Background: an optimization exercise with open tools, aiming at a short achievable clock period and few clock cycles. Do not read the settings as production practice.
At most, simulation tests tie the RTL to the original design; equivalence was not proved.
The series may have gaps, and a smaller design here may also do less where the tests do not look.
The RTL of runs 2 and 3 was laid out without a check of its function.

## design/flow/run.sh

```bash
#!/bin/bash
# synth_recipe.tcl (not shown) runs the flow's synth.tcl, then flattens the netlist and writes it again
# the make line also repeats each setting of config.mk as NAME=value (left out here)
make -C /OpenROAD-flow-scripts/flow DESIGN_CONFIG=/design/flow/config.mk WORK_HOME=/design/flow/orfs CLKGATE_MAP_FILE= SYNTH_SCRIPT=/design/flow/synth_recipe.tcl finish
```

## design/flow/config.mk

```make
export PLATFORM = sky130hd
export DESIGN_NAME = myCPU
export DESIGN_NICKNAME = myCPU
export VERILOG_FILES = /design/flow/design.v
export SDC_FILE = /design/flow/constraint.sdc
export NUM_CORES = 8
export LEC_CHECK = 0
export CAP_MARGIN = 20
export CORE_MARGIN = 2
export CORE_UTILIZATION = 40
export SLEW_MARGIN = 20
```

## design/flow/constraint.sdc

```tcl
create_clock -name core_clock -period 8.0 [get_ports {cpu_clk}]
set_input_delay 1.6000 -clock core_clock [delete_from_list [all_inputs] [get_ports {cpu_clk}]]
set_output_delay 1.6000 -clock core_clock [all_outputs]
set_load 0.01 [all_outputs]
```

## design/flow/design.v

```verilog
module ALU (
    input  wire signed [31:0] a,
    input  wire signed [31:0] b,
    input  wire        [ 3:0] op,
    output reg         [31:0] c,
    output reg                comp
);
  always @(*) begin
    case (op)
      'b0000:  c = a + b;
      'b0001:  c = a - b;
      'b0010:  c = a & b;
      'b0011:   c = a | b;
      'b0100:  c = a ^ b;
      'b0101:  c = a << b[4:0];
      'b0110:  c = a >> b[4:0];
      'b0111:  c = a >>> b[4:0];
      'b1100:  c = a < b;
      'b1101: c = $unsigned(a) < $unsigned(b);
      default:   c = 32'd0;
    endcase
  end
  always @(*) begin
    case (op)
      'b1000:  comp = a == b;
      'b1001:  comp = a != b;
      'b1010:  comp = a < b;
      'b1011:  comp = a >= b;
      'b1110: comp = $unsigned(a) < $unsigned(b);
      'b1111: comp = $unsigned(a) >= $unsigned(b);
      default:  comp = 1'b0;
    endcase
  end
endmodule
module Controller (
    input  wire [6:0] opcode,
    input  wire [2:0] funct3,
    input  wire [6:0] funct7,
    output reg  [1:0] npc_op,
    output reg        rf_we,
    output reg  [1:0] rf_wsel,
    output reg  [2:0] sext_op,
    output reg  [3:0] alu_op,
    output reg        alu_asel,
    output reg        alu_bsel,
    output reg        ram_we,
    output reg  [2:0] ram_r_op,
    output reg  [1:0] ram_w_op,
    output reg        rf_rf1,     
    output reg        rf_rf2      
);
  always @(*) begin
    case (opcode)
      7'b0110011, 7'b0010011, 7'b0000011, 7'b0100011, 7'b0110111, 7'b0010111: npc_op = 'b00;
      7'b1100111: npc_op = 'b01;
      7'b1101111: npc_op = 'b11;
      7'b1100011: npc_op = 'b10;
      default: npc_op = 'b00;
    endcase
  end
  always @(*) begin
    case (opcode)
      7'b0110011, 7'b0010011, 7'b0000011, 7'b1100111, 7'b0110111, 7'b1101111, 7'b0010111: rf_we = 1'b1;
      7'b0100011, 7'b1100011: rf_we = 1'b0;
      default: rf_we = 1'b0;
    endcase
  end
  always @(*) begin
    case (opcode)
      7'b0110011, 7'b0010011, 7'b0010111: rf_wsel = 'b00;
      7'b0000011: rf_wsel = 'b01;
      7'b1100111, 7'b1101111: rf_wsel = 'b10;
      7'b0110111: rf_wsel = 'b11;
      default: rf_wsel = 'b00;
    endcase
  end
  always @(*) begin
    case (opcode)
      7'b0010011, 7'b0000011, 7'b1100111: sext_op = 'b000;
      7'b0100011: sext_op = 'b001;
      7'b1100011: sext_op = 'b010;
      7'b0110111, 7'b0010111: sext_op = 'b011;
      7'b1101111: sext_op = 'b100;
      default: sext_op = 'b000;
    endcase
  end
  always @(*) begin
    case (opcode)
      7'b0110011: begin
        case (funct3)
          3'b000:  alu_op = (funct7[5]) ? 'b0001 : 'b0000;
          3'b111:  alu_op = 'b0010;
          3'b110:  alu_op = 'b0011;
          3'b100:  alu_op = 'b0100;
          3'b001:  alu_op = 'b0101;
          3'b101:  alu_op = (funct7[5]) ? 'b0111 : 'b0110;
          3'b010:  alu_op = 'b1100;
          3'b011:  alu_op = 'b1101;
          default: alu_op = 'b0000;
        endcase
      end
      7'b0010011: begin
        case (funct3)
          3'b000:  alu_op = 'b0000;
          3'b111:  alu_op = 'b0010;
          3'b110:  alu_op = 'b0011;
          3'b100:  alu_op = 'b0100;
          3'b001:  alu_op = 'b0101;
          3'b101:  alu_op = (funct7[5]) ? 'b0111 : 'b0110;
          3'b010:  alu_op = 'b1100;
          3'b011:  alu_op = 'b1101;
          default: alu_op = 'b0000;
        endcase
      end
      7'b0000011, 7'b1100111, 7'b0100011, 7'b0010111: begin
        alu_op = 'b0000;
      end
      7'b1100011: begin
        case (funct3)
          3'b000:  alu_op = 'b1000;
          3'b001:  alu_op = 'b1001;
          3'b100:  alu_op = 'b1010;
          3'b101:  alu_op = 'b1011;
          3'b110:  alu_op = 'b1110;
          3'b111:  alu_op = 'b1111;
          default: alu_op = 'b1000;
        endcase
      end
      default: alu_op = 'b0000;
    endcase
  end
  always @(*) begin
    case (opcode)
      7'b0010111: alu_asel = 'b1;
      default:   alu_asel = 'b0;
    endcase
  end
  always @(*) begin
    case (opcode)
      7'b0110011, 7'b1100011: alu_bsel = 'b0;
      7'b0010011, 7'b0000011, 7'b1100111, 7'b0100011, 7'b0010111: alu_bsel = 'b1;
      default: alu_bsel = 'b0;
    endcase
  end
  always @(*) begin
    case (opcode)
      7'b0100011:   ram_we = 1'b1;
      default: ram_we = 1'b0;
    endcase
  end
  always @(*) begin
    case (opcode)
      7'b0000011: begin
        case (funct3)
          3'b000:  ram_r_op = 'b000;
          3'b100:  ram_r_op = 'b001;
          3'b001:  ram_r_op = 'b010;
          3'b101:  ram_r_op = 'b011;
          3'b010:  ram_r_op = 'b100;
          default: ram_r_op = 'b100;
        endcase
      end
      default: ram_r_op = 'b100;
    endcase
  end
  always @(*) begin
    case (opcode)
      7'b0100011: begin
        case (funct3)
          3'b000:  ram_w_op = 'b00;
          3'b001:  ram_w_op = 'b01;
          3'b010:  ram_w_op = 'b10;
          default: ram_w_op = 'b10;
        endcase
      end
      default: ram_w_op = 'b10;
    endcase
  end
  always @(*) begin
    case (opcode)
      7'b0110011, 7'b0010011, 7'b0000011, 7'b1100111, 7'b0100011, 7'b1100011: rf_rf1 = 1'd1;
      7'b0110111, 7'b1101111, 7'b0010111: rf_rf1 = 1'd0;
      default: rf_rf1 = 1'd0;
    endcase
  end
  always @(*) begin
    case (opcode)
      7'b0110011, 7'b0100011, 7'b1100011: rf_rf2 = 1'b1;
      7'b0010011, 7'b0000011, 7'b1100111, 7'b0110111, 7'b1101111, 7'b0010111: rf_rf2 = 1'b0;
      default: rf_rf2 = 1'b0;
    endcase
  end
endmodule
module EX_MEM (
    input  wire        clk,
    input  wire        rst,
    input  wire        pipeline_stop,
    input  wire        id_mem_hazard,
    input  wire        ex_have_inst,
    input  wire [31:0] ex_pc,
    input  wire [31:0] ex_c,
    input  wire        ex_comp,
    input  wire [31:0] ex_ext,
    input  wire [31:0] ex_pc4,
    input  wire [31:0] ex_rD2,
    input  wire [ 1:0] ex_npc_op,
    input  wire        ex_ram_we,
    input  wire [ 2:0] ex_ram_r_op,
    input  wire [ 1:0] ex_ram_w_op,
    input  wire        ex_rf_we,
    input  wire [ 1:0] ex_rf_wsel,
    input  wire [ 4:0] ex_wR,
    output reg         mem_have_inst,
    output reg  [31:0] mem_pc,
    output reg  [31:0] mem_c,
    output reg  [31:0] mem_ext,
    output reg  [31:0] mem_pc4,
    output reg  [31:0] mem_rD2,
    output reg         mem_ram_we,
    output reg  [ 2:0] mem_ram_r_op,
    output reg  [ 1:0] mem_ram_w_op,
    output reg         mem_rf_we,
    output reg  [ 1:0] mem_rf_wsel,
    output reg  [ 4:0] mem_wR,
    output reg  [31:0] if_pc,
    output reg  [31:0] if_c,
    output reg         if_comp,
    output reg  [31:0] if_ext,
    output reg  [ 1:0] if_npc_op
);
  always @(posedge clk or posedge rst) begin
    if (rst) mem_have_inst <= 1'd0;
    else if (id_mem_hazard) mem_have_inst <= 1'd0;
    else mem_have_inst <= ex_have_inst;
  end
  always @(posedge clk or posedge rst) begin
    if (rst) mem_c <= 32'd0;
    else if (pipeline_stop) mem_c <= mem_c;
    else mem_c <= ex_c;
  end
  always @(posedge clk or posedge rst) begin
    if (rst) mem_ext <= 32'd0;
    else if (pipeline_stop) mem_ext <= mem_ext;
    else mem_ext <= ex_ext;
  end
  always @(posedge clk or posedge rst) begin
    if (rst) mem_pc <= 32'd0;
    else if (pipeline_stop) mem_pc <= mem_pc;
    else mem_pc <= ex_pc;
  end
  always @(posedge clk or posedge rst) begin
    if (rst) mem_pc4 <= 32'd0;
    else if (pipeline_stop) mem_pc4 <= mem_pc4;
    else mem_pc4 <= ex_pc4;
  end
  always @(posedge clk or posedge rst) begin
    if (rst) mem_rD2 <= 32'd0;
    else if (pipeline_stop) mem_rD2 <= mem_rD2;
    else mem_rD2 <= ex_rD2;
  end
  always @(posedge clk or posedge rst) begin
    if (rst) mem_ram_we <= 1'd0;
    else if (pipeline_stop) mem_ram_we <= mem_ram_we;
    else mem_ram_we <= ex_ram_we;
  end
  always @(posedge clk or posedge rst) begin
    if (rst) mem_ram_r_op <= 3'd0;
    else if (pipeline_stop) mem_ram_r_op <= ex_ram_r_op;
    else mem_ram_r_op <= ex_ram_r_op;
  end
  always @(posedge clk or posedge rst) begin
    if (rst) mem_ram_w_op <= 2'd0;
    else if (pipeline_stop) mem_ram_w_op <= ex_ram_w_op;
    else mem_ram_w_op <= ex_ram_w_op;
  end
  always @(posedge clk or posedge rst) begin
    if (rst) mem_rf_we <= 1'd0;
    else if (pipeline_stop) mem_rf_we <= mem_rf_we;
    else mem_rf_we <= ex_rf_we;
  end
  always @(posedge clk or posedge rst) begin
    if (rst) mem_rf_wsel <= 2'd0;
    else if (pipeline_stop) mem_rf_wsel <= mem_rf_wsel;
    else mem_rf_wsel <= ex_rf_wsel;
  end
  always @(posedge clk or posedge rst) begin
    if (rst) mem_wR <= 5'd0;
    else if (pipeline_stop) mem_wR <= mem_wR;
    else mem_wR <= ex_wR;
  end
  always @(posedge clk or posedge rst) begin
    if (rst) if_pc <= 32'd0;
    else if (pipeline_stop) if_pc <= if_pc;
    else if_pc <= ex_pc;
  end
  always @(posedge clk or posedge rst) begin
    if (rst) if_c <= 32'd0;
    else if (pipeline_stop) if_c <= if_c;
    else if_c <= ex_c;
  end
  always @(posedge clk or posedge rst) begin
    if (rst) if_comp <= 1'd0;
    else if (pipeline_stop) if_comp <= if_comp;
    else if_comp <= ex_comp;
  end
  always @(posedge clk or posedge rst) begin
    if (rst) if_ext <= 32'd0;
    else if (pipeline_stop) if_ext <= if_ext;
    else if_ext <= ex_ext;
  end
  always @(posedge clk or posedge rst) begin
    if (rst) if_npc_op <= 2'd0;
    else if (pipeline_stop) if_npc_op <= if_npc_op;
    else if_npc_op <= ex_npc_op;
  end
endmodule
module HazardDetection (
    input  wire        clk,
    input  wire        rst,
    input  wire [ 6:0] id_opcode,
    input  wire [ 4:0] id_rR1,
    input  wire [ 4:0] id_rR2,
    input  wire        id_rf_rf1,
    input  wire        id_rf_rf2,
    input  wire [ 6:0] ex_opcode,
    input  wire [ 4:0] ex_wR,
    input  wire        ex_rf_we,
    input  wire [ 1:0] ex_rf_wsel,
    input  wire [31:0] ex_c,
    input  wire [31:0] ex_ext,
    input  wire [31:0] ex_pc4,
    input  wire [ 4:0] mem_wR,
    input  wire        mem_rf_we,
    input  wire [ 1:0] mem_rf_wsel,
    input  wire [31:0] mem_c,
    input  wire [31:0] mem_ext,
    input  wire [31:0] mem_pc4,
    input  wire [31:0] mem_rdo,
    input  wire [ 4:0] wb_wR,
    input  wire        wb_rf_we,
    input  wire [ 1:0] wb_rf_wsel,
    input  wire [31:0] wb_c,
    input  wire [31:0] wb_ext,
    input  wire [31:0] wb_pc4,
    input  wire [31:0] wb_rdo,
    output reg  [31:0] forward_rD1,
    output reg  [31:0] forward_rD2,
    output wire        rs1_id_data_hazard,
    output wire        rs2_id_data_hazard,
    output wire        control_hazard_update_pc,
    output wire        id_ex_hazard,
    output wire        id_mem_hazard,
    output wire        id_wb_hazard,
    output wire        id_control_hazard,
    output wire        if_id_pipeline_stop,
    output wire        id_ex_pipeline_stop,
    output wire        ex_mem_pipeline_stop,
    output wire        mem_wb_pipeline_stop
);
  wire rs1_id_ex_hazard;
  wire rs2_id_ex_hazard;
  wire rs1_id_mem_hazard;
  wire rs2_id_mem_hazard;
  wire rs1_id_wb_hazard;
  wire rs2_id_wb_hazard;
  wire id_ex_ld_hazard;
  reg [3:0] data_hazard_cycle_cnt;
  reg [3:0] control_hazard_cycle_cnt;
  reg start;
  always @(posedge clk or posedge rst) begin
    if (rst) start <= 1'd0;
    else start <= 1'd1;
  end
  assign rs1_id_ex_hazard = (ex_wR == id_rR1) && ex_rf_we && id_rf_rf1 && ex_wR;
  assign rs2_id_ex_hazard = (ex_wR == id_rR2) && ex_rf_we && id_rf_rf2 && ex_wR;
  assign rs1_id_mem_hazard = (mem_wR == id_rR1) && mem_rf_we && id_rf_rf1 && mem_wR;
  assign rs2_id_mem_hazard = (mem_wR == id_rR2) && mem_rf_we && id_rf_rf2 && mem_wR;
  assign rs1_id_wb_hazard = (wb_wR == id_rR1) && wb_rf_we && id_rf_rf1 && wb_wR;
  assign rs2_id_wb_hazard = (wb_wR == id_rR2) && wb_rf_we && id_rf_rf2 && wb_wR;
  assign rs1_id_data_hazard = rs1_id_ex_hazard || rs1_id_mem_hazard || rs1_id_wb_hazard;
  assign rs2_id_data_hazard = rs2_id_ex_hazard || rs2_id_mem_hazard || rs2_id_wb_hazard;
  assign id_ex_ld_hazard = (rs1_id_ex_hazard || rs2_id_ex_hazard) && (ex_opcode == 7'b0000011) && (data_hazard_cycle_cnt < 4'd1);
  assign id_control_hazard = ((id_opcode == 7'b1100011) || (id_opcode == 7'b1101111) || (id_opcode == 7'b1100111))
                                && (control_hazard_cycle_cnt < 4'd3) && (!id_ex_ld_hazard) && (start);
  assign control_hazard_update_pc = control_hazard_cycle_cnt == 4'd2;
  assign id_ex_hazard = id_ex_ld_hazard;
  assign id_mem_hazard = 0;
  assign id_wb_hazard = 0;
  assign if_id_pipeline_stop = id_ex_hazard || id_mem_hazard || id_wb_hazard || id_control_hazard;  
  assign id_ex_pipeline_stop = id_ex_hazard || id_mem_hazard || id_wb_hazard;   
  assign ex_mem_pipeline_stop = id_mem_hazard || id_wb_hazard;   
  assign mem_wb_pipeline_stop = id_wb_hazard;   
  always @(posedge clk or posedge rst) begin
    if (rst) data_hazard_cycle_cnt <= 4'd0;
    else if (id_ex_ld_hazard) data_hazard_cycle_cnt <= data_hazard_cycle_cnt + 4'd1;
    else if (!id_control_hazard) data_hazard_cycle_cnt <= 4'd0;
  end
  always @(posedge clk or posedge rst) begin
    if (rst) control_hazard_cycle_cnt <= 4'd0;
    else if (id_control_hazard) control_hazard_cycle_cnt <= control_hazard_cycle_cnt + 4'd1;
    else control_hazard_cycle_cnt <= 4'd0;
  end
  always @(*) begin
    if (rs1_id_ex_hazard && (ex_opcode != 7'b0000011)) begin
      case (ex_rf_wsel)
        'b00: forward_rD1 = ex_c;
        'b10: forward_rD1 = ex_pc4;
        'b11: forward_rD1 = ex_ext;
        default: forward_rD1 = ex_c;
      endcase
    end else if (rs1_id_mem_hazard) begin
      case (mem_rf_wsel)
        'b00: forward_rD1 = mem_c;
        'b01: forward_rD1 = mem_rdo;
        'b10: forward_rD1 = mem_pc4;
        'b11: forward_rD1 = mem_ext;
        default: forward_rD1 = mem_c;
      endcase
    end else if (rs1_id_wb_hazard) begin
      case (wb_rf_wsel)
        'b00: forward_rD1 = wb_c;
        'b01: forward_rD1 = wb_rdo;
        'b10: forward_rD1 = wb_pc4;
        'b11: forward_rD1 = wb_ext;
        default: forward_rD1 = wb_c;
      endcase
    end else begin
      forward_rD1 = 32'd0;
    end
  end
  always @(*) begin
    if (rs2_id_ex_hazard && (ex_opcode != 7'b0000011)) begin
      case (ex_rf_wsel)
        'b00: forward_rD2 = ex_c;
        'b10: forward_rD2 = ex_pc4;
        'b11: forward_rD2 = ex_ext;
        default: forward_rD2 = ex_c;
      endcase
    end else if (rs2_id_mem_hazard) begin
      case (mem_rf_wsel)
        'b00: forward_rD2 = mem_c;
        'b01: forward_rD2 = mem_rdo;
        'b10: forward_rD2 = mem_pc4;
        'b11: forward_rD2 = mem_ext;
        default: forward_rD2 = mem_c;
      endcase
    end else if (rs2_id_wb_hazard) begin
      case (wb_rf_wsel)
        'b00: forward_rD2 = wb_c;
        'b01: forward_rD2 = wb_rdo;
        'b10: forward_rD2 = wb_pc4;
        'b11: forward_rD2 = wb_ext;
        default: forward_rD2 = wb_c;
      endcase
    end else begin
      forward_rD2 = 32'd0;
    end
  end
endmodule
module ID_EX (
    input  wire        clk,
    input  wire        rst,
    input  wire        pipeline_stop,
    input  wire        id_ex_hazard,
    input  wire        id_have_inst,
    input  wire [ 6:0] id_opcode,
    input  wire [31:0] id_ext,
    input  wire [31:0] id_pc,
    input  wire [31:0] id_pc4,
    input  wire [31:0] id_rD1,
    input  wire [31:0] id_rD2,
    input  wire [ 1:0] id_npc_op,
    input  wire        id_ram_we,
    input  wire [ 2:0] id_ram_r_op,
    input  wire [ 1:0] id_ram_w_op,
    input  wire [ 3:0] id_alu_op,
    input  wire        id_alu_asel,
    input  wire        id_alu_bsel,
    input  wire        id_rf_we,
    input  wire [ 1:0] id_rf_wsel,
    input  wire [ 4:0] id_wR,
    output reg         ex_have_inst,
    output reg  [ 6:0] ex_opcode,
    output reg  [31:0] ex_ext,
    output reg  [31:0] ex_pc,
    output reg  [31:0] ex_pc4,
    output reg  [31:0] ex_rD1,
    output reg  [31:0] ex_rD2,
    output reg  [ 1:0] ex_npc_op,
    output reg         ex_ram_we,
    output reg  [ 2:0] ex_ram_r_op,
    output reg  [ 1:0] ex_ram_w_op,
    output reg  [ 3:0] ex_alu_op,
    output reg         ex_alu_asel,
    output reg         ex_alu_bsel,
    output reg         ex_rf_we,
    output reg  [ 1:0] ex_rf_wsel,
    output reg  [ 4:0] ex_wR
);
  always @(posedge clk or posedge rst) begin
    if (rst) ex_have_inst <= 1'd0;
    else if (id_ex_hazard) ex_have_inst <= 1'd0;
    else ex_have_inst <= id_have_inst;
  end
  always @(posedge clk or posedge rst) begin
    if (rst) ex_opcode <= 7'd0;
    else if (pipeline_stop) ex_opcode <= ex_opcode;
    else ex_opcode <= id_opcode;
  end
  always @(posedge clk or posedge rst) begin
    if (rst) ex_ext <= 32'd0;
    else if (pipeline_stop) ex_ext <= ex_ext;
    else ex_ext <= id_ext;
  end
  always @(posedge clk or posedge rst) begin
    if (rst) ex_pc <= 32'd0;
    else if (pipeline_stop) ex_pc <= ex_pc;
    else ex_pc <= id_pc;
  end
  always @(posedge clk or posedge rst) begin
    if (rst) ex_pc4 <= 32'd0;
    else if (pipeline_stop) ex_pc4 <= ex_pc4;
    else ex_pc4 <= id_pc4;
  end
  always @(posedge clk or posedge rst) begin
    if (rst) ex_rD1 <= 32'd0;
    else if (pipeline_stop) ex_rD1 <= ex_rD1;
    else ex_rD1 <= id_rD1;
  end
  always @(posedge clk or posedge rst) begin
    if (rst) ex_rD2 <= 32'd0;
    else if (pipeline_stop) ex_rD2 <= ex_rD2;
    else ex_rD2 <= id_rD2;
  end
  always @(posedge clk or posedge rst) begin
    if (rst) ex_npc_op <= 2'd0;
    else if (pipeline_stop) ex_npc_op <= ex_npc_op;
    else ex_npc_op <= id_npc_op;
  end
  always @(posedge clk or posedge rst) begin
    if (rst) ex_ram_we <= 1'd0;
    else if (pipeline_stop) ex_ram_we <= ex_ram_we;
    else ex_ram_we <= id_ram_we;
  end
  always @(posedge clk or posedge rst) begin
    if (rst) ex_ram_r_op <= 3'd0;
    else if (pipeline_stop) ex_ram_r_op <= ex_ram_r_op;
    else ex_ram_r_op <= id_ram_r_op;
  end
  always @(posedge clk or posedge rst) begin
    if (rst) ex_ram_w_op <= 2'd0;
    else if (pipeline_stop) ex_ram_w_op <= ex_ram_w_op;
    else ex_ram_w_op <= id_ram_w_op;
  end
  always @(posedge clk or posedge rst) begin
    if (rst) ex_alu_op <= 4'd0;
    else if (pipeline_stop) ex_alu_op <= ex_alu_op;
    else ex_alu_op <= id_alu_op;
  end
  always @(posedge clk or posedge rst) begin
    if (rst) ex_alu_asel <= 1'd0;
    else if (pipeline_stop) ex_alu_asel <= ex_alu_asel;
    else ex_alu_asel <= id_alu_asel;
  end
  always @(posedge clk or posedge rst) begin
    if (rst) ex_alu_bsel <= 1'd0;
    else if (pipeline_stop) ex_alu_bsel <= ex_alu_bsel;
    else ex_alu_bsel <= id_alu_bsel;
  end
  always @(posedge clk or posedge rst) begin
    if (rst) ex_rf_we <= 1'd0;
    else if (pipeline_stop) ex_rf_we <= ex_rf_we;
    else ex_rf_we <= id_rf_we;
  end
  always @(posedge clk or posedge rst) begin
    if (rst) ex_rf_wsel <= 2'd0;
    else if (pipeline_stop) ex_rf_wsel <= ex_rf_wsel;
    else ex_rf_wsel <= id_rf_wsel;
  end
  always @(posedge clk or posedge rst) begin
    if (rst) ex_wR <= 5'd0;
    else if (pipeline_stop) ex_wR <= ex_wR;
    else ex_wR <= id_wR;
  end
endmodule
module IF_ID (
    input  wire        clk,
    input  wire        rst,
    input  wire        pipeline_stop,
    input  wire        control_hazard,
    input  wire [31:0] if_inst,
    input  wire [31:0] if_pc,
    input  wire [31:0] if_pc4,
    output reg         id_have_inst,
    output reg  [31:0] id_inst,
    output reg  [31:0] id_pc,
    output reg  [31:0] id_pc4
);
  always @(posedge clk or posedge rst) begin
    if (rst) id_have_inst <= 1'd0;
    else if (control_hazard) id_have_inst <= 1'd0;
    else id_have_inst <= 1'd1;
  end
  always @(posedge clk or posedge rst) begin
    if (rst) id_inst <= 32'd0;
    else if (pipeline_stop) id_inst <= id_inst;
    else id_inst <= if_inst;
  end
  always @(posedge clk or posedge rst) begin
    if (rst) id_pc <= 32'd0;
    else if (pipeline_stop) id_pc <= id_pc;
    else id_pc <= if_pc;
  end
  always @(posedge clk or posedge rst) begin
    if (rst) id_pc4 <= 32'd0;
    else if (pipeline_stop) id_pc4 <= id_pc4;
    else id_pc4 <= if_pc4;
  end
endmodule
module MEM_WB (
    input  wire        clk,
    input  wire        rst,
    input  wire        pipeline_stop,
    input  wire        id_wb_hazard,
    input  wire        mem_have_inst,
    input  wire [31:0] mem_c,
    input  wire [31:0] mem_ext,
    input  wire [31:0] mem_pc,
    input  wire [31:0] mem_pc4,
    input  wire [31:0] mem_rdo,
    input  wire        mem_rf_we,
    input  wire [ 1:0] mem_rf_wsel,
    input  wire [ 4:0] mem_wR,
    output reg         wb_have_inst,
    output reg  [31:0] wb_pc,
    output reg  [31:0] wb_c,
    output reg  [31:0] wb_ext,
    output reg  [31:0] wb_pc4,
    output reg  [31:0] wb_rdo,
    output reg         wb_rf_we,
    output reg  [ 1:0] wb_rf_wsel,
    output reg  [ 4:0] wb_wR
);
  always @(posedge clk or posedge rst) begin
    if (rst) wb_have_inst <= 1'd0;
    else if (id_wb_hazard) wb_have_inst <= 1'd0;
    else wb_have_inst <= mem_have_inst;
  end
  always @(posedge clk or posedge rst) begin
    if (rst) wb_pc <= 32'd0;
    else if (pipeline_stop) wb_pc <= wb_pc;
    else wb_pc <= mem_pc;
  end
  always @(posedge clk or posedge rst) begin
    if (rst) wb_c <= 32'd0;
    else if (pipeline_stop) wb_c <= wb_c;
    else wb_c <= mem_c;
  end
  always @(posedge clk or posedge rst) begin
    if (rst) wb_ext <= 32'd0;
    else if (pipeline_stop) wb_ext <= wb_ext;
    else wb_ext <= mem_ext;
  end
  always @(posedge clk or posedge rst) begin
    if (rst) wb_pc4 <= 32'd0;
    else if (pipeline_stop) wb_pc4 <= wb_pc4;
    else wb_pc4 <= mem_pc4;
  end
  always @(posedge clk or posedge rst) begin
    if (rst) wb_rdo <= 32'd0;
    else if (pipeline_stop) wb_rdo <= wb_rdo;
    else wb_rdo <= mem_rdo;
  end
  always @(posedge clk or posedge rst) begin
    if (rst) wb_rf_we <= 1'd0;
    else if (pipeline_stop) wb_rf_we <= wb_rf_we;
    else wb_rf_we <= mem_rf_we;
  end
  always @(posedge clk or posedge rst) begin
    if (rst) wb_rf_wsel <= 2'd0;
    else if (pipeline_stop) wb_rf_wsel <= wb_rf_wsel;
    else wb_rf_wsel <= mem_rf_wsel;
  end
  always @(posedge clk or posedge rst) begin
    if (rst) wb_wR <= 5'd0;
    else if (pipeline_stop) wb_wR <= wb_wR;
    else wb_wR <= mem_wR;
  end
endmodule
module MUX (
    input wire [ 1:0] rf_wsel,
    input wire [31:0] rf_wD_npc_pc4,
    input wire [31:0] rf_wD_sext_ext,
    input wire [31:0] rf_wD_alu_c,
    input wire [31:0] rf_wD_dram_rdo,
    input wire        alu_asel,
    input wire [31:0] alu_a_rf_rD1,
    input wire [31:0] alu_a_pc_pc,
    input wire        alu_bsel,
    input wire [31:0] alu_b_rf_rD2,
    input wire [31:0] alu_b_sext_ext,
    output reg [31:0] rf_wD,
    output reg [31:0] alu_a,
    output reg [31:0] alu_b
);
  always @(*) begin
    case (rf_wsel)
      'b00: rf_wD = rf_wD_alu_c;
      'b01: rf_wD = rf_wD_dram_rdo;
      'b10: rf_wD = rf_wD_npc_pc4;
      'b11: rf_wD = rf_wD_sext_ext;
      default: rf_wD = 32'd0;
    endcase
  end
  always @(*) begin
    case (alu_asel)
      'b0: alu_a = alu_a_rf_rD1;
      'b1: alu_a = alu_a_pc_pc;
      default: alu_a = 32'd0;
    endcase
  end
  always @(*) begin
    case (alu_bsel)
      'b0: alu_b = alu_b_rf_rD2;
      'b1: alu_b = alu_b_sext_ext;
      default: alu_b = 32'd0;
    endcase
  end
endmodule
module NPC (
    input  wire [31:0] if_pc,
    input  wire        control_hazard_update_pc,
    input  wire        pipeline_stop,
    input  wire [31:0] pc,
    input  wire [31:0] offset,
    input  wire        br,
    input  wire [31:0] next,
    input  wire [ 1:0] op,
    output reg  [31:0] npc,
    output wire [31:0] pc4
);
  assign pc4 = pc + 32'd4;
  always @(*) begin
    if (control_hazard_update_pc) begin
      case (op)
        'b00: npc = if_pc + 32'd4;
        'b01: npc = next;
        'b10: npc = br ? if_pc + offset : if_pc + 32'd4;
        'b11: npc = if_pc + offset;
        default:  npc = if_pc + 32'd4;
      endcase
    end else if (pipeline_stop) begin
      npc = pc;
    end else begin
      npc = pc + 32'd4;
    end
  end
endmodule
module PC (
    input  wire        rst,
    input  wire        clk,
    input  wire [31:0] din,
    output reg  [31:0] pc
);
  always @(posedge clk or posedge rst) begin
    if (rst) pc <= 0;
    else pc <= din;
  end
endmodule
module RAM (
    input  wire [31:0] Bus_rdata,
    input  wire [31:0] Bus_addr,
    input  wire [31:0] wdin,
    input  wire [ 2:0] r_op,
    input  wire [ 1:0] w_op,
    output reg  [31:0] Bus_wdata,
    output reg  [31:0] rdo
);
  wire [1:0] low_addr;
  assign low_addr = Bus_addr[1:0];
  always @(*) begin
    case (r_op)
      'b000: begin
        case (low_addr)
          2'b00:   rdo = {{24{Bus_rdata[7]}}, Bus_rdata[7:0]};
          2'b01:   rdo = {{24{Bus_rdata[15]}}, Bus_rdata[15:8]};
          2'b10:   rdo = {{24{Bus_rdata[23]}}, Bus_rdata[23:16]};
          2'b11:   rdo = {{24{Bus_rdata[31]}}, Bus_rdata[31:24]};
          default: rdo = {{24{Bus_rdata[7]}}, Bus_rdata[7:0]};
        endcase
      end
      'b001: begin
        case (low_addr)
          2'b00:   rdo = {24'd0, Bus_rdata[7:0]};
          2'b01:   rdo = {24'd0, Bus_rdata[15:8]};
          2'b10:   rdo = {24'd0, Bus_rdata[23:16]};
          2'b11:   rdo = {24'd0, Bus_rdata[31:24]};
          default: rdo = {24'd0, Bus_rdata[7:0]};
        endcase
      end
      'b010: begin
        case (low_addr[1])
          1'b0: rdo = {{16{Bus_rdata[15]}}, Bus_rdata[15:0]};
          1'b1: rdo = {{16{Bus_rdata[31]}}, Bus_rdata[31:16]};
          default: rdo = {{16{Bus_rdata[15]}}, Bus_rdata[15:0]};
        endcase
      end
      'b011: begin
        case (low_addr[1])
          1'b0: rdo = {16'd0, Bus_rdata[15:0]};
          1'b1: rdo = {16'd0, Bus_rdata[31:16]};
          default: rdo = {16'd0, Bus_rdata[15:0]};
        endcase
      end
      'b100: rdo = Bus_rdata;
      default:  rdo = Bus_rdata;
    endcase
  end
  always @(*) begin
    case (w_op)
      'b00: begin
        case (low_addr)
          2'b00:   Bus_wdata = {Bus_rdata[31:8], wdin[7:0]};
          2'b01:   Bus_wdata = {Bus_rdata[31:16], wdin[7:0], Bus_rdata[7:0]};
          2'b10:   Bus_wdata = {Bus_rdata[31:24], wdin[7:0], Bus_rdata[15:0]};
          2'b11:   Bus_wdata = {wdin[7:0], Bus_rdata[23:0]};
          default: Bus_wdata = {Bus_rdata[31:8], wdin[7:0]};
        endcase
      end
      'b01: begin
        case (low_addr[1])
          1'b0: Bus_wdata = {Bus_rdata[31:16], wdin[15:0]};
          1'b1: Bus_wdata = {wdin[15:0], Bus_rdata[15:0]};
          default: Bus_wdata = {Bus_rdata[31:16], wdin[15:0]};
        endcase
      end
      'b10: Bus_wdata = wdin;
      default:  Bus_wdata = wdin;
    endcase
  end
endmodule
module RF (
    input  wire        rst,
    input  wire        clk,
    input  wire [ 4:0] rR1,
    input  wire [ 4:0] rR2,
    input  wire [31:0] forward_rD1,
    input  wire [31:0] forward_rD2,
    input  wire        rs1_id_data_hazard,
    input  wire        rs2_id_data_hazard,
    input  wire [ 4:0] wR,
    input  wire        we,
    input  wire [31:0] wD,
    output wire [31:0] rD1,
    output wire [31:0] rD2
);
  reg [31:0] rf[0:31];
  assign rD1 = rs1_id_data_hazard ? forward_rD1 : rf[rR1];
  assign rD2 = rs2_id_data_hazard ? forward_rD2 : rf[rR2];
  integer i;
  always @(posedge clk or posedge rst) begin
    if (rst) begin
      for (i = 0; i < 32; i = i + 1) begin
        rf[i] <= 32'd0;
      end
    end else if (we && (wR != 5'd0)) begin
      rf[wR] <= wD;
    end
  end
endmodule
module SEXT (
    input  wire [ 2:0] op,
    input  wire [24:0] din,
    output reg  [31:0] ext
);
  always @(*) begin
    case (op)
      'b000:  ext = {{20{din[24]}}, din[24:13]};
      'b001:  ext = {{20{din[24]}}, din[24:18], din[4:0]};
      'b010:  ext = {{20{din[24]}}, din[0], din[23:18], din[4:1], 1'b0};
      'b011:  ext = {din[24:5], 12'd0};
      'b100:  ext = {{12{din[24]}}, din[12:5], din[13], din[23:14], 1'b0};
      default: ext = 32'd0;
    endcase
  end
endmodule
`timescale 1ns / 1ps
module myCPU (
    input wire cpu_rst,
    input wire cpu_clk,
    output wire [13:0] inst_addr,
    input  wire [31:0] inst,
    output wire [31:0] Bus_addr,
    input  wire [31:0] Bus_rdata,
    output wire        Bus_wen,
    output wire [31:0] Bus_wdata
    , 
    (*mark_debug = "true"*) output wire        debug_wb_have_inst,
    (*mark_debug = "true"*) output wire [31:0] debug_wb_pc,
    (*mark_debug = "true"*) output             debug_wb_ena,
    (*mark_debug = "true"*) output wire [ 4:0] debug_wb_reg,
    (*mark_debug = "true"*) output wire [31:0] debug_wb_value
);
  wire [31:0] pc;
  wire [31:0] npc_npc;
  wire [31:0] if_inst;
  wire [31:0] if_pc;
  wire [31:0] if_pc4;
  wire        id_ex_hazard;
  wire        id_mem_hazard;
  wire        id_wb_hazard;
  wire        id_control_hazard;
  wire        id_have_inst;
  wire [31:0] id_inst;
  wire [ 6:0] id_opcode;
  wire [31:0] id_pc;
  wire [31:0] id_pc4;
  wire [31:0] id_ext;
  wire [31:0] id_rD1;
  wire [31:0] id_rD2;
  wire [ 1:0] id_npc_op;
  wire [ 2:0] id_sext_op;
  wire        id_ram_we;
  wire [ 2:0] id_ram_r_op;
  wire [ 1:0] id_ram_w_op;
  wire [ 3:0] id_alu_op;
  wire        id_alu_asel;
  wire        id_alu_bsel;
  wire        id_rf_rf1;
  wire        id_rf_rf2;
  wire        id_rf_we;
  wire [ 1:0] id_rf_wsel;
  wire [ 4:0] id_rR1;
  wire [ 4:0] id_rR2;
  wire [ 4:0] id_wR;
  wire        ex_have_inst;
  wire [ 6:0] ex_opcode;
  wire [31:0] ex_a;
  wire [31:0] ex_b;
  wire [31:0] ex_c;
  wire        ex_comp;
  wire [31:0] ex_ext;
  wire [31:0] ex_pc;
  wire [31:0] ex_pc4;
  wire [31:0] ex_rD1;
  wire [31:0] ex_rD2;
  wire [ 1:0] ex_npc_op;
  wire        ex_ram_we;
  wire [ 2:0] ex_ram_r_op;
  wire [ 1:0] ex_ram_w_op;
  wire [ 3:0] ex_alu_op;
  wire        ex_alu_asel;
  wire        ex_alu_bsel;
  wire        ex_rf_we;
  wire [ 1:0] ex_rf_wsel;
  wire [ 4:0] ex_wR;
  wire        mem_have_inst;
  wire [31:0] mem_c;
  wire [31:0] mem_ext;
  wire [31:0] mem_pc;
  wire [31:0] mem_pc4;
  wire [31:0] mem_rD2;
  wire [31:0] mem_rdo;
  wire [31:0] mem_addr;
  wire [31:0] mem_rdata;
  wire [31:0] mem_wdata;
  wire        mem_ram_we;
  wire [ 2:0] mem_ram_r_op;
  wire [ 1:0] mem_ram_w_op;
  wire        mem_rf_we;
  wire [ 1:0] mem_rf_wsel;
  wire [ 4:0] mem_wR;
  wire [31:0] if_c;
  wire        if_comp;
  wire [31:0] if_ext;
  wire [ 1:0] if_npc_op;
  (*mark_debug = "true"*) wire        wb_have_inst;
  (*mark_debug = "true"*) wire [31:0] wb_pc;
  wire [31:0] wb_c;
  wire [31:0] wb_ext;
  wire [31:0] wb_pc4;
  wire [31:0] wb_rdo;
  (*mark_debug = "true"*) wire [31:0] wb_wD;
  wire        wb_rf_we;
  wire [ 1:0] wb_rf_wsel;
  (*mark_debug = "true"*) wire [ 4:0] wb_wR;
  wire [31:0] forward_rD1;
  wire [31:0] forward_rD2;
  wire        rs1_id_data_hazard;
  wire        rs2_id_data_hazard;
  wire        if_id_pipeline_stop;
  wire        id_ex_pipeline_stop;
  wire        ex_mem_pipeline_stop;
  wire        mem_wb_pipeline_stop;
  wire        control_hazard_update_pc;
  assign if_inst = inst;
  assign id_opcode = id_inst[6:0];
  assign id_rR1 = id_inst[19:15];
  assign id_rR2 = id_inst[24:20];
  assign id_wR = id_inst[11:7];
  assign inst_addr = pc[15:2];
  assign Bus_wdata = mem_wdata;
  assign mem_rdata = Bus_rdata;
  assign mem_addr = mem_c;
  assign Bus_wen = mem_ram_we;
  assign Bus_addr = mem_addr;
  NPC U_NPC (
      .if_pc                   (if_pc),
      .control_hazard_update_pc(control_hazard_update_pc),
      .pipeline_stop           (if_id_pipeline_stop),
      .pc                      (pc),
      .offset                  (if_ext),
      .br                      (if_comp),
      .next                    (if_c),
      .op                      (if_npc_op),
      .npc                     (npc_npc),
      .pc4                     (if_pc4)
  );
  PC U_PC (
      .rst(cpu_rst),
      .clk(cpu_clk),
      .din(npc_npc),
      .pc (pc)
  );
  SEXT U_SEXT (
      .op (id_sext_op),
      .din(id_inst[31:7]),
      .ext(id_ext)
  );
  ALU U_ALU (
      .a   (ex_a),
      .b   (ex_b),
      .op  (ex_alu_op),
      .c   (ex_c),
      .comp(ex_comp)
  );
  RAM U_RAM (
      .Bus_rdata(mem_rdata),
      .Bus_addr (mem_addr),
      .wdin     (mem_rD2),
      .r_op     (mem_ram_r_op),
      .w_op     (mem_ram_w_op),
      .Bus_wdata(mem_wdata),
      .rdo      (mem_rdo)
  );
  Controller U_Controller (
      .opcode  (id_inst[6:0]),
      .funct3  (id_inst[14:12]),
      .funct7  (id_inst[31:25]),
      .npc_op  (id_npc_op),
      .rf_we   (id_rf_we),
      .rf_wsel (id_rf_wsel),
      .sext_op (id_sext_op),
      .alu_op  (id_alu_op),
      .alu_asel(id_alu_asel),
      .alu_bsel(id_alu_bsel),
      .ram_we  (id_ram_we),
      .ram_r_op(id_ram_r_op),
      .ram_w_op(id_ram_w_op),
      .rf_rf1  (id_rf_rf1),
      .rf_rf2  (id_rf_rf2)
  );
  RF U_RF (
      .rst               (cpu_rst),
      .clk               (cpu_clk),
      .rR1               (id_rR1),
      .rR2               (id_rR2),
      .forward_rD1       (forward_rD1),
      .forward_rD2       (forward_rD2),
      .rs1_id_data_hazard(rs1_id_data_hazard),
      .rs2_id_data_hazard(rs2_id_data_hazard),
      .wR                (wb_wR),
      .we                (wb_rf_we),
      .wD                (wb_wD),
      .rD1               (id_rD1),
      .rD2               (id_rD2)
  );
  MUX U_MUX (
      .rf_wsel       (wb_rf_wsel),
      .rf_wD_npc_pc4 (wb_pc4),
      .rf_wD_sext_ext(wb_ext),
      .rf_wD_alu_c   (wb_c),
      .rf_wD_dram_rdo(wb_rdo),
      .alu_asel      (ex_alu_asel),
      .alu_a_rf_rD1  (ex_rD1),
      .alu_a_pc_pc   (ex_pc),
      .alu_bsel      (ex_alu_bsel),
      .alu_b_rf_rD2  (ex_rD2),
      .alu_b_sext_ext(ex_ext),
      .rf_wD         (wb_wD),
      .alu_a         (ex_a),
      .alu_b         (ex_b)
  );
  IF_ID U_IF_ID (
      .clk           (cpu_clk),
      .rst           (cpu_rst),
      .pipeline_stop (if_id_pipeline_stop),
      .control_hazard(id_control_hazard),
      .if_inst       (if_inst),
      .if_pc         (pc),
      .if_pc4        (if_pc4),
      .id_have_inst  (id_have_inst),
      .id_inst       (id_inst),
      .id_pc         (id_pc),
      .id_pc4        (id_pc4)
  );
  ID_EX U_ID_EX (
      .clk          (cpu_clk),
      .rst          (cpu_rst),
      .pipeline_stop(id_ex_pipeline_stop),
      .id_ex_hazard (id_ex_hazard),
      .id_have_inst (id_have_inst),
      .id_opcode    (id_opcode),
      .id_ext       (id_ext),
      .id_pc        (id_pc),
      .id_pc4       (id_pc4),
      .id_rD1       (id_rD1),
      .id_rD2       (id_rD2),
      .id_npc_op    (id_npc_op),
      .id_ram_we    (id_ram_we),
      .id_ram_r_op  (id_ram_r_op),
      .id_ram_w_op  (id_ram_w_op),
      .id_alu_op    (id_alu_op),
      .id_alu_asel  (id_alu_asel),
      .id_alu_bsel  (id_alu_bsel),
      .id_rf_we     (id_rf_we),
      .id_rf_wsel   (id_rf_wsel),
      .id_wR        (id_wR),
      .ex_have_inst (ex_have_inst),
      .ex_opcode    (ex_opcode),
      .ex_ext       (ex_ext),
      .ex_pc        (ex_pc),
      .ex_pc4       (ex_pc4),
      .ex_rD1       (ex_rD1),
      .ex_rD2       (ex_rD2),
      .ex_npc_op    (ex_npc_op),
      .ex_ram_we    (ex_ram_we),
      .ex_ram_r_op  (ex_ram_r_op),
      .ex_ram_w_op  (ex_ram_w_op),
      .ex_alu_op    (ex_alu_op),
      .ex_alu_asel  (ex_alu_asel),
      .ex_alu_bsel  (ex_alu_bsel),
      .ex_rf_we     (ex_rf_we),
      .ex_rf_wsel   (ex_rf_wsel),
      .ex_wR        (ex_wR)
  );
  EX_MEM U_EX_MEM (
      .clk          (cpu_clk),
      .rst          (cpu_rst),
      .pipeline_stop(ex_mem_pipeline_stop),
      .id_mem_hazard(id_mem_hazard),
      .ex_have_inst (ex_have_inst),
      .ex_pc        (ex_pc),
      .ex_c         (ex_c),
      .ex_comp      (ex_comp),
      .ex_ext       (ex_ext),
      .ex_pc4       (ex_pc4),
      .ex_rD2       (ex_rD2),
      .ex_npc_op    (ex_npc_op),
      .ex_ram_we    (ex_ram_we),
      .ex_ram_r_op  (ex_ram_r_op),
      .ex_ram_w_op  (ex_ram_w_op),
      .ex_rf_we     (ex_rf_we),
      .ex_rf_wsel   (ex_rf_wsel),
      .ex_wR        (ex_wR),
      .mem_have_inst(mem_have_inst),
      .mem_pc       (mem_pc),
      .mem_c        (mem_c),
      .mem_ext      (mem_ext),
      .mem_pc4      (mem_pc4),
      .mem_rD2      (mem_rD2),
      .mem_ram_we   (mem_ram_we),
      .mem_ram_r_op (mem_ram_r_op),
      .mem_ram_w_op (mem_ram_w_op),
      .mem_rf_we    (mem_rf_we),
      .mem_rf_wsel  (mem_rf_wsel),
      .mem_wR       (mem_wR),
      .if_pc        (if_pc),
      .if_c         (if_c),
      .if_comp      (if_comp),
      .if_ext       (if_ext),
      .if_npc_op    (if_npc_op)
  );
  MEM_WB U_MEM_WB (
      .clk          (cpu_clk),
      .rst          (cpu_rst),
      .pipeline_stop(mem_wb_pipeline_stop),
      .id_wb_hazard (id_wb_hazard),
      .mem_have_inst(mem_have_inst),
      .mem_pc       (mem_pc),
      .mem_c        (mem_c),
      .mem_ext      (mem_ext),
      .mem_pc4      (mem_pc4),
      .mem_rdo      (mem_rdo),
      .mem_rf_we    (mem_rf_we),
      .mem_rf_wsel  (mem_rf_wsel),
      .mem_wR       (mem_wR),
      .wb_have_inst (wb_have_inst),
      .wb_pc        (wb_pc),
      .wb_c         (wb_c),
      .wb_ext       (wb_ext),
      .wb_pc4       (wb_pc4),
      .wb_rdo       (wb_rdo),
      .wb_rf_we     (wb_rf_we),
      .wb_rf_wsel   (wb_rf_wsel),
      .wb_wR        (wb_wR)
  );
  HazardDetection U_HazardDetection (
      .clk                     (cpu_clk),
      .rst                     (cpu_rst),
      .id_opcode               (id_opcode),
      .id_rR1                  (id_rR1),
      .id_rR2                  (id_rR2),
      .id_rf_rf1               (id_rf_rf1),
      .id_rf_rf2               (id_rf_rf2),
      .ex_opcode               (ex_opcode),
      .ex_wR                   (ex_wR),
      .ex_rf_we                (ex_rf_we),
      .ex_rf_wsel              (ex_rf_wsel),
      .ex_c                    (ex_c),
      .ex_ext                  (ex_ext),
      .ex_pc4                  (ex_pc4),
      .mem_wR                  (mem_wR),
      .mem_rf_we               (mem_rf_we),
      .mem_rf_wsel             (mem_rf_wsel),
      .mem_c                   (mem_c),
      .mem_rdo                 (mem_rdo),
      .mem_ext                 (mem_ext),
      .mem_pc4                 (mem_pc4),
      .wb_wR                   (wb_wR),
      .wb_rf_we                (wb_rf_we),
      .wb_rf_wsel              (wb_rf_wsel),
      .wb_c                    (wb_c),
      .wb_rdo                  (wb_rdo),
      .wb_ext                  (wb_ext),
      .wb_pc4                  (wb_pc4),
      .forward_rD1             (forward_rD1),
      .forward_rD2             (forward_rD2),
      .rs1_id_data_hazard      (rs1_id_data_hazard),
      .rs2_id_data_hazard      (rs2_id_data_hazard),
      .control_hazard_update_pc(control_hazard_update_pc),
      .id_ex_hazard            (id_ex_hazard),
      .id_mem_hazard           (id_mem_hazard),
      .id_wb_hazard            (id_wb_hazard),
      .id_control_hazard       (id_control_hazard),
      .if_id_pipeline_stop     (if_id_pipeline_stop),
      .id_ex_pipeline_stop     (id_ex_pipeline_stop),
      .ex_mem_pipeline_stop    (ex_mem_pipeline_stop),
      .mem_wb_pipeline_stop    (mem_wb_pipeline_stop)
  );
  assign debug_wb_have_inst = wb_have_inst;
  assign debug_wb_pc        = wb_pc;
  assign debug_wb_ena       = wb_rf_we;
  assign debug_wb_reg       = wb_wR;
  assign debug_wb_value     = wb_wD;
endmodule
```

Run 1, clock wires, drivers and flops:
(1.5 px per um)
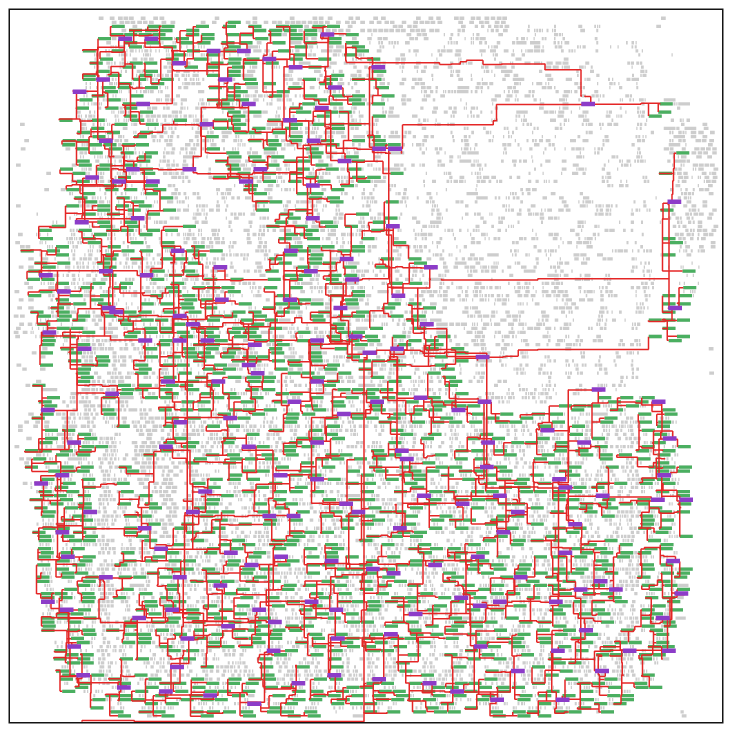
green -> flip-flops  # count 1691
red -> clock wires  # length 23.0 mm
purple -> cells driving clock nets  # count 183
routed clock nets = 184
worst skew pair latency: 0.91 ns

Run 1, M2 wires:
(1 px per um)
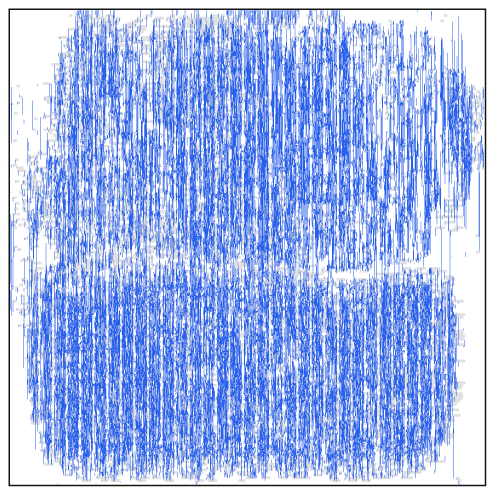
wire length on this layer = 193 mm
longest straight run = 169 um
nets with wire on the layer = 7692
main direction = vertical
Post-Route WL: 503 mm
met2 GRT Util: 57.4%

Run 1, local utilization:
The die is cut into 24 by 24 equal tiles; dark purple is low, yellow is high, 0 to 100% covered.
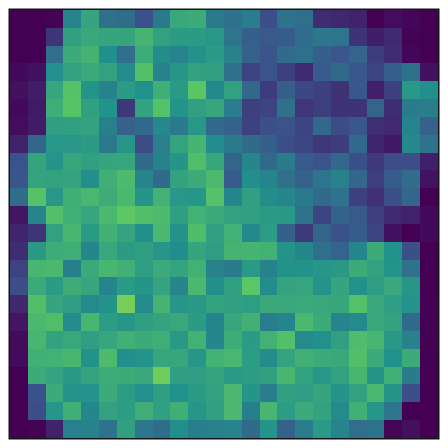
mean over tiles = 43%
fullest tile = 79%
emptiest ninth of the die = top right
nearly empty tiles = 5.9%
tiles over 75% full = 0.30%
Finished Core Util: 45.9%
Initial Util: 40.3%
Core Box Area: 220000 um^2

==> results.tsv, run 1 <==
metric	value	unit
status	finished clean	
cts_tree	built	
drive_above_1_share	9.75	%
die_h	475	um
ctsHoldBuffers	0	
period_minus_slack	6.23	ns
num_rows	172	
cts_buffer_depth	3	
die_w	475	um
synth_xor_area_share	1.46	%
worst_pin_slew	1.36	ns
worstHoldPathCells	0	
synth_area	88600	um^2
hold_slack	0.359	ns
synthSimpleGateAreaFrac	15.2	%
clk_pin_slew	0.06	ns
regToRegStartpoint	U_ID_EX.ex_alu_bsel	
worst-path-max-fanout	39	
synth_area_per_cell	8.93	um^2
finalHoldViolations	0	
r2r_cells	13	
max_freq	0.161	GHz
ant_nets	0	
muxShareOfSynthArea	5.55	%
fin_skew	0.0663	ns
required	6.40	ns
busiest_layer	met1	
hold_path_end	U_MEM_WB.wb_have_inst	
dieArea	225000	um^2
io_pins	216	
grt_antenna_before_repair	62	
yosys.area_share.adder	1.99	%
synth_seq_cells	1691	
register_area	42300	um^2
ff2ff_setup_slack	1.93	ns
io_buffers	215	
cts_resized	0	
worstHoldPathType	flip-flop to flip-flop	
end_kind	output pin	
drt_iter0_drc	15804	
top_register	U_RF.rf	
grt-ovfl-total	0	
vias	87870	
drc	0	
relSlewSlack	9.11	%
cap_violations	0	
first_pass_iters	13	
post_drt_via_cell_ratio	6.82	
min_from	U_EX_MEM.mem_have_inst	
reg2reg_to	U_ID_EX.ex_rD2[31]	
post-dp-hpwl	330	mm
synth_ff_type	dfrtp_1	
wl_per_cell	39.1	um
final.setup.tns	0	ns
synth_compound_area_share	23.4	%
clock-sinks	1691	
seq_area_frac_synth	47.7	%
grt_pass1_vias	81874	
area_growth	13.8	%
multi_input_area	43200	um^2
cts_max_level	4	
grt_pass1_wl	683	mm
report.final.setup_viol	0	
async_flop_share	100	%
numCtsBuffers	183	
use_met1	58.4	%
cp-start-kind	flip-flop	
path_class	flip-flop to output pin	
grt_max_degree	163	
grt_setup_unrepaired	false	
yosysWarnings	14	
largest_reg_flops	1024	
synth_edf_count	0	
fillers	21323	
ys_types	97	
arrival	4.63	ns
final_max_slew_viol_count	0	
post_cts_buffers	0	
track_usage	43.7	%
syn_inst	9922	
cts_root_buf	clkbuf_16	
synth_top_family_by_area	compound AO/OA/AOI/OAI gates	
layout.nets	9950	
gp_congestion	1.06	
grtUsageMet3	18.4	%
period_share	77.8	%
Testbench counts for the RTL of run 1, summed over its fixed seeds: cycles 130,781.
==> run 1: worst max-delay path by stage <==
stage / startpoint / endpoint / slack, ns / cells past startpoint
floorplan: cpu_rst / U_EX_MEM.if_c[0] / -17.04 / 1
global placement: U_ID_EX.ex_alu_bsel / U_ID_EX.ex_rD2[27] / 2.01 / 13
detailed placement: U_ID_EX.ex_alu_bsel / U_ID_EX.ex_rD2[31] / 2.17 / 13
CTS: U_MEM_WB.wb_rf_wsel[0] / debug_wb_value[5] / 1.81 / 5
global route: U_MEM_WB.wb_rf_wsel[0] / debug_wb_value[5] / 1.75 / 5
finish: U_MEM_WB.wb_rf_wsel[0] / debug_wb_value[5] / 1.77 / 5
==> run 1: cells in the mapped netlist (59+ instances only) <==
cell type  count  area (um^2)
nor3_1       137          686
nor2_1       385         1450
o211ai_1      83          623
o21ai_0     1282         6420
a22oi_1      971         7290
xnor2_1       75          657
nand2_1     2196         8240
nand4_1      101          632
mux2i_1      239         2390
xor2_1        73          639
a21oi_1      397         1990
nand3_1      114          571
a211oi_1      59          443
inv_1        162          608
mux2_2        77          867
nor4_1        82          513
ha_1         136         1700
buf_1         69          259
clkbuf_1     737         2770
dfrtp_1     1691        42300
==> run 1: critical path: stages, from the launching register on <==
cell and delay (ns):
dfrtp_4 0.88, buf_4 0.54, mux2_2 0.42, o21ai_4 0.84, inv_1 0.37, clkdlybuf4s50_1 0.64
==> run 1: through the flow <==
step | instances | worst slack, ns | util (%) | instance area, um^2
3_3_place_gp | 12509 | 2.01 | 42.9 | 94400
6_report | 12884 | 1.77 | 45.9 | 101000
5_1_grt | 12853 | 1.75 | 45.8 | 101000
4_1_cts | 12846 | 1.81 | 45.8 | 101000
2_1_floorplan | 9923 | -17.04 | - | 88600
3_5_place_dp | 12512 | 2.17 | 42.9 | 94400
==> run 1: layer usage <==
metal	share of wire [%]	up-vias
met4	7.8	48
met5	0.091	-
met1	38	43032
met2	38	7600
li1	-	35200
met3	15	1990
==> run 1: cell families after synthesis <==
logic type / Yosys count
AO/OA/AOI/OAI: 3283
XOR/XNOR: 148
adder cells (fa/ha/maj): 139
buffers and inverters: 1051
flip-flops: 1691
multiplexers: 397
other: 2
AND/OR/NAND/NOR: 3211
==> run 1: cells in the final DEF, fill, tap and decap left out, types with 136 or more instances in the layout <==
master	count
o21ai_0	1248
ha_1	136
clkdlybuf4s50_1	215
a22oi_1	971
buf_4	283
dfrtp_1	1683
nand2_1	2177
inv_1	160
a21oi_1	395
clkbuf_16	187
nor2_1	317
mux2i_1	237
==> run 1: final cells by class <==
class / count / share of cell area [%]
Antenna cell: 32 / 0.0794
Clock buffer: 271 / 5.37
Clock inverter: 63 / 0.775
Inverter: 172 / 0.646
Multi-Input combinational cell: 7181 / 42.9
Sequential cell: 1691 / 42.0
Tap cell: 2958 / 3.67
Timing Repair Buffer: 516 / 4.63
--- run 2 (changed files replaced; the others as in run 1) ---
==> design/flow/design.v <==
`timescale 1ns / 1ps
module myCPU (
    input wire cpu_rst,
    input wire cpu_clk,
    output wire [13:0] inst_addr,
    input  wire [31:0] inst,
    output wire [31:0] Bus_addr,
    input  wire [31:0] Bus_rdata,
    output wire        Bus_wen,
    output wire [31:0] Bus_wdata
    , 
    output wire        debug_wb_have_inst,
    output wire [31:0] debug_wb_pc,
    output             debug_wb_ena,
    output wire [ 4:0] debug_wb_reg,
    output wire [31:0] debug_wb_value
);
  localparam IB = 5;             
  localparam NB = 1 << IB;       
  localparam TB = 14 - IB;       
  wire clk = cpu_clk;
  wire rst = cpu_rst;
  reg  [31:0] pc_f;
  reg         d_valid;
  reg  [31:0] d_inst;
  reg  [31:0] d_pc;
  reg  [31:0] d_pnpc;
  reg         d_hit;
  reg         d_ptaken;
  reg  [ 1:0] d_ctr;
  reg         e_valid;
  reg  [31:0] e_pc;
  reg  [31:0] e_pc4;
  reg  [31:0] e_tgt;
  reg  [31:0] e_pnpc;
  reg  [31:0] e_a;
  reg  [31:0] e_b;
  reg  [31:0] e_sd;
  reg  [31:0] e_pre;
  reg         e_aM, e_aW, e_bM, e_bW, e_sM, e_sW;
  reg         e_r_add, e_r_slt, e_r_sltu, e_r_and, e_r_or, e_r_xor, e_r_sll, e_r_sr, e_r_pre;
  reg         e_sub, e_sra;
  reg  [ 4:0] e_rd;
  reg         e_rfwe;
  reg         e_ld;
  reg         e_st;
  reg         e_sw;
  reg         e_sbsh;
  reg  [ 2:0] e_f3;
  reg         e_br;
  reg         e_jal;
  reg         e_jalr;
  reg         e_tok;
  reg         e_nok;
  reg         e_hit;
  reg  [ 1:0] e_ctr;
  reg         e_ret;
  reg         e_call;
  reg         m_valid;
  reg  [31:0] m_pc;
  reg  [31:0] m_res;
  reg  [ 4:0] m_rd;
  reg         m_rfwe;
  reg         m_ld;
  reg  [ 2:0] m_f3;
  reg  [ 1:0] m_alo;
  reg         m_sbsh;
  reg  [31:0] m_sd;
  reg         w_valid;
  reg  [31:0] w_pc;
  reg         w_rfwe;
  reg  [ 4:0] w_rd;
  reg  [31:0] w_val;
  reg  [31:0] bus_addr_r;
  reg         bus_wen_r;
  reg  [31:0] bus_wdata_r;
  reg         r_redir;
  reg  [31:0] r_rpc;
  reg         r_call;
  reg  [31:0] r_link;
  reg         u_valid;
  reg  [IB-1:0] u_idx;
  reg  [TB-1:0] u_tag;
  reg  [13:0] u_tgt;
  reg         u_taken;
  reg         u_br;
  reg         u_hit;
  reg  [ 1:0] u_ctr;
  reg         u_ret;
  reg         u_call;
  reg  [31:0] ras;
  reg         btb_v   [0:NB-1];
  reg  [TB-1:0] btb_tag [0:NB-1];
  reg  [13:0] btb_tgt [0:NB-1];
  reg  [ 1:0] btb_ctr [0:NB-1];
  reg         btb_ret [0:NB-1];
  reg         btb_call[0:NB-1];
  reg  [31:0] rf      [1:31];
  wire [IB-1:0] f_idx = pc_f[IB+1:2];
  wire          f_hit = btb_v[f_idx] && (btb_tag[f_idx] == pc_f[15:IB+2]);
  wire [ 1:0]   f_ctr = btb_ctr[f_idx];
  wire          f_ptaken = f_hit && f_ctr[1];
  wire [31:0]   f_pc4 = pc_f + 32'd4;
  wire [31:0]   f_btgt = btb_ret[f_idx] ? ras : {pc_f[31:16], btb_tgt[f_idx], 2'b00};
  wire [31:0]   f_pnpc = f_ptaken ? f_btgt : f_pc4;
  wire          f_call = f_ptaken && btb_call[f_idx];
  assign inst_addr = pc_f[15:2];
  wire [ 6:0] d_op  = d_inst[6:0];
  wire [ 4:0] d_rd  = d_inst[11:7];
  wire [ 2:0] d_f3  = d_inst[14:12];
  wire [ 4:0] d_rs1 = d_inst[19:15];
  wire [ 4:0] d_rs2 = d_inst[24:20];
  wire        d_f7b = d_inst[30];
  wire d_is_lui   = d_op == 7'b0110111;
  wire d_is_auipc = d_op == 7'b0010111;
  wire d_is_jal   = d_op == 7'b1101111;
  wire d_is_jalr  = d_op == 7'b1100111;
  wire d_is_br    = d_op == 7'b1100011;
  wire d_is_ld    = d_op == 7'b0000011;
  wire d_is_st    = d_op == 7'b0100011;
  wire d_is_opi   = d_op == 7'b0010011;
  wire d_is_op    = d_op == 7'b0110011;
  wire d_is_ctl   = d_is_jal | d_is_jalr | d_is_br;
  wire d_is_mem   = d_is_ld | d_is_st;
  wire [31:0] d_immI = {{20{d_inst[31]}}, d_inst[31:20]};
  wire [31:0] d_immS = {{20{d_inst[31]}}, d_inst[31:25], d_inst[11:7]};
  wire [31:0] d_immB = {{20{d_inst[31]}}, d_inst[7], d_inst[30:25], d_inst[11:8], 1'b0};
  wire [31:0] d_immU = {d_inst[31:12], 12'd0};
  wire [31:0] d_immJ = {{12{d_inst[31]}}, d_inst[19:12], d_inst[20], d_inst[30:21], 1'b0};
  wire [31:0] d_pc4   = d_pc + 32'd4;
  wire [31:0] d_tgtB  = d_pc + d_immB;
  wire [31:0] d_tgtJ  = d_pc + d_immJ;
  wire [31:0] d_auipc = d_pc + d_immU;
  wire [31:0] d_tgt   = d_is_jal ? d_tgtJ : d_tgtB;
  wire d_use1 = ~(d_is_lui | d_is_auipc | d_is_jal);
  wire d_use2 = d_is_op | d_is_br | d_is_st;
  wire d_rfwe = ~(d_is_br | d_is_st);
  wire        w_we = w_valid && w_rfwe && (w_rd != 5'd0);
  wire [31:0] d_rv1 = (d_rs1 == 5'd0) ? 32'd0 : (w_we && w_rd == d_rs1) ? w_val : rf[d_rs1];
  wire [31:0] d_rv2 = (d_rs2 == 5'd0) ? 32'd0 : (w_we && w_rd == d_rs2) ? w_val : rf[d_rs2];
  wire e_wr = e_valid && e_rfwe && (e_rd != 5'd0);
  wire m_wr = m_valid && m_rfwe && (m_rd != 5'd0);
  wire d_1E = e_wr && (e_rd == d_rs1);
  wire d_2E = e_wr && (e_rd == d_rs2);
  wire d_1M = m_wr && (m_rd == d_rs1);
  wire d_2M = m_wr && (m_rd == d_rs2);
  wire d_lduse = e_ld && ((d_use1 && d_1E) || (d_use2 && d_2E));
  wire d_memrmw = e_valid && e_sbsh && d_is_mem;
  wire stall_d = d_valid && (d_lduse || d_memrmw);
  wire d_back = d_inst[31];
  wire d_rd_tgt = (d_is_jal && !d_ptaken) || (d_is_br && d_back && !d_hit);
  wire d_rd_seq = !d_is_ctl && d_ptaken;
  wire redir_d = d_valid && !stall_d && !r_redir && (d_rd_tgt || d_rd_seq);
  wire [31:0] d_rdpc = d_rd_seq ? d_pc4 : d_tgt;
  wire [31:0] d_pnpc2 = redir_d ? d_rdpc : d_pnpc;
  wire d_tok = (d_pnpc2 == d_tgt);
  wire d_nok = (d_pnpc2 == d_pc4);
  wire d_alu = d_is_op || d_is_opi;
  wire d_r_add  = (d_alu && d_f3 == 3'b000) || d_is_mem;
  wire d_r_sll  = d_alu && d_f3 == 3'b001;
  wire d_r_slt  = d_alu && d_f3 == 3'b010;
  wire d_r_sltu = d_alu && d_f3 == 3'b011;
  wire d_r_xor  = d_alu && d_f3 == 3'b100;
  wire d_r_sr   = d_alu && d_f3 == 3'b101;
  wire d_r_or   = d_alu && d_f3 == 3'b110;
  wire d_r_and  = d_alu && d_f3 == 3'b111;
  wire d_r_pre  = d_is_lui || d_is_auipc || d_is_jal || d_is_jalr;
  wire [31:0] d_pre = d_is_lui ? d_immU : d_is_auipc ? d_auipc : d_pc4;
  wire [31:0] d_bimm = d_is_st ? d_immS : d_immI;
  wire [31:0] m_fwd = m_res;
  wire [31:0] ea = e_aM ? m_fwd : e_aW ? w_val : e_a;
  wire [31:0] eb = e_bM ? m_fwd : e_bW ? w_val : e_b;
  wire [31:0] es = e_sM ? m_fwd : e_sW ? w_val : e_sd;
  wire [31:0] e_sum = ea + (e_sub ? ~eb : eb) + {31'd0, e_sub};
  wire        e_eq  = (ea == eb);
  wire        e_lt  = ($signed(ea) < $signed(eb));
  wire        e_ltu = (ea < eb);
  wire [31:0] e_sll = ea << eb[4:0];
  wire [31:0] e_sr  = $signed({e_sra & ea[31], ea}) >>> eb[4:0];
  wire [31:0] e_res = ({32{e_r_add}} & e_sum)
                    | ({32{e_r_slt}} & {31'd0, e_lt})
                    | ({32{e_r_sltu}} & {31'd0, e_ltu})
                    | ({32{e_r_and}} & (ea & eb))
                    | ({32{e_r_or}} & (ea | eb))
                    | ({32{e_r_xor}} & (ea ^ eb))
                    | ({32{e_r_sll}} & e_sll)
                    | ({32{e_r_sr}} & e_sr)
                    | ({32{e_r_pre}} & e_pre);
  wire e_cond = (e_f3[2] ? (e_f3[1] ? e_ltu : e_lt) : e_eq) ^ e_f3[0];
  wire e_taken = e_jal || (e_br && e_cond);
  wire [31:0] e_jt = {e_sum[31:1], 1'b0};
  wire e_mis = e_jalr ? (e_jt != e_pnpc) : (e_taken ? !e_tok : !e_nok);
  wire [31:0] e_rpc = e_jalr ? e_jt : e_taken ? e_tgt : e_pc4;
  wire e_live = e_valid && !r_redir;
  wire [31:0] m_rsh = Bus_rdata >> {m_alo, 3'b000};
  wire [31:0] m_ldv = m_f3[1] ? Bus_rdata :
                      m_f3[0] ? {{16{~m_f3[2] & m_rsh[15]}}, m_rsh[15:0]} :
                                {{24{~m_f3[2] & m_rsh[7]}}, m_rsh[7:0]};
  wire [31:0] m_merge;
  assign m_merge[7:0]   = (m_f3[0] ? !m_alo[1] : m_alo == 2'd0) ? m_sd[7:0] : Bus_rdata[7:0];
  assign m_merge[15:8]  = m_f3[0] ? (!m_alo[1] ? m_sd[15:8] : Bus_rdata[15:8])
                                  : (m_alo == 2'd1 ? m_sd[7:0] : Bus_rdata[15:8]);
  assign m_merge[23:16] = (m_f3[0] ? m_alo[1] : m_alo == 2'd2) ? m_sd[7:0] : Bus_rdata[23:16];
  assign m_merge[31:24] = m_f3[0] ? (m_alo[1] ? m_sd[15:8] : Bus_rdata[31:24])
                                  : (m_alo == 2'd3 ? m_sd[7:0] : Bus_rdata[31:24]);
  assign Bus_addr  = bus_addr_r;
  assign Bus_wen   = bus_wen_r;
  assign Bus_wdata = bus_wdata_r;
  integer i;
  always @(posedge clk or posedge rst) begin
    if (rst) begin
      pc_f <= 32'd0;
    end else if (r_redir) begin
      pc_f <= r_rpc;
    end else if (redir_d) begin
      pc_f <= d_rdpc;
    end else if (!stall_d) begin
      pc_f <= f_pnpc;
    end
  end
  always @(posedge clk or posedge rst) begin
    if (rst) begin
      d_valid <= 1'b0;
    end else if (r_redir || redir_d) begin
      d_valid <= 1'b0;
    end else if (!stall_d) begin
      d_valid <= 1'b1;
    end
  end
  always @(posedge clk) begin
    if (!stall_d) begin
      d_inst   <= inst;
      d_pc     <= pc_f;
      d_pnpc   <= f_pnpc;
      d_hit    <= f_hit;
      d_ptaken <= f_ptaken;
      d_ctr    <= f_ctr;
    end
  end
  always @(posedge clk or posedge rst) begin
    if (rst) begin
      e_valid <= 1'b0;
    end else begin
      e_valid <= d_valid && !stall_d && !r_redir;
    end
  end
  always @(posedge clk) begin
    e_pc    <= d_pc;
    e_pc4   <= d_pc4;
    e_tgt   <= d_tgt;
    e_pnpc  <= d_pnpc2;
    e_a     <= d_rv1;
    e_b     <= d_use2 && !d_is_st ? d_rv2 : d_bimm;
    e_sd    <= d_rv2;
    e_pre   <= d_pre;
    e_aM    <= d_1E;
    e_aW    <= !d_1E && d_1M;
    e_bM    <= d_use2 && !d_is_st && d_2E;
    e_bW    <= d_use2 && !d_is_st && !d_2E && d_2M;
    e_sM    <= d_2E;
    e_sW    <= !d_2E && d_2M;
    e_r_add <= d_r_add;
    e_r_slt <= d_r_slt;
    e_r_sltu <= d_r_sltu;
    e_r_and <= d_r_and;
    e_r_or  <= d_r_or;
    e_r_xor <= d_r_xor;
    e_r_sll <= d_r_sll;
    e_r_sr  <= d_r_sr;
    e_r_pre <= d_r_pre;
    e_sub   <= d_is_op && d_f7b && d_f3 == 3'b000;
    e_sra   <= d_f7b;
    e_rd    <= d_rd;
    e_rfwe  <= d_rfwe;
    e_ld    <= d_is_ld;
    e_st    <= d_is_st;
    e_sw    <= d_is_st && d_f3[1];
    e_sbsh  <= d_is_st && !d_f3[1];
    e_f3    <= d_f3;
    e_br    <= d_is_br;
    e_jal   <= d_is_jal;
    e_jalr  <= d_is_jalr;
    e_tok   <= d_tok;
    e_nok   <= d_nok;
    e_hit   <= d_hit;
    e_ctr   <= d_ctr;
    e_ret   <= d_is_jalr && d_rd == 5'd0 && d_inst[31:20] == 12'd0;
    e_call  <= (d_is_jal || d_is_jalr) && d_rd != 5'd0;
  end
  always @(posedge clk or posedge rst) begin
    if (rst) begin
      m_valid <= 1'b0;
      m_sbsh  <= 1'b0;
      bus_wen_r <= 1'b0;
      r_redir <= 1'b0;
      r_call  <= 1'b0;
      u_valid <= 1'b0;
    end else begin
      m_valid <= e_live;
      m_sbsh  <= e_live && e_sbsh;
      bus_wen_r <= (e_live && e_sw) || m_sbsh;
      r_redir <= e_live && e_mis;
      r_call  <= e_live && e_mis && e_call;
      u_valid <= e_live && (e_taken || e_jalr || (e_br && e_hit));
    end
  end
  always @(posedge clk) begin
    m_pc   <= e_pc;
    m_res  <= e_res;
    m_rd   <= e_rd;
    m_rfwe <= e_rfwe;
    m_ld   <= e_ld;
    m_f3   <= e_f3;
    m_alo  <= e_sum[1:0];
    m_sd   <= es;
    if (!m_sbsh) bus_addr_r <= e_sum;
    bus_wdata_r <= m_sbsh ? m_merge : es;
    r_rpc  <= e_rpc;
    r_link <= e_pc4;
    u_idx  <= e_pc[IB+1:2];
    u_tag  <= e_pc[15:IB+2];
    u_tgt  <= e_jalr ? e_jt[15:2] : e_tgt[15:2];
    u_taken <= e_taken || e_jalr;
    u_br   <= e_br;
    u_hit  <= e_hit;
    u_ctr  <= e_ctr;
    u_ret  <= e_ret;
    u_call <= e_call;
  end
  always @(posedge clk or posedge rst) begin
    if (rst) begin
      w_valid <= 1'b0;
    end else begin
      w_valid <= m_valid;
    end
  end
  always @(posedge clk) begin
    w_pc   <= m_pc;
    w_rfwe <= m_rfwe;
    w_rd   <= m_rd;
    w_val  <= m_ld ? m_ldv : m_res;
  end
  always @(posedge clk or posedge rst) begin
    if (rst) begin
      for (i = 1; i < 32; i = i + 1) rf[i] <= 32'd0;
    end else if (w_we) begin
      rf[w_rd] <= w_val;
    end
  end
  always @(posedge clk or posedge rst) begin
    if (rst) begin
      ras <= 32'd0;
    end else if (r_redir) begin
      if (r_call) ras <= r_link;
    end else if (redir_d) begin
      if (d_is_jal && d_rd != 5'd0) ras <= d_pc4;
    end else if (!stall_d && f_call) begin
      ras <= f_pc4;
    end
  end
  wire [1:0] u_ctr_inc = (u_ctr == 2'b11) ? 2'b11 : u_ctr + 2'b01;
  wire [1:0] u_ctr_dec = (u_ctr == 2'b00) ? 2'b00 : u_ctr - 2'b01;
  always @(posedge clk or posedge rst) begin
    if (rst) begin
      for (i = 0; i < NB; i = i + 1) begin
        btb_v[i]   <= 1'b0;
        btb_ctr[i] <= 2'b00;
      end
    end else if (u_valid) begin
      btb_v[u_idx] <= 1'b1;
      if (!u_br) btb_ctr[u_idx] <= 2'b11;
      else if (u_taken) btb_ctr[u_idx] <= u_hit ? u_ctr_inc : 2'b10;
      else btb_ctr[u_idx] <= u_ctr_dec;
    end
  end
  always @(posedge clk) begin
    if (u_valid) begin
      btb_tag[u_idx]  <= u_tag;
      btb_ret[u_idx]  <= u_ret;
      btb_call[u_idx] <= u_call;
      if (u_taken) btb_tgt[u_idx] <= u_tgt;
    end
  end
  assign debug_wb_have_inst = w_valid;
  assign debug_wb_pc        = w_pc;
  assign debug_wb_ena       = w_rfwe;
  assign debug_wb_reg       = w_rd;
  assign debug_wb_value     = w_val;
endmodule
==> design/flow/config.mk <==
export PLATFORM = sky130hd
export DESIGN_NAME = myCPU
export DESIGN_NICKNAME = myCPU
export VERILOG_FILES = /design/flow/design.v
export SDC_FILE = /design/flow/constraint.sdc
export NUM_CORES = 8
export LEC_CHECK = 0
export CAP_MARGIN = 20
export CORE_MARGIN = 2
export CORE_UTILIZATION = 40
export SETUP_SLACK_MARGIN = 4.5
export SLEW_MARGIN = 20
==> results.tsv, run 2 <==
metric	value	unit	change
cp-start-kind	flip-flop		unchanged
first_pass_iters	10		was 13
seq_area_frac_synth	54.9	%	was 47.7%
layout_common_cells	dfrtp_1, mux2_2, edfxtp_1		was nand2_1, dfrtp_1, o21ai_0
grt_setup_unrepaired	true		was false
yosys.area_share.adder	1.92	%	was 1.99%
insertion_delay	0.96	ns	was 0.91 ns
routed.top_layer	met5		unchanged
grt_pass1_vias	97867		was 81874
area_growth	22.7	%	was 13.8%
async_flop_share	43.6	%	was 100%
worstHoldPathCells	0		unchanged
track_usage	35.7	%	was 43.7%
final_max_slew_viol_count	0		unchanged
cap_violations	0		unchanged
drt-met1-wl	215	mm	was 193 mm
drt_iter0_drc	17460		was 15804
path_class	flip-flop to flip-flop		was flip-flop to output pin
reg2reg_to	r_call		was U_ID_EX.ex_rD2[31]
drc	0		unchanged
clock-sinks	2662		was 1691
synth_area_per_cell	12.0	um^2	was 8.93 um^2
numCtsBuffers	291		was 183
synthSimpleGateAreaFrac	8.01	%	was 15.2%
finalHoldViolations	0		unchanged
status	finished clean		unchanged
cts_tree	built		unchanged
post-synth-top-area-cell	dfrtp_1		unchanged
synth_ff_type	dfrtp_1		unchanged
yosysWarnings	4		was 14
place_ws	1.58	ns	was 2.17 ns
post_drt_via_cell_ratio	6.72		was 6.82
synth_seq_cells	2662		was 1691
synth_top_cells_by_count	dfrtp_1, mux2_2, edfxtp_1		was nand2_1, dfrtp_1, o21ai_0
regToRegStartpoint	e_aW		was U_ID_EX.ex_alu_bsel
worst_pin_slew	1.29	ns	was 1.36 ns
layout.nets	11165		was 9950
gp_congestion	1.01		was 1.06
die_h	562	um	was 475 um
drt_wl_total	582	mm	was 503 mm
period_share	62.3	%	was 77.8%
crit_start	e_aW		was U_MEM_WB.wb_rf_wsel[0]
largest_reg_flops	992		was 1024
synth_compound_area_share	14.2	%	was 23.4%
synth_area	125000	um^2	was 88600 um^2
relSlewSlack	13.9	%	was 9.11%
drive_above_1_share	30.6	%	was 9.75%
ant_nets	0		unchanged
start_util	40.3	%	about the same
arrival	5.78	ns	was 4.63 ns
cts_max_level	5		was 4
final.setup.tns	0	ns	unchanged
synth_edf_count	932		was 0
grt_max_degree	158		was 163
layout_commonest_cell	dfrtp_1		was nand2_1
fin_ws	3.01	ns	was 1.77 ns
r2r_cells	17		was 13
worst-path-max-fanout	9		was 39
dr_wl_met2	241	mm	was 193 mm
grt_antenna_before_repair	38		was 62
dieArea	316000	um^2	was 225000 um^2
muxShareOfSynthArea	15.4	%	was 5.55%
coreArea	309000	um^2	was 220000 um^2
num_rows	204		was 172
ff2ff_setup_slack	3.01	ns	was 1.93 ns
ys_types	94		was 97
ctsHoldBuffers	0		unchanged
io_buffers	215		unchanged
worstHoldPathType	flip-flop to flip-flop		unchanged
-- run 2: metal layers --
metal	track usage [%]	up-vias
li1	-	40538
met1	46.1	51866
met2	51.0	8084
met3	11.2	2278
met4	24.1	24
met5	0.678	-
-- run 2: kinds of logic after synthesis --
family,Yosys count
adder cells (fa/ha/maj),189
flip-flops,2662
buffers and inverters,1054
AND/OR/NAND/NOR,2145
XOR/XNOR,292
multiplexers,1484
AO/OA/AOI/OAI,2567
-- run 2: area by class of cell --
cell class	instances	area, um^2	area share [%]
multi-input combinational	6683	57200	37.4
clock inverter	127	1520	0.994
timing repair inverter	1	8.76	0.00573
clock buffer	402	8160	5.34
tap	4120	5150	3.37
timing repair buffer	1064	11400	7.45
inverter	207	823	0.538
antenna	30	75.1	0.0491
sequential	2662	68600	44.9
-- run 2: worst max-delay path by stage --
stage	endpoint	slack, ns	cells past startpoint
after CTS	r_call	2.95	18
after floorplan	btb_ctr[0][0]	-9.63	1
after detailed placement	e_nok	1.58	19
after global routing	r_call	2.86	17
after global placement	e_nok	1.66	19
final	r_call	3.01	17
-- run 2: worst max-delay path, cell delays in order (launching register included) --
cell	delay, ns
dfxtp_4	0.43
buf_4	0.20
mux2_2	0.37
mux2i_4	0.26
inv_1	0.14
ha_1	0.57
nand4_1	0.22
buf_4	0.21
nor3_2	0.34
a211oi_1	0.20
a2111oi_4	0.27
nand4_1	0.17
nor4_1	0.21
or4b_4	0.54
nor4b_4	0.26
nand4_1	0.16
nor4_2	0.23
a211oi_1	0.12
-- run 2: per-stage QoR --
step	area, um^2	std cells	hold slack (ns)	util, %
after global placement	132000	14247	0.310	42.8
after CTS	150000	15141	0.294	48.4
final	153000	15296	0.243	49.4
after floorplan	125000	10393	0.310	-
after global routing	153000	15277	0.288	49.4
after detailed placement	133000	14249	0.312	42.8
-- run 2: timing repair --
item	CTS	global route
setup buffers	328	120
gates resized for setup	957	500
cloned	35	5
setup endpoints to repair	563	391
pin swaps	153	212
Run 2, routing congestion:
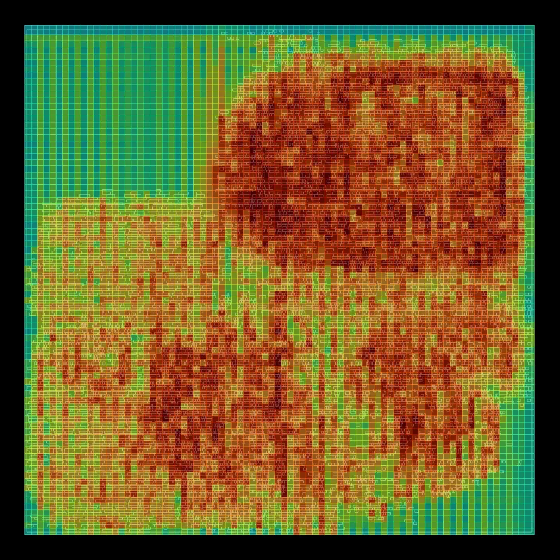
Finished Core Util: 49.4%
Avg WL per Cell: 38.0 um

Run 2, M2 wires:
(1 px per um)
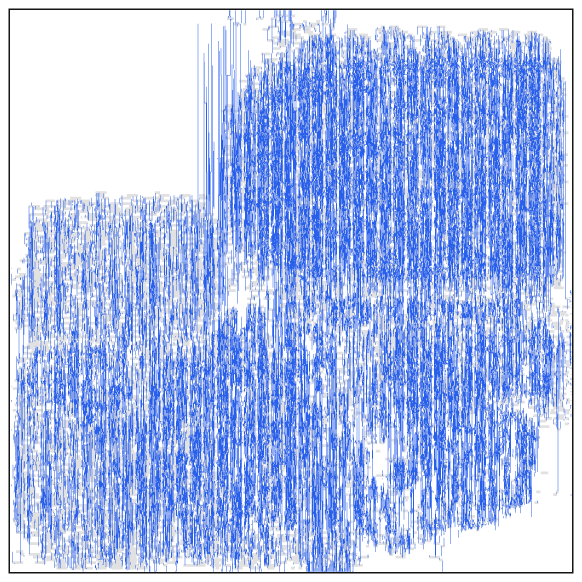
longest straight run = 245 um
share of all routed wire = 41%
wire length on this layer = 241 mm
nets with wire on the layer = 9797
met2 GRT Util: 51.0%
vias: 102790

==> run 3, diff against run 2 <==
--- a/design/flow/config.mk
+++ b/design/flow/config.mk
@@ -10,3 +10,2 @@
 export CORE_UTILIZATION = 40
-export SETUP_SLACK_MARGIN = 4.5
 export SLEW_MARGIN = 20
==> results.tsv, run 3 <==
metric	value	unit	change
period_share	85.4	%	was 62.3%
max_freq	0.146	GHz	was 0.200 GHz
synth_seq_cells	2662		unchanged
post-synth-top-area-cell	dfrtp_1		unchanged
layout_commonest_cell	dfrtp_1		unchanged
fillers	27861		was 26961
layout_common_cells	dfrtp_1, mux2_2, edfxtp_1		unchanged
gp_congestion	1.01		about the same
post_drt_via_cell_ratio	6.67		was 6.72
async_flop_share	43.6	%	unchanged
cts_max_level	5		unchanged
layout.nets	10688		was 11165
ctsHoldBuffers	0		unchanged
synth_edf_count	932		unchanged
required	8.77	ns	was 8.80 ns
synth_ff_type	dfrtp_1		unchanged
multi_input_area	53100	um^2	was 57200 um^2
worstHoldPathType	flip-flop to flip-flop		unchanged
track_usage	33.9	%	was 35.7%
grt_pass1_vias	95018		was 97867
worst_pin_slew	1.36	ns	was 1.29 ns
synth_most_common_cell	dfrtp_1		unchanged
insertion_delay	0.92	ns	was 0.96 ns
cts_buffer_depth	4		unchanged
path_class	flip-flop to flip-flop		unchanged
cts_resized	0		was 957
synth_top_area_share	23.3	%	unchanged
report.final.setup_viol	0		unchanged
fin_ws	1.17	ns	was 3.01 ns
grt_pass1_wl	759	mm	was 796 mm
grt_antenna_before_repair	48		was 38
clk_pin_slew	0.06	ns	about the same
die_h	562	um	unchanged
cts_tree	built		unchanged
finalInstanceArea	143000	um^2	was 153000 um^2
grt_setup_unrepaired	false		was true
first_pass_iters	11		was 10
wl_per_cell	37.1	um	was 38.0 um
die_w	562	um	unchanged
cp-start-kind	flip-flop		unchanged
worstHoldPathCells	0		unchanged
ant_nets	0		unchanged
io_buffers	215		unchanged
finalHoldViolations	0		unchanged
top_register	rf		unchanged
period_minus_slack	6.83	ns	was 4.99 ns
grt-ovfl-total	0		unchanged
yosysWarnings	4		unchanged
fin_skew	0.0803	ns	was 0.0888 ns
grt_max_degree	184		was 158
syn_inst	10393		unchanged
io_pins	216		unchanged
register_area	68500	um^2	was 68600 um^2
r2r_cells	16		was 17
worst-path-max-fanout	24		was 9
synth_area_leaders	dfrtp_1, edfxtp_1, mux2_2		unchanged
numCtsBuffers	295		was 291
crit_chain	buf_4 -> mux2i_1 -> o21ai_0 -> ha_1 -> a21oi_1 -> o21ai_0 -> o2bb2ai_1 -> nor4_1 -> nor2_1 -> a41oi_1 -> xnor3_1 -> or4b_1 -> nor4b_1 -> nand4_1 -> nor4_1 -> a211oi_1		was buf_4 -> mux2_2 -> mux2i_4 -> inv_1 -> ha_1 -> nand4_1 -> buf_4 -> nor3_2 -> a211oi_1 -> a2111oi_4 -> nand4_1 -> nor4_1 -> or4b_4 -> nor4b_4 -> nand4_1 -> nor4_2 -> a211oi_1
dieArea	316000	um^2	unchanged
cap_violations	0		unchanged
cp_slowest_cell	o21ai_0		was ha_1
synth_area	125000	um^2	unchanged
final.setup.tns	0	ns	unchanged
drc	0		unchanged
cts_root_buf	clkbuf_16		unchanged
status	finished clean		unchanged
[run 3: changes by cell type in the layout (fill, tap and decap cells not counted), sizes merged, moves of 3 or more]
| cell | change |
|---|---|
| buf | -464 |
| clkdlybuf4s50 | +62 |
| bufbuf | -15 |
| dlygate4sd2 | -39 |
| and3 | -3 |
| clkbuf | +14 |
| clkinvlp | -13 |
| clkdlybuf4s15 | -12 |
| clkinv | +3 |
[run 3: worst max-delay path by stage]
stage	from	to	slack, ns	cells after the start
3_5_place_dp	e_bW	r_call	1.37	18
4_1_cts	e_bW	r_call	1.36	18
5_1_grt	d_inst[4]	e_nok	0.72	21
2_1_floorplan	cpu_rst	btb_ctr[0][0]	-9.63	1
6_report	e_aW	r_call	1.17	16
3_3_place_gp	e_bW	r_redir	1.29	17
[run 3: layout make-up]
class | instances | share of cell area (%)
Antenna cell | 30 | 0.0526
Clock buffer | 422 | 6.01
Clock inverter | 120 | 0.945
Inverter | 207 | 0.551
Multi-Input combinational cell | 6677 | 37.2
Sequential cell | 2662 | 48.0
Tap cell | 4120 | 3.61
Timing Repair Buffer | 590 | 3.66
[run 3: critical path, delay by kind of cell, from the launching register on]
family          cells  cell delay, ns
compound gates      6            2.23
xor+xnor            1            0.28
fa+ha+maj           1            0.48
buf+inv             1            0.47
flops               1            0.48
mux                 1            0.13
simple gates        6            2.59
[run 3: stage by stage]
| stage | hold WS [ns] | cells | utilization [%] |
|---|---|---|---|
| 2_1_floorplan | 0.310 | 10393 | - |
| 3_3_place_gp | 0.314 | 14247 | 42.8 |
| 3_5_place_dp | 0.312 | 14252 | 42.9 |
| 4_1_cts | 0.317 | 14794 | 46.1 |
| 5_1_grt | 0.324 | 14815 | 46.1 |
| 6_report | 0.283 | 14828 | 46.1 |
[run 3: layer usage]
metal / wire [um] / track usage (%) / up-vias
li1: - / - / 39503
met1: 209000 / 44.0 / 49899
met2: 230000 / 48.6 / 7348
met3: 67000 / 10.5 / 2075
met4: 43800 / 22.3 / 26
met5: 189 / 0.120 / -
[run 3: kinds of logic after synthesis]
kind of cell             share of synthesized area, %
multiplexers                                     15.4
flip-flops                                       54.9
buffers and inverters                            3.26
AND/OR/NAND/NOR                                  8.01
XOR/XNOR                                         2.24
adder cells (fa/ha/maj)                          1.92
AO/OA/AOI/OAI                                    14.2
Run 3, local utilization:
(0.5 px per um) The die is cut into 28 by 28 equal tiles; dark purple is low, yellow is high, 0 to 100% covered.
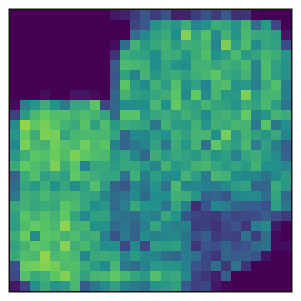
mean over tiles = 44%
emptiest ninth of the die = top left
tiles over 75% full = 3.6%
fullest tile = 84%
Core Box Area: 309000 um^2
Initial Util: 40.3%
Finished Core Util: 46.1%

Run 3, M2 wires:
(1 px per um)
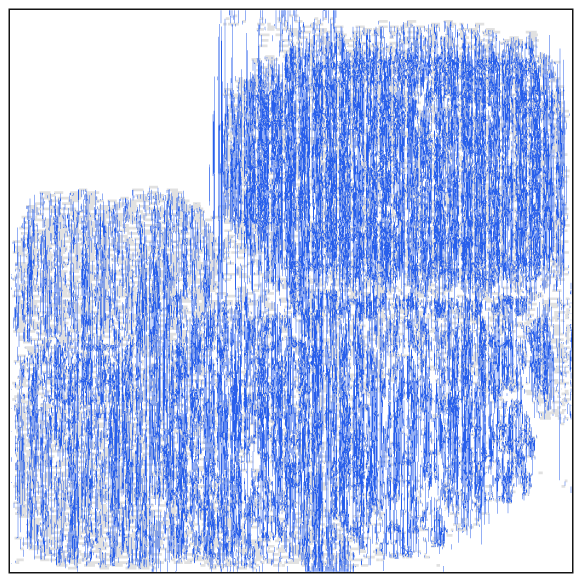
wire length on this layer = 230 mm
longest straight run = 273 um
share of all routed wire = 42%
main direction = vertical
nets with wire on the layer = 9250
met2 GRT Util: 48.6%
vias: 98851
Post-Route WL: 550 mm

--- run 4 (changed files replaced; the others as in run 3) ---
==> design/flow/design.v <==
`timescale 1ns / 1ps
module myCPU (
    input wire cpu_rst,
    input wire cpu_clk,
    output wire [13:0] inst_addr,
    input  wire [31:0] inst,
    output wire [31:0] Bus_addr,
    input  wire [31:0] Bus_rdata,
    output wire        Bus_wen,
    output wire [31:0] Bus_wdata
    , 
    output wire        debug_wb_have_inst,
    output wire [31:0] debug_wb_pc,
    output             debug_wb_ena,
    output wire [ 4:0] debug_wb_reg,
    output wire [31:0] debug_wb_value
);
  localparam IB = 5;             
  localparam NB = 1 << IB;       
  localparam TB = 14 - IB;       
  wire clk = cpu_clk;
  wire rst = cpu_rst;
  reg  [31:0] pc_f;
  reg  [13:0] pc_o;              
  reg         d_valid;
  reg  [31:0] d_inst;
  reg  [31:0] d_pc;
  reg  [31:0] d_pc4;
  reg  [31:0] d_tq;              
  reg  [31:0] d_pnpc;
  reg         d_hit;
  reg         d_ptaken;
  reg  [ 1:0] d_ctr;
  reg         d_is_lui, d_is_auipc, d_is_jal, d_is_jalr, d_is_br, d_is_ld, d_is_st, d_is_alu;
  reg         d_use1, d_use2;
  reg         e_valid;
  reg  [31:0] e_pc;
  reg  [31:0] e_pc4;
  reg  [31:0] e_tgt;
  reg  [31:0] e_pnpc;
  reg  [31:0] e_a;
  reg  [31:0] e_b;
  reg  [31:0] e_sd;
  reg  [31:0] e_pre;
  reg         e_fas, e_fao, e_fbs, e_fbo, e_fss, e_fso;
  reg         e_r_add, e_r_slt, e_r_sltu, e_r_and, e_r_or, e_r_xor, e_r_sll, e_r_sr, e_r_pre;
  reg         e_sub, e_sra;
  reg  [ 4:0] e_rd;
  reg         e_rfwe;
  reg         e_ld;
  reg         e_sw;
  reg         e_sbsh;
  reg  [ 2:0] e_f3;
  reg         e_br;
  reg         e_jal;
  reg         e_jalr;
  reg         e_tok;
  reg         e_nok;
  reg         e_hit;
  reg  [ 1:0] e_ctr;
  reg         e_ret;
  reg         e_call;
  reg         m_valid;
  reg  [31:0] m_pc;
  reg  [31:0] m_sum;
  reg  [31:0] m_oth;
  reg         m_add;
  reg  [ 4:0] m_rd;
  reg         m_rfwe;
  reg         m_ld;
  reg  [ 2:0] m_f3;
  reg  [ 1:0] m_alo;
  reg         m_sbsh;
  reg  [31:0] m_sd;
  reg         w_we;
  reg  [ 4:0] w_rd;
  reg  [31:0] w_val;
  reg  [31:1] w_sel;
  reg         o_have;
  reg  [31:0] o_pc;
  reg         o_ena;
  reg  [ 4:0] o_rd;
  reg  [31:0] o_val;
  reg  [31:0] bus_addr_r;
  reg         bus_wen_r;
  reg  [31:0] bus_wdata_r;
  reg         r_redir;
  reg         r_sj, r_st;
  reg  [31:0] r_jt;
  reg  [31:0] r_tgt;
  reg  [31:0] r_pc4;
  reg         u_valid;
  reg  [IB-1:0] u_idx;
  reg  [TB-1:0] u_tag;
  reg  [13:0] u_tgt;
  reg         u_taken;
  reg         u_br;
  reg         u_hit;
  reg  [ 1:0] u_ctr;
  reg         u_ret;
  reg         u_call;
  reg  [31:0] ras;
  reg         btb_v   [0:NB-1];
  reg  [TB-1:0] btb_tag [0:NB-1];
  reg  [13:0] btb_tgt [0:NB-1];
  reg  [ 1:0] btb_ctr [0:NB-1];
  reg         btb_ret [0:NB-1];
  reg         btb_call[0:NB-1];
  reg  [31:0] rf      [1:31];
  reg  [31:1] rf_ok;             
  wire [IB-1:0] f_idx = pc_f[IB+1:2];
  wire          f_hit = btb_v[f_idx] && (btb_tag[f_idx] == pc_f[15:IB+2]);
  wire [ 1:0]   f_ctr = btb_ctr[f_idx];
  wire          f_ptaken = f_hit && f_ctr[1];
  wire [31:0]   f_pc4 = pc_f + 32'd4;
  wire [31:0]   f_btgt = btb_ret[f_idx] ? ras : {pc_f[31:16], btb_tgt[f_idx], 2'b00};
  wire [31:0]   f_pnpc = f_ptaken ? f_btgt : f_pc4;
  assign inst_addr = pc_o;
  wire [6:0] f_op = inst[6:0];
  wire f_is_lui   = f_op == 7'b0110111;
  wire f_is_auipc = f_op == 7'b0010111;
  wire f_is_jal   = f_op == 7'b1101111;
  wire f_is_jalr  = f_op == 7'b1100111;
  wire f_is_br    = f_op == 7'b1100011;
  wire f_is_ld    = f_op == 7'b0000011;
  wire f_is_st    = f_op == 7'b0100011;
  wire f_is_opi   = f_op == 7'b0010011;
  wire f_is_op    = f_op == 7'b0110011;
  wire [15:0] f_immB = {{4{inst[31]}}, inst[7], inst[30:25], inst[11:8], 1'b0};
  wire [15:0] f_immJ = {inst[15:12], inst[20], inst[30:21], 1'b0};
  wire [15:0] f_tqB  = pc_f[15:0] + f_immB;
  wire [15:0] f_tqJ  = pc_f[15:0] + f_immJ;
  wire [31:0] f_tq   = {pc_f[31:16], f_is_jal ? f_tqJ : f_tqB};
  wire [ 4:0] d_rd  = d_inst[11:7];
  wire [ 2:0] d_f3  = d_inst[14:12];
  wire [ 4:0] d_rs1 = d_inst[19:15];
  wire [ 4:0] d_rs2 = d_inst[24:20];
  wire        d_f7b = d_inst[30];
  wire        d_is_ctl = d_is_jal | d_is_jalr | d_is_br;
  wire        d_is_mem = d_is_ld | d_is_st;
  wire        d_rfwe = ~(d_is_br | d_is_st);
  wire        d_sub = d_is_alu && d_inst[5] && d_f7b && d_f3 == 3'b000;
  wire        d_call = (d_is_jal || d_is_jalr) && d_rd != 5'd0;
  wire [31:0] d_immI = {{20{d_inst[31]}}, d_inst[31:20]};
  wire [31:0] d_immS = {{20{d_inst[31]}}, d_inst[31:25], d_inst[11:7]};
  wire [31:0] d_immB = {{20{d_inst[31]}}, d_inst[7], d_inst[30:25], d_inst[11:8], 1'b0};
  wire [31:0] d_immJ = {{12{d_inst[31]}}, d_inst[19:12], d_inst[20], d_inst[30:21], 1'b0};
  wire [31:0] d_immU = {d_inst[31:12], 12'd0};
  wire [31:0] d_timm = d_is_jal ? d_immJ : d_immB;
  wire [31:0] d_tgt  = d_pc + d_timm;
  wire [31:0] d_auipc = {d_pc[31:12] + d_inst[31:12], d_pc[11:0]};
  function automatic addeq(input [31:0] a, input [31:0] b, input [31:0] x);
    reg [31:0] k, co;
    begin
      k  = a ^ b ^ x;
      co = (a & b) | ((a ^ b) & k);
      addeq = !k[0] && (k[31:1] == co[30:0]);
    end
  endfunction
  wire [31:0] m_rsh = Bus_rdata >> {m_alo, 3'b000};
  wire [31:0] m_ldv = m_f3[1] ? Bus_rdata :
                      m_f3[0] ? {{16{~m_f3[2] & m_rsh[15]}}, m_rsh[15:0]} :
                                {{24{~m_f3[2] & m_rsh[7]}}, m_rsh[7:0]};
  wire [31:0] m_val = m_ld ? m_ldv : m_add ? m_sum : m_oth;
  wire e_wr = e_valid && e_rfwe && (e_rd != 5'd0);
  wire m_wr = m_valid && m_rfwe && (m_rd != 5'd0);
  wire d_1E = e_wr && (e_rd == d_rs1);
  wire d_2E = e_wr && (e_rd == d_rs2);
  wire d_1M = m_wr && (m_rd == d_rs1);
  wire d_2M = m_wr && (m_rd == d_rs2);
  wire d_1W = w_we && (w_rd == d_rs1);
  wire d_2W = w_we && (w_rd == d_rs2);
  wire [31:0] d_rf1 = (d_rs1 != 5'd0 && rf_ok[d_rs1]) ? rf[d_rs1] : 32'd0;
  wire [31:0] d_rf2 = (d_rs2 != 5'd0 && rf_ok[d_rs2]) ? rf[d_rs2] : 32'd0;
  wire [31:0] d_v1 = d_1M ? m_val : d_1W ? w_val : d_rf1;
  wire [31:0] d_v2 = d_2M ? m_val : d_2W ? w_val : d_rf2;
  wire d_bsel = d_use2 && !d_is_st;    
  wire d_lduse = e_ld && ((d_use1 && d_1E) || (d_use2 && d_2E));
  wire d_subfw = d_sub && d_2E;
  wire d_memrmw = e_valid && e_sbsh && d_is_mem;
  wire stall_d = d_valid && (d_lduse || d_subfw || d_memrmw);
  wire d_back = d_inst[31];
  wire d_rd_tgt = (d_is_jal && !d_ptaken) || (d_is_br && d_back && !d_hit);
  wire d_rd_seq = !d_is_ctl && d_ptaken;
  wire redir_d = d_valid && !stall_d && !r_redir && (d_rd_tgt || d_rd_seq);
  wire [31:0] d_rdpc = d_rd_seq ? d_pc4 : d_tq;
  wire d_tok_p = addeq(d_pc, d_timm, d_pnpc);
  wire d_tok_q = addeq(d_pc, d_timm, d_tq);
  wire d_tok = d_rd_tgt ? d_tok_q : (!d_rd_seq && d_tok_p);
  wire d_nok = d_rd_seq || (!d_rd_tgt && d_pnpc == d_pc4);
  wire d_r_add  = (d_is_alu && d_f3 == 3'b000) || d_is_mem;
  wire d_r_sll  = d_is_alu && d_f3 == 3'b001;
  wire d_r_slt  = d_is_alu && d_f3 == 3'b010;
  wire d_r_sltu = d_is_alu && d_f3 == 3'b011;
  wire d_r_xor  = d_is_alu && d_f3 == 3'b100;
  wire d_r_sr   = d_is_alu && d_f3 == 3'b101;
  wire d_r_or   = d_is_alu && d_f3 == 3'b110;
  wire d_r_and  = d_is_alu && d_f3 == 3'b111;
  wire d_r_pre  = d_is_lui || d_is_auipc || d_is_jal || d_is_jalr;
  wire [31:0] d_pre = d_is_lui ? d_immU : d_is_auipc ? d_auipc : d_pc4;
  wire [31:0] ea = e_a  | ({32{e_fas}} & m_sum) | ({32{e_fao}} & m_oth);
  wire [31:0] eb = e_b  | ({32{e_fbs}} & m_sum) | ({32{e_fbo}} & m_oth);
  wire [31:0] es = e_sd | ({32{e_fss}} & m_sum) | ({32{e_fso}} & m_oth);
  wire [31:0] e_sum = ea + eb + {31'd0, e_sub};
  wire        e_eq  = (ea == eb);
  wire        e_ltu = (ea < eb);
  wire        e_lt  = (ea[31] != eb[31]) ? ea[31] : e_ltu;
  wire [31:0] e_sll = ea << eb[4:0];
  wire signed [32:0] e_srx = {e_sra & ea[31], ea};
  wire [32:0] e_srs = e_srx >>> eb[4:0];
  wire [31:0] e_sr  = e_srs[31:0];
  wire [31:0] e_oth = ({32{e_r_slt}} & {31'd0, e_lt})
                    | ({32{e_r_sltu}} & {31'd0, e_ltu})
                    | ({32{e_r_and}} & (ea & eb))
                    | ({32{e_r_or}} & (ea | eb))
                    | ({32{e_r_xor}} & (ea ^ eb))
                    | ({32{e_r_sll}} & e_sll)
                    | ({32{e_r_sr}} & e_sr)
                    | ({32{e_r_pre}} & e_pre);
  wire [31:0] e_jk = ea ^ eb ^ e_pnpc;
  wire [31:0] e_jg = ea & eb;
  wire [31:0] e_jco = e_jg | ((ea ^ eb) & e_jk);
  wire        e_jok = (e_jk[1] == e_jg[0]) && (e_jk[31:2] == e_jco[30:1]);
  wire e_cond = (e_f3[2] ? (e_f3[1] ? e_ltu : e_lt) : e_eq) ^ e_f3[0];
  wire e_taken = e_jal || (e_br && e_cond);
  wire [31:0] e_jt = {e_sum[31:1], 1'b0};
  wire e_mis = e_jalr ? !e_jok : (e_taken ? !e_tok : !e_nok);
  wire e_live = e_valid && !r_redir;
  wire [31:0] r_rpc = r_sj ? r_jt : r_st ? r_tgt : r_pc4;
  wire [31:0] m_merge;
  assign m_merge[7:0]   = (m_f3[0] ? !m_alo[1] : m_alo == 2'd0) ? m_sd[7:0] : Bus_rdata[7:0];
  assign m_merge[15:8]  = m_f3[0] ? (!m_alo[1] ? m_sd[15:8] : Bus_rdata[15:8])
                                  : (m_alo == 2'd1 ? m_sd[7:0] : Bus_rdata[15:8]);
  assign m_merge[23:16] = (m_f3[0] ? m_alo[1] : m_alo == 2'd2) ? m_sd[7:0] : Bus_rdata[23:16];
  assign m_merge[31:24] = m_f3[0] ? (m_alo[1] ? m_sd[15:8] : Bus_rdata[31:24])
                                  : (m_alo == 2'd3 ? m_sd[7:0] : Bus_rdata[31:24]);
  assign Bus_addr  = bus_addr_r;
  assign Bus_wen   = bus_wen_r;
  assign Bus_wdata = bus_wdata_r;
  integer i;
  wire [31:0] pc_next = r_redir ? r_rpc : redir_d ? d_rdpc : f_pnpc;
  always @(posedge clk or posedge rst) begin
    if (rst) begin
      pc_f <= 32'd0;
    end else if (r_redir || redir_d || !stall_d) begin
      pc_f <= pc_next;
    end
  end
  always @(posedge clk or posedge rst) begin
    if (rst) begin
      pc_o <= 14'd0;
    end else begin
      pc_o <= (r_redir || redir_d || !stall_d) ? pc_next[15:2] : pc_f[15:2];
    end
  end
  always @(posedge clk or posedge rst) begin
    if (rst) begin
      d_valid <= 1'b0;
    end else if (r_redir || redir_d) begin
      d_valid <= 1'b0;
    end else if (!stall_d) begin
      d_valid <= 1'b1;
    end
  end
  always @(posedge clk) begin
    if (!stall_d) begin
      d_inst     <= inst;
      d_pc       <= pc_f;
      d_pc4      <= f_pc4;
      d_tq       <= f_tq;
      d_pnpc     <= f_pnpc;
      d_hit      <= f_hit;
      d_ptaken   <= f_ptaken;
      d_ctr      <= f_ctr;
      d_is_lui   <= f_is_lui;
      d_is_auipc <= f_is_auipc;
      d_is_jal   <= f_is_jal;
      d_is_jalr  <= f_is_jalr;
      d_is_br    <= f_is_br;
      d_is_ld    <= f_is_ld;
      d_is_st    <= f_is_st;
      d_is_alu   <= f_is_op || f_is_opi;
      d_use1     <= !(f_is_lui || f_is_auipc || f_is_jal);
      d_use2     <= f_is_op || f_is_br || f_is_st;
    end
  end
  always @(posedge clk or posedge rst) begin
    if (rst) begin
      e_valid <= 1'b0;
    end else begin
      e_valid <= d_valid && !stall_d && !r_redir;
    end
  end
  always @(posedge clk) begin
    e_pc    <= d_pc;
    e_pc4   <= d_pc4;
    e_tgt   <= d_tgt;
    e_pnpc  <= redir_d ? d_rdpc : d_pnpc;
    e_a     <= d_1E ? 32'd0 : d_v1;
    e_b     <= !d_bsel ? (d_is_st ? d_immS : d_immI) : d_2E ? 32'd0 : d_sub ? ~d_v2 : d_v2;
    e_sd    <= d_2E ? 32'd0 : d_v2;
    e_fas   <= d_1E && e_r_add;
    e_fao   <= d_1E && !e_r_add;
    e_fbs   <= d_bsel && d_2E && e_r_add;
    e_fbo   <= d_bsel && d_2E && !e_r_add;
    e_fss   <= d_2E && e_r_add;
    e_fso   <= d_2E && !e_r_add;
    e_pre   <= d_pre;
    e_r_add <= d_r_add;
    e_r_slt <= d_r_slt;
    e_r_sltu <= d_r_sltu;
    e_r_and <= d_r_and;
    e_r_or  <= d_r_or;
    e_r_xor <= d_r_xor;
    e_r_sll <= d_r_sll;
    e_r_sr  <= d_r_sr;
    e_r_pre <= d_r_pre;
    e_sub   <= d_sub;
    e_sra   <= d_f7b;
    e_rd    <= d_rd;
    e_rfwe  <= d_rfwe;
    e_ld    <= d_is_ld;
    e_sw    <= d_is_st && d_f3[1];
    e_sbsh  <= d_is_st && !d_f3[1];
    e_f3    <= d_f3;
    e_br    <= d_is_br;
    e_jal   <= d_is_jal;
    e_jalr  <= d_is_jalr;
    e_tok   <= d_tok;
    e_nok   <= d_nok;
    e_hit   <= d_hit;
    e_ctr   <= d_ctr;
    e_ret   <= d_is_jalr && d_rd == 5'd0 && d_inst[31:20] == 12'd0;
    e_call  <= d_call;
  end
  always @(posedge clk or posedge rst) begin
    if (rst) begin
      m_valid <= 1'b0;
      m_sbsh  <= 1'b0;
      bus_wen_r <= 1'b0;
      r_redir <= 1'b0;
      u_valid <= 1'b0;
    end else begin
      m_valid <= e_live;
      m_sbsh  <= e_live && e_sbsh;
      bus_wen_r <= (e_live && e_sw) || m_sbsh;
      r_redir <= e_live && e_mis;
      u_valid <= e_live && (e_taken || e_jalr || (e_br && e_hit));
    end
  end
  always @(posedge clk) begin
    m_pc   <= e_pc;
    m_sum  <= e_sum;
    m_oth  <= e_oth;
    m_add  <= e_r_add;
    m_rd   <= e_rd;
    m_rfwe <= e_rfwe;
    m_ld   <= e_ld;
    m_f3   <= e_f3;
    m_alo  <= e_sum[1:0];
    m_sd   <= es;
    if (!m_sbsh) bus_addr_r <= e_sum;
    bus_wdata_r <= m_sbsh ? m_merge : es;
    r_sj   <= e_jalr;
    r_st   <= e_taken;
    r_jt   <= e_jt;
    r_tgt  <= e_tgt;
    r_pc4  <= e_pc4;
    u_idx  <= e_pc[IB+1:2];
    u_tag  <= e_pc[15:IB+2];
    u_tgt  <= e_jalr ? e_jt[15:2] : e_tgt[15:2];
    u_taken <= e_taken || e_jalr;
    u_br   <= e_br;
    u_hit  <= e_hit;
    u_ctr  <= e_ctr;
    u_ret  <= e_ret;
    u_call <= e_call;
  end
  always @(posedge clk or posedge rst) begin
    if (rst) begin
      w_we  <= 1'b0;
      w_sel <= 31'd0;
    end else begin
      w_we  <= m_wr;
      for (i = 1; i < 32; i = i + 1) w_sel[i] <= m_wr && m_rd == i;
    end
  end
  always @(posedge clk) begin
    w_rd  <= m_rd;
    w_val <= m_val;
  end
  always @(posedge clk or posedge rst) begin
    if (rst) begin
      o_have <= 1'b0;
    end else begin
      o_have <= m_valid;
    end
  end
  always @(posedge clk) begin
    if (m_valid) begin
      o_pc  <= m_pc;
      o_ena <= m_rfwe;
      o_rd  <= m_rd;
      o_val <= m_val;
    end
  end
  always @(posedge clk) begin
    for (i = 1; i < 32; i = i + 1) begin
      if (w_sel[i]) rf[i] <= w_val;
    end
  end
  always @(posedge clk or posedge rst) begin
    if (rst) begin
      rf_ok <= 31'd0;
    end else begin
      rf_ok <= rf_ok | w_sel;
    end
  end
  always @(posedge clk or posedge rst) begin
    if (rst) begin
      ras <= 32'd0;
    end else if (d_valid && !stall_d && !r_redir && d_call) begin
      ras <= d_pc4;
    end
  end
  wire [1:0] u_ctr_inc = (u_ctr == 2'b11) ? 2'b11 : u_ctr + 2'b01;
  wire [1:0] u_ctr_dec = (u_ctr == 2'b00) ? 2'b00 : u_ctr - 2'b01;
  always @(posedge clk or posedge rst) begin
    if (rst) begin
      for (i = 0; i < NB; i = i + 1) begin
        btb_v[i]   <= 1'b0;
        btb_ctr[i] <= 2'b00;
      end
    end else if (u_valid) begin
      btb_v[u_idx] <= 1'b1;
      if (!u_br) btb_ctr[u_idx] <= 2'b11;
      else if (u_taken) btb_ctr[u_idx] <= u_hit ? u_ctr_inc : 2'b10;
      else btb_ctr[u_idx] <= u_ctr_dec;
    end
  end
  always @(posedge clk) begin
    if (u_valid) begin
      btb_tag[u_idx]  <= u_tag;
      btb_ret[u_idx]  <= u_ret;
      btb_call[u_idx] <= u_call;
      if (u_taken) btb_tgt[u_idx] <= u_tgt;
    end
  end
  assign debug_wb_have_inst = o_have;
  assign debug_wb_pc        = o_pc;
  assign debug_wb_ena       = o_ena;
  assign debug_wb_reg       = o_rd;
  assign debug_wb_value     = o_val;
endmodule
==> design/flow/config.mk <==
export PLATFORM = sky130hd
export DESIGN_NAME = myCPU
export DESIGN_NICKNAME = myCPU
export VERILOG_FILES = /design/flow/design.v
export SDC_FILE = /design/flow/constraint.sdc
export NUM_CORES = 8
export LEC_CHECK = 0
export CAP_MARGIN = 20
export CORE_MARGIN = 2
export CORE_UTILIZATION = 40
export SETUP_SLACK_MARGIN = 4.5
export SLEW_MARGIN = 20
==> results.tsv, run 4 <==
metric	value	unit	change
clock-sinks	2821		was 2662
layout_commonest_cell	edfxtp_1		was dfrtp_1
period_share	48.9	%	was 85.4%
max_freq	0.256	GHz	was 0.146 GHz
cpMostUsedCell	buf_12		
numCtsBuffers	305		was 295
crit_start	pc_f[2]		was e_aW
period_minus_slack	3.91	ns	was 6.83 ns
arrival	4.65	ns	was 7.61 ns
regToRegStartpoint	pc_f[2]		was e_aW
path_class	flip-flop to flip-flop		unchanged
ctsHoldBuffers	0		unchanged
status	finished clean		unchanged
async_flop_share	8.68	%	was 43.6%
track_usage	33.6	%	was 33.9%
drc	0		unchanged
cts_buffer_depth	4		unchanged
io_pins	216		unchanged
first_pass_iters	14		was 11
post-synth-top-area-cell	edfxtp_1		was dfrtp_1
seq_area_frac_synth	63.6	%	was 54.9%
synth_most_common_cell	edfxtp_1		was dfrtp_1
cp_slowest_cell	a222oi_1		was o21ai_0
synth_edf_count	2011		was 932
register_area	78000	um^2	was 68500 um^2
final_max_slew_viol_count	0		unchanged
layout.nets	10091		was 10688
ant_nets	0		unchanged
critPathMaxStageDelay	0.63	ns	was 0.87 ns
synth_area	122000	um^2	was 125000 um^2
clk_pin_slew	0.06	ns	about the same
synth_top_area_share	49.3	%	was 23.3%
grt_pass1_wl	727	mm	was 759 mm
crit_path_end	pc_f[3]		was r_call
drt_iter0_drc	20059		was 16731
multi_input_area	45200	um^2	was 53100 um^2
layout_common_cells	edfxtp_1, dfxtp_1, buf_4		was dfrtp_1, mux2_2, edfxtp_1
ff2ff_setup_slack	4.09	ns	was 1.17 ns
r2r_cells	15		was 16
crit_chain	buf_8 -> ha_4 -> buf_12 -> clkinv_8 -> nor3_4 -> ha_2 -> a222oi_1 -> o2111ai_2 -> a2111oi_4 -> nor4_4 -> and3_4 -> buf_12 -> mux2_4 -> a221oi_4 -> a21oi_2		was buf_4 -> mux2i_1 -> o21ai_0 -> ha_1 -> a21oi_1 -> o21ai_0 -> o2bb2ai_1 -> nor4_1 -> nor2_1 -> a41oi_1 -> xnor3_1 -> or4b_1 -> nor4b_1 -> nand4_1 -> nor4_1 -> a211oi_1
placed_cells	13090		was 14252
cts_root_buf	clkbuf_16		unchanged
worst_pin_slew	1.25	ns	was 1.36 ns
instances_no_fill	14137		was 14828
cap_violations	0		unchanged
grt-ovfl-total	0		unchanged
cp_top_family	compound AO/OA/AOI/OAI gates		was simple AND/OR/NAND/NOR gates
reg2reg_to	pc_f[3]		was r_call
biggestRegsByFlops	rf x992, btb_tgt x448, btb_tag x288		unchanged
ys_types	96		was 94
worst-path-max-fanout	7		was 24
synth_area_leaders	edfxtp_1, dfxtp_1, dfrtp_1		was dfrtp_1, edfxtp_1, mux2_2
top_register	rf		unchanged
cts_tree	built		unchanged
drive_above_1_share	23.0	%	was 22.0%
synth_area_per_cell	13.5	um^2	was 12.0 um^2
synth_ff_type	edfxtp_1		was dfrtp_1
grt_antenna_before_repair	43		was 48
report.final.setup_viol	0		unchanged
grt_max_degree	147		was 184
gp_congestion	1.03		was 1.01
fillers	25913		was 27861
relSlewSlack	16.9	%	was 8.52%
area_growth	22.6	%	was 14.6%
required	8.74	ns	was 8.77 ns
die_w	557	um	was 562 um
path_depth	15		was 16
worstHoldPathType	flip-flop to flip-flop		unchanged
die_h	557	um	was 562 um
grt_pass1_vias	88970		was 95018
synth_seq_cells	2821		was 2662
grt_setup_unrepaired	true		was false
cp-start-kind	flip-flop		unchanged
num_rows	203		was 204
dieArea	310000	um^2	was 316000 um^2
path_buf_inv	4		was 1
yosysWarnings	36		was 4
finalHoldViolations	0		unchanged
io_buffers	215		unchanged
final.setup.tns	0	ns	unchanged
post_drt_via_cell_ratio	6.69		was 6.67
insertion_delay	0.97	ns	was 0.92 ns
end_kind	flip-flop		unchanged
place_area	131000	um^2	was 133000 um^2
cts_max_level	5		unchanged
wl_per_cell	38.3	um	was 37.1 um
synth_top_cells_by_count	edfxtp_1, dfxtp_1, nor2_1		was dfrtp_1, mux2_2, edfxtp_1
finalInstanceArea	150000	um^2	was 143000 um^2
post-dp-hpwl	322	mm	was 350 mm
hold_slack	0.304	ns	was 0.283 ns
largest_reg_flops	992		unchanged
fin_skew	0.0995	ns	was 0.0803 ns
syn_inst	9071		was 10393
Testbench counts for the RTL of run 4, summed over its fixed seeds: cycles 88,022.
==> run 4: changes by cell type after synthesis, moves of 99 or more <==
cell,change
clkbuf_1,-220
dfrtp_1,-916
a22oi_1,-198
mux2_2,-950
edfxtp_1,+1079
nor2_1,-115
inv_1,+99
==> run 4: repair_timing <==
action,4_1_cts,5_1_grt
setup buffers,266,143
resized for setup,752,363
endpoints found under the setup margin,565,287
cloned,32,13
pin swaps,163,210
==> run 4: final cells by class <==
| cell class | count | area share (%) |
|---|---|---|
| antenna | 29 | 0.0483 |
| clock buffer | 401 | 5.57 |
| timing repair inverter | 2 | 0.00917 |
| tap | 4100 | 3.42 |
| clock inverter | 161 | 1.16 |
| inverter | 305 | 0.807 |
| sequential | 2821 | 52.0 |
| timing repair buffer | 966 | 6.88 |
| multi-input combinational | 5352 | 30.1 |
==> run 4: kinds of logic (layout without fill, tap and decap cells) <==
family,count (synthesis),count (layout),synth area share [%]
flip-flops,2821,2821,63.6
AND/OR/NAND/NOR,1841,1843,7.22
buffers and inverters,900,1835,2.96
multiplexers,533,533,6.77
adder cells (fa/ha/maj),272,272,3.27
AO/OA/AOI/OAI,2408,2408,14.1
XOR/XNOR,296,296,2.12
other,0,29,0
==> run 4: how the worst min path moves through the flow <==
stage | depth (start not counted) | end | start | slack [ns]
2_1_floorplan | 0 | m_pc[15] | e_pc[15] | 0.31
3_3_place_gp | 0 | r_pc4[19] | e_pc4[19] | 0.31
3_5_place_dp | 0 | r_pc4[12] | e_pc4[12] | 0.31
4_1_cts | 0 | r_pc4[6] | e_pc4[6] | 0.31
5_1_grt | 0 | r_pc4[6] | e_pc4[6] | 0.31
6_report | 0 | r_pc4[6] | e_pc4[6] | 0.30
==> run 4: routing by layer <==
| layer | GRT usage (%) | wire (um) | up-vias |
|---|---|---|---|
| met1 | 44.1 | 197000 | 46864 |
| met4 | 20.8 | 43000 | 30 |
| met3 | 11.0 | 78000 | 2211 |
| met5 | 0.0463 | 232 | - |
| li1 | - | - | 36769 |
| met2 | 47.8 | 223000 | 8719 |
==> run 4: stage by stage <==
step                worst slack (ns)
detailed placement              2.16
finish                          4.09
global route                    3.97
floorplan                       3.18
global placement                2.12
CTS                             4.08
==> run 4: worst reg2reg max path, delay by kind of cell, from the launching register on <==
kind | cells | cell delay [ns]
AOI/OAI and AO/OA | 5 | 1.71
DFF | 1 | 0.52
buffers and inverters | 4 | 0.48
adders and majority gates | 2 | 0.36
muxes | 1 | 0.34
and+or+nand+nor | 3 | 0.33
Run 4, M2 wires:
(1 px per um)
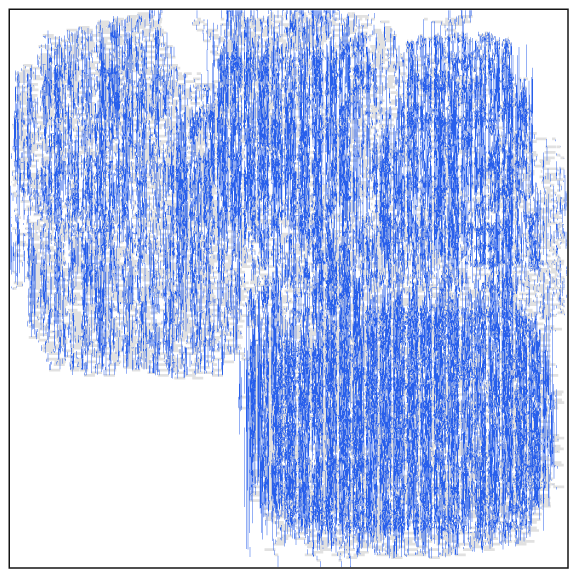
Post-Route WL: 541 mm
met2 GRT Util: 47.8%
vias: 94593

Run 4, local utilization:
(0.5 px per um) The die is cut into 28 by 28 equal tiles; dark purple is low, yellow is high, 0 to 100% covered.
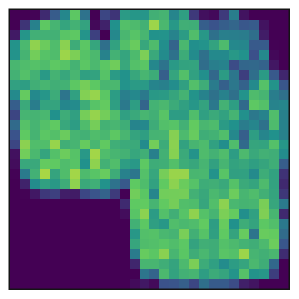
Initial Util: 40.1%
Finished Core Util: 49.2%
Core Box Area: 305000 um^2

==> run 5, diff against run 4 <==
--- a/design/flow/design.v
+++ b/design/flow/design.v
@@ -1 +1,139 @@
+module ks_inv (input a, output y);
+  assign y = ~a;
+endmodule
+module ks_nand2 (input a, input b, output y);
+  assign y = ~(a & b);
+endmodule
+module ks_nor2 (input a, input b, output y);
+  assign y = ~(a | b);
+endmodule
+module ks_xor2 (input a, input b, output y);
+  assign y = a ^ b;
+endmodule
+module ks_xnor2 (input a, input b, output y);
+  assign y = ~(a ^ b);
+endmodule
+module ks_aoi21 (input a, input b, input c, output y);
+  assign y = ~(a | (b & c));
+endmodule
+module ks_oai21 (input a, input b, input c, output y);
+  assign y = ~(a & (b | c));
+endmodule
+module ks_majn (input a, input b, input c, output y);
+  assign y = ~((a & b) | ((a | b) & c));
+endmodule
+module ks_prefix #(parameter N = 32) (
+    input  [N-1:0] gn,    
+    input  [N-1:0] tn,    
+    output [N-1:0] c      
+);
+  localparam L = (N <= 2) ? 1 : (N <= 4) ? 2 : (N <= 8) ? 3 : (N <= 16) ? 4 : 5;
+  wire [N-1:0] G[0:L];
+  wire [N-1:0] T[0:L];
+  assign G[0] = gn;
+  assign T[0] = tn;
+  genvar l, i;
+  generate
+    for (l = 1; l <= L; l = l + 1) begin : LV
+      for (i = 0; i < N; i = i + 1) begin : C
+        if (i >= (1 << (l - 1))) begin : CMB
+          if (l % 2 == 1) begin : LH
+            ks_oai21 ug (.a(G[l-1][i]), .b(T[l-1][i]), .c(G[l-1][i-(1<<(l-1))]), .y(G[l][i]));
+            if (i >= (1 << l)) begin : BT
+              ks_nor2 ut (.a(T[l-1][i]), .b(T[l-1][i-(1<<(l-1))]), .y(T[l][i]));
+            end else begin : NT
+              assign T[l][i] = 1'b0;
+            end
+          end else begin : HL
+            ks_aoi21 ug (.a(G[l-1][i]), .b(T[l-1][i]), .c(G[l-1][i-(1<<(l-1))]), .y(G[l][i]));
+            if (i >= (1 << l)) begin : BT
+              ks_nand2 ut (.a(T[l-1][i]), .b(T[l-1][i-(1<<(l-1))]), .y(T[l][i]));
+            end else begin : NT
+              assign T[l][i] = 1'b0;
+            end
+          end
+        end else begin : PASS
+          ks_inv ug (.a(G[l-1][i]), .y(G[l][i]));
+          assign T[l][i] = 1'b0;
+        end
+      end
+    end
+    if (L % 2 == 1) begin : OH
+      assign c = G[L];
+    end else begin : OL
+      for (i = 0; i < N; i = i + 1) begin : CI
+        ks_inv u (.a(G[L][i]), .y(c[i]));
+      end
+    end
+  endgenerate
+endmodule
+module ks_add #(parameter N = 32) (
+    input  [N-1:0] a,
+    input  [N-1:0] b,
+    input          cin,
+    output [N-1:0] s
+);
+  wire [N-1:0] x, gn, tn, c;
+  genvar i;
+  generate
+    for (i = 0; i < N; i = i + 1) begin : B
+      ks_xor2 ux (.a(a[i]), .b(b[i]), .y(x[i]));
+      if (i == 0) begin : B0
+        ks_majn ug (.a(a[0]), .b(b[0]), .c(cin), .y(gn[0]));
+        assign tn[0] = 1'b1;
+        ks_xor2 us (.a(x[0]), .b(cin), .y(s[0]));
+      end else begin : BI
+        ks_nand2 ug (.a(a[i]), .b(b[i]), .y(gn[i]));
+        ks_nor2  ut (.a(a[i]), .b(b[i]), .y(tn[i]));
+        ks_xor2  us (.a(x[i]), .b(c[i-1]), .y(s[i]));
+      end
+    end
+  endgenerate
+  ks_prefix #(.N(N)) up (.gn(gn), .tn(tn), .c(c));
+endmodule
+module ks_inc #(parameter N = 30) (
+    input  [N-1:0] a,
+    output [N-1:0] s
+);
+  wire [N-1:0] gn, tn, c;
+  genvar i;
+  generate
+    for (i = 0; i < N; i = i + 1) begin : B
+      if (i == 0) begin : B0
+        ks_inv ug (.a(a[0]), .y(gn[0]));
+        assign tn[0] = 1'b1;
+        ks_inv us (.a(a[0]), .y(s[0]));
+      end else begin : BI
+        assign gn[i] = 1'b1;
+        ks_inv ut (.a(a[i]), .y(tn[i]));
+        ks_xor2 us (.a(a[i]), .b(c[i-1]), .y(s[i]));
+      end
+    end
+  endgenerate
+  ks_prefix #(.N(N)) up (.gn(gn), .tn(tn), .c(c));
+endmodule
+module ks_lt #(parameter N = 32) (
+    input  [N-1:0] a,
+    input  [N-1:0] b,
+    input          sgn,
+    output         lt
+);
+  wire [N-1:0] aa, bn, gn, tn, c;
+  assign aa = {a[N-1] ^ sgn, a[N-2:0]};
+  assign bn = ~{b[N-1] ^ sgn, b[N-2:0]};
+  genvar i;
+  generate
+    for (i = 0; i < N; i = i + 1) begin : B
+      if (i == 0) begin : B0
+        ks_nor2 ug (.a(aa[0]), .b(bn[0]), .y(gn[0]));
+        assign tn[0] = 1'b1;
+      end else begin : BI
+        ks_nand2 ug (.a(aa[i]), .b(bn[i]), .y(gn[i]));
+        ks_nor2  ut (.a(aa[i]), .b(bn[i]), .y(tn[i]));
+      end
+    end
+  endgenerate
+  ks_prefix #(.N(N)) up (.gn(gn), .tn(tn), .c(c));
+  assign lt = ~c[N-1];
+endmodule
 `timescale 1ns / 1ps
@@ -24,2 +162,3 @@
   reg  [13:0] pc_o;              
+  reg  [13:0] pc_b;              
   reg         d_valid;
@@ -38,3 +177,2 @@
   reg  [31:0] e_pc4;
-  reg  [31:0] e_tgt;
   reg  [31:0] e_pnpc;
@@ -43,6 +181,6 @@
   reg  [31:0] e_sd;
-  reg  [31:0] e_pre;
+  reg  [31:0] e_timm;
   reg         e_fas, e_fao, e_fbs, e_fbo, e_fss, e_fso;
   reg         e_r_add, e_r_slt, e_r_sltu, e_r_and, e_r_or, e_r_xor, e_r_sll, e_r_sr, e_r_pre;
-  reg         e_sub, e_sra;
+  reg         e_sub, e_sra, e_sgn;
   reg  [ 4:0] e_rd;
@@ -71,3 +209,3 @@
   reg  [ 2:0] m_f3;
-  reg  [ 1:0] m_alo;
+  reg  [31:0] m_addr;
   reg         m_sbsh;
@@ -110,7 +248,9 @@
   reg  [31:1] rf_ok;             
-  wire [IB-1:0] f_idx = pc_f[IB+1:2];
-  wire          f_hit = btb_v[f_idx] && (btb_tag[f_idx] == pc_f[15:IB+2]);
+  wire [IB-1:0] f_idx = pc_b[IB-1:0];
+  wire          f_hit = btb_v[f_idx] && (btb_tag[f_idx] == pc_b[13:IB]);
   wire [ 1:0]   f_ctr = btb_ctr[f_idx];
   wire          f_ptaken = f_hit && f_ctr[1];
-  wire [31:0]   f_pc4 = pc_f + 32'd4;
+  wire [31:0]   f_pc4;
+  assign f_pc4[1:0] = pc_f[1:0];
+  ks_inc #(.N(30)) u_finc (.a(pc_f[31:2]), .s(f_pc4[31:2]));
   wire [31:0]   f_btgt = btb_ret[f_idx] ? ras : {pc_f[31:16], btb_tgt[f_idx], 2'b00};
@@ -130,4 +270,5 @@
   wire [15:0] f_immJ = {inst[15:12], inst[20], inst[30:21], 1'b0};
-  wire [15:0] f_tqB  = pc_f[15:0] + f_immB;
-  wire [15:0] f_tqJ  = pc_f[15:0] + f_immJ;
+  wire [15:0] f_tqB, f_tqJ;
+  ks_add #(.N(16)) u_ftqb (.a(pc_f[15:0]), .b(f_immB), .cin(1'b0), .s(f_tqB));
+  ks_add #(.N(16)) u_ftqj (.a(pc_f[15:0]), .b(f_immJ), .cin(1'b0), .s(f_tqJ));
   wire [31:0] f_tq   = {pc_f[31:16], f_is_jal ? f_tqJ : f_tqB};
@@ -149,4 +290,2 @@
   wire [31:0] d_timm = d_is_jal ? d_immJ : d_immB;
-  wire [31:0] d_tgt  = d_pc + d_timm;
-  wire [31:0] d_auipc = {d_pc[31:12] + d_inst[31:12], d_pc[11:0]};
   function automatic addeq(input [31:0] a, input [31:0] b, input [31:0] x);
@@ -159,2 +298,3 @@
   endfunction
+  wire [1:0]  m_alo = m_addr[1:0];
   wire [31:0] m_rsh = Bus_rdata >> {m_alo, 3'b000};
@@ -190,3 +330,3 @@
   wire d_nok = d_rd_seq || (!d_rd_tgt && d_pnpc == d_pc4);
-  wire d_r_add  = (d_is_alu && d_f3 == 3'b000) || d_is_mem;
+  wire d_r_add  = (d_is_alu && d_f3 == 3'b000) || d_is_mem || d_is_lui || d_is_auipc;
   wire d_r_sll  = d_is_alu && d_f3 == 3'b001;
@@ -198,4 +338,3 @@
   wire d_r_and  = d_is_alu && d_f3 == 3'b111;
-  wire d_r_pre  = d_is_lui || d_is_auipc || d_is_jal || d_is_jalr;
-  wire [31:0] d_pre = d_is_lui ? d_immU : d_is_auipc ? d_auipc : d_pc4;
+  wire d_r_pre  = d_is_jal || d_is_jalr;
   wire [31:0] ea = e_a  | ({32{e_fas}} & m_sum) | ({32{e_fao}} & m_oth);
@@ -203,6 +342,9 @@
   wire [31:0] es = e_sd | ({32{e_fss}} & m_sum) | ({32{e_fso}} & m_oth);
-  wire [31:0] e_sum = ea + eb + {31'd0, e_sub};
+  wire [31:0] e_sum;
+  ks_add #(.N(32)) u_eadd (.a(ea), .b(eb), .cin(e_sub), .s(e_sum));
   wire        e_eq  = (ea == eb);
-  wire        e_ltu = (ea < eb);
-  wire        e_lt  = (ea[31] != eb[31]) ? ea[31] : e_ltu;
+  wire        e_lt;              
+  ks_lt #(.N(32)) u_elt (.a(ea), .b(eb), .sgn(e_sgn), .lt(e_lt));
+  wire [31:0] e_tgt;
+  ks_add #(.N(32)) u_etgt (.a(e_pc), .b(e_timm), .cin(1'b0), .s(e_tgt));
   wire [31:0] e_sll = ea << eb[4:0];
@@ -211,4 +353,3 @@
   wire [31:0] e_sr  = e_srs[31:0];
-  wire [31:0] e_oth = ({32{e_r_slt}} & {31'd0, e_lt})
-                    | ({32{e_r_sltu}} & {31'd0, e_ltu})
+  wire [31:0] e_oth = ({32{e_r_slt | e_r_sltu}} & {31'd0, e_lt})
                     | ({32{e_r_and}} & (ea & eb))
@@ -218,3 +359,3 @@
                     | ({32{e_r_sr}} & e_sr)
-                    | ({32{e_r_pre}} & e_pre);
+                    | ({32{e_r_pre}} & e_pc4);
   wire [31:0] e_jk = ea ^ eb ^ e_pnpc;
@@ -223,3 +364,3 @@
   wire        e_jok = (e_jk[1] == e_jg[0]) && (e_jk[31:2] == e_jco[30:1]);
-  wire e_cond = (e_f3[2] ? (e_f3[1] ? e_ltu : e_lt) : e_eq) ^ e_f3[0];
+  wire e_cond = (e_f3[2] ? e_lt : e_eq) ^ e_f3[0];
   wire e_taken = e_jal || (e_br && e_cond);
@@ -244,3 +385,3 @@
       pc_f <= 32'd0;
-    end else if (r_redir || redir_d || !stall_d) begin
+    end else if (pc_upd) begin
       pc_f <= pc_next;
@@ -248,2 +389,3 @@
   end
+  wire pc_upd = r_redir || redir_d || !stall_d;
   always @(posedge clk or posedge rst) begin
@@ -251,4 +393,6 @@
       pc_o <= 14'd0;
+      pc_b <= 14'd0;
     end else begin
-      pc_o <= (r_redir || redir_d || !stall_d) ? pc_next[15:2] : pc_f[15:2];
+      pc_o <= pc_upd ? pc_next[15:2] : pc_f[15:2];
+      pc_b <= pc_upd ? pc_next[15:2] : pc_o;
     end
@@ -296,9 +440,10 @@
     e_pc4   <= d_pc4;
-    e_tgt   <= d_tgt;
+    e_timm  <= d_timm;
     e_pnpc  <= redir_d ? d_rdpc : d_pnpc;
-    e_a     <= d_1E ? 32'd0 : d_v1;
-    e_b     <= !d_bsel ? (d_is_st ? d_immS : d_immI) : d_2E ? 32'd0 : d_sub ? ~d_v2 : d_v2;
+    e_a     <= d_is_auipc ? d_pc : (!d_use1 || d_1E) ? 32'd0 : d_v1;
+    e_b     <= !d_bsel ? (d_is_st ? d_immS : (d_is_lui || d_is_auipc) ? d_immU : d_immI)
+             : d_2E ? 32'd0 : d_sub ? ~d_v2 : d_v2;
     e_sd    <= d_2E ? 32'd0 : d_v2;
-    e_fas   <= d_1E && e_r_add;
-    e_fao   <= d_1E && !e_r_add;
+    e_fas   <= d_use1 && d_1E && e_r_add;
+    e_fao   <= d_use1 && d_1E && !e_r_add;
     e_fbs   <= d_bsel && d_2E && e_r_add;
@@ -307,3 +452,2 @@
     e_fso   <= d_2E && !e_r_add;
-    e_pre   <= d_pre;
     e_r_add <= d_r_add;
@@ -319,2 +463,3 @@
     e_sra   <= d_f7b;
+    e_sgn   <= d_is_br ? !d_f3[1] : !d_f3[0];
     e_rd    <= d_rd;
@@ -359,5 +504,5 @@
     m_f3   <= e_f3;
-    m_alo  <= e_sum[1:0];
+    m_addr <= e_sum;
     m_sd   <= es;
-    if (!m_sbsh) bus_addr_r <= e_sum;
+    bus_addr_r <= m_sbsh ? m_addr : e_sum;
     bus_wdata_r <= m_sbsh ? m_merge : es;
@@ -388,4 +533,6 @@
   always @(posedge clk) begin
-    w_rd  <= m_rd;
-    w_val <= m_val;
+    if (m_wr) begin
+      w_rd  <= m_rd;
+      w_val <= m_val;
+    end
   end
@@ -399,8 +546,6 @@
   always @(posedge clk) begin
-    if (m_valid) begin
-      o_pc  <= m_pc;
-      o_ena <= m_rfwe;
-      o_rd  <= m_rd;
-      o_val <= m_val;
-    end
+    o_pc  <= m_pc;
+    o_ena <= m_rfwe;
+    o_rd  <= m_rd;
+    o_val <= m_val;
   end
--- a/design/flow/config.mk
+++ b/design/flow/config.mk
@@ -10,3 +10,4 @@
 export CORE_UTILIZATION = 40
-export SETUP_SLACK_MARGIN = 4.5
+export SETUP_SLACK_MARGIN = 5
 export SLEW_MARGIN = 20
+export SYNTH_HIERARCHICAL = 1
==> results.tsv, run 5 <==
metric	value	unit	change
numCtsBuffers	303		was 305
final_max_slew_viol_count	0		unchanged
register_area	77000	um^2	was 78000 um^2
worstHoldPathType	flip-flop to flip-flop		unchanged
max_freq	0.267	GHz	was 0.256 GHz
final.setup.tns	0	ns	unchanged
yosysWarnings	77		was 36
io_buffers	215		unchanged
cap_violations	0		unchanged
cp_top_family	compound AO/OA/AOI/OAI gates		unchanged
instances_no_fill	15513		was 14137
worst-path-max-fanout	6		was 7
track_usage	37.4	%	was 33.6%
clock-sinks	2794		was 2821
grt_antenna_before_repair	60		was 43
post_drt_via_cell_ratio	6.90		was 6.69
cp-start-kind	flip-flop		unchanged
worst_pin_slew	1.29	ns	was 1.25 ns
die_w	569	um	was 557 um
status	finished clean		unchanged
path_buf_inv	6		was 4
die_h	569	um	was 557 um
cts_root_buf	clkbuf_16		unchanged
end_kind	flip-flop		unchanged
r2r_cells	15		unchanged
io_pins	216		unchanged
largest_reg_flops	992		unchanged
cp_slowest_cell	a2111o_1		was a222oi_1
gp_congestion	1.00		was 1.03
syn_inst	10059		was 9071
crit_chain	buf_12 -> buf_6 -> buf_12 -> ha_4 -> buf_12 -> buf_12 -> and4b_4 -> buf_12 -> a22o_1 -> a221oi_2 -> nand4_1 -> a2111o_1 -> a31oi_4 -> mux2i_1 -> a211o_1		was buf_8 -> ha_4 -> buf_12 -> clkinv_8 -> nor3_4 -> ha_2 -> a222oi_1 -> o2111ai_2 -> a2111oi_4 -> nor4_4 -> and3_4 -> buf_12 -> mux2_4 -> a221oi_4 -> a21oi_2
arrival	4.56	ns	was 4.65 ns
multi_input_area	53900	um^2	was 45200 um^2
cpMostUsedCell	buf_12		unchanged
layout_commonest_cell	edfxtp_1		unchanged
cts_buffer_depth	4		unchanged
num_rows	207		was 203
period_minus_slack	3.74	ns	was 3.91 ns
biggestRegsByFlops	rf x992, btb_tgt x448, btb_tag x288		unchanged
fin_skew	0.108	ns	was 0.0995 ns
first_pass_iters	14		unchanged
dieArea	324000	um^2	was 310000 um^2
post-dp-hpwl	360	mm	was 322 mm
grt_max_degree	134		was 147
grt_setup_unrepaired	true		unchanged
report.final.setup_viol	0		unchanged
synth_area	128000	um^2	was 122000 um^2
critPathMaxStageDelay	0.53	ns	was 0.63 ns
relSlewSlack	14.1	%	was 16.9%
coreArea	318000	um^2	was 305000 um^2
grt-ovfl-total	0		unchanged
insertion_delay	1.00	ns	was 0.97 ns
drive_above_1_share	29.5	%	was 23.0%
ctsHoldBuffers	0		unchanged
top_register	rf		unchanged
layout.nets	11293		was 10091
grt_pass1_vias	99016		was 88970
ant_nets	0		unchanged
placed_cells	14177		was 13090
cts_max_level	5		unchanged
period_share	46.8	%	was 48.9%
start_util	40.2	%	was 40.1%
cts_tree	built		unchanged
required	8.82	ns	was 8.74 ns
clk_pin_slew	0.06	ns	about the same
path_depth	15		unchanged
drt_iter0_drc	21413		was 20059
drt_wl_total	633	mm	was 541 mm
path_class	flip-flop to flip-flop		unchanged
grt_pass1_wl	834	mm	was 727 mm
fillers	26665		was 25913
drc	0		unchanged
synth_area_per_cell	12.7	um^2	was 13.5 um^2
worstHoldPathCells	0		unchanged
layout_common_cells	edfxtp_1, nand2_1, nor2_1		was edfxtp_1, dfxtp_1, buf_4
area_growth	27.1	%	was 22.6%
finalHoldViolations	0		unchanged
Testbench counts for the RTL of run 5, summed over its fixed seeds: cycles 88,022.
[run 5: cell type report]
type,count,share of cell area (%)
diodes,42,0.0647
flip-flops and latches,2794,47.4
clock buffers,381,5.10
multi-input cells,6290,33.2
well taps,4180,3.22
repair inverters,3,0.0131
repair buffers,1212,8.94
clock inverters,170,0.961
inverters,441,1.12
[run 5: layer usage]
metal | vias to the layer above | share of wire (%) | GRT usage, %
met3 | 3140 | 16 | 16.5
met1 | 52659 | 35 | 46.7
met4 | 57 | 9.6 | 26.1
met5 | - | 0.14 | 0.818
li1 | 40853 | - | -
met2 | 10382 | 40 | 51.3
[run 5: worst paths after layout]
path	from	to	slack, ns
min in group asynchronous	cpu_rst	btb_ctr[21][0]	1.14
max in group asynchronous	cpu_rst	pc_b[4]	5.52
min reg2reg	m_pc[17]	o_pc[17]	0.32
max	d_inst[21]	e_b[12]	4.26
max reg2reg	d_inst[21]	e_b[12]	4.26
min	m_pc[17]	o_pc[17]	0.32
[run 5: timing repair]
action | in CTS | in global routing
pin swaps | 307 | 257
setup endpoints to repair | 788 | 523
gates resized for setup | 1841 | 592
cloned | 97 | 25
buffers inserted | 401 | 202
[run 5: per-stage QoR]
stage          instance area, um^2  hold slack, ns  util [%]  setup slack (ns)
2_1_floorplan               129000           0.310         -              2.99
3_3_place_gp                137000           0.314      43.0              1.99
3_5_place_dp                137000           0.312      43.0              2.03
4_1_cts                     157000           0.327      49.5              4.28
5_1_grt                     162000           0.332      51.0              4.28
6_report                    162000           0.325      51.1              4.26
Run 5, M2 wires:
(1 px per um)
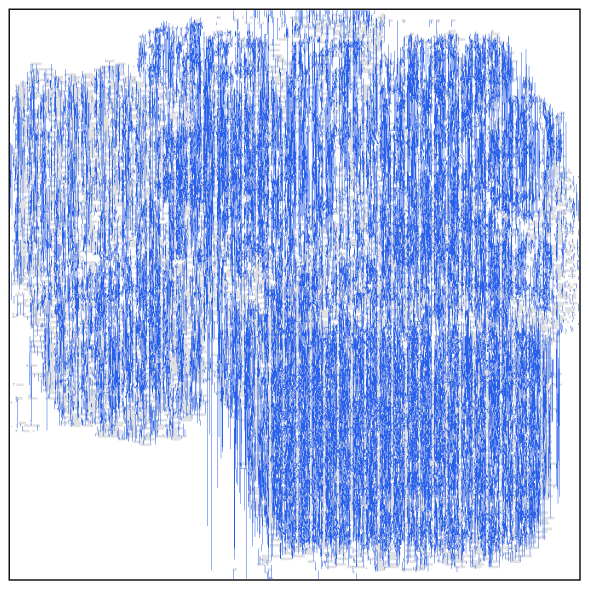
share of all routed wire = 40%
wire length on this layer = 250 mm
met2 GRT Util: 51.3%
vias: 107091

Run 5, routing congestion:
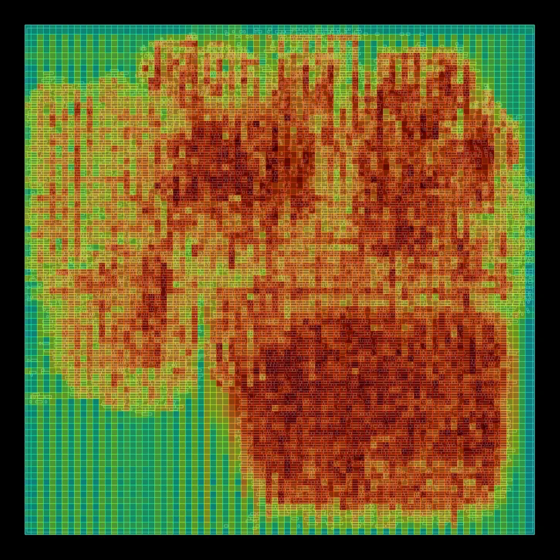
Most Used Layer, Global Route: met2
grt met3 use: 16.5%
Avg WL per Cell: 40.8 um

## Run 6: files that changed since run 5, shown whole
==> design/flow/design.v <==
module ks_inv (input a, output y);
  assign y = ~a;
endmodule
module ks_nand2 (input a, input b, output y);
  assign y = ~(a & b);
endmodule
module ks_nor2 (input a, input b, output y);
  assign y = ~(a | b);
endmodule
module ks_xor2 (input a, input b, output y);
  assign y = a ^ b;
endmodule
module ks_xnor2 (input a, input b, output y);
  assign y = ~(a ^ b);
endmodule
module ks_aoi21 (input a, input b, input c, output y);
  assign y = ~(a | (b & c));
endmodule
module ks_oai21 (input a, input b, input c, output y);
  assign y = ~(a & (b | c));
endmodule
module ks_majn (input a, input b, input c, output y);
  assign y = ~((a & b) | ((a | b) & c));
endmodule
module ks_prefix #(parameter N = 32) (
    input  [N-1:0] gn,    
    input  [N-1:0] tn,    
    output [N-1:0] c      
);
  localparam L = (N <= 2) ? 1 : (N <= 4) ? 2 : (N <= 8) ? 3 : (N <= 16) ? 4 : 5;
  wire [N-1:0] G[0:L];
  wire [N-1:0] T[0:L];
  assign G[0] = gn;
  assign T[0] = tn;
  genvar l, i;
  generate
    for (l = 1; l <= L; l = l + 1) begin : LV
      for (i = 0; i < N; i = i + 1) begin : C
        if (i >= (1 << (l - 1))) begin : CMB
          if (l % 2 == 1) begin : LH
            ks_oai21 ug (.a(G[l-1][i]), .b(T[l-1][i]), .c(G[l-1][i-(1<<(l-1))]), .y(G[l][i]));
            if (i >= (1 << l)) begin : BT
              ks_nor2 ut (.a(T[l-1][i]), .b(T[l-1][i-(1<<(l-1))]), .y(T[l][i]));
            end else begin : NT
              assign T[l][i] = 1'b0;
            end
          end else begin : HL
            ks_aoi21 ug (.a(G[l-1][i]), .b(T[l-1][i]), .c(G[l-1][i-(1<<(l-1))]), .y(G[l][i]));
            if (i >= (1 << l)) begin : BT
              ks_nand2 ut (.a(T[l-1][i]), .b(T[l-1][i-(1<<(l-1))]), .y(T[l][i]));
            end else begin : NT
              assign T[l][i] = 1'b0;
            end
          end
        end else begin : PASS
          ks_inv ug (.a(G[l-1][i]), .y(G[l][i]));
          assign T[l][i] = 1'b0;
        end
      end
    end
    if (L % 2 == 1) begin : OH
      assign c = G[L];
    end else begin : OL
      for (i = 0; i < N; i = i + 1) begin : CI
        ks_inv u (.a(G[L][i]), .y(c[i]));
      end
    end
  endgenerate
endmodule
module ks_add #(parameter N = 32) (
    input  [N-1:0] a,
    input  [N-1:0] b,
    input          cin,
    output [N-1:0] s
);
  wire [N-1:0] x, gn, tn, c;
  genvar i;
  generate
    for (i = 0; i < N; i = i + 1) begin : B
      ks_xor2 ux (.a(a[i]), .b(b[i]), .y(x[i]));
      if (i == 0) begin : B0
        ks_majn ug (.a(a[0]), .b(b[0]), .c(cin), .y(gn[0]));
        assign tn[0] = 1'b1;
        ks_xor2 us (.a(x[0]), .b(cin), .y(s[0]));
      end else begin : BI
        ks_nand2 ug (.a(a[i]), .b(b[i]), .y(gn[i]));
        ks_nor2  ut (.a(a[i]), .b(b[i]), .y(tn[i]));
        ks_xor2  us (.a(x[i]), .b(c[i-1]), .y(s[i]));
      end
    end
  endgenerate
  ks_prefix #(.N(N)) up (.gn(gn), .tn(tn), .c(c));
endmodule
module ks_inc #(parameter N = 30) (
    input  [N-1:0] a,
    output [N-1:0] s
);
  wire [N-1:0] gn, tn, c;
  genvar i;
  generate
    for (i = 0; i < N; i = i + 1) begin : B
      if (i == 0) begin : B0
        ks_inv ug (.a(a[0]), .y(gn[0]));
        assign tn[0] = 1'b1;
        ks_inv us (.a(a[0]), .y(s[0]));
      end else begin : BI
        assign gn[i] = 1'b1;
        ks_inv ut (.a(a[i]), .y(tn[i]));
        ks_xor2 us (.a(a[i]), .b(c[i-1]), .y(s[i]));
      end
    end
  endgenerate
  ks_prefix #(.N(N)) up (.gn(gn), .tn(tn), .c(c));
endmodule
module ks_lt #(parameter N = 32) (
    input  [N-1:0] a,
    input  [N-1:0] b,
    input          sgn,
    output         lt
);
  wire [N-1:0] aa, bn, gn, tn, c;
  assign aa = {a[N-1] ^ sgn, a[N-2:0]};
  assign bn = ~{b[N-1] ^ sgn, b[N-2:0]};
  genvar i;
  generate
    for (i = 0; i < N; i = i + 1) begin : B
      if (i == 0) begin : B0
        ks_nor2 ug (.a(aa[0]), .b(bn[0]), .y(gn[0]));
        assign tn[0] = 1'b1;
      end else begin : BI
        ks_nand2 ug (.a(aa[i]), .b(bn[i]), .y(gn[i]));
        ks_nor2  ut (.a(aa[i]), .b(bn[i]), .y(tn[i]));
      end
    end
  endgenerate
  ks_prefix #(.N(N)) up (.gn(gn), .tn(tn), .c(c));
  assign lt = ~c[N-1];
endmodule
module ks_eq #(parameter N = 32) (
    input  [N-1:0] a,
    input  [N-1:0] b,
    output         eq
);
  wire [N-1:0] e;
  genvar i;
  generate
    for (i = 0; i < N; i = i + 1) begin : B
      ks_xnor2 u (.a(a[i]), .b(b[i]), .y(e[i]));
    end
  endgenerate
  wire [15:0] l1;
  wire [7:0]  l2;
  wire [3:0]  l3;
  wire [1:0]  l4;
  wire        l5;
  generate
    for (i = 0; i < 16; i = i + 1) begin : C1
      ks_nand2 u (.a(e[2*i]), .b(e[2*i+1]), .y(l1[i]));
    end
    for (i = 0; i < 8; i = i + 1) begin : C2
      ks_nor2 u (.a(l1[2*i]), .b(l1[2*i+1]), .y(l2[i]));
    end
    for (i = 0; i < 4; i = i + 1) begin : C3
      ks_nand2 u (.a(l2[2*i]), .b(l2[2*i+1]), .y(l3[i]));
    end
    for (i = 0; i < 2; i = i + 1) begin : C4
      ks_nor2 u (.a(l3[2*i]), .b(l3[2*i+1]), .y(l4[i]));
    end
  endgenerate
  ks_nand2 u5 (.a(l4[0]), .b(l4[1]), .y(l5));
  ks_inv u6 (.a(l5), .y(eq));
endmodule
`timescale 1ns / 1ps
module myCPU (
    input wire cpu_rst,
    input wire cpu_clk,
    output wire [13:0] inst_addr,
    input  wire [31:0] inst,
    output wire [31:0] Bus_addr,
    input  wire [31:0] Bus_rdata,
    output wire        Bus_wen,
    output wire [31:0] Bus_wdata
    , 
    output wire        debug_wb_have_inst,
    output wire [31:0] debug_wb_pc,
    output             debug_wb_ena,
    output wire [ 4:0] debug_wb_reg,
    output wire [31:0] debug_wb_value
);
  localparam NB = 8;             
  localparam NL = 4;             
  wire clk = cpu_clk;
  wire rst = cpu_rst;
  reg  [31:0] pc_f;
  reg  [13:0] pc_o;              
  reg  [13:0] pc_b;              
  reg         d_valid;
  reg  [31:0] d_inst;
  reg  [31:0] d_pc;
  reg  [31:0] d_pc4;
  reg  [31:0] d_pnpc;
  reg         d_hit;
  reg         d_ptaken;
  reg         d_is_lui, d_is_auipc, d_is_jal, d_is_jalr, d_is_br, d_is_ld, d_is_st, d_is_alu;
  reg         d_use1, d_use2;
  reg         p_1E, p_2E, p_1M, p_2M, p_1W, p_2W;    
  reg  [31:1]  q_oh1, q_oh2;     
  reg         d_bpos, d_bneg;    
  reg         e_valid;
  reg  [31:0] e_pc;
  reg  [31:0] e_pc4;
  reg  [31:0] e_pnpc;
  reg  [31:0] e_a;
  reg  [31:0] e_b;
  reg  [31:0] e_sd;
  reg  [31:0] e_timm;
  reg         e_fan, e_fas, e_fao, e_fbn, e_fbs, e_fbo, e_fsn, e_fss, e_fso;
  reg         e_xan, e_xas, e_xao, e_xbn, e_xbs, e_xbo;    
  reg         e_t1, e_t0, e_m1, e_m0, e_uselt;
  reg         e_r_add, e_r_slt, e_r_sltu, e_r_and, e_r_or, e_r_xor, e_r_sll, e_r_sr, e_r_pre;
  reg         e_sub, e_sra, e_sgn;
  reg  [ 4:0] e_rd;
  reg         e_rfwe;
  reg         e_ld;
  reg         e_sw;
  reg         e_sbsh;
  reg  [ 2:0] e_f3;
  reg         e_br;
  reg         e_jal;
  reg         e_jalr;
  reg         e_tok;
  reg         e_nok;
  reg         e_ret;
  reg         e_call;
  reg         m_valid;
  reg  [31:0] m_pc;
  reg  [31:0] m_sum;
  reg  [31:0] m_oth;
  reg         m_add;
  reg  [ 4:0] m_rd;
  reg         m_rfwe;
  reg         m_ld;
  reg  [ 2:0] m_f3;
  reg  [31:0] m_addr;
  reg         m_sbsh;
  reg  [31:0] m_sd;
  reg         w_we;
  reg  [ 4:0] w_rd;
  reg  [31:0] w_val;
  reg  [31:1] w_sel;
  reg         o_have;
  reg  [31:0] o_pc;
  reg         o_ena;
  reg  [ 4:0] o_rd;
  reg  [31:0] o_val;
  reg  [31:0] bus_addr_r;
  reg         bus_wen_r;
  reg  [31:0] bus_wdata_r;
  reg         r_redir;
  reg         r_sj, r_st;
  reg  [31:0] r_jt;
  reg  [31:0] r_tgt;
  reg  [31:0] r_pc4;
  reg         u_valid;
  reg  [13:0] u_tag;
  reg  [13:0] u_tgt;
  reg         u_taken;
  reg         u_br;
  reg         u_ret;
  reg         u_call;
  reg  [31:0] ras;
  reg  [NL-1:0] lv;
  reg  [13:0] ltag  [0:NL-1];
  reg  [ 6:0] llast [0:NL-1];
  reg  [ 6:0] lcur  [0:NL-1];
  reg  [ 6:0] lccur [0:NL-1];
  reg  [NL-1:0] lex;
  reg  [ 1:0] lptr;
  reg         d_lhit, d_lx;
  reg  [NL-1:0] d_lsel;
  reg         e_lback, e_lx;
  reg  [NL-1:0] e_lsel;
  reg  [ 6:0] e_lcnt;
  reg         u_lv, u_lx;
  reg  [NL-1:0] u_lsel;
  reg  [ 6:0] u_lcnt;
  reg  [NL-1:0] u_lok;
  reg         btb_v   [0:NB-1];
  reg  [13:0] btb_tag [0:NB-1];
  reg  [ 2:0] btb_ptr;
  reg  [13:0] btb_tgt [0:NB-1];
  reg  [ 1:0] btb_ctr [0:NB-1];
  reg         btb_ret [0:NB-1];
  reg         btb_call[0:NB-1];
  reg  [31:0] rf      [1:31];
  reg  [31:1] rf_ok;             
  reg  [NB-1:0] f_m;
  reg           f_hit, f_ret;
  reg  [ 1:0]   f_ctr;
  reg  [13:0]   f_tgt;
  integer k;
  always @(*) begin
    f_hit = 1'b0; f_ret = 1'b0; f_ctr = 2'b00; f_tgt = 14'd0;
    for (k = 0; k < NB; k = k + 1) begin
      f_m[k] = btb_v[k] && (btb_tag[k] == pc_b);
      f_hit  = f_hit | f_m[k];
      f_ret  = f_ret | (f_m[k] & btb_ret[k]);
      f_ctr  = f_ctr | ({2{f_m[k]}} & btb_ctr[k]);
      f_tgt  = f_tgt | ({14{f_m[k]}} & btb_tgt[k]);
    end
  end
  reg  [NL-1:0] f_lm;
  integer kk;
  always @(*) begin
    for (kk = 0; kk < NL; kk = kk + 1) f_lm[kk] = lv[kk] && (ltag[kk] == pc_b);
  end
  wire          f_lhit = |f_lm;
  wire          f_lx = |(f_lm & lex & ~({NL{d_valid && d_lhit}} & d_lsel));
  wire          f_ptaken = f_hit && f_ctr[1] && !f_lx;
  wire [31:0]   f_pc4;
  assign f_pc4[1:0] = pc_f[1:0];
  ks_inc #(.N(30)) u_finc (.a(pc_f[31:2]), .s(f_pc4[31:2]));
  wire [31:0]   f_btgt = f_ret ? ras : {pc_f[31:16], f_tgt, 2'b00};
  wire [31:0]   f_pnpc = f_ptaken ? f_btgt : f_pc4;
  assign inst_addr = pc_o;
  wire [6:0] f_op = inst[6:0];
  wire f_is_lui   = f_op == 7'b0110111;
  wire f_is_auipc = f_op == 7'b0010111;
  wire f_is_jal   = f_op == 7'b1101111;
  wire f_is_jalr  = f_op == 7'b1100111;
  wire f_is_br    = f_op == 7'b1100011;
  wire f_is_ld    = f_op == 7'b0000011;
  wire f_is_st    = f_op == 7'b0100011;
  wire f_is_opi   = f_op == 7'b0010011;
  wire f_is_op    = f_op == 7'b0110011;
  wire [15:0] f_immB = {{4{inst[31]}}, inst[7], inst[30:25], inst[11:8], 1'b0};
  wire [15:0] f_immJ = {inst[15:12], inst[20], inst[30:21], 1'b0};
  wire [15:0] f_tqB, f_tqJ;
  ks_add #(.N(16)) u_ftqb (.a(pc_f[15:0]), .b(f_immB), .cin(1'b0), .s(f_tqB));
  ks_add #(.N(16)) u_ftqj (.a(pc_f[15:0]), .b(f_immJ), .cin(1'b0), .s(f_tqJ));
  wire [31:0] f_tq   = {pc_f[31:16], f_is_jal ? f_tqJ : f_tqB};
  wire f_rdt_n = f_is_jal || (f_is_br && inst[31] && !f_lx);
  wire f_rdr_n = f_is_jalr && inst[11:7] == 5'd0 && inst[31:20] == 12'd0;
  wire f_rd_t = (f_is_jal && !f_ptaken) || (f_is_br && inst[31] && !f_hit && !f_lx);
  wire f_rd_r = f_rdr_n && !f_ptaken;
  wire [31:0] f_nohit = f_rdt_n ? f_tq : f_rdr_n ? ras : f_pc4;
  wire [31:0] f_yhit  = (f_ctr[1] && !f_lx) ? f_btgt : f_pc4;
  wire [31:0] f_pnpc2 = f_hit ? f_yhit : f_nohit;
  wire [ 4:0] d_rd  = d_inst[11:7];
  wire [ 2:0] d_f3  = d_inst[14:12];
  wire [ 4:0] d_rs1 = d_inst[19:15];
  wire [ 4:0] d_rs2 = d_inst[24:20];
  wire        d_f7b = d_inst[30];
  wire        d_is_ctl = d_is_jal | d_is_jalr | d_is_br;
  wire        d_is_mem = d_is_ld | d_is_st;
  wire        d_rfwe = ~(d_is_br | d_is_st);
  wire        d_sub = d_is_alu && d_inst[5] && d_f7b && d_f3 == 3'b000;
  wire        d_call = (d_is_jal || d_is_jalr) && d_rd != 5'd0;
  wire [31:0] d_immI = {{20{d_inst[31]}}, d_inst[31:20]};
  wire [31:0] d_immS = {{20{d_inst[31]}}, d_inst[31:25], d_inst[11:7]};
  wire [31:0] d_immB = {{20{d_inst[31]}}, d_inst[7], d_inst[30:25], d_inst[11:8], 1'b0};
  wire [31:0] d_immJ = {{12{d_inst[31]}}, d_inst[19:12], d_inst[20], d_inst[30:21], 1'b0};
  wire [31:0] d_immU = {d_inst[31:12], 12'd0};
  wire [31:0] d_timm = d_is_jal ? d_immJ : d_immB;
  function automatic addeq(input [31:0] a, input [31:0] b, input [31:0] x);
    reg [31:0] k, co;
    begin
      k  = a ^ b ^ x;
      co = (a & b) | ((a ^ b) & k);
      addeq = !k[0] && (k[31:1] == co[30:0]);
    end
  endfunction
  wire [1:0]  m_alo = m_addr[1:0];
  wire [31:0] m_rsh = Bus_rdata >> {m_alo, 3'b000};
  wire [31:0] m_ldv = m_f3[1] ? Bus_rdata :
                      m_f3[0] ? {{16{~m_f3[2] & m_rsh[15]}}, m_rsh[15:0]} :
                                {{24{~m_f3[2] & m_rsh[7]}}, m_rsh[7:0]};
  wire [31:0] m_val = m_ld ? m_ldv : m_add ? m_sum : m_oth;
  wire e_wr = e_valid && e_rfwe && (e_rd != 5'd0);
  wire m_wr = m_valid && m_rfwe && (m_rd != 5'd0);
  wire d_1E = p_1E;
  wire d_2E = p_2E;
  wire d_1M = p_1M;
  wire d_2M = p_2M;
  wire d_1W = p_1W;
  wire d_2W = p_2W;
  reg  [31:0] d_rf1, d_rf2;
  always @(*) begin
    d_rf1 = 32'd0;
    d_rf2 = 32'd0;
    for (k = 1; k < 32; k = k + 1) begin
      d_rf1 = d_rf1 | ({32{q_oh1[k]}} & rf[k]);
      d_rf2 = d_rf2 | ({32{q_oh2[k]}} & rf[k]);
    end
  end
  wire [31:0] d_v1 = ({32{d_1M}} & m_val) | ({32{d_1W}} & w_val) | d_rf1;
  wire [31:0] d_v2 = ({32{d_2M}} & m_val) | ({32{d_2W}} & w_val) | d_rf2;
  wire d_bsel = d_use2 && !d_is_st;    
  wire d_lduse = e_ld && ((d_use1 && d_1E) || (d_use2 && d_2E));
  wire d_subfw = d_bneg && d_2E;
  wire d_memrmw = e_valid && e_sbsh && d_is_mem;
  wire stall_d = d_valid && (d_lduse || d_subfw || d_memrmw);
  wire       d_wr   = d_valid && d_rfwe && (d_rd != 5'd0);
  wire       e_wrl  = e_live && e_rfwe && (e_rd != 5'd0);
  wire [4:0] i_rs1 = inst[19:15];
  wire [4:0] i_rs2 = inst[24:20];
  wire n_1E = !stall_d && d_wr && (d_rd == i_rs1);
  wire n_2E = !stall_d && d_wr && (d_rd == i_rs2);
  wire f_1M = e_wrl && (e_rd == i_rs1);
  wire f_2M = e_wrl && (e_rd == i_rs2);
  wire f_1W = m_wr && (m_rd == i_rs1) && !f_1M;
  wire f_2W = m_wr && (m_rd == i_rs2) && !f_2M;
  wire s_1M = e_wrl && (e_rd == d_rs1);
  wire s_2M = e_wrl && (e_rd == d_rs2);
  wire s_1W = m_wr && (m_rd == d_rs1) && !s_1M;
  wire s_2W = m_wr && (m_rd == d_rs2) && !s_2M;
  wire n_1M = stall_d ? s_1M : f_1M;
  wire n_2M = stall_d ? s_2M : f_2M;
  wire n_1W = stall_d ? s_1W : f_1W;
  wire n_2W = stall_d ? s_2W : f_2W;
  reg  [31:1] f_oh1, f_oh2, s_oh1, s_oh2;
  integer q;
  always @(*) begin
    for (q = 1; q < 32; q = q + 1) begin
      f_oh1[q] = (i_rs1 == q) && (rf_ok[q] || w_sel[q]) && !f_1M && !f_1W;
      f_oh2[q] = (i_rs2 == q) && (rf_ok[q] || w_sel[q]) && !f_2M && !f_2W;
      s_oh1[q] = (d_rs1 == q) && (rf_ok[q] || w_sel[q]) && !s_1M && !s_1W;
      s_oh2[q] = (d_rs2 == q) && (rf_ok[q] || w_sel[q]) && !s_2M && !s_2W;
    end
  end
  wire [31:1] n_oh1 = stall_d ? s_oh1 : f_oh1;
  wire [31:1] n_oh2 = stall_d ? s_oh2 : f_oh2;
  wire d_back = d_inst[31];
  wire d_rd_seq = !d_is_ctl && d_ptaken;
  wire redir_d = d_valid && !stall_d && !r_redir && d_rd_seq;
  wire [31:0] d_rdpc = d_pc4;
  wire d_tok_p = addeq(d_pc, d_timm, d_pnpc);
  wire d_tok = !d_rd_seq && d_tok_p;
  wire d_nok = d_rd_seq || d_pnpc == d_pc4;
  wire d_t1 = d_is_jal || (d_is_br && !d_f3[0]);
  wire d_t0 = d_is_jal || (d_is_br && d_f3[0]);
  wire d_m1 = d_t1 ? !d_tok : !d_nok;
  wire d_m0 = d_t0 ? !d_tok : !d_nok;
  wire d_shift = d_is_alu && d_f3[1:0] == 2'b01;
  wire d_r_add  = (d_is_alu && d_f3 == 3'b000) || d_is_mem || d_is_lui || d_is_auipc;
  wire d_r_sll  = d_is_alu && d_f3 == 3'b001;
  wire d_r_slt  = d_is_alu && d_f3 == 3'b010;
  wire d_r_sltu = d_is_alu && d_f3 == 3'b011;
  wire d_r_xor  = d_is_alu && d_f3 == 3'b100;
  wire d_r_sr   = d_is_alu && d_f3 == 3'b101;
  wire d_r_or   = d_is_alu && d_f3 == 3'b110;
  wire d_r_and  = d_is_alu && d_f3 == 3'b111;
  wire d_r_pre  = d_is_jal || d_is_jalr;
  wire [31:0] ea = ({32{e_fan}} & e_a)  | ({32{e_fas}} & m_sum) | ({32{e_fao}} & m_oth);
  wire [31:0] eb = ({32{e_fbn}} & e_b)  | ({32{e_fbs}} & m_sum) | ({32{e_fbo}} & m_oth);
  wire [31:0] es = ({32{e_fsn}} & e_sd) | ({32{e_fss}} & m_sum) | ({32{e_fso}} & m_oth);
  wire [31:0] xa = ({32{e_xan}} & e_a)  | ({32{e_xas}} & m_sum) | ({32{e_xao}} & m_oth);
  wire [ 4:0] xb = ({5{e_xbn}} & e_b[4:0]) | ({5{e_xbs}} & m_sum[4:0]) | ({5{e_xbo}} & m_oth[4:0]);
  wire [31:0] e_sum;
  ks_add #(.N(32)) u_eadd (.a(ea), .b(eb), .cin(e_sub), .s(e_sum));
  wire        e_eq;
  ks_eq #(.N(32)) u_eeq (.a(ea), .b(eb), .eq(e_eq));
  wire        e_lt;              
  ks_lt #(.N(32)) u_elt (.a(ea), .b(eb), .sgn(e_sgn), .lt(e_lt));
  wire [31:0] e_tgt;
  ks_add #(.N(32)) u_etgt (.a(e_pc), .b(e_timm), .cin(1'b0), .s(e_tgt));
  wire [31:0] e_sll = xa << xb;
  wire signed [32:0] e_srx = {e_sra & xa[31], xa};
  wire [32:0] e_srs = e_srx >>> xb;
  wire [31:0] e_sr  = e_srs[31:0];
  wire [31:0] e_oth = ({32{e_r_slt | e_r_sltu}} & {31'd0, e_lt})
                    | ({32{e_r_and}} & (ea & eb))
                    | ({32{e_r_or}} & (ea | eb))
                    | ({32{e_r_xor}} & (ea ^ eb))
                    | ({32{e_r_sll}} & e_sll)
                    | ({32{e_r_sr}} & e_sr)
                    | ({32{e_r_pre}} & e_pc4);
  wire [31:0] e_jk = ea ^ eb ^ e_pnpc;
  wire [31:0] e_jg = ea & eb;
  wire [31:0] e_jco = e_jg | ((ea ^ eb) & e_jk);
  wire        e_jok = (e_jk[1] == e_jg[0]) && (e_jk[31:2] == e_jco[30:1]);
  wire e_raw = e_uselt ? e_lt : e_eq;
  wire e_taken = e_raw ? e_t1 : e_t0;
  wire [31:0] e_jt = {e_sum[31:1], 1'b0};
  wire e_mis = e_jalr ? !e_jok : (e_raw ? e_m1 : e_m0);
  wire e_live = e_valid && !r_redir;
  wire [31:0] r_rpc = r_sj ? r_jt : r_st ? r_tgt : r_pc4;
  wire [31:0] m_merge;
  assign m_merge[7:0]   = (m_f3[0] ? !m_alo[1] : m_alo == 2'd0) ? m_sd[7:0] : Bus_rdata[7:0];
  assign m_merge[15:8]  = m_f3[0] ? (!m_alo[1] ? m_sd[15:8] : Bus_rdata[15:8])
                                  : (m_alo == 2'd1 ? m_sd[7:0] : Bus_rdata[15:8]);
  assign m_merge[23:16] = (m_f3[0] ? m_alo[1] : m_alo == 2'd2) ? m_sd[7:0] : Bus_rdata[23:16];
  assign m_merge[31:24] = m_f3[0] ? (m_alo[1] ? m_sd[15:8] : Bus_rdata[31:24])
                                  : (m_alo == 2'd3 ? m_sd[7:0] : Bus_rdata[31:24]);
  assign Bus_addr  = bus_addr_r;
  assign Bus_wen   = bus_wen_r;
  assign Bus_wdata = bus_wdata_r;
  integer i;
  wire [31:0] pc_next = r_redir ? r_rpc : redir_d ? d_rdpc : f_pnpc2;
  always @(posedge clk or posedge rst) begin
    if (rst) begin
      pc_f <= 32'd0;
    end else if (pc_upd) begin
      pc_f <= pc_next;
    end
  end
  wire pc_upd = r_redir || redir_d || !stall_d;
  always @(posedge clk or posedge rst) begin
    if (rst) begin
      pc_o <= 14'd0;
      pc_b <= 14'd0;
    end else begin
      pc_o <= pc_upd ? pc_next[15:2] : pc_f[15:2];
      pc_b <= pc_upd ? pc_next[15:2] : pc_o;
    end
  end
  always @(posedge clk or posedge rst) begin
    if (rst) begin
      d_valid <= 1'b0;
    end else if (r_redir || redir_d) begin
      d_valid <= 1'b0;
    end else if (!stall_d) begin
      d_valid <= 1'b1;
    end
  end
  always @(posedge clk) begin
    if (!stall_d) begin
      d_inst     <= inst;
      d_pc       <= pc_f;
      d_pc4      <= f_pc4;
      d_pnpc     <= f_pnpc2;
      d_hit      <= f_hit;
      d_ptaken   <= f_ptaken || f_rd_t || f_rd_r;
      d_lhit     <= f_lhit;
      d_lsel     <= f_lm;
      d_lx       <= f_lx;
      d_is_lui   <= f_is_lui;
      d_is_auipc <= f_is_auipc;
      d_is_jal   <= f_is_jal;
      d_is_jalr  <= f_is_jalr;
      d_is_br    <= f_is_br;
      d_is_ld    <= f_is_ld;
      d_is_st    <= f_is_st;
      d_is_alu   <= f_is_op || f_is_opi;
      d_use1     <= !(f_is_lui || f_is_auipc || f_is_jal);
      d_use2     <= f_is_op || f_is_br || f_is_st;
      d_bpos     <= f_is_br || (f_is_op && !(inst[30] && inst[14:12] == 3'b000));
      d_bneg     <= f_is_op && inst[30] && inst[14:12] == 3'b000;
    end
  end
  always @(posedge clk) begin
    p_1E <= n_1E;
    p_2E <= n_2E;
    p_1M <= n_1M;
    p_2M <= n_2M;
    p_1W <= n_1W;
    p_2W <= n_2W;
    q_oh1 <= n_oh1;
    q_oh2 <= n_oh2;
  end
  always @(posedge clk or posedge rst) begin
    if (rst) begin
      e_valid <= 1'b0;
    end else begin
      e_valid <= d_valid && !stall_d && !r_redir;
    end
  end
  always @(posedge clk) begin
    e_pc    <= d_pc;
    e_pc4   <= d_pc4;
    e_timm  <= d_timm;
    e_pnpc  <= redir_d ? d_rdpc : d_pnpc;
    e_a     <= ({32{d_is_auipc}} & d_pc) | ({32{d_use1}} & d_v1);
    e_b     <= ({32{!d_bsel}} & (d_is_st ? d_immS : (d_is_lui || d_is_auipc) ? d_immU : d_immI))
             | ({32{d_bpos}} & d_v2) | ({32{d_bneg}} & ~d_v2);
    e_sd    <= d_v2;
    e_fan   <= !(d_use1 && d_1E);
    e_fbn   <= !(d_bsel && d_2E);
    e_fsn   <= !d_2E;
    e_xan   <= d_shift && !d_1E;
    e_xas   <= d_shift && d_1E && e_r_add;
    e_xao   <= d_shift && d_1E && !e_r_add;
    e_xbn   <= d_shift && !(d_bsel && d_2E);
    e_xbs   <= d_shift && d_bsel && d_2E && e_r_add;
    e_xbo   <= d_shift && d_bsel && d_2E && !e_r_add;
    e_t1    <= d_t1;
    e_t0    <= d_t0;
    e_m1    <= d_m1;
    e_m0    <= d_m0;
    e_uselt <= d_f3[2];
    e_fas   <= d_use1 && d_1E && e_r_add;
    e_fao   <= d_use1 && d_1E && !e_r_add;
    e_fbs   <= d_bsel && d_2E && e_r_add;
    e_fbo   <= d_bsel && d_2E && !e_r_add;
    e_fss   <= d_2E && e_r_add;
    e_fso   <= d_2E && !e_r_add;
    e_r_add <= d_r_add;
    e_r_slt <= d_r_slt;
    e_r_sltu <= d_r_sltu;
    e_r_and <= d_r_and;
    e_r_or  <= d_r_or;
    e_r_xor <= d_r_xor;
    e_r_sll <= d_r_sll;
    e_r_sr  <= d_r_sr;
    e_r_pre <= d_r_pre;
    e_sub   <= d_sub;
    e_sra   <= d_f7b;
    e_sgn   <= d_is_br ? !d_f3[1] : !d_f3[0];
    e_rd    <= d_rd;
    e_rfwe  <= d_rfwe;
    e_ld    <= d_is_ld;
    e_sw    <= d_is_st && d_f3[1];
    e_sbsh  <= d_is_st && !d_f3[1];
    e_f3    <= d_f3;
    e_br    <= d_is_br;
    e_jal   <= d_is_jal;
    e_jalr  <= d_is_jalr;
    e_tok   <= d_tok;
    e_nok   <= d_nok;
    e_ret   <= d_is_jalr && d_rd == 5'd0 && d_inst[31:20] == 12'd0;
    e_call  <= d_call;
    e_lback <= d_is_br && d_back;
    e_lx    <= d_lx;
    e_lsel  <= d_lhit ? d_lsel : l_new;
    e_lcnt  <= d_lhit ? d_lcur : 7'd0;
  end
  always @(posedge clk or posedge rst) begin
    if (rst) begin
      m_valid <= 1'b0;
      m_sbsh  <= 1'b0;
      bus_wen_r <= 1'b0;
      r_redir <= 1'b0;
      u_valid <= 1'b0;
      u_lv    <= 1'b0;
    end else begin
      m_valid <= e_live;
      m_sbsh  <= e_live && e_sbsh;
      bus_wen_r <= (e_live && e_sw) || m_sbsh;
      r_redir <= e_live && e_mis;
      u_valid <= e_live && (e_jal || e_jalr || e_br);
      u_lv    <= e_live && e_lback;
    end
  end
  always @(posedge clk) begin
    m_pc   <= e_pc;
    m_sum  <= e_sum;
    m_oth  <= e_oth;
    m_add  <= e_r_add;
    m_rd   <= e_rd;
    m_rfwe <= e_rfwe;
    m_ld   <= e_ld;
    m_f3   <= e_f3;
    m_addr <= e_sum;
    m_sd   <= es;
    bus_addr_r <= m_sbsh ? m_addr : e_sum;
    bus_wdata_r <= m_sbsh ? m_merge : es;
    r_sj   <= e_jalr;
    r_st   <= e_taken;
    r_jt   <= e_jt;
    r_tgt  <= e_tgt;
    r_pc4  <= e_pc4;
    u_tag  <= e_pc[15:2];
    u_tgt  <= e_jalr ? e_jt[15:2] : e_tgt[15:2];
    u_taken <= e_taken || e_jalr;
    u_lx    <= e_lx;
    u_lsel  <= e_lsel;
    u_lcnt  <= e_lcnt;
    for (i = 0; i < NL; i = i + 1) u_lok[i] <= e_lsel[i] && ltag[i] == e_pc[15:2];
    u_br   <= e_br;
    u_ret  <= e_ret;
    u_call <= e_call;
  end
  always @(posedge clk or posedge rst) begin
    if (rst) begin
      w_we  <= 1'b0;
      w_sel <= 31'd0;
    end else begin
      w_we  <= m_wr;
      for (i = 1; i < 32; i = i + 1) w_sel[i] <= m_wr && m_rd == i;
    end
  end
  always @(posedge clk) begin
    if (m_wr) begin
      w_rd  <= m_rd;
      w_val <= m_val;
    end
  end
  always @(posedge clk or posedge rst) begin
    if (rst) begin
      o_have <= 1'b0;
    end else begin
      o_have <= m_valid;
    end
  end
  always @(posedge clk) begin
    o_pc  <= m_pc;
    o_ena <= m_rfwe;
    o_rd  <= m_rd;
    o_val <= m_val;
  end
  always @(posedge clk) begin
    for (i = 1; i < 32; i = i + 1) begin
      if (w_sel[i]) rf[i] <= w_val;
    end
  end
  always @(posedge clk or posedge rst) begin
    if (rst) begin
      rf_ok <= 31'd0;
    end else begin
      rf_ok <= rf_ok | w_sel;
    end
  end
  always @(posedge clk or posedge rst) begin
    if (rst) begin
      ras <= 32'd0;
    end else if (d_valid && !stall_d && !r_redir && d_call) begin
      ras <= d_pc4;
    end
  end
  reg  [ 6:0] d_lcur;
  reg  [NL-1:0] l_new;
  integer kl;
  always @(*) begin
    d_lcur = 7'd0;
    for (kl = 0; kl < NL; kl = kl + 1) begin
      d_lcur   = d_lcur | ({7{d_lsel[kl]}} & lcur[kl]);
      l_new[kl] = (lptr == kl);
    end
  end
  wire       l_dgo = d_valid && !stall_d && !r_redir && d_is_br && d_back;
  wire [6:0] u_lcnt1 = (u_lcnt == 7'h7f) ? 7'h7f : u_lcnt + 7'd1;
  reg  [6:0] l_cur_n  [0:NL-1];
  reg  [6:0] l_last_n [0:NL-1];
  reg  [6:0] l_ccur_n [0:NL-1];
  reg  [NL-1:0] l_ex_n;
  always @(*) begin
    for (kl = 0; kl < NL; kl = kl + 1) begin
      l_last_n[kl] = llast[kl];
      l_ccur_n[kl] = lccur[kl];
      l_cur_n[kl]  = lcur[kl];
      if (u_lv && u_lok[kl]) begin
        if (u_taken) begin
          l_ccur_n[kl] = u_lcnt1;
          if (u_lx) l_last_n[kl] = 7'd0;
        end else begin
          l_ccur_n[kl] = 7'd0;
          l_last_n[kl] = (u_lcnt == 7'h7f) ? 7'd0 : u_lcnt1;
        end
      end
      l_ex_n[kl] = (l_last_n[kl] != 7'd0) &&
                   (r_redir ? (l_ccur_n[kl] + 7'd1 == l_last_n[kl]) :
                    (l_dgo && d_lhit && d_lsel[kl]) ? (d_lx ? (l_last_n[kl] == 7'd1) : (lcur[kl] + 7'd2 == l_last_n[kl])) :
                    (l_dgo && !d_lhit && l_new[kl]) ? 1'b0 :
                    (lcur[kl] + 7'd1 == l_last_n[kl]));
      if (r_redir) begin
        l_cur_n[kl] = l_ccur_n[kl];
      end else if (l_dgo && d_lhit && d_lsel[kl]) begin
        l_cur_n[kl] = d_lx ? 7'd0 : (lcur[kl] == 7'h7f) ? 7'h7f : lcur[kl] + 7'd1;
      end else if (l_dgo && !d_lhit && l_new[kl]) begin
        l_cur_n[kl]  = 7'd1;
        l_last_n[kl] = 7'd0;
        l_ccur_n[kl] = 7'd0;
      end
    end
  end
  always @(posedge clk or posedge rst) begin
    if (rst) begin
      lv   <= {NL{1'b0}};
      lptr <= 2'd0;
      lex  <= {NL{1'b0}};
    end else begin
      if (l_dgo && !d_lhit) begin
        lv   <= lv | l_new;
        lptr <= lptr + 2'd1;
      end
      for (i = 0; i < NL; i = i + 1)
        lex[i] <= l_ex_n[i];
    end
  end
  always @(posedge clk) begin
    for (i = 0; i < NL; i = i + 1) begin
      lcur[i]  <= l_cur_n[i];
      llast[i] <= l_last_n[i];
      lccur[i] <= l_ccur_n[i];
      if (l_dgo && !d_lhit && l_new[i]) ltag[i] <= d_pc[15:2];
    end
  end
  reg  [NB-1:0] u_m;
  integer j;
  reg           u_hit;
  reg  [ 1:0]   u_ctr;
  always @(*) begin
    u_hit = 1'b0; u_ctr = 2'b00;
    for (j = 0; j < NB; j = j + 1) begin
      u_m[j] = btb_v[j] && (btb_tag[j] == u_tag);
      u_hit  = u_hit | u_m[j];
      u_ctr  = u_ctr | ({2{u_m[j]}} & btb_ctr[j]);
    end
  end
  wire [1:0] u_ctr_inc = (u_ctr == 2'b11) ? 2'b11 : u_ctr + 2'b01;
  wire [1:0] u_ctr_dec = (u_ctr == 2'b00) ? 2'b00 : u_ctr - 2'b01;
  wire       u_alloc = u_valid && !u_hit && u_taken;
  wire [1:0] u_ctr_new = !u_br ? 2'b11 : !u_hit ? 2'b10 : u_taken ? u_ctr_inc : u_ctr_dec;
  always @(posedge clk or posedge rst) begin
    if (rst) begin
      btb_ptr <= 3'd0;
      for (i = 0; i < NB; i = i + 1) begin
        btb_v[i]   <= 1'b0;
        btb_ctr[i] <= 2'b00;
      end
    end else begin
      if (u_alloc) btb_ptr <= btb_ptr + 3'd1;
      for (i = 0; i < NB; i = i + 1) begin
        if (u_valid && (u_hit ? u_m[i] : (u_taken && btb_ptr == i))) begin
          btb_v[i]   <= 1'b1;
          btb_ctr[i] <= u_ctr_new;
        end
      end
    end
  end
  always @(posedge clk) begin
    for (i = 0; i < NB; i = i + 1) begin
      if (u_valid && (u_hit ? u_m[i] : (u_taken && btb_ptr == i))) begin
        btb_tag[i]  <= u_tag;
        btb_ret[i]  <= u_ret;
        btb_call[i] <= u_call;
        if (u_taken) btb_tgt[i] <= u_tgt;
      end
    end
  end
  assign debug_wb_have_inst = o_have;
  assign debug_wb_pc        = o_pc;
  assign debug_wb_ena       = o_ena;
  assign debug_wb_reg       = o_rd;
  assign debug_wb_value     = o_val;
endmodule
==> design/flow/config.mk <==
export PLATFORM = sky130hd
export DESIGN_NAME = myCPU
export DESIGN_NICKNAME = myCPU
export VERILOG_FILES = /design/flow/design.v
export SDC_FILE = /design/flow/constraint.sdc
export NUM_CORES = 8
export LEC_CHECK = 0
export CAP_MARGIN = 20
export CORE_MARGIN = 2
export CORE_UTILIZATION = 45
export SETUP_SLACK_MARGIN = 5
export SLEW_MARGIN = 20
export SYNTH_HIERARCHICAL = 1
==> results.tsv, run 6 <==
metric	value	unit	change
grt_setup_unrepaired	true		unchanged
crit_chain	buf_12 -> buf_4 -> xnor2_1 -> nand3_1 -> nor4_4 -> buf_12 -> buf_4 -> a22oi_2 -> nand4_1 -> mux2_4 -> mux2i_4 -> a211oi_2 -> a211o_1		was buf_12 -> buf_6 -> buf_12 -> ha_4 -> buf_12 -> buf_12 -> and4b_4 -> buf_12 -> a22o_1 -> a221oi_2 -> nand4_1 -> a2111o_1 -> a31oi_4 -> mux2i_1 -> a211o_1
status	finished clean		unchanged
die_w	508	um	was 569 um
fin_ws	4.70	ns	was 4.26 ns
cts_buffer_depth	4		unchanged
critPathMaxStageDelay	0.50	ns	was 0.53 ns
r2r_cells	13		was 15
post_drt_via_cell_ratio	6.98		was 6.90
fin_skew	0.131	ns	was 0.108 ns
required	8.82	ns	about the same
worstHoldPathCells	0		unchanged
dieArea	258000	um^2	was 324000 um^2
layout_common_cells	edfxtp_1, nand2_1, nor2_1		unchanged
gp_congestion	1.02		was 1.00
grt_antenna_before_repair	40		was 60
max_freq	0.303	GHz	was 0.267 GHz
grt_pass1_vias	92924		was 99016
biggestRegsByFlops	rf x992, btb_tag x112, btb_tgt x112		was rf x992, btb_tgt x448, btb_tag x288
fillers	21456		was 26665
die_h	508	um	was 569 um
num_rows	185		was 207
clock-sinks	2421		was 2794
largest_reg_flops	992		unchanged
area_growth	21.5	%	was 27.1%
finalHoldViolations	0		unchanged
cts_tree	built		unchanged
post-dp-hpwl	355	mm	was 360 mm
insertion_delay	0.99	ns	was 1.00 ns
arrival	4.11	ns	was 4.56 ns
top_register	rf		unchanged
drc	0		unchanged
layout_commonest_cell	edfxtp_1		unchanged
cp-start-kind	flip-flop		unchanged
report.final.setup_viol	0		unchanged
wl_per_cell	39.5	um	was 40.8 um
worst-path-max-fanout	10		was 6
grt-ovfl-total	0		unchanged
relSlewSlack	9.04	%	was 14.1%
cp_top_family	simple AND/OR/NAND/NOR gates		was compound AO/OA/AOI/OAI gates
final_max_slew_viol_count	0		unchanged
final.setup.tns	0	ns	unchanged
worstHoldPathType	flip-flop to flip-flop		unchanged
numCtsBuffers	281		was 303
period_share	41.2	%	was 46.8%
ant_nets	0		unchanged
multi_input_area	50100	um^2	was 53900 um^2
worst_pin_slew	1.35	ns	was 1.29 ns
path_class	flip-flop to flip-flop		unchanged
end_kind	flip-flop		unchanged
grt_pass1_wl	755	mm	was 834 mm
io_pins	216		unchanged
io_buffers	215		unchanged
syn_inst	10010		was 10059
cap_violations	0		unchanged
clk_pin_slew	0.06	ns	about the same
cts_root_buf	clkbuf_16		unchanged
synth_area_per_cell	11.4	um^2	was 12.7 um^2
drt_iter0_drc	19519		was 21413
yosysWarnings	24		was 77
place_ws	2.88	ns	was 2.03 ns
synth_area	114000	um^2	was 128000 um^2
track_usage	42.0	%	was 37.4%
path_depth	13		was 15
period_minus_slack	3.30	ns	was 3.74 ns
layout.nets	10970		was 11293
path_buf_inv	4		was 6
first_pass_iters	17		was 14
register_area	64800	um^2	was 77000 um^2
cp_slowest_cell	dfrtp_4		was a2111o_1
drive_above_1_share	23.6	%	was 29.5%
cts_max_level	5		unchanged
grt_max_degree	106		was 134
Testbench counts for the RTL of run 6, summed over its fixed seeds: cycles 83,222.
run 6: path summary, 6_finish.rpt:
path	from	to	slack, ns
min	e_lcnt[1]	u_lcnt[1]	0.32
max in group asynchronous	cpu_rst	r_redir	5.61
max reg2reg	pc_b[10]	pc_o[10]	4.70
max	pc_b[10]	pc_o[10]	4.70
min reg2reg	e_lcnt[1]	u_lcnt[1]	0.32
min in group asynchronous	cpu_rst	rf_ok[26]	1.04
run 6: per-stage QoR:
stage / instance area (um^2) / hold WS, ns / utilization (%) / instances
6_report: 139000 / 0.322 / 54.9 / 14350
2_1_floorplan: 115000 / 0.310 / - / 10078
5_1_grt: 139000 / 0.330 / 54.8 / 14329
3_5_place_dp: 122000 / 0.312 / 47.9 / 13351
4_1_cts: 136000 / 0.322 / 53.5 / 14132
3_3_place_gp: 121000 / 0.310 / 47.9 / 13348
run 6: cell type report:
type / count / share of cell area [%]
diodes: 25 / 0.0450
clock inverters: 98 / 0.711
multi-input cells: 6669 / 36.0
clock buffers: 388 / 5.73
repair buffers: 956 / 6.60
flip-flops and latches: 2421 / 46.6
inverters: 427 / 1.23
well taps: 3366 / 3.03
run 6: repair_timing:
item | 4_1_cts | 5_1_grt
resized for setup | 1478 | 452
hold buffers | 0 | 0
pin swaps | 178 | 194
gates cloned | 33 | 8
endpoints found under the setup margin | 1016 | 516
setup buffers | 262 | 175
run 6: metal layers:
metal / wire [um] / share of wire, % / up-vias / GRT usage (%)
li1: - / - / 39487 / -
met1: 201000 / 35 / 49073 / 53.3
met2: 233000 / 41 / 9079 / 60.1
met3: 83500 / 15 / 2528 / 14.9
met4: 48500 / 8.6 / 42 / 28.0
met5: 332 / 0.059 / - / 0.204
Run 6, M2 wires:
(1 px per um)
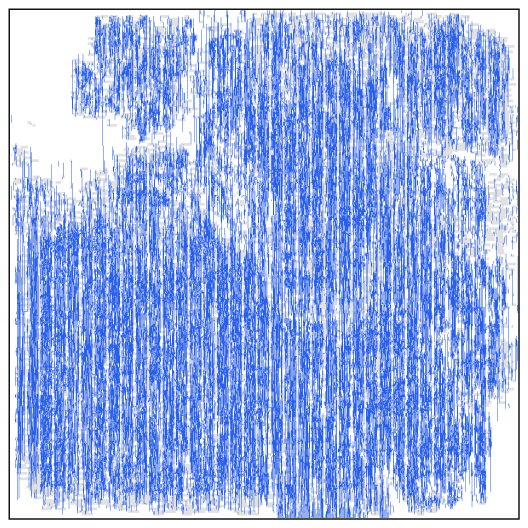
met2 GRT Util: 60.1%
Post-Route WL: 567 mm
vias: 100209

Run 6, local utilization:
The die is cut into 25 by 25 equal tiles; dark purple is low, yellow is high, 0 to 100% covered.
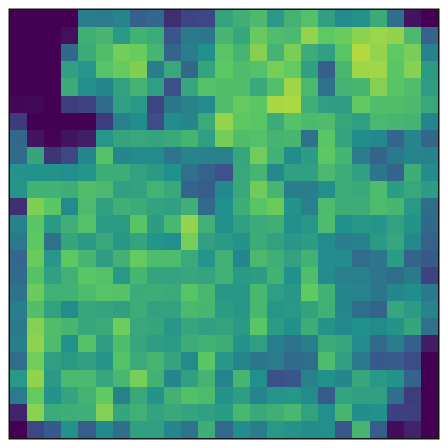
emptiest ninth of the die = top left
mean over tiles = 52%
nearly empty tiles = 4.8%
tiles over 75% full = 7.8%
fullest tile = 88%
Initial Util: 45.2%
Core Box Area: 253000 um^2
Finished Core Util: 54.9%

==> run 7, diff against run 6 <==
--- a/design/flow/design.v
+++ b/design/flow/design.v
@@ -346,4 +346,18 @@
   wire [31:0] f_nohit = f_rdt_n ? f_tq : f_rdr_n ? ras : f_pc4;
-  wire [31:0] f_yhit  = (f_ctr[1] && !f_lx) ? f_btgt : f_pc4;
-  wire [31:0] f_pnpc2 = f_hit ? f_yhit : f_nohit;
+  reg  [13:0] f_tsel;
+  reg         f_anyt, f_anyr, f_any4;
+  integer kt;
+  always @(*) begin
+    f_tsel = 14'd0; f_anyt = 1'b0; f_anyr = 1'b0; f_any4 = 1'b0;
+    for (kt = 0; kt < NB; kt = kt + 1) begin
+      f_tsel = f_tsel | ({14{f_m[kt] & btb_ctr[kt][1] & !btb_ret[kt] & !f_lx}} & btb_tgt[kt]);
+      f_anyt = f_anyt | (f_m[kt] & btb_ctr[kt][1] & !btb_ret[kt] & !f_lx);
+      f_anyr = f_anyr | (f_m[kt] & btb_ctr[kt][1] & btb_ret[kt] & !f_lx);
+      f_any4 = f_any4 | (f_m[kt] & (!btb_ctr[kt][1] | f_lx));
+    end
+  end
+  wire [31:0] f_pnpc2 = {({16{f_anyt}} & pc_f[31:16]), f_tsel, 2'b00}
+                      | ({32{f_anyr}} & ras)
+                      | ({32{f_any4}} & f_pc4)
+                      | ({32{!f_hit}} & f_nohit);
   wire [ 4:0] d_rd  = d_inst[11:7];
@@ -507,2 +521,5 @@
   wire pc_upd = r_redir || redir_d || !stall_d;
+  always @(posedge clk) begin
+    pc_b <= pc_upd ? pc_next[15:2] : pc_o;
+  end
   always @(posedge clk or posedge rst) begin
@@ -510,6 +527,4 @@
       pc_o <= 14'd0;
-      pc_b <= 14'd0;
     end else begin
       pc_o <= pc_upd ? pc_next[15:2] : pc_f[15:2];
-      pc_b <= pc_upd ? pc_next[15:2] : pc_o;
     end
==> results.tsv, run 7 <==
metric	value	unit	change
drt_wl_total	550	mm	was 567 mm
cp_top_family	simple AND/OR/NAND/NOR gates		unchanged
min_from	m_pc[16]		was e_lcnt[1]
ff2ff_setup_slack	4.74	ns	was 4.70 ns
cts_root_buf	clkbuf_16		unchanged
insertion_delay	0.98	ns	was 0.99 ns
required	8.70	ns	was 8.82 ns
grt_pass1_vias	92270		was 92924
clk_pin_slew	0.06	ns	about the same
drive_above_1_share	22.1	%	was 23.6%
yosysWarnings	24		unchanged
hold_path_end	o_pc[16]		was u_lcnt[1]
synth_area_per_cell	11.4	um^2	about the same
layout.nets	10884		was 10970
layout_common_cells	edfxtp_1, nand2_1, nor2_1		unchanged
arrival	4.05	ns	was 4.11 ns
ctsHoldBuffers	0		unchanged
worstHoldPathCells	0		unchanged
placed_cells	13356		was 13351
grt-ovfl-total	0		unchanged
cap_violations	0		unchanged
top_register	rf		unchanged
cpMostUsedCell	buf_6		
reg2reg_to	u_taken		was pc_o[10]
regToRegStartpoint	e_fbs		was pc_b[10]
gp_congestion	1.01		was 1.02
final_max_slew_viol_count	0		unchanged
worst_pin_slew	1.34	ns	was 1.35 ns
status	finished clean		unchanged
die_h	507	um	was 508 um
relSlewSlack	10.1	%	was 9.04%
drt_iter0_drc	19485		was 19519
first_pass_iters	17		unchanged
wl_per_cell	38.6	um	was 39.5 um
grt_setup_unrepaired	true		unchanged
syn_inst	10026		was 10010
num_rows	184		was 185
drc	0		unchanged
area_growth	20.6	%	was 21.5%
path_buf_inv	5		was 4
r2r_cells	16		was 13
die_w	507	um	was 508 um
crit_chain	buf_6 -> nand3b_1 -> buf_6 -> nor2_4 -> and3_4 -> nand2_2 -> or3_4 -> buf_4 -> buf_6 -> o221a_4 -> a22oi_2 -> nor3b_4 -> inv_1		was buf_12 -> buf_4 -> xnor2_1 -> nand3_1 -> nor4_4 -> buf_12 -> buf_4 -> a22oi_2 -> nand4_1 -> mux2_4 -> mux2i_4 -> a211oi_2 -> a211o_1
layout_commonest_cell	edfxtp_1		unchanged
cp-start-kind	input port		was flip-flop
worstHoldPathType	flip-flop to flip-flop		unchanged
largest_reg_flops	992		unchanged
period_share	41.9	%	was 41.2%
cts_max_level	5		unchanged
clock-sinks	2421		unchanged
instances_no_fill	14245		was 14350
period_minus_slack	3.35	ns	was 3.30 ns
max_freq	0.298	GHz	was 0.303 GHz
track_usage	40.9	%	was 42.0%
grt_max_degree	119		was 106
grt_antenna_before_repair	52		was 40
io_buffers	215		unchanged
dieArea	257000	um^2	was 258000 um^2
worst-path-max-fanout	5		was 10
path_class	input port to flip-flop		was flip-flop to flip-flop
post-dp-hpwl	344	mm	was 355 mm
end_kind	flip-flop		unchanged
critPathMaxStageDelay	0.40	ns	was 0.50 ns
cts_tree	built		unchanged
Testbench counts for the RTL of run 7, summed over its fixed seeds: cycles 83,222.
## run 7: stage by stage
| stage | utilization [%] | instance area, um^2 | setup WS [ns] | hold WS, ns |
|---|---|---|---|---|
| 5_1_grt | 54.6 | 137000 | 4.67 | 0.312 |
| 2_1_floorplan | - | 115000 | 4.01 | 0.310 |
| 6_report | 54.6 | 137000 | 4.65 | 0.308 |
| 3_3_place_gp | 48.2 | 121000 | 2.66 | 0.310 |
| 4_1_cts | 53.4 | 134000 | 4.68 | 0.314 |
| 3_5_place_dp | 48.2 | 121000 | 2.68 | 0.312 |
## run 7: worst max path at each step
| stage | from | endpoint | slack, ns | cells after the start |
|---|---|---|---|---|
| after global routing | inst[3] | d_pnpc[30] | 4.67 | 14 |
| after CTS | inst[3] | d_pnpc[30] | 4.68 | 14 |
| after detailed placement | inst[3] | pc_f[17] | 2.68 | 11 |
| after floorplan | cpu_rst | btb_ctr[0][0] | 4.01 | 1 |
| after global placement | inst[3] | pc_f[26] | 2.66 | 11 |
| final | inst[3] | d_pnpc[15] | 4.65 | 13 |
## run 7: routing by layer
metal,vias to the layer above,share of wire (%),track usage (%)
met1,48435,35,52.2
li1,39314,-,-
met4,46,8.5,26.8
met3,2597,15,15.8
met2,9261,40,57.6
met5,-,0.11,0.185
## run 7: area by class of cell
type                       instances  area (um^2)
clock buffer                     364         7880
clock inverter                   125         1390
sequential                      2421        64700
timing repair buffer             862         8260
fill                           21312       114000
antenna                           22         55.1
inverter                         474         1880
tap                             3348         4190
multi-input combinational       6629        49000
## run 7: repair_timing
item / CTS / global route
pin swaps: 148 / 164
setup endpoints to repair: 1050 / 592
resized for setup: 1352 / 467
gates cloned: 16 / 7
endpoints found under the hold margin: 0 / 0
setup buffers: 220 / 130
Run 7, local utilization:
The die is cut into 25 by 25 equal tiles; dark purple is low, yellow is high, 0 to 100% covered.
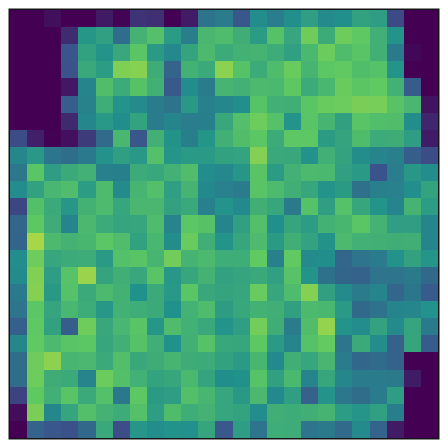
Initial Util: 45.3%
Finished Core Util: 54.6%
Core Box Area: 251000 um^2

Run 7, M2 wires:
(1 px per um)
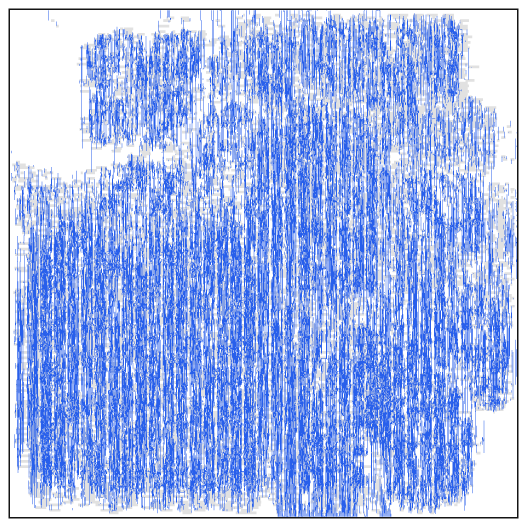
longest straight run = 139 um
share of all routed wire = 40%
wire length on this layer = 223 mm
main direction = vertical
nets with wire on the layer = 9477
met2 GRT Util: 57.6%
vias: 99653

==> run 8, diff against run 7 <==
--- a/design/flow/design.v
+++ b/design/flow/design.v
@@ -216,4 +216,4 @@
   reg  [31:0] e_timm;
-  reg         e_fan, e_fas, e_fao, e_fbn, e_fbs, e_fbo, e_fsn, e_fss, e_fso;
-  reg         e_xan, e_xas, e_xao, e_xbn, e_xbs, e_xbo;    
+  reg  [31:0] m_fa, m_fb, m_fs, m_fxa;
+  reg  [ 4:0] m_fxb;
   reg         e_t1, e_t0, e_m1, e_m0, e_uselt;
@@ -467,7 +467,7 @@
   wire d_r_pre  = d_is_jal || d_is_jalr;
-  wire [31:0] ea = ({32{e_fan}} & e_a)  | ({32{e_fas}} & m_sum) | ({32{e_fao}} & m_oth);
-  wire [31:0] eb = ({32{e_fbn}} & e_b)  | ({32{e_fbs}} & m_sum) | ({32{e_fbo}} & m_oth);
-  wire [31:0] es = ({32{e_fsn}} & e_sd) | ({32{e_fss}} & m_sum) | ({32{e_fso}} & m_oth);
-  wire [31:0] xa = ({32{e_xan}} & e_a)  | ({32{e_xas}} & m_sum) | ({32{e_xao}} & m_oth);
-  wire [ 4:0] xb = ({5{e_xbn}} & e_b[4:0]) | ({5{e_xbs}} & m_sum[4:0]) | ({5{e_xbo}} & m_oth[4:0]);
+  wire [31:0] ea = e_a  | m_fa;
+  wire [31:0] eb = e_b  | m_fb;
+  wire [31:0] es = e_sd | m_fs;
+  wire [31:0] xa = e_a  | m_fxa;
+  wire [ 4:0] xb = e_b[4:0] | m_fxb;
   wire [31:0] e_sum;
@@ -587,15 +587,11 @@
     e_pnpc  <= redir_d ? d_rdpc : d_pnpc;
-    e_a     <= ({32{d_is_auipc}} & d_pc) | ({32{d_use1}} & d_v1);
+    e_a     <= ({32{d_is_auipc}} & d_pc) | ({32{d_use1 && !d_1E}} & d_v1);
     e_b     <= ({32{!d_bsel}} & (d_is_st ? d_immS : (d_is_lui || d_is_auipc) ? d_immU : d_immI))
-             | ({32{d_bpos}} & d_v2) | ({32{d_bneg}} & ~d_v2);
-    e_sd    <= d_v2;
-    e_fan   <= !(d_use1 && d_1E);
-    e_fbn   <= !(d_bsel && d_2E);
-    e_fsn   <= !d_2E;
-    e_xan   <= d_shift && !d_1E;
-    e_xas   <= d_shift && d_1E && e_r_add;
-    e_xao   <= d_shift && d_1E && !e_r_add;
-    e_xbn   <= d_shift && !(d_bsel && d_2E);
-    e_xbs   <= d_shift && d_bsel && d_2E && e_r_add;
-    e_xbo   <= d_shift && d_bsel && d_2E && !e_r_add;
+             | ({32{d_bpos && !d_2E}} & d_v2) | ({32{d_bneg}} & ~d_v2);
+    e_sd    <= {32{!d_2E}} & d_v2;
+    m_fa    <= ({32{d_use1 && d_1E && e_r_add}} & e_sum) | ({32{d_use1 && d_1E && !e_r_add}} & e_oth);
+    m_fb    <= ({32{d_bsel && d_2E && e_r_add}} & e_sum) | ({32{d_bsel && d_2E && !e_r_add}} & e_oth);
+    m_fs    <= ({32{d_2E && e_r_add}} & e_sum) | ({32{d_2E && !e_r_add}} & e_oth);
+    m_fxa   <= ({32{d_shift && d_1E && e_r_add}} & e_sum) | ({32{d_shift && d_1E && !e_r_add}} & e_oth);
+    m_fxb   <= ({5{d_shift && d_bsel && d_2E && e_r_add}} & e_sum[4:0]) | ({5{d_shift && d_bsel && d_2E && !e_r_add}} & e_oth[4:0]);
     e_t1    <= d_t1;
@@ -605,8 +601,2 @@
     e_uselt <= d_f3[2];
-    e_fas   <= d_use1 && d_1E && e_r_add;
-    e_fao   <= d_use1 && d_1E && !e_r_add;
-    e_fbs   <= d_bsel && d_2E && e_r_add;
-    e_fbo   <= d_bsel && d_2E && !e_r_add;
-    e_fss   <= d_2E && e_r_add;
-    e_fso   <= d_2E && !e_r_add;
     e_r_add <= d_r_add;
==> results.tsv, run 8 <==
metric	value	unit	change
synth_area	118000	um^2	was 114000 um^2
drc	0		unchanged
final_max_slew_viol_count	0		unchanged
ant_nets	0		unchanged
grt_setup_unrepaired	true		unchanged
die_h	515	um	was 507 um
instances_no_fill	14807		was 14245
top_register	rf		unchanged
biggestRegsByFlops	rf x992, btb_tag x112, btb_tgt x112		unchanged
yosysWarnings	24		unchanged
drt_wl_total	574	mm	was 550 mm
first_pass_iters	8		was 17
grt_max_degree	99		was 119
grt-ovfl-total	0		unchanged
layout.nets	11277		was 10884
period_minus_slack	3.27	ns	was 3.35 ns
numCtsBuffers	285		was 282
cp_slowest_cell	a221oi_4		was or3_4
largest_reg_flops	992		unchanged
cts_tree	built		unchanged
clk_pin_slew	0.06	ns	about the same
vias	102006		was 99653
path_buf_inv	10		was 5
cts_root_buf	clkbuf_16		unchanged
path_class	flip-flop to flip-flop		was input port to flip-flop
placed_cells	13882		was 13356
insertion_delay	0.92	ns	was 0.98 ns
io_buffers	215		unchanged
cts_max_level	5		unchanged
worst-path-max-fanout	8		was 5
grt_pass1_wl	770	mm	was 738 mm
synth_area_per_cell	11.3	um^2	was 11.4 um^2
fillers	21849		was 21312
max_freq	0.306	GHz	was 0.298 GHz
final.setup.tns	0	ns	unchanged
worst_pin_slew	1.22	ns	was 1.34 ns
arrival	3.89	ns	was 4.05 ns
cpMostUsedCell	buf_6		unchanged
start_util	45.3	%	about the same
grt_antenna_before_repair	46		was 52
finalHoldViolations	0		unchanged
area_growth	21.7	%	was 20.6%
crit_chain	buf_12 -> buf_12 -> xnor2_2 -> nand3b_1 -> nor4_4 -> buf_6 -> buf_4 -> buf_6 -> a22oi_2 -> and4_4 -> o221ai_4 -> buf_4 -> buf_6 -> buf_12 -> buf_6 -> a221oi_4 -> inv_1		was buf_6 -> nand3b_1 -> buf_6 -> nor2_4 -> and3_4 -> nand2_2 -> or3_4 -> buf_4 -> buf_6 -> o221a_4 -> a22oi_2 -> nor3b_4 -> inv_1
period_share	40.9	%	was 41.9%
cap_violations	0		unchanged
post-dp-hpwl	368	mm	was 344 mm
layout_common_cells	edfxtp_1, nor2_1, dfxtp_1		was edfxtp_1, nand2_1, nor2_1
dieArea	266000	um^2	was 257000 um^2
report.final.setup_viol	0		unchanged
gp_congestion	1.04		was 1.01
clock-sinks	2539		was 2421
die_w	515	um	was 507 um
cp-start-kind	flip-flop		was input port
syn_inst	10396		was 10026
coreArea	260000	um^2	was 251000 um^2
drt_iter0_drc	18920		was 19485
end_kind	flip-flop		unchanged
drive_above_1_share	23.2	%	was 22.1%
grt_pass1_vias	95201		was 92270
cts_buffer_depth	4		unchanged
relSlewSlack	18.4	%	was 10.1%
required	8.62	ns	was 8.70 ns
status	finished clean		unchanged
post_drt_via_cell_ratio	6.89		was 7.00
critPathMaxStageDelay	0.39	ns	was 0.40 ns
worstHoldPathType	flip-flop to flip-flop		unchanged
ctsHoldBuffers	0		unchanged
cp_top_family	buffers and inverters		was simple AND/OR/NAND/NOR gates
io_pins	216		unchanged
layout_commonest_cell	edfxtp_1		unchanged
num_rows	187		was 184
Testbench counts for the RTL of run 8, summed over its fixed seeds: cycles 83,222.
-- run 8: per-layer routing --
layer / share of wire, % / track usage (%) / up-vias
li1: - / - / 40297
met1: 35 / 51.4 / 49816
met2: 42 / 60.5 / 9257
met3: 15 / 14.9 / 2594
met4: 8.8 / 28.2 / 42
met5: 0.10 / 0.749 / -
-- run 8: path summary, 6_finish.rpt --
path / slack [ns] / depth (start not counted) / from / endpoint
max: 4.73 / 17 / pc_b[9] / d_pnpc[3]
min: 0.33 / 0 / e_lcnt[0] / u_lcnt[0]
max reg2reg: 4.73 / 17 / pc_b[9] / d_pnpc[3]
min reg2reg: 0.33 / 0 / e_lcnt[0] / u_lcnt[0]
max in group asynchronous: 5.40 / 4 / cpu_rst / u_lv
min in group asynchronous: 1.08 / 2 / cpu_rst / w_sel[18]
-- run 8: cell type report --
class                   count  area (um^2)  area share, %
well taps                3496         4370           3.05
inverters                 464         1820           1.27
flip-flops and latches   2539        67000           46.8
diodes                     30         75.1         0.0524
clock buffers             379         7960           5.56
repair inverters            1         8.76        0.00612
repair buffers            870         8390           5.86
clock inverters           126         1230          0.857
multi-input cells        6902        52300           36.5
-- run 8: what timing repair did --
action,CTS,global route
setup endpoints to repair,1213,592
buffers inserted,210,150
gates cloned,13,12
pin swaps,125,137
resized for setup,1554,484
-- run 8: worst reg2reg max path: stages, from the launching register on --
cell      delay [ns]
dfxtp_2         0.33
buf_12          0.15
buf_12          0.16
xnor2_2         0.14
nand3b_1        0.16
nor4_4          0.07
buf_6           0.14
buf_4           0.16
buf_6           0.13
a22oi_2         0.17
and4_4          0.26
o221ai_4        0.13
buf_4           0.17
buf_6           0.11
buf_12          0.13
buf_6           0.13
a221oi_4        0.39
inv_1           0.09
-- run 8: through the flow --
step           area (um^2)  hold slack (ns)  worst slack [ns]
2_1_floorplan       119000            0.310              4.01
3_3_place_gp        125000            0.311              2.09
3_5_place_dp        125000            0.313              2.31
4_1_cts             139000            0.327              4.74
5_1_grt             143000            0.332              4.70
6_report            143000            0.326              4.73
Run 8, clock wires, drivers and flops:
(1 px per um)
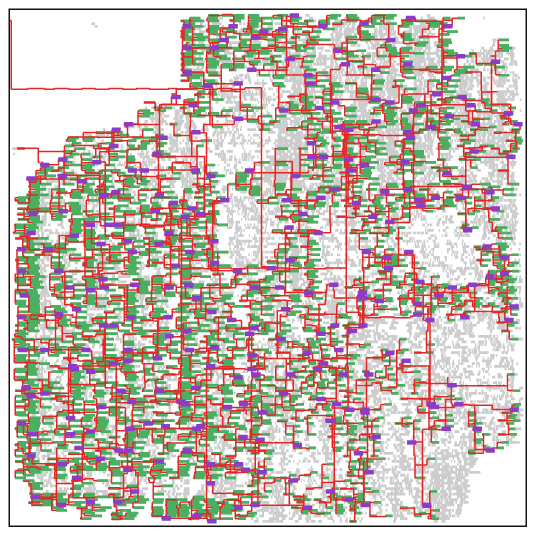
green -> flip-flops  # count 2539
purple -> cells driving clock nets  # count 285
red -> clock wires  # length 31.9 mm
routed clock nets = 286
flops lie = widely spread
Worst Skew: 0.0909 ns

Run 8, routing congestion:
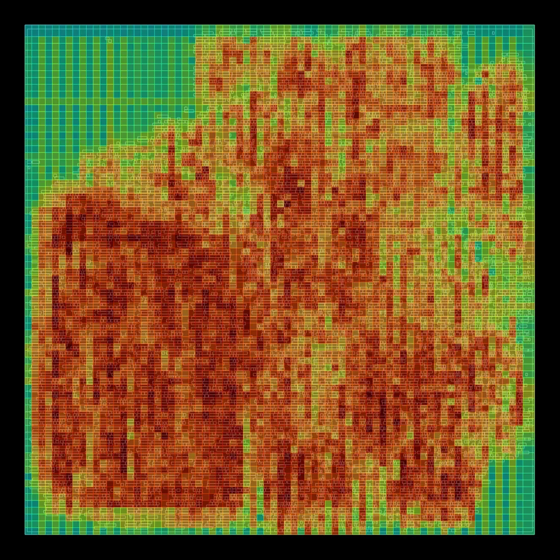
global-route usage over all layers: 41.5%
grt met3 use: 14.9%
Global Route met1 Usage: 51.4%
Finished Core Util: 55.1%
Avg WL per Cell: 38.7 um

==> run 9, diff against run 8 <==
--- a/design/flow/design.v
+++ b/design/flow/design.v
@@ -200,3 +200,2 @@
   reg  [31:0] d_pc4;
-  reg  [31:0] d_pnpc;
   reg         d_hit;
@@ -450,2 +449,3 @@
   wire [31:0] d_rdpc = d_pc4;
+  wire [31:0] d_pnpc = pc_f;
   wire d_tok_p = addeq(d_pc, d_timm, d_pnpc);
@@ -545,3 +545,2 @@
       d_pc4      <= f_pc4;
-      d_pnpc     <= f_pnpc2;
       d_hit      <= f_hit;
==> results.tsv, run 9 <==
metric	value	unit	change
status	finished clean		unchanged
area_growth	23.5	%	was 21.7%
numCtsBuffers	293		was 285
start_util	45.3	%	about the same
grt_pass1_vias	94414		was 95201
drc	0		unchanged
final.setup.tns	0	ns	unchanged
io_buffers	215		unchanged
final_max_slew_viol_count	0		unchanged
io_pins	216		unchanged
gp_congestion	1.03		was 1.04
period_share	39.6	%	was 40.9%
grt_max_degree	127		was 99
arrival	3.88	ns	was 3.89 ns
multi_input_area	52600	um^2	was 52300 um^2
coreArea	257000	um^2	was 260000 um^2
relSlewSlack	16.6	%	was 18.4%
biggestRegsByFlops	rf x992, btb_tag x112, btb_tgt x112		unchanged
die_w	513	um	was 515 um
yosysWarnings	24		unchanged
top_register	rf		unchanged
cts_tree	built		unchanged
die_h	513	um	was 515 um
fin_skew	0.0935	ns	was 0.0909 ns
post-dp-hpwl	372	mm	was 368 mm
grt-ovfl-total	0		unchanged
vias	101768		was 102006
path_class	flip-flop to flip-flop		unchanged
clk_pin_slew	0.07	ns	was 0.06 ns
register_area	66100	um^2	was 67000 um^2
end_kind	flip-flop		unchanged
cts_buffer_depth	4		unchanged
cp-start-kind	flip-flop		unchanged
grt_pass1_wl	770	mm	about the same
report.final.setup_viol	0		unchanged
post_drt_via_cell_ratio	6.92		was 6.89
grt_setup_unrepaired	true		unchanged
grt_antenna_before_repair	45		was 46
cts_max_level	5		unchanged
dieArea	263000	um^2	was 266000 um^2
worstHoldPathType	flip-flop to flip-flop		unchanged
num_rows	186		was 187
worst_pin_slew	1.24	ns	was 1.22 ns
clock-sinks	2507		was 2539
layout_common_cells	edfxtp_1, nand2_1, nor2_1		was edfxtp_1, nor2_1, dfxtp_1
synth_area_per_cell	11.3	um^2	about the same
worst-path-max-fanout	18		was 8
layout.nets	11277		unchanged
drt_iter0_drc	18440		was 18920
max_freq	0.316	GHz	was 0.306 GHz
period_minus_slack	3.16	ns	was 3.27 ns
wl_per_cell	39.6	um	was 38.7 um
largest_reg_flops	992		unchanged
syn_inst	10311		was 10396
ant_nets	0		unchanged
insertion_delay	0.98	ns	was 0.92 ns
Testbench counts for the RTL of run 9, summed over its fixed seeds: cycles 83,222.
run 9: cell count changes in the layout (fill, tap and decap cells not counted), sizes merged, moves of 26 or more:
cell,change
nor2,-63
edfxtp,-32
a31o,+41
nand2,+45
o21ai,+26
a211oi,+44
xor2,+28
o211ai,-57
a221o,+34
a22oi,-33
a21oi,-77
buf,+69
mux2i,+33
run 9: critical path, stage by stage (launching register included):
cell and delay, ns:
dfxtp_2 0.62, buf_4 0.49, a22oi_1 0.25, nand4_1 0.19, nor4_4 0.63, o21ai_2 0.16
mux2i_1 0.25, o211ai_1 0.35
run 9: cell type report:
| type | count | share of cell area (%) |
|---|---|---|
| timing repair buffer | 933 | 6.72 |
| multi-input combinational | 6875 | 36.6 |
| antenna | 30 | 0.0521 |
| tap | 3384 | 2.94 |
| sequential | 2507 | 45.9 |
| clock buffer | 373 | 5.57 |
| clock inverter | 142 | 1.02 |
| inverter | 453 | 1.20 |
run 9: repair_timing:
| action | 4_1_cts | 5_1_grt |
|---|---|---|
| gates resized for setup | 1611 | 591 |
| buffers inserted | 181 | 194 |
| endpoints found under the hold margin | 0 | 0 |
| cloned | 19 | 22 |
| pin swaps | 132 | 187 |
| setup endpoints to repair | 1013 | 620 |
run 9: stage by stage:
| stage | instances | area (um^2) | hold WS, ns | setup WS [ns] |
|---|---|---|---|---|
| after global routing | 14668 | 144000 | 0.327 | 4.78 |
| after CTS | 14444 | 139000 | 0.326 | 4.82 |
| after floorplan | 10379 | 118000 | 0.310 | 4.01 |
| final | 14697 | 144000 | 0.324 | 4.84 |
| after global placement | 13725 | 124000 | 0.310 | 2.52 |
| after detailed placement | 13729 | 124000 | 0.312 | 2.85 |
run 9: path summary, 6_finish.rpt:
check                           endpoint  depth (start not counted)  slack, ns  startpoint
worst max register to register    e_b[0]                          7       4.84   q_oh2[18]
max in group asynchronous        pc_o[9]                          3       5.26     cpu_rst
worst min register to register  o_pc[18]                          0       0.32    m_pc[18]
worst min-delay path            o_pc[18]                          0       0.32    m_pc[18]
worst max-delay path              e_b[0]                          7       4.84   q_oh2[18]
min in group asynchronous       rf_ok[2]                          2       1.16     cpu_rst
run 9: layer usage:
metal | part of all wire (%) | global-route usage [%]
met5 | 0.048 | 0
met4 | 9.1 | 30.0
met3 | 15 | 15.1
met2 | 41 | 60.9
met1 | 35 | 52.1
Run 9, M2 wires:
(1 px per um)
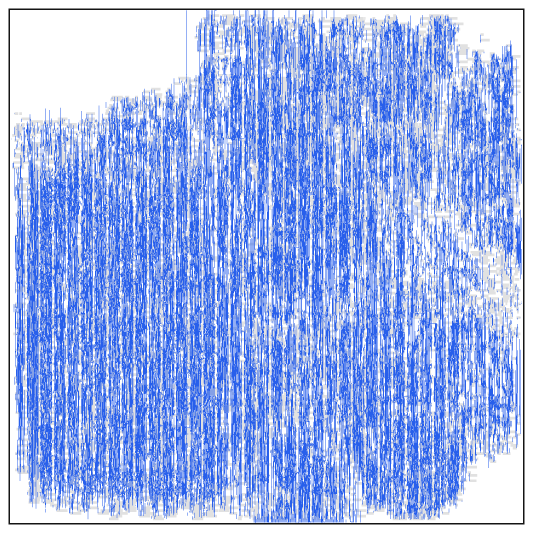
main direction = vertical
share of all routed wire = 41%
wire length on this layer = 241 mm
longest straight run = 119 um
met2 GRT Util: 60.9%
Post-Route WL: 582 mm

Run 9, routing congestion:
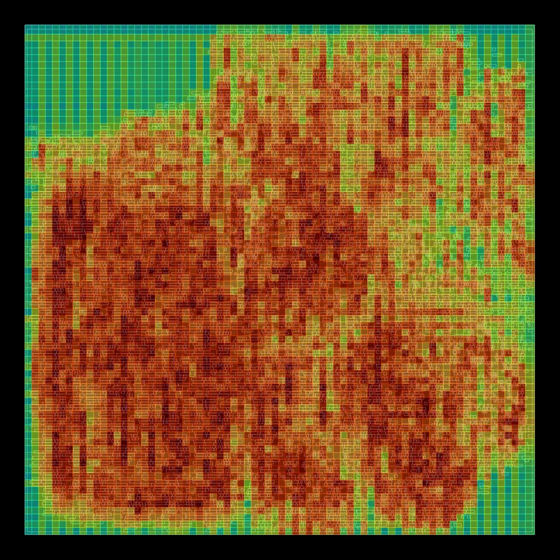
Finished Core Util: 56.0%
Global Route met1 Usage: 52.1%
global-route usage over all layers: 42.1%

==> run 10, diff against run 9 <==
--- a/design/flow/config.mk
+++ b/design/flow/config.mk
@@ -10,2 +10,3 @@
 export CORE_UTILIZATION = 45
+export PLACE_DENSITY = 0.7
 export SETUP_SLACK_MARGIN = 5
==> results.tsv, run 10 <==
metric	value	unit	change
area_growth	23.3	%	was 23.5%
grt_antenna_before_repair	54		was 45
ctsHoldBuffers	0		unchanged
die_h	513	um	unchanged
layout_common_cells	edfxtp_1, nand2_1, nor2_1		unchanged
period_share	41.1	%	was 39.6%
fin_skew	0.137	ns	was 0.0935 ns
drt_iter0_drc	20383		was 18440
io_pins	216		unchanged
drive_above_1_share	24.6	%	was 24.8%
cp-start-kind	flip-flop		unchanged
ant_nets	0		unchanged
cts_buffer_depth	4		unchanged
grt_max_degree	126		was 127
post-dp-hpwl	356	mm	was 372 mm
place_area	124000	um^2	about the same
vias	103037		was 101768
fillers	20790		was 21372
largest_reg_flops	992		unchanged
grt_pass1_wl	751	mm	was 770 mm
drt_wl_total	568	mm	was 582 mm
cts_max_level	5		unchanged
dieArea	263000	um^2	unchanged
crit_chain	buf_8 -> xnor2_1 -> nand4_1 -> nor4_4 -> a32o_2 -> buf_6 -> nor3_4 -> or4_4 -> a21oi_4 -> buf_6 -> buf_12 -> nor2_4 -> a211oi_2		was buf_4 -> a22oi_1 -> nand4_1 -> nor4_4 -> o21ai_2 -> mux2i_1 -> o211ai_1
grt-ovfl-total	0		unchanged
cap_violations	0		unchanged
critPathMaxStageDelay	0.52	ns	was 0.63 ns
track_usage	40.8	%	was 42.1%
die_w	513	um	unchanged
end_kind	flip-flop		unchanged
max_freq	0.304	GHz	was 0.316 GHz
top_register	rf		unchanged
insertion_delay	1.03	ns	was 0.98 ns
clk_pin_slew	0.06	ns	was 0.07 ns
cts_tree	built		unchanged
numCtsBuffers	283		was 293
cts_root_buf	clkbuf_16		unchanged
cpMostUsedCell	buf_6		
num_rows	186		unchanged
syn_inst	10311		unchanged
path_class	flip-flop to flip-flop		unchanged
post_drt_via_cell_ratio	7.05		was 6.92
final_max_slew_viol_count	0		unchanged
relSlewSlack	16.1	%	was 16.6%
worst_pin_slew	1.25	ns	was 1.24 ns
report.final.setup_viol	0		unchanged
arrival	4.11	ns	was 3.88 ns
synth_area_per_cell	11.3	um^2	unchanged
worst-path-max-fanout	12		was 18
finalHoldViolations	0		unchanged
io_buffers	215		unchanged
status	finished clean		unchanged
worstHoldPathType	flip-flop to flip-flop		unchanged
finalInstanceArea	144000	um^2	about the same
cp_slowest_cell	or4_4		was nor4_4
biggestRegsByFlops	rf x992, btb_tag x112, btb_tgt x112		unchanged
drc	0		unchanged
period_minus_slack	3.29	ns	was 3.16 ns
layout.nets	11191		was 11277
==> run 10: cell type report <==
cell class	count	area, um^2	area share [%]
Timing Repair Buffer	860	8970	6.24
Tap cell	3384	4230	2.95
Clock buffer	373	8010	5.57
Sequential cell	2507	66200	46.1
Antenna cell	37	92.6	0.0644
Inverter	453	1750	1.22
Clock inverter	119	1380	0.960
Multi-Input combinational cell	6871	53000	36.9
Timing Repair inverter	1	5.00	0.00348
==> run 10: path summary, 6_finish.rpt <==
path | from | to | slack [ns] | cells after the start
max | pc_b[10] | pc_f[20] | 4.71 | 13
min | e_f3[0] | m_f3[0] | 0.31 | 0
max reg2reg | pc_b[10] | pc_f[20] | 4.71 | 13
min reg2reg | e_f3[0] | m_f3[0] | 0.31 | 0
max in group asynchronous | cpu_rst | pc_o[1] | 5.48 | 4
min in group asynchronous | cpu_rst | pc_o[10] | 0.94 | 2
==> run 10: repair_timing <==
action,in CTS,in global routing
gates resized for setup,1591,661
endpoints found under the setup margin,1087,613
pin swaps,165,229
cloned,18,15
setup buffers,187,193
==> run 10: critical path, delay by kind of cell (launching register included) <==
family / cells / cell delay [ns]
xor gates and xnor gates: 1 / 0.27
DFF: 1 / 0.32
and+or+nand+nor: 5 / 1.15
AOI/OAI and AO/OA: 3 / 0.77
buffers and inverters: 4 / 0.59
==> run 10: per-layer routing <==
layer,up-vias,wire (um),share of wire (%),track usage (%)
met5,-,520,0.092,0.566
met4,40,54000,9.5,28.7
met3,3045,89400,16,16.2
met2,10238,231000,41,57.9
met1,49732,193000,34,50.4
li1,39982,-,-,-
==> run 10: metrics by stage <==
step                      setup WS, ns  cells  utilization [%]  hold WS, ns
final                             4.71  14605             55.9        0.309
after global routing              4.69  14573             55.9        0.318
after CTS                         4.78  14358             53.9        0.313
after detailed placement          2.74  13661             48.2        0.313
after global placement            1.54  13654             48.2        0.310
after floorplan                   4.01  10379                -        0.310
Run 10, routing congestion:
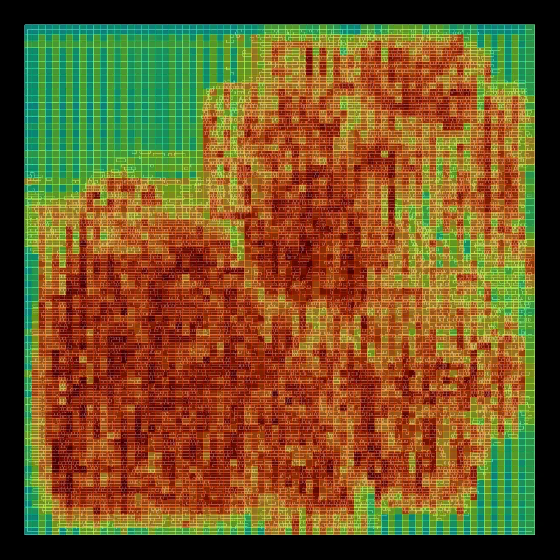
Global Route met1 Usage: 50.4%
grt met3 use: 16.2%
met2 GRT Util: 57.9%
Finished Core Util: 55.9%
Avg WL per Cell: 38.9 um

Run 10, local utilization:
The die is cut into 26 by 26 equal tiles; dark purple is low, yellow is high, 0 to 100% covered.
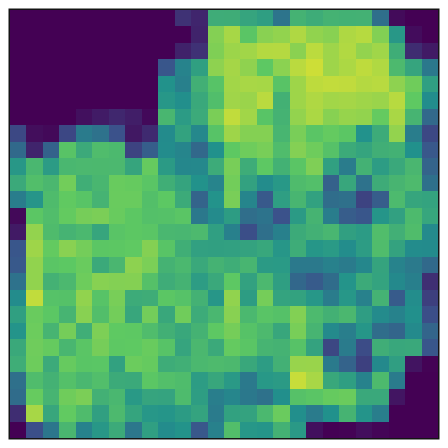
Initial Util: 45.3%
Core Box Area: 257000 um^2

==> run 11, diff against run 10 <==
--- a/design/flow/config.mk
+++ b/design/flow/config.mk
@@ -9,4 +9,3 @@
 export CORE_MARGIN = 2
-export CORE_UTILIZATION = 45
-export PLACE_DENSITY = 0.7
+export CORE_UTILIZATION = 50
 export SETUP_SLACK_MARGIN = 5
==> results.tsv, run 11 <==
metric	value	unit	change
grt_pass1_vias	94697		was 94638
cp-start-kind	flip-flop		unchanged
report.final.setup_viol	0		unchanged
syn_inst	10311		unchanged
io_pins	216		unchanged
gp_congestion	1.03		was 1.06
biggestRegsByFlops	rf x992, btb_tag x112, btb_tgt x112		unchanged
relSlewSlack	14.9	%	was 16.1%
vias	101749		was 103037
period_share	41.0	%	was 41.1%
die_w	487	um	was 513 um
path_class	flip-flop to flip-flop		unchanged
fin_ws	4.72	ns	was 4.71 ns
grt_max_degree	120		was 126
clk_pin_slew	0.06	ns	about the same
io_buffers	215		unchanged
layout_common_cells	edfxtp_1, nand2_1, nor2_1		unchanged
cts_max_level	5		unchanged
cts_tree	built		unchanged
synth_area_per_cell	11.3	um^2	unchanged
drc	0		unchanged
dieArea	237000	um^2	was 263000 um^2
worst_pin_slew	1.27	ns	was 1.25 ns
largest_reg_flops	992		unchanged
grt_pass1_wl	765	mm	was 751 mm
status	finished clean		unchanged
layout_commonest_cell	edfxtp_1		unchanged
grt_setup_unrepaired	true		unchanged
layout.nets	11231		was 11191
numCtsBuffers	287		was 283
yosysWarnings	24		unchanged
instances_no_fill	14304		was 14605
final_max_slew_viol_count	0		unchanged
cts_buffer_depth	4		unchanged
grt-ovfl-total	0		unchanged
drive_above_1_share	24.7	%	was 24.6%
arrival	4.10	ns	was 4.11 ns
fin_skew	0.130	ns	was 0.137 ns
area_growth	22.5	%	was 23.3%
die_h	487	um	was 513 um
num_rows	177		was 186
worst-path-max-fanout	7		was 12
top_register	rf		unchanged
synth_area	117000	um^2	unchanged
place_ws	2.58	ns	was 2.74 ns
finalHoldViolations	0		unchanged
placed_cells	13391		was 13661
end_kind	flip-flop		unchanged
insertion_delay	1.03	ns	about the same
post_drt_via_cell_ratio	7.11		was 7.05
max_freq	0.305	GHz	was 0.304 GHz
post-dp-hpwl	368	mm	was 356 mm
cts_root_buf	clkbuf_16		unchanged
period_minus_slack	3.28	ns	was 3.29 ns
cap_violations	0		unchanged
grt_antenna_before_repair	43		was 54
worstHoldPathType	flip-flop to flip-flop		unchanged
ant_nets	0		unchanged
hold_slack	0.323	ns	was 0.309 ns
first_pass_iters	10		was 12
clock-sinks	2507		unchanged
final.setup.tns	0	ns	unchanged
drt_iter0_drc	18358		was 20383
drt_wl_total	575	mm	was 568 mm
required	8.81	ns	was 8.82 ns
==> run 11: cell types whose count changed in the layout (fill, tap and decap cells not counted), moves of 21 or more <==
cell and delta:
buf_4 +46, dfrtp_2 +38, a21oi_2 -27, dfxtp_4 -23, dfrtp_4 -22, buf_6 -21
==> run 11: metrics by stage <==
stage	cell area [um^2]
final	143000
after global placement	124000
after global routing	143000
after detailed placement	124000
after floorplan	118000
after CTS	139000
==> run 11: path summary, 6_finish.rpt <==
path | start | endpoint | slack (ns) | depth (start not counted)
setup / recovery | pc_b[12] | pc_f[19] | 4.72 | 14
hold / removal | e_lcnt[3] | u_lcnt[3] | 0.32 | 0
setup reg to reg | pc_b[12] | pc_f[19] | 4.72 | 14
hold reg to reg | e_lcnt[3] | u_lcnt[3] | 0.32 | 0
max in group asynchronous | cpu_rst | m_sbsh | 5.31 | 3
min in group asynchronous | cpu_rst | w_sel[18] | 1.18 | 2
==> run 11: what timing repair did <==
action                                  in CTS  in global routing
gates cloned                                20                 16
endpoints found under the hold margin        0                  0
hold buffers                                 0                  0
resized for setup                         1646                474
endpoints found under the setup margin    1034                553
pin swaps                                  167                180
buffers inserted                           206                135
==> run 11: area by class of cell <==
class / instances / area [um^2]
sequential: 2507 / 66100
timing repair buffer: 893 / 9050
clock buffer: 378 / 7940
tap: 3043 / 3810
fill: 18351 / 89300
inverter: 453 / 1740
antenna: 33 / 82.6
clock inverter: 122 / 1340
multi-input combinational: 6875 / 52700
==> run 11: critical path: stages (launching register included) <==
cell and delay [ns]:
dfxtp_4 0.37, buf_6 0.14, buf_16 0.16, buf_6 0.12, xor2_4 0.17, nand3b_1 0.18
nor4_4 0.06, a2111oi_4 0.68, a211oi_4 0.21, o21bai_4 0.26, buf_12 0.15, buf_16 0.14
a31o_4 0.23, a211oi_2 0.18, a211oi_2 0.08
==> run 11: metal layers <==
layer,track usage (%),part of all wire (%)
met1,58.5,35
met2,66.0,41
met5,0.388,0.061
met3,17.5,15
met4,32.5,9.1
Run 11, routing congestion:
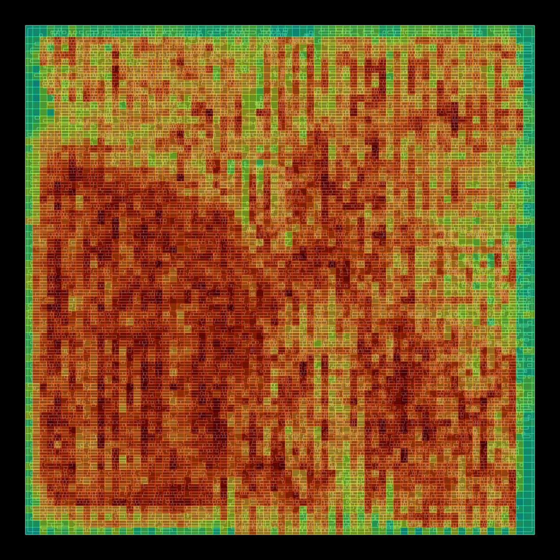
global-route usage over all layers: 46.6%
Avg WL per Cell: 40.2 um
met2 GRT Util: 66.0%
Finished Core Util: 61.5%
grt met3 use: 17.5%

Run 11, local utilization:
The die is cut into 24 by 24 equal tiles; dark purple is low, yellow is high, 0 to 100% covered.
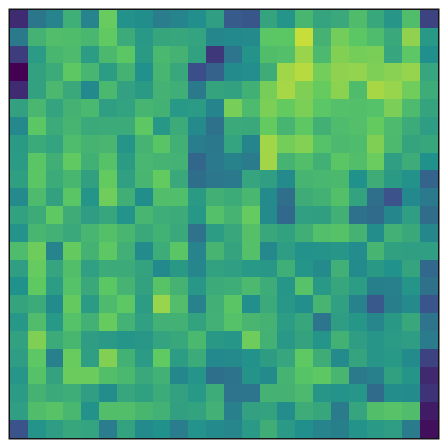
tiles over 75% full = 10%
densest ninth of the die = top right
fullest tile = 91%
nearly empty tiles = 0.20%
mean over tiles = 59%
Core Box Area: 232000 um^2
Initial Util: 50.2%

==> run 12, diff against run 11 <==
--- a/design/flow/config.mk
+++ b/design/flow/config.mk
@@ -7,7 +7,7 @@
 export LEC_CHECK = 0
-export CAP_MARGIN = 20
+export CAP_MARGIN = 60
 export CORE_MARGIN = 2
-export CORE_UTILIZATION = 50
+export CORE_UTILIZATION = 45
 export SETUP_SLACK_MARGIN = 5
-export SLEW_MARGIN = 20
+export SLEW_MARGIN = 60
 export SYNTH_HIERARCHICAL = 1
==> results.tsv, run 12 <==
metric	value	unit	change
fillers	21245		was 18351
placed_cells	13896		was 13391
grtUsageMet3	15.5	%	was 17.5%
die_h	513	um	was 487 um
cts_max_level	5		unchanged
io_pins	216		unchanged
layout_commonest_cell	edfxtp_1		unchanged
worst_pin_slew	0.720	ns	was 1.27 ns
status	finished clean		unchanged
largest_reg_flops	992		unchanged
path_buf_inv	1		was 5
post_drt_via_cell_ratio	6.92		was 7.11
use_met1	51.8	%	was 58.5%
grt_pass1_wl	773	mm	was 765 mm
finalInstanceArea	145000	um^2	was 143000 um^2
cts_root_buf	clkbuf_16		unchanged
multi_input_area	52200	um^2	was 52700 um^2
cp-start-kind	flip-flop		unchanged
drt_iter0_drc	17937		was 18358
grt_pass1_vias	94654		was 94697
biggestRegsByFlops	rf x992, btb_tag x112, btb_tgt x112		unchanged
cp_slowest_cell	dfrtp_1		was a2111oi_4
grt_antenna_before_repair	43		unchanged
cap_violations	0		unchanged
num_rows	186		was 177
synth_area	117000	um^2	unchanged
io_buffers	215		unchanged
grt_max_degree	78		was 120
layout.nets	11342		was 11231
drc	0		unchanged
track_usage	42.2	%	was 46.6%
cp_top_family	flip-flops		was compound AO/OA/AOI/OAI gates
area_growth	24.2	%	was 22.5%
end_kind	output pin		was flip-flop
start_util	45.3	%	was 50.2%
final_max_slew_viol_count	0		unchanged
ant_nets	0		unchanged
cts_tree	built		unchanged
path_depth	1		was 14
register_area	66200	um^2	was 66100 um^2
wl_per_cell	39.3	um	was 40.2 um
clock-sinks	2507		unchanged
die_w	513	um	was 487 um
top_register	rf		unchanged
instances_no_fill	14760		was 14304
post-dp-hpwl	385	mm	was 368 mm
path_class	flip-flop to output pin		was flip-flop to flip-flop
layout_common_cells	edfxtp_1, nand2_1, nor2_1		unchanged
first_pass_iters	10		unchanged
worst-path-max-fanout	2		was 7
finalHoldViolations	0		unchanged
dieArea	263000	um^2	was 237000 um^2
coreArea	257000	um^2	was 232000 um^2
numCtsBuffers	291		was 287
arrival	1.57	ns	was 4.10 ns
max_freq	0.315	GHz	was 0.305 GHz
crit_chain	buf_2		was buf_6 -> buf_16 -> buf_6 -> xor2_4 -> nand3b_1 -> nor4_4 -> a2111oi_4 -> a211oi_4 -> o21bai_4 -> buf_12 -> buf_16 -> a31o_4 -> a211oi_2 -> a211oi_2
clk_pin_slew	0.06	ns	about the same
worstHoldPathType	flip-flop to flip-flop		unchanged
required	6.40	ns	was 8.81 ns
gp_congestion	1.03		about the same
syn_inst	10311		unchanged
yosysWarnings	24		unchanged
drive_above_1_share	25.0	%	was 24.7%
grt_setup_unrepaired	true		unchanged
period_minus_slack	3.17	ns	was 3.28 ns
critPathMaxStageDelay	0.44	ns	was 0.68 ns
report.final.setup_viol	0		unchanged
place_area	128000	um^2	was 124000 um^2
synth_area_per_cell	11.3	um^2	unchanged
worstHoldPathCells	0		unchanged
final.setup.tns	0	ns	unchanged
relSlewSlack	52.0	%	was 14.9%
r2r_cells	14		unchanged
period_share	39.7	%	was 41.0%
cts_buffer_depth	4		unchanged
grt-ovfl-total	0		unchanged
busiest_layer	met2		unchanged
run 12: worst paths after layout:
path	from	to	slack, ns
min in group asynchronous	cpu_rst	rf_ok[5]	0.95
worst max register to register	pc_b[5]	pc_f[17]	4.87
max in group asynchronous	cpu_rst	m_sbsh	5.93
worst max-delay path	pc_o[4]	inst_addr[4]	4.83
worst min-delay path	m_pc[16]	o_pc[16]	0.32
worst min register to register	m_pc[16]	o_pc[16]	0.32
run 12: per-stage QoR:
| stage | utilization [%] | hold WS [ns] | setup slack [ns] |
|---|---|---|---|
| 3_3_place_gp | 48.4 | 0.310 | 2.52 |
| 2_1_floorplan | - | 0.310 | 4.01 |
| 5_1_grt | 56.2 | 0.326 | 4.79 |
| 6_report | 56.3 | 0.319 | 4.83 |
| 3_5_place_dp | 49.6 | 0.312 | 3.31 |
| 4_1_cts | 54.8 | 0.326 | 4.80 |
run 12: what timing repair did:
action                      CTS  global route
resized for setup          1422           439
setup endpoints to repair   863           516
gates cloned                 18            17
hold buffers                  0             0
pin swaps                   102           120
buffers inserted            147           127
run 12: final cells by class:
type                       instances  share of cell area, %
antenna                           33                 0.0571
clock buffer                     371                   5.49
clock inverter                   137                  0.955
inverter                         453                   1.20
multi-input combinational       6874                   36.0
sequential                      2507                   45.7
tap                             3384                   2.93
timing repair buffer            1001                   7.61
run 12: layer usage:
layer  part of all wire (%)  vias up
met5                  0.084        -
met4                    9.0       45
met3                     15     2652
met2                     42     9360
met1                     35    49822
li1                       -    40320
Run 12, M2 wires:
(1 px per um)
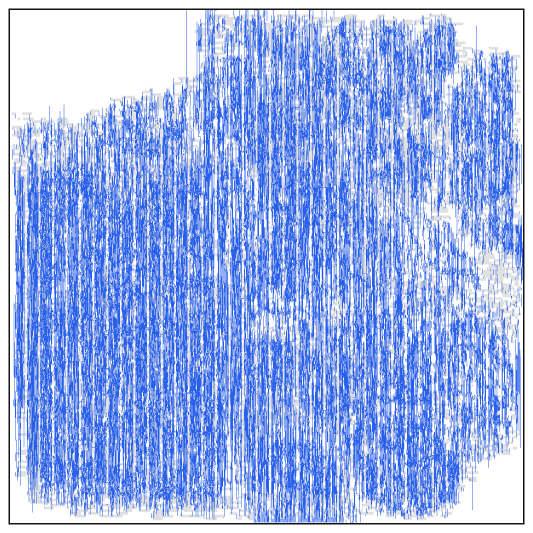
Post-Route WL: 580 mm
vias: 102199
met2 GRT Util: 61.3%

Run 12, clock wires, drivers and flops:
(1 px per um)
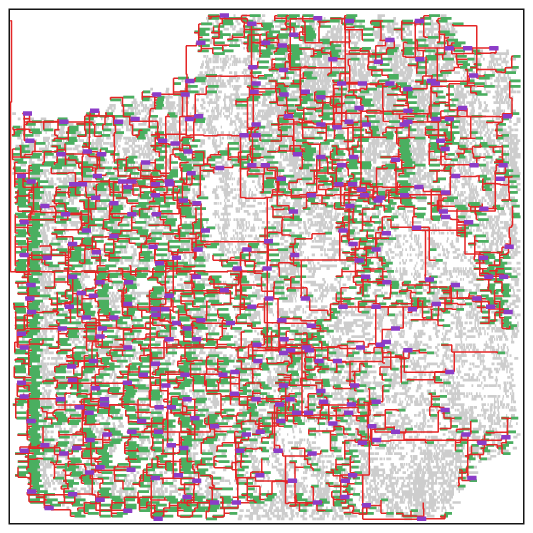
red -> clock wires  # length 31.4 mm
green -> flip-flops  # count 2507
purple -> cells driving clock nets  # count 291
routed clock nets = 292
flops lie = widely spread
worst skew pair latency: 1.01 ns
Worst Skew: 0.130 ns

==> run 13, diff against run 12 <==
--- a/design/flow/design.v
+++ b/design/flow/design.v
@@ -245,2 +245,5 @@
   reg  [31:0] m_sd;
+  reg  [ 3:0] l_b0, l_s7;
+  reg  [ 1:0] l_b1;
+  reg         l_b2, l_b3, l_sx1, l_sx23, l_sum, l_oth;
   reg         w_we;
@@ -386,7 +389,13 @@
   wire [1:0]  m_alo = m_addr[1:0];
-  wire [31:0] m_rsh = Bus_rdata >> {m_alo, 3'b000};
-  wire [31:0] m_ldv = m_f3[1] ? Bus_rdata :
-                      m_f3[0] ? {{16{~m_f3[2] & m_rsh[15]}}, m_rsh[15:0]} :
-                                {{24{~m_f3[2] & m_rsh[7]}}, m_rsh[7:0]};
-  wire [31:0] m_val = m_ld ? m_ldv : m_add ? m_sum : m_oth;
+  wire [31:0] r = Bus_rdata;
+  wire        l_sgn = (l_s7[0] & r[7]) | (l_s7[1] & r[15]) | (l_s7[2] & r[23]) | (l_s7[3] & r[31]);
+  wire [31:0] m_val;
+  assign m_val[7:0]   = ({8{l_b0[0]}} & r[7:0]) | ({8{l_b0[1]}} & r[15:8]) | ({8{l_b0[2]}} & r[23:16])
+                      | ({8{l_b0[3]}} & r[31:24]) | ({8{l_sum}} & m_sum[7:0]) | ({8{l_oth}} & m_oth[7:0]);
+  assign m_val[15:8]  = ({8{l_b1[0]}} & r[15:8]) | ({8{l_b1[1]}} & r[31:24]) | {8{l_sx1 & l_sgn}}
+                      | ({8{l_sum}} & m_sum[15:8]) | ({8{l_oth}} & m_oth[15:8]);
+  assign m_val[23:16] = ({8{l_b2}} & r[23:16]) | {8{l_sx23 & l_sgn}}
+                      | ({8{l_sum}} & m_sum[23:16]) | ({8{l_oth}} & m_oth[23:16]);
+  assign m_val[31:24] = ({8{l_b3}} & r[31:24]) | {8{l_sx23 & l_sgn}}
+                      | ({8{l_sum}} & m_sum[31:24]) | ({8{l_oth}} & m_oth[31:24]);
   wire e_wr = e_valid && e_rfwe && (e_rd != 5'd0);
@@ -656,2 +665,14 @@
     m_f3   <= e_f3;
+    l_b0   <= {4{e_ld}} & (e_f3[1] ? 4'b0001 :
+                           e_f3[0] ? (e_sum[1] ? 4'b0100 : 4'b0001) :
+                                     (4'b0001 << e_sum[1:0]));
+    l_b1   <= {2{e_ld}} & (e_f3[1] ? 2'b01 : e_f3[0] ? (e_sum[1] ? 2'b10 : 2'b01) : 2'b00);
+    l_b2   <= e_ld && e_f3[1];
+    l_b3   <= e_ld && e_f3[1];
+    l_sx1  <= e_ld && !e_f3[1] && !e_f3[0];
+    l_sx23 <= e_ld && !e_f3[1];
+    l_s7   <= {4{e_ld && !e_f3[2] && !e_f3[1]}} &
+              (e_f3[0] ? (e_sum[1] ? 4'b1000 : 4'b0010) : (4'b0001 << e_sum[1:0]));
+    l_sum  <= !e_ld && e_r_add;
+    l_oth  <= !e_ld && !e_r_add;
     m_addr <= e_sum;
--- a/design/flow/config.mk
+++ b/design/flow/config.mk
@@ -7,3 +7,3 @@
 export LEC_CHECK = 0
-export CAP_MARGIN = 60
+export CAP_MARGIN = 20
 export CORE_MARGIN = 2
@@ -11,3 +11,3 @@
 export SETUP_SLACK_MARGIN = 5
-export SLEW_MARGIN = 60
+export SLEW_MARGIN = 20
 export SYNTH_HIERARCHICAL = 1
==> results.tsv, run 13 <==
metric	value	unit	change
numCtsBuffers	292		was 291
coreArea	256000	um^2	was 257000 um^2
grt_antenna_before_repair	42		was 43
post_drt_via_cell_ratio	6.94		was 6.92
hold_path_end	o_pc[23]		was o_pc[16]
final_max_slew_viol_count	0		unchanged
finalHoldViolations	0		unchanged
cp-start-kind	flip-flop		unchanged
clock-sinks	2518		was 2507
status	finished clean		unchanged
io_buffers	215		unchanged
biggestRegsByFlops	rf x992, btb_tag x112, btb_tgt x112		unchanged
drive_above_1_share	24.8	%	was 25.0%
cts_tree	built		unchanged
drc	0		unchanged
worst_pin_slew	1.22	ns	was 0.720 ns
ant_nets	0		unchanged
path_class	flip-flop to flip-flop		was flip-flop to output pin
insertion_delay	1.03	ns	was 1.01 ns
drt_iter0_drc	19775		was 17937
num_rows	186		unchanged
io_pins	216		unchanged
final.setup.tns	0	ns	unchanged
min_from	m_pc[23]		was m_pc[16]
area_growth	23.3	%	was 24.2%
cap_violations	0		unchanged
grt-ovfl-total	0		unchanged
ff2ff_setup_slack	4.79	ns	was 4.87 ns
fillers	21372		was 21245
cts_root_buf	clkbuf_16		unchanged
die_h	512	um	was 513 um
worstHoldPathType	flip-flop to flip-flop		unchanged
largest_reg_flops	992		unchanged
grt_max_degree	101		was 78
period_share	40.1	%	was 39.7%
gp_congestion	1.06		was 1.03
top_register	rf		unchanged
die_w	512	um	was 513 um
r2r_cells	11		was 14
layout_common_cells	edfxtp_1, nand2_1, nor2_1		unchanged
required	8.78	ns	was 6.40 ns
period_minus_slack	3.21	ns	was 3.17 ns
grt_pass1_wl	773	mm	about the same
worst-path-max-fanout	5		was 2
track_usage	42.4	%	was 42.2%
dieArea	262000	um^2	was 263000 um^2
end_kind	flip-flop		was output pin
layout_commonest_cell	edfxtp_1		unchanged
reg2reg_to	m_fs[10]		was pc_f[17]
first_pass_iters	11		was 10
layout.nets	11213		was 11342
grt_setup_unrepaired	true		unchanged
cts_buffer_depth	4		unchanged
report.final.setup_viol	0		unchanged
clk_pin_slew	0.06	ns	about the same
syn_inst	10195		was 10311
ctsHoldBuffers	0		unchanged
wl_per_cell	39.8	um	was 39.3 um
post-dp-hpwl	374	mm	was 385 mm
yosysWarnings	24		unchanged
worstHoldPathCells	0		unchanged
max_freq	0.311	GHz	was 0.315 GHz
cts_max_level	5		unchanged
fin_skew	0.162	ns	was 0.130 ns
synth_area	116000	um^2	was 117000 um^2
grt_pass1_vias	94202		was 94654
start_util	45.2	%	was 45.3%
relSlewSlack	18.5	%	was 52.0%
synth_area_per_cell	11.4	um^2	was 11.3 um^2
regToRegStartpoint	m_fxb[0]		was pc_b[5]
arrival	3.99	ns	was 1.57 ns
final_util	55.7	%	was 56.3%
Testbench counts for the RTL of run 13, summed over its fixed seeds: cycles 83,222.
## run 13: worst max path at each step
| stage | start | to |
|---|---|---|
| floorplan | cpu_rst | btb_ctr[0][0] |
| global placement | inst[6] | pc_f[11] |
| finish | m_fxb[0] | m_fs[10] |
| CTS | pc_o[0] | inst_addr[0] |
| detailed placement | Bus_rdata[19] | e_a[19] |
| global route | m_fxb[0] | m_fs[10] |
## run 13: worst max-delay path, cell delays in order, from the launching register on
cell,delay [ns]
dfxtp_4,0.36
buf_12,0.14
buf_16,0.15
nor4_4,0.38
a21oi_2,0.09
mux4_2,0.49
and2_4,0.18
a311oi_2,0.29
a21oi_2,0.09
a221o_2,0.51
mux2i_4,0.28
nor2_2,0.07
## run 13: per-layer routing
| layer | track usage (%) | vias up | routed length (um) |
|---|---|---|---|
| li1 | - | 39887 | - |
| met1 | 52.0 | 49414 | 203000 |
| met2 | 61.2 | 9313 | 239000 |
| met3 | 15.7 | 2867 | 83900 |
| met4 | 30.5 | 26 | 55800 |
| met5 | 0.110 | - | 346 |
## run 13: cell type report
class / count / area, um^2 / share of cell area [%]
clock inverter: 149 / 1490 / 1.04
antenna: 27 / 67.6 / 0.0473
multi-input combinational: 6789 / 51500 / 36.0
sequential: 2518 / 66300 / 46.4
inverter: 427 / 1650 / 1.16
tap: 3384 / 4230 / 2.96
clock buffer: 362 / 7950 / 5.56
timing repair buffer: 971 / 9790 / 6.85
## run 13: what timing repair did
action / in CTS / in global routing
hold endpoints to repair: 0 / 0
gates cloned: 17 / 14
gates resized for setup: 1615 / 592
pin swaps: 158 / 232
buffers inserted: 242 / 202
endpoints found under the setup margin: 1040 / 457
## run 13: metrics by stage
stage,setup slack [ns],hold slack [ns],std cells,cell area [um^2]
floorplan,4.01,0.310,10263,117000
global placement,2.88,0.311,13614,123000
detailed placement,2.79,0.312,13614,123000
finish,4.79,0.288,14627,143000
global route,4.77,0.306,14601,143000
CTS,4.80,0.300,14384,138000
Run 13, routing congestion:
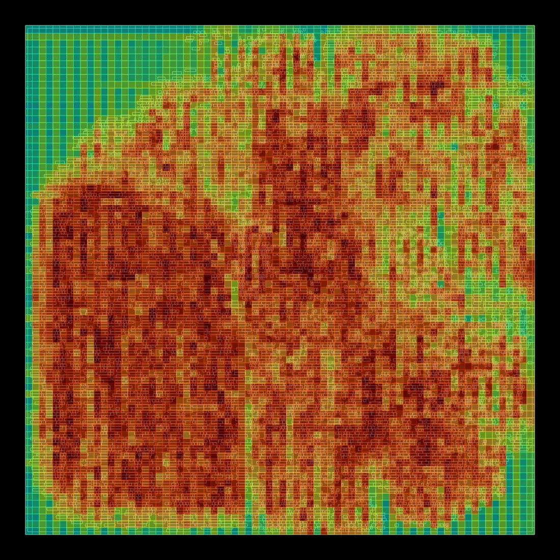
met2 GRT Util: 61.2%
Global Route met1 Usage: 52.0%

Run 13, M2 wires:
(1 px per um)
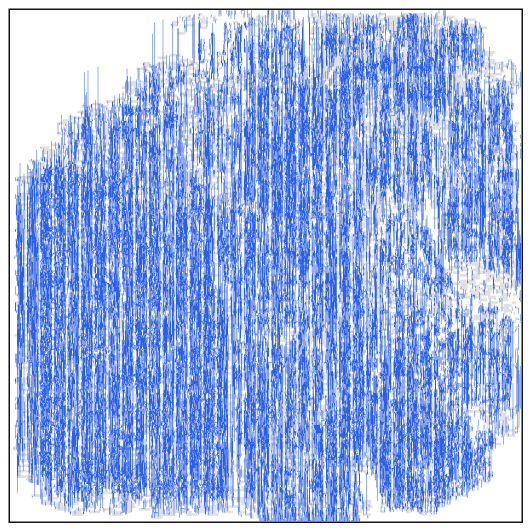
share of all routed wire = 41%
longest straight run = 180 um
vias: 101507
Post-Route WL: 582 mm

==> run 14, diff against run 13 <==
--- a/design/flow/design.v
+++ b/design/flow/design.v
@@ -207,2 +207,6 @@
   reg         d_bpos, d_bneg;    
+  reg  [31:0] d_tq;              
+  reg         d_fz;              
+  reg         d_zeq, d_zgt, d_zinv;    
+  reg         e_dec;             
   reg         e_valid;
@@ -245,5 +249,2 @@
   reg  [31:0] m_sd;
-  reg  [ 3:0] l_b0, l_s7;
-  reg  [ 1:0] l_b1;
-  reg         l_b2, l_b3, l_sx1, l_sx23, l_sum, l_oth;
   reg         w_we;
@@ -389,13 +390,7 @@
   wire [1:0]  m_alo = m_addr[1:0];
-  wire [31:0] r = Bus_rdata;
-  wire        l_sgn = (l_s7[0] & r[7]) | (l_s7[1] & r[15]) | (l_s7[2] & r[23]) | (l_s7[3] & r[31]);
-  wire [31:0] m_val;
-  assign m_val[7:0]   = ({8{l_b0[0]}} & r[7:0]) | ({8{l_b0[1]}} & r[15:8]) | ({8{l_b0[2]}} & r[23:16])
-                      | ({8{l_b0[3]}} & r[31:24]) | ({8{l_sum}} & m_sum[7:0]) | ({8{l_oth}} & m_oth[7:0]);
-  assign m_val[15:8]  = ({8{l_b1[0]}} & r[15:8]) | ({8{l_b1[1]}} & r[31:24]) | {8{l_sx1 & l_sgn}}
-                      | ({8{l_sum}} & m_sum[15:8]) | ({8{l_oth}} & m_oth[15:8]);
-  assign m_val[23:16] = ({8{l_b2}} & r[23:16]) | {8{l_sx23 & l_sgn}}
-                      | ({8{l_sum}} & m_sum[23:16]) | ({8{l_oth}} & m_oth[23:16]);
-  assign m_val[31:24] = ({8{l_b3}} & r[31:24]) | {8{l_sx23 & l_sgn}}
-                      | ({8{l_sum}} & m_sum[31:24]) | ({8{l_oth}} & m_oth[31:24]);
+  wire [31:0] m_rsh = Bus_rdata >> {m_alo, 3'b000};
+  wire [31:0] m_ldv = m_f3[1] ? Bus_rdata :
+                      m_f3[0] ? {{16{~m_f3[2] & m_rsh[15]}}, m_rsh[15:0]} :
+                                {{24{~m_f3[2] & m_rsh[7]}}, m_rsh[7:0]};
+  wire [31:0] m_val = m_ld ? m_ldv : m_add ? m_sum : m_oth;
   wire e_wr = e_valid && e_rfwe && (e_rd != 5'd0);
@@ -456,8 +451,20 @@
   wire d_rd_seq = !d_is_ctl && d_ptaken;
-  wire redir_d = d_valid && !stall_d && !r_redir && d_rd_seq;
-  wire [31:0] d_rdpc = d_pc4;
+  wire [31:0] ea;
+  wire [4:0] d_brr = (d_rs1 == 5'd0) ? d_rs2 : d_rs1;
+  wire d_early = d_fz && e_live && e_dec && (e_rd == d_brr);
+  wire d_eq1 = (ea == 32'd1);
+  wire d_imin = ea[31] && (ea[30:0] == 31'd0);
+  wire d_gt1 = (!ea[31] && (ea[30:1] != 30'd0)) || d_imin;
+  wire d_lt1 = (ea[31] && !d_imin) || (ea == 32'd0);
+  wire d_et = (d_zeq ? d_eq1 : d_zgt ? d_gt1 : d_lt1) ^ d_zinv;
+  wire d_emis = d_early && (d_et != d_ptaken);
+  wire redir_d = d_valid && !stall_d && !r_redir && (d_rd_seq || d_emis);
+  wire d_rdt = d_emis && d_et;
+  wire [31:0] d_rdpc = d_rdt ? d_tq : d_pc4;
+  wire d_lxe = d_early ? !d_et : d_lx;
   wire [31:0] d_pnpc = pc_f;
   wire d_tok_p = addeq(d_pc, d_timm, d_pnpc);
-  wire d_tok = !d_rd_seq && d_tok_p;
-  wire d_nok = d_rd_seq || d_pnpc == d_pc4;
+  wire d_tok_q = addeq(d_pc, d_timm, d_tq);
+  wire d_tok = d_emis ? (d_et && d_tok_q) : (!d_rd_seq && d_tok_p);
+  wire d_nok = d_emis ? !d_et : (d_rd_seq || d_pnpc == d_pc4);
   wire d_t1 = d_is_jal || (d_is_br && !d_f3[0]);
@@ -476,3 +483,3 @@
   wire d_r_pre  = d_is_jal || d_is_jalr;
-  wire [31:0] ea = e_a  | m_fa;
+  assign ea = e_a | m_fa;
   wire [31:0] eb = e_b  | m_fb;
@@ -571,2 +578,7 @@
       d_bneg     <= f_is_op && inst[30] && inst[14:12] == 3'b000;
+      d_tq       <= f_tq;
+      d_fz       <= f_is_br && ((inst[19:15] == 5'd0) != (inst[24:20] == 5'd0)) && inst[13] == 1'b0;
+      d_zeq      <= !inst[14];
+      d_zgt      <= inst[14] && inst[19:15] == 5'd0;
+      d_zinv     <= inst[12];
     end
@@ -635,3 +647,4 @@
     e_lback <= d_is_br && d_back;
-    e_lx    <= d_lx;
+    e_lx    <= d_lxe;
+    e_dec   <= d_is_alu && !d_inst[5] && d_f3 == 3'b000 && d_rd == d_rs1 && d_rd != 5'd0 && d_inst[31:20] == 12'hfff;
     e_lsel  <= d_lhit ? d_lsel : l_new;
@@ -665,14 +678,2 @@
     m_f3   <= e_f3;
-    l_b0   <= {4{e_ld}} & (e_f3[1] ? 4'b0001 :
-                           e_f3[0] ? (e_sum[1] ? 4'b0100 : 4'b0001) :
-                                     (4'b0001 << e_sum[1:0]));
-    l_b1   <= {2{e_ld}} & (e_f3[1] ? 2'b01 : e_f3[0] ? (e_sum[1] ? 2'b10 : 2'b01) : 2'b00);
-    l_b2   <= e_ld && e_f3[1];
-    l_b3   <= e_ld && e_f3[1];
-    l_sx1  <= e_ld && !e_f3[1] && !e_f3[0];
-    l_sx23 <= e_ld && !e_f3[1];
-    l_s7   <= {4{e_ld && !e_f3[2] && !e_f3[1]}} &
-              (e_f3[0] ? (e_sum[1] ? 4'b1000 : 4'b0010) : (4'b0001 << e_sum[1:0]));
-    l_sum  <= !e_ld && e_r_add;
-    l_oth  <= !e_ld && !e_r_add;
     m_addr <= e_sum;
@@ -776,3 +777,3 @@
                    (r_redir ? (l_ccur_n[kl] + 7'd1 == l_last_n[kl]) :
-                    (l_dgo && d_lhit && d_lsel[kl]) ? (d_lx ? (l_last_n[kl] == 7'd1) : (lcur[kl] + 7'd2 == l_last_n[kl])) :
+                    (l_dgo && d_lhit && d_lsel[kl]) ? (d_lxe ? (l_last_n[kl] == 7'd1) : (lcur[kl] + 7'd2 == l_last_n[kl])) :
                     (l_dgo && !d_lhit && l_new[kl]) ? 1'b0 :
@@ -782,3 +783,3 @@
       end else if (l_dgo && d_lhit && d_lsel[kl]) begin
-        l_cur_n[kl] = d_lx ? 7'd0 : (lcur[kl] == 7'h7f) ? 7'h7f : lcur[kl] + 7'd1;
+        l_cur_n[kl] = d_lxe ? 7'd0 : (lcur[kl] == 7'h7f) ? 7'h7f : lcur[kl] + 7'd1;
       end else if (l_dgo && !d_lhit && l_new[kl]) begin
==> results.tsv, run 14 <==
metric	value	unit	change
grt_max_degree	136		was 101
arrival	4.62	ns	was 3.99 ns
place_area	125000	um^2	was 123000 um^2
synth_area_per_cell	11.3	um^2	was 11.4 um^2
num_rows	187		was 186
io_buffers	215		unchanged
yosysWarnings	24		unchanged
drt_iter0_drc	18779		was 19775
worstHoldPathType	flip-flop to flip-flop		unchanged
top_register	rf		unchanged
cp_top_family	simple AND/OR/NAND/NOR gates		was compound AO/OA/AOI/OAI gates
status	finished clean		unchanged
coreArea	259000	um^2	was 256000 um^2
cap_violations	0		unchanged
place_ws	2.34	ns	was 2.79 ns
max_freq	0.263	GHz	was 0.311 GHz
finalHoldViolations	0		unchanged
grt_pass1_wl	786	mm	was 773 mm
worst_pin_slew	1.23	ns	was 1.22 ns
die_w	515	um	was 512 um
final.setup.tns	0	ns	unchanged
ant_nets	0		unchanged
worst-path-max-fanout	8		was 5
track_usage	42.9	%	was 42.4%
dieArea	265000	um^2	was 262000 um^2
grt_setup_unrepaired	true		unchanged
end_kind	flip-flop		unchanged
post_drt_via_cell_ratio	6.92		was 6.94
start_util	45.2	%	about the same
gp_congestion	1.06		about the same
syn_inst	10418		was 10195
crit_chain	buf_12 -> nor2b_4 -> a2111oi_4 -> nand4_1 -> or4_4 -> or2_4 -> or4_4 -> buf_6 -> mux2i_1 -> o22ai_2 -> a21oi_1 -> nor3_1		was buf_12 -> buf_16 -> nor4_4 -> a21oi_2 -> mux4_2 -> and2_4 -> a311oi_2 -> a21oi_2 -> a221o_2 -> mux2i_4 -> nor2_2
biggestRegsByFlops	rf x992, btb_tag x112, btb_tgt x112		unchanged
period_share	47.5	%	was 40.1%
io_pins	216		unchanged
cts_max_level	5		unchanged
grt-ovfl-total	0		unchanged
cpMostUsedCell	or4_4		was a21oi_2
post-dp-hpwl	381	mm	was 374 mm
critPathMaxStageDelay	0.58	ns	was 0.51 ns
drive_above_1_share	23.7	%	was 24.8%
die_h	515	um	was 512 um
clk_pin_slew	0.07	ns	was 0.06 ns
grt_antenna_before_repair	50		was 42
report.final.setup_viol	0		unchanged
clock-sinks	2527		was 2518
layout_common_cells	edfxtp_1, nor2_1, nand2_1		was edfxtp_1, nand2_1, nor2_1
synth_area	117000	um^2	was 116000 um^2
path_buf_inv	2		unchanged
wl_per_cell	40.0	um	was 39.8 um
fin_skew	0.107	ns	was 0.162 ns
insertion_delay	0.99	ns	was 1.03 ns
cts_root_buf	clkbuf_16		unchanged
final_max_slew_viol_count	0		unchanged
area_growth	22.6	%	was 23.3%
finalInstanceArea	144000	um^2	was 143000 um^2
drc	0		unchanged
period_minus_slack	3.80	ns	was 3.21 ns
cts_buffer_depth	4		unchanged
relSlewSlack	17.0	%	was 18.5%
layout.nets	11398		was 11213
path_class	flip-flop to flip-flop		unchanged
cp-start-kind	flip-flop		unchanged
largest_reg_flops	992		unchanged
cp_slowest_cell	or4_4		was a221o_2
placed_cells	13855		was 13614
numCtsBuffers	288		was 292
instances_no_fill	14776		was 14627
fin_ws	4.20	ns	was 4.79 ns
grt_pass1_vias	95212		was 94202
cts_tree	built		unchanged
required	8.82	ns	was 8.78 ns
first_pass_iters	12		was 11
layout_commonest_cell	edfxtp_1		unchanged
Testbench counts for the RTL of run 14, summed over its fixed seeds: cycles 81,724.
-- run 14: cell type report --
type | count | area [um^2]
Multi-Input combinational cell | 6959 | 52600
Clock buffer | 368 | 7910
Fill cell | 21757 | 116000
Tap cell | 3402 | 4260
Clock inverter | 130 | 1400
Timing Repair Buffer | 908 | 9150
Sequential cell | 2527 | 66600
Inverter | 454 | 1800
Antenna cell | 28 | 70.1
-- run 14: worst paths after layout --
check	start	endpoint	slack, ns	depth (start not counted)
min reg2reg	m_pc[31]	o_pc[31]	0.29	0
min	m_pc[31]	o_pc[31]	0.29	0
max reg2reg	d_inst[16]	pc_f[1]	4.20	12
min in group asynchronous	cpu_rst	pc_o[5]	1.06	2
max	d_inst[16]	pc_f[1]	4.20	12
max in group asynchronous	cpu_rst	w_sel[24]	5.46	3
-- run 14: layer usage --
layer | GRT usage (%) | wire (um)
met1 | 52.8 | 206000
met2 | 61.4 | 243000
met3 | 15.9 | 86300
met4 | 31.6 | 56200
met5 | 0.511 | 242
-- run 14: through the flow --
stage	hold WS [ns]	util, %
floorplan	0.310	-
global placement	0.312	48.2
detailed placement	0.312	48.3
CTS	0.300	53.9
global route	0.305	55.4
finish	0.291	55.4
-- run 14: repair_timing --
item	4_1_cts	5_1_grt
hold buffers	0	0
setup endpoints to repair	1270	767
setup buffers	228	123
pin swaps	108	183
cloned	23	14
resized for setup	1578	601
Run 14, routing congestion:
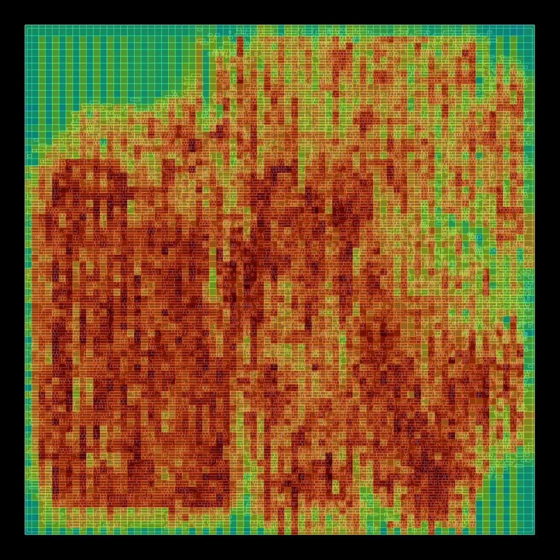
Finished Core Util: 55.4%
grt met3 use: 15.9%

Run 14, M2 wires:
(1 px per um)
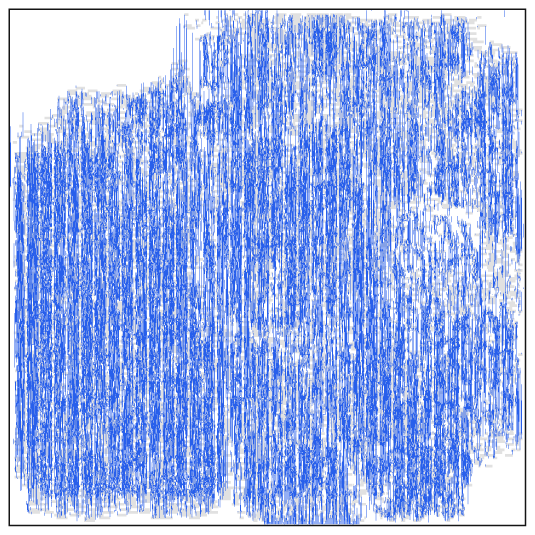
longest straight run = 243 um
nets with wire on the layer = 9900
wire length on this layer = 243 mm
main direction = vertical
vias: 102219
Post-Route WL: 591 mm
met2 GRT Util: 61.4%


==> notes/layouts.md <==
Pictures saved along the way, in no particular order.

M2 wires.
(1 px per um)
Plate I
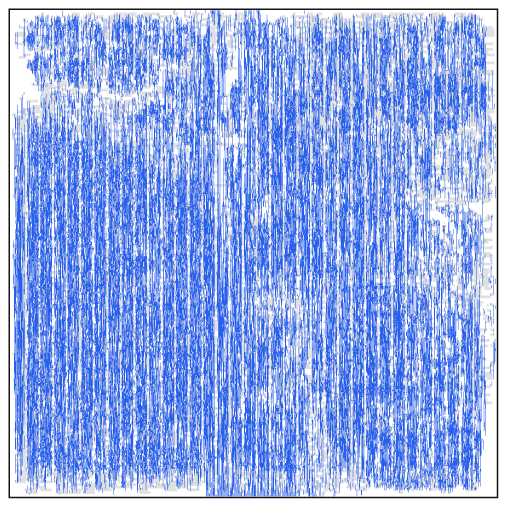
Plate II
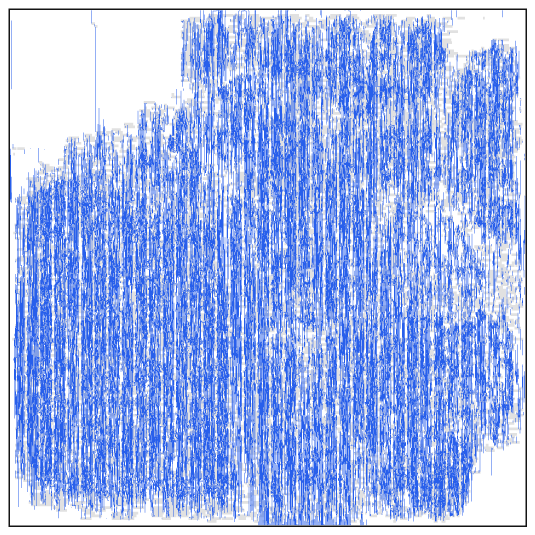
Plate II comes from run 8.
Plate I comes from run 11.

Key to Plate I:
nets with wire on the layer = 9861
wire length on this layer = 235 mm
main direction = vertical

## afterwards: timing with drivers on the ports
The results above use ideal ports. As a check the final layouts listed here were re-extracted and re-timed, cells and wires unchanged. Step 1 assumes that a clkbuf_16 drives the clock port and a buf_2 every other input. Step 2, shift: input delay + t, output delay - t, t = (earliest + latest rising clock arrival at the registers) / 2. This alone moves slack from input paths to output paths. a / b / c = no drivers / after step 1 / after step 2; a / b = the first two.
run | shift t [ns] | setup WS [ns] | hold slack, ns
run 1 | 0.966 | 1.774 / 1.685 / 1.929 | 0.359 / 0.359 / 0.359
run 2 | 1.010 | 3.012 / 3.012 / 3.012 | 0.243 / 0.243 / 0.243
run 3 | 0.996 | 1.167 / 1.167 / 1.167 | 0.283 / 0.283 / 0.283
run 4 | 1.020 | 4.091 / 4.091 / 3.130 | 0.304 / 0.304 / 0.304
run 5 | 1.063 | 4.256 / 4.256 / 3.569 | 0.325 / 0.325 / 0.325
run 6 | 1.030 | 4.701 / 4.698 / 3.792 | 0.322 / 0.322 / 0.322
run 7 | 1.034 | 4.647 / 4.719 / 3.685 | 0.308 / 0.308 / 0.308
run 8 | 0.979 | 4.730 / 4.730 / 3.868 | 0.326 / 0.326 / 0.326
run 9 | 1.042 | 4.836 / 4.737 / 3.869 | 0.324 / 0.324 / 0.324
run 10 | 1.060 | 4.713 / 4.671 / 3.697 | 0.309 / 0.309 / 0.309
run 11 | 1.078 | 4.718 / 4.700 / 3.733 | 0.323 / 0.323 / 0.323
run 12 | 1.043 | 4.827 / 4.726 / 3.896 | 0.319 / 0.319 / 0.319
run 13 | 1.050 | 4.789 / 4.717 / 3.920 | 0.288 / 0.288 / 0.288
run 14 | 1.050 | 4.202 / 4.202 / 3.265 | 0.291 / 0.291 / 0.291
After both steps setup and hold are still met in every run listed. For run 10, which loses most, drivers alone change the setup slack by -0.042 ns; drivers and shift together by -1.016 ns.
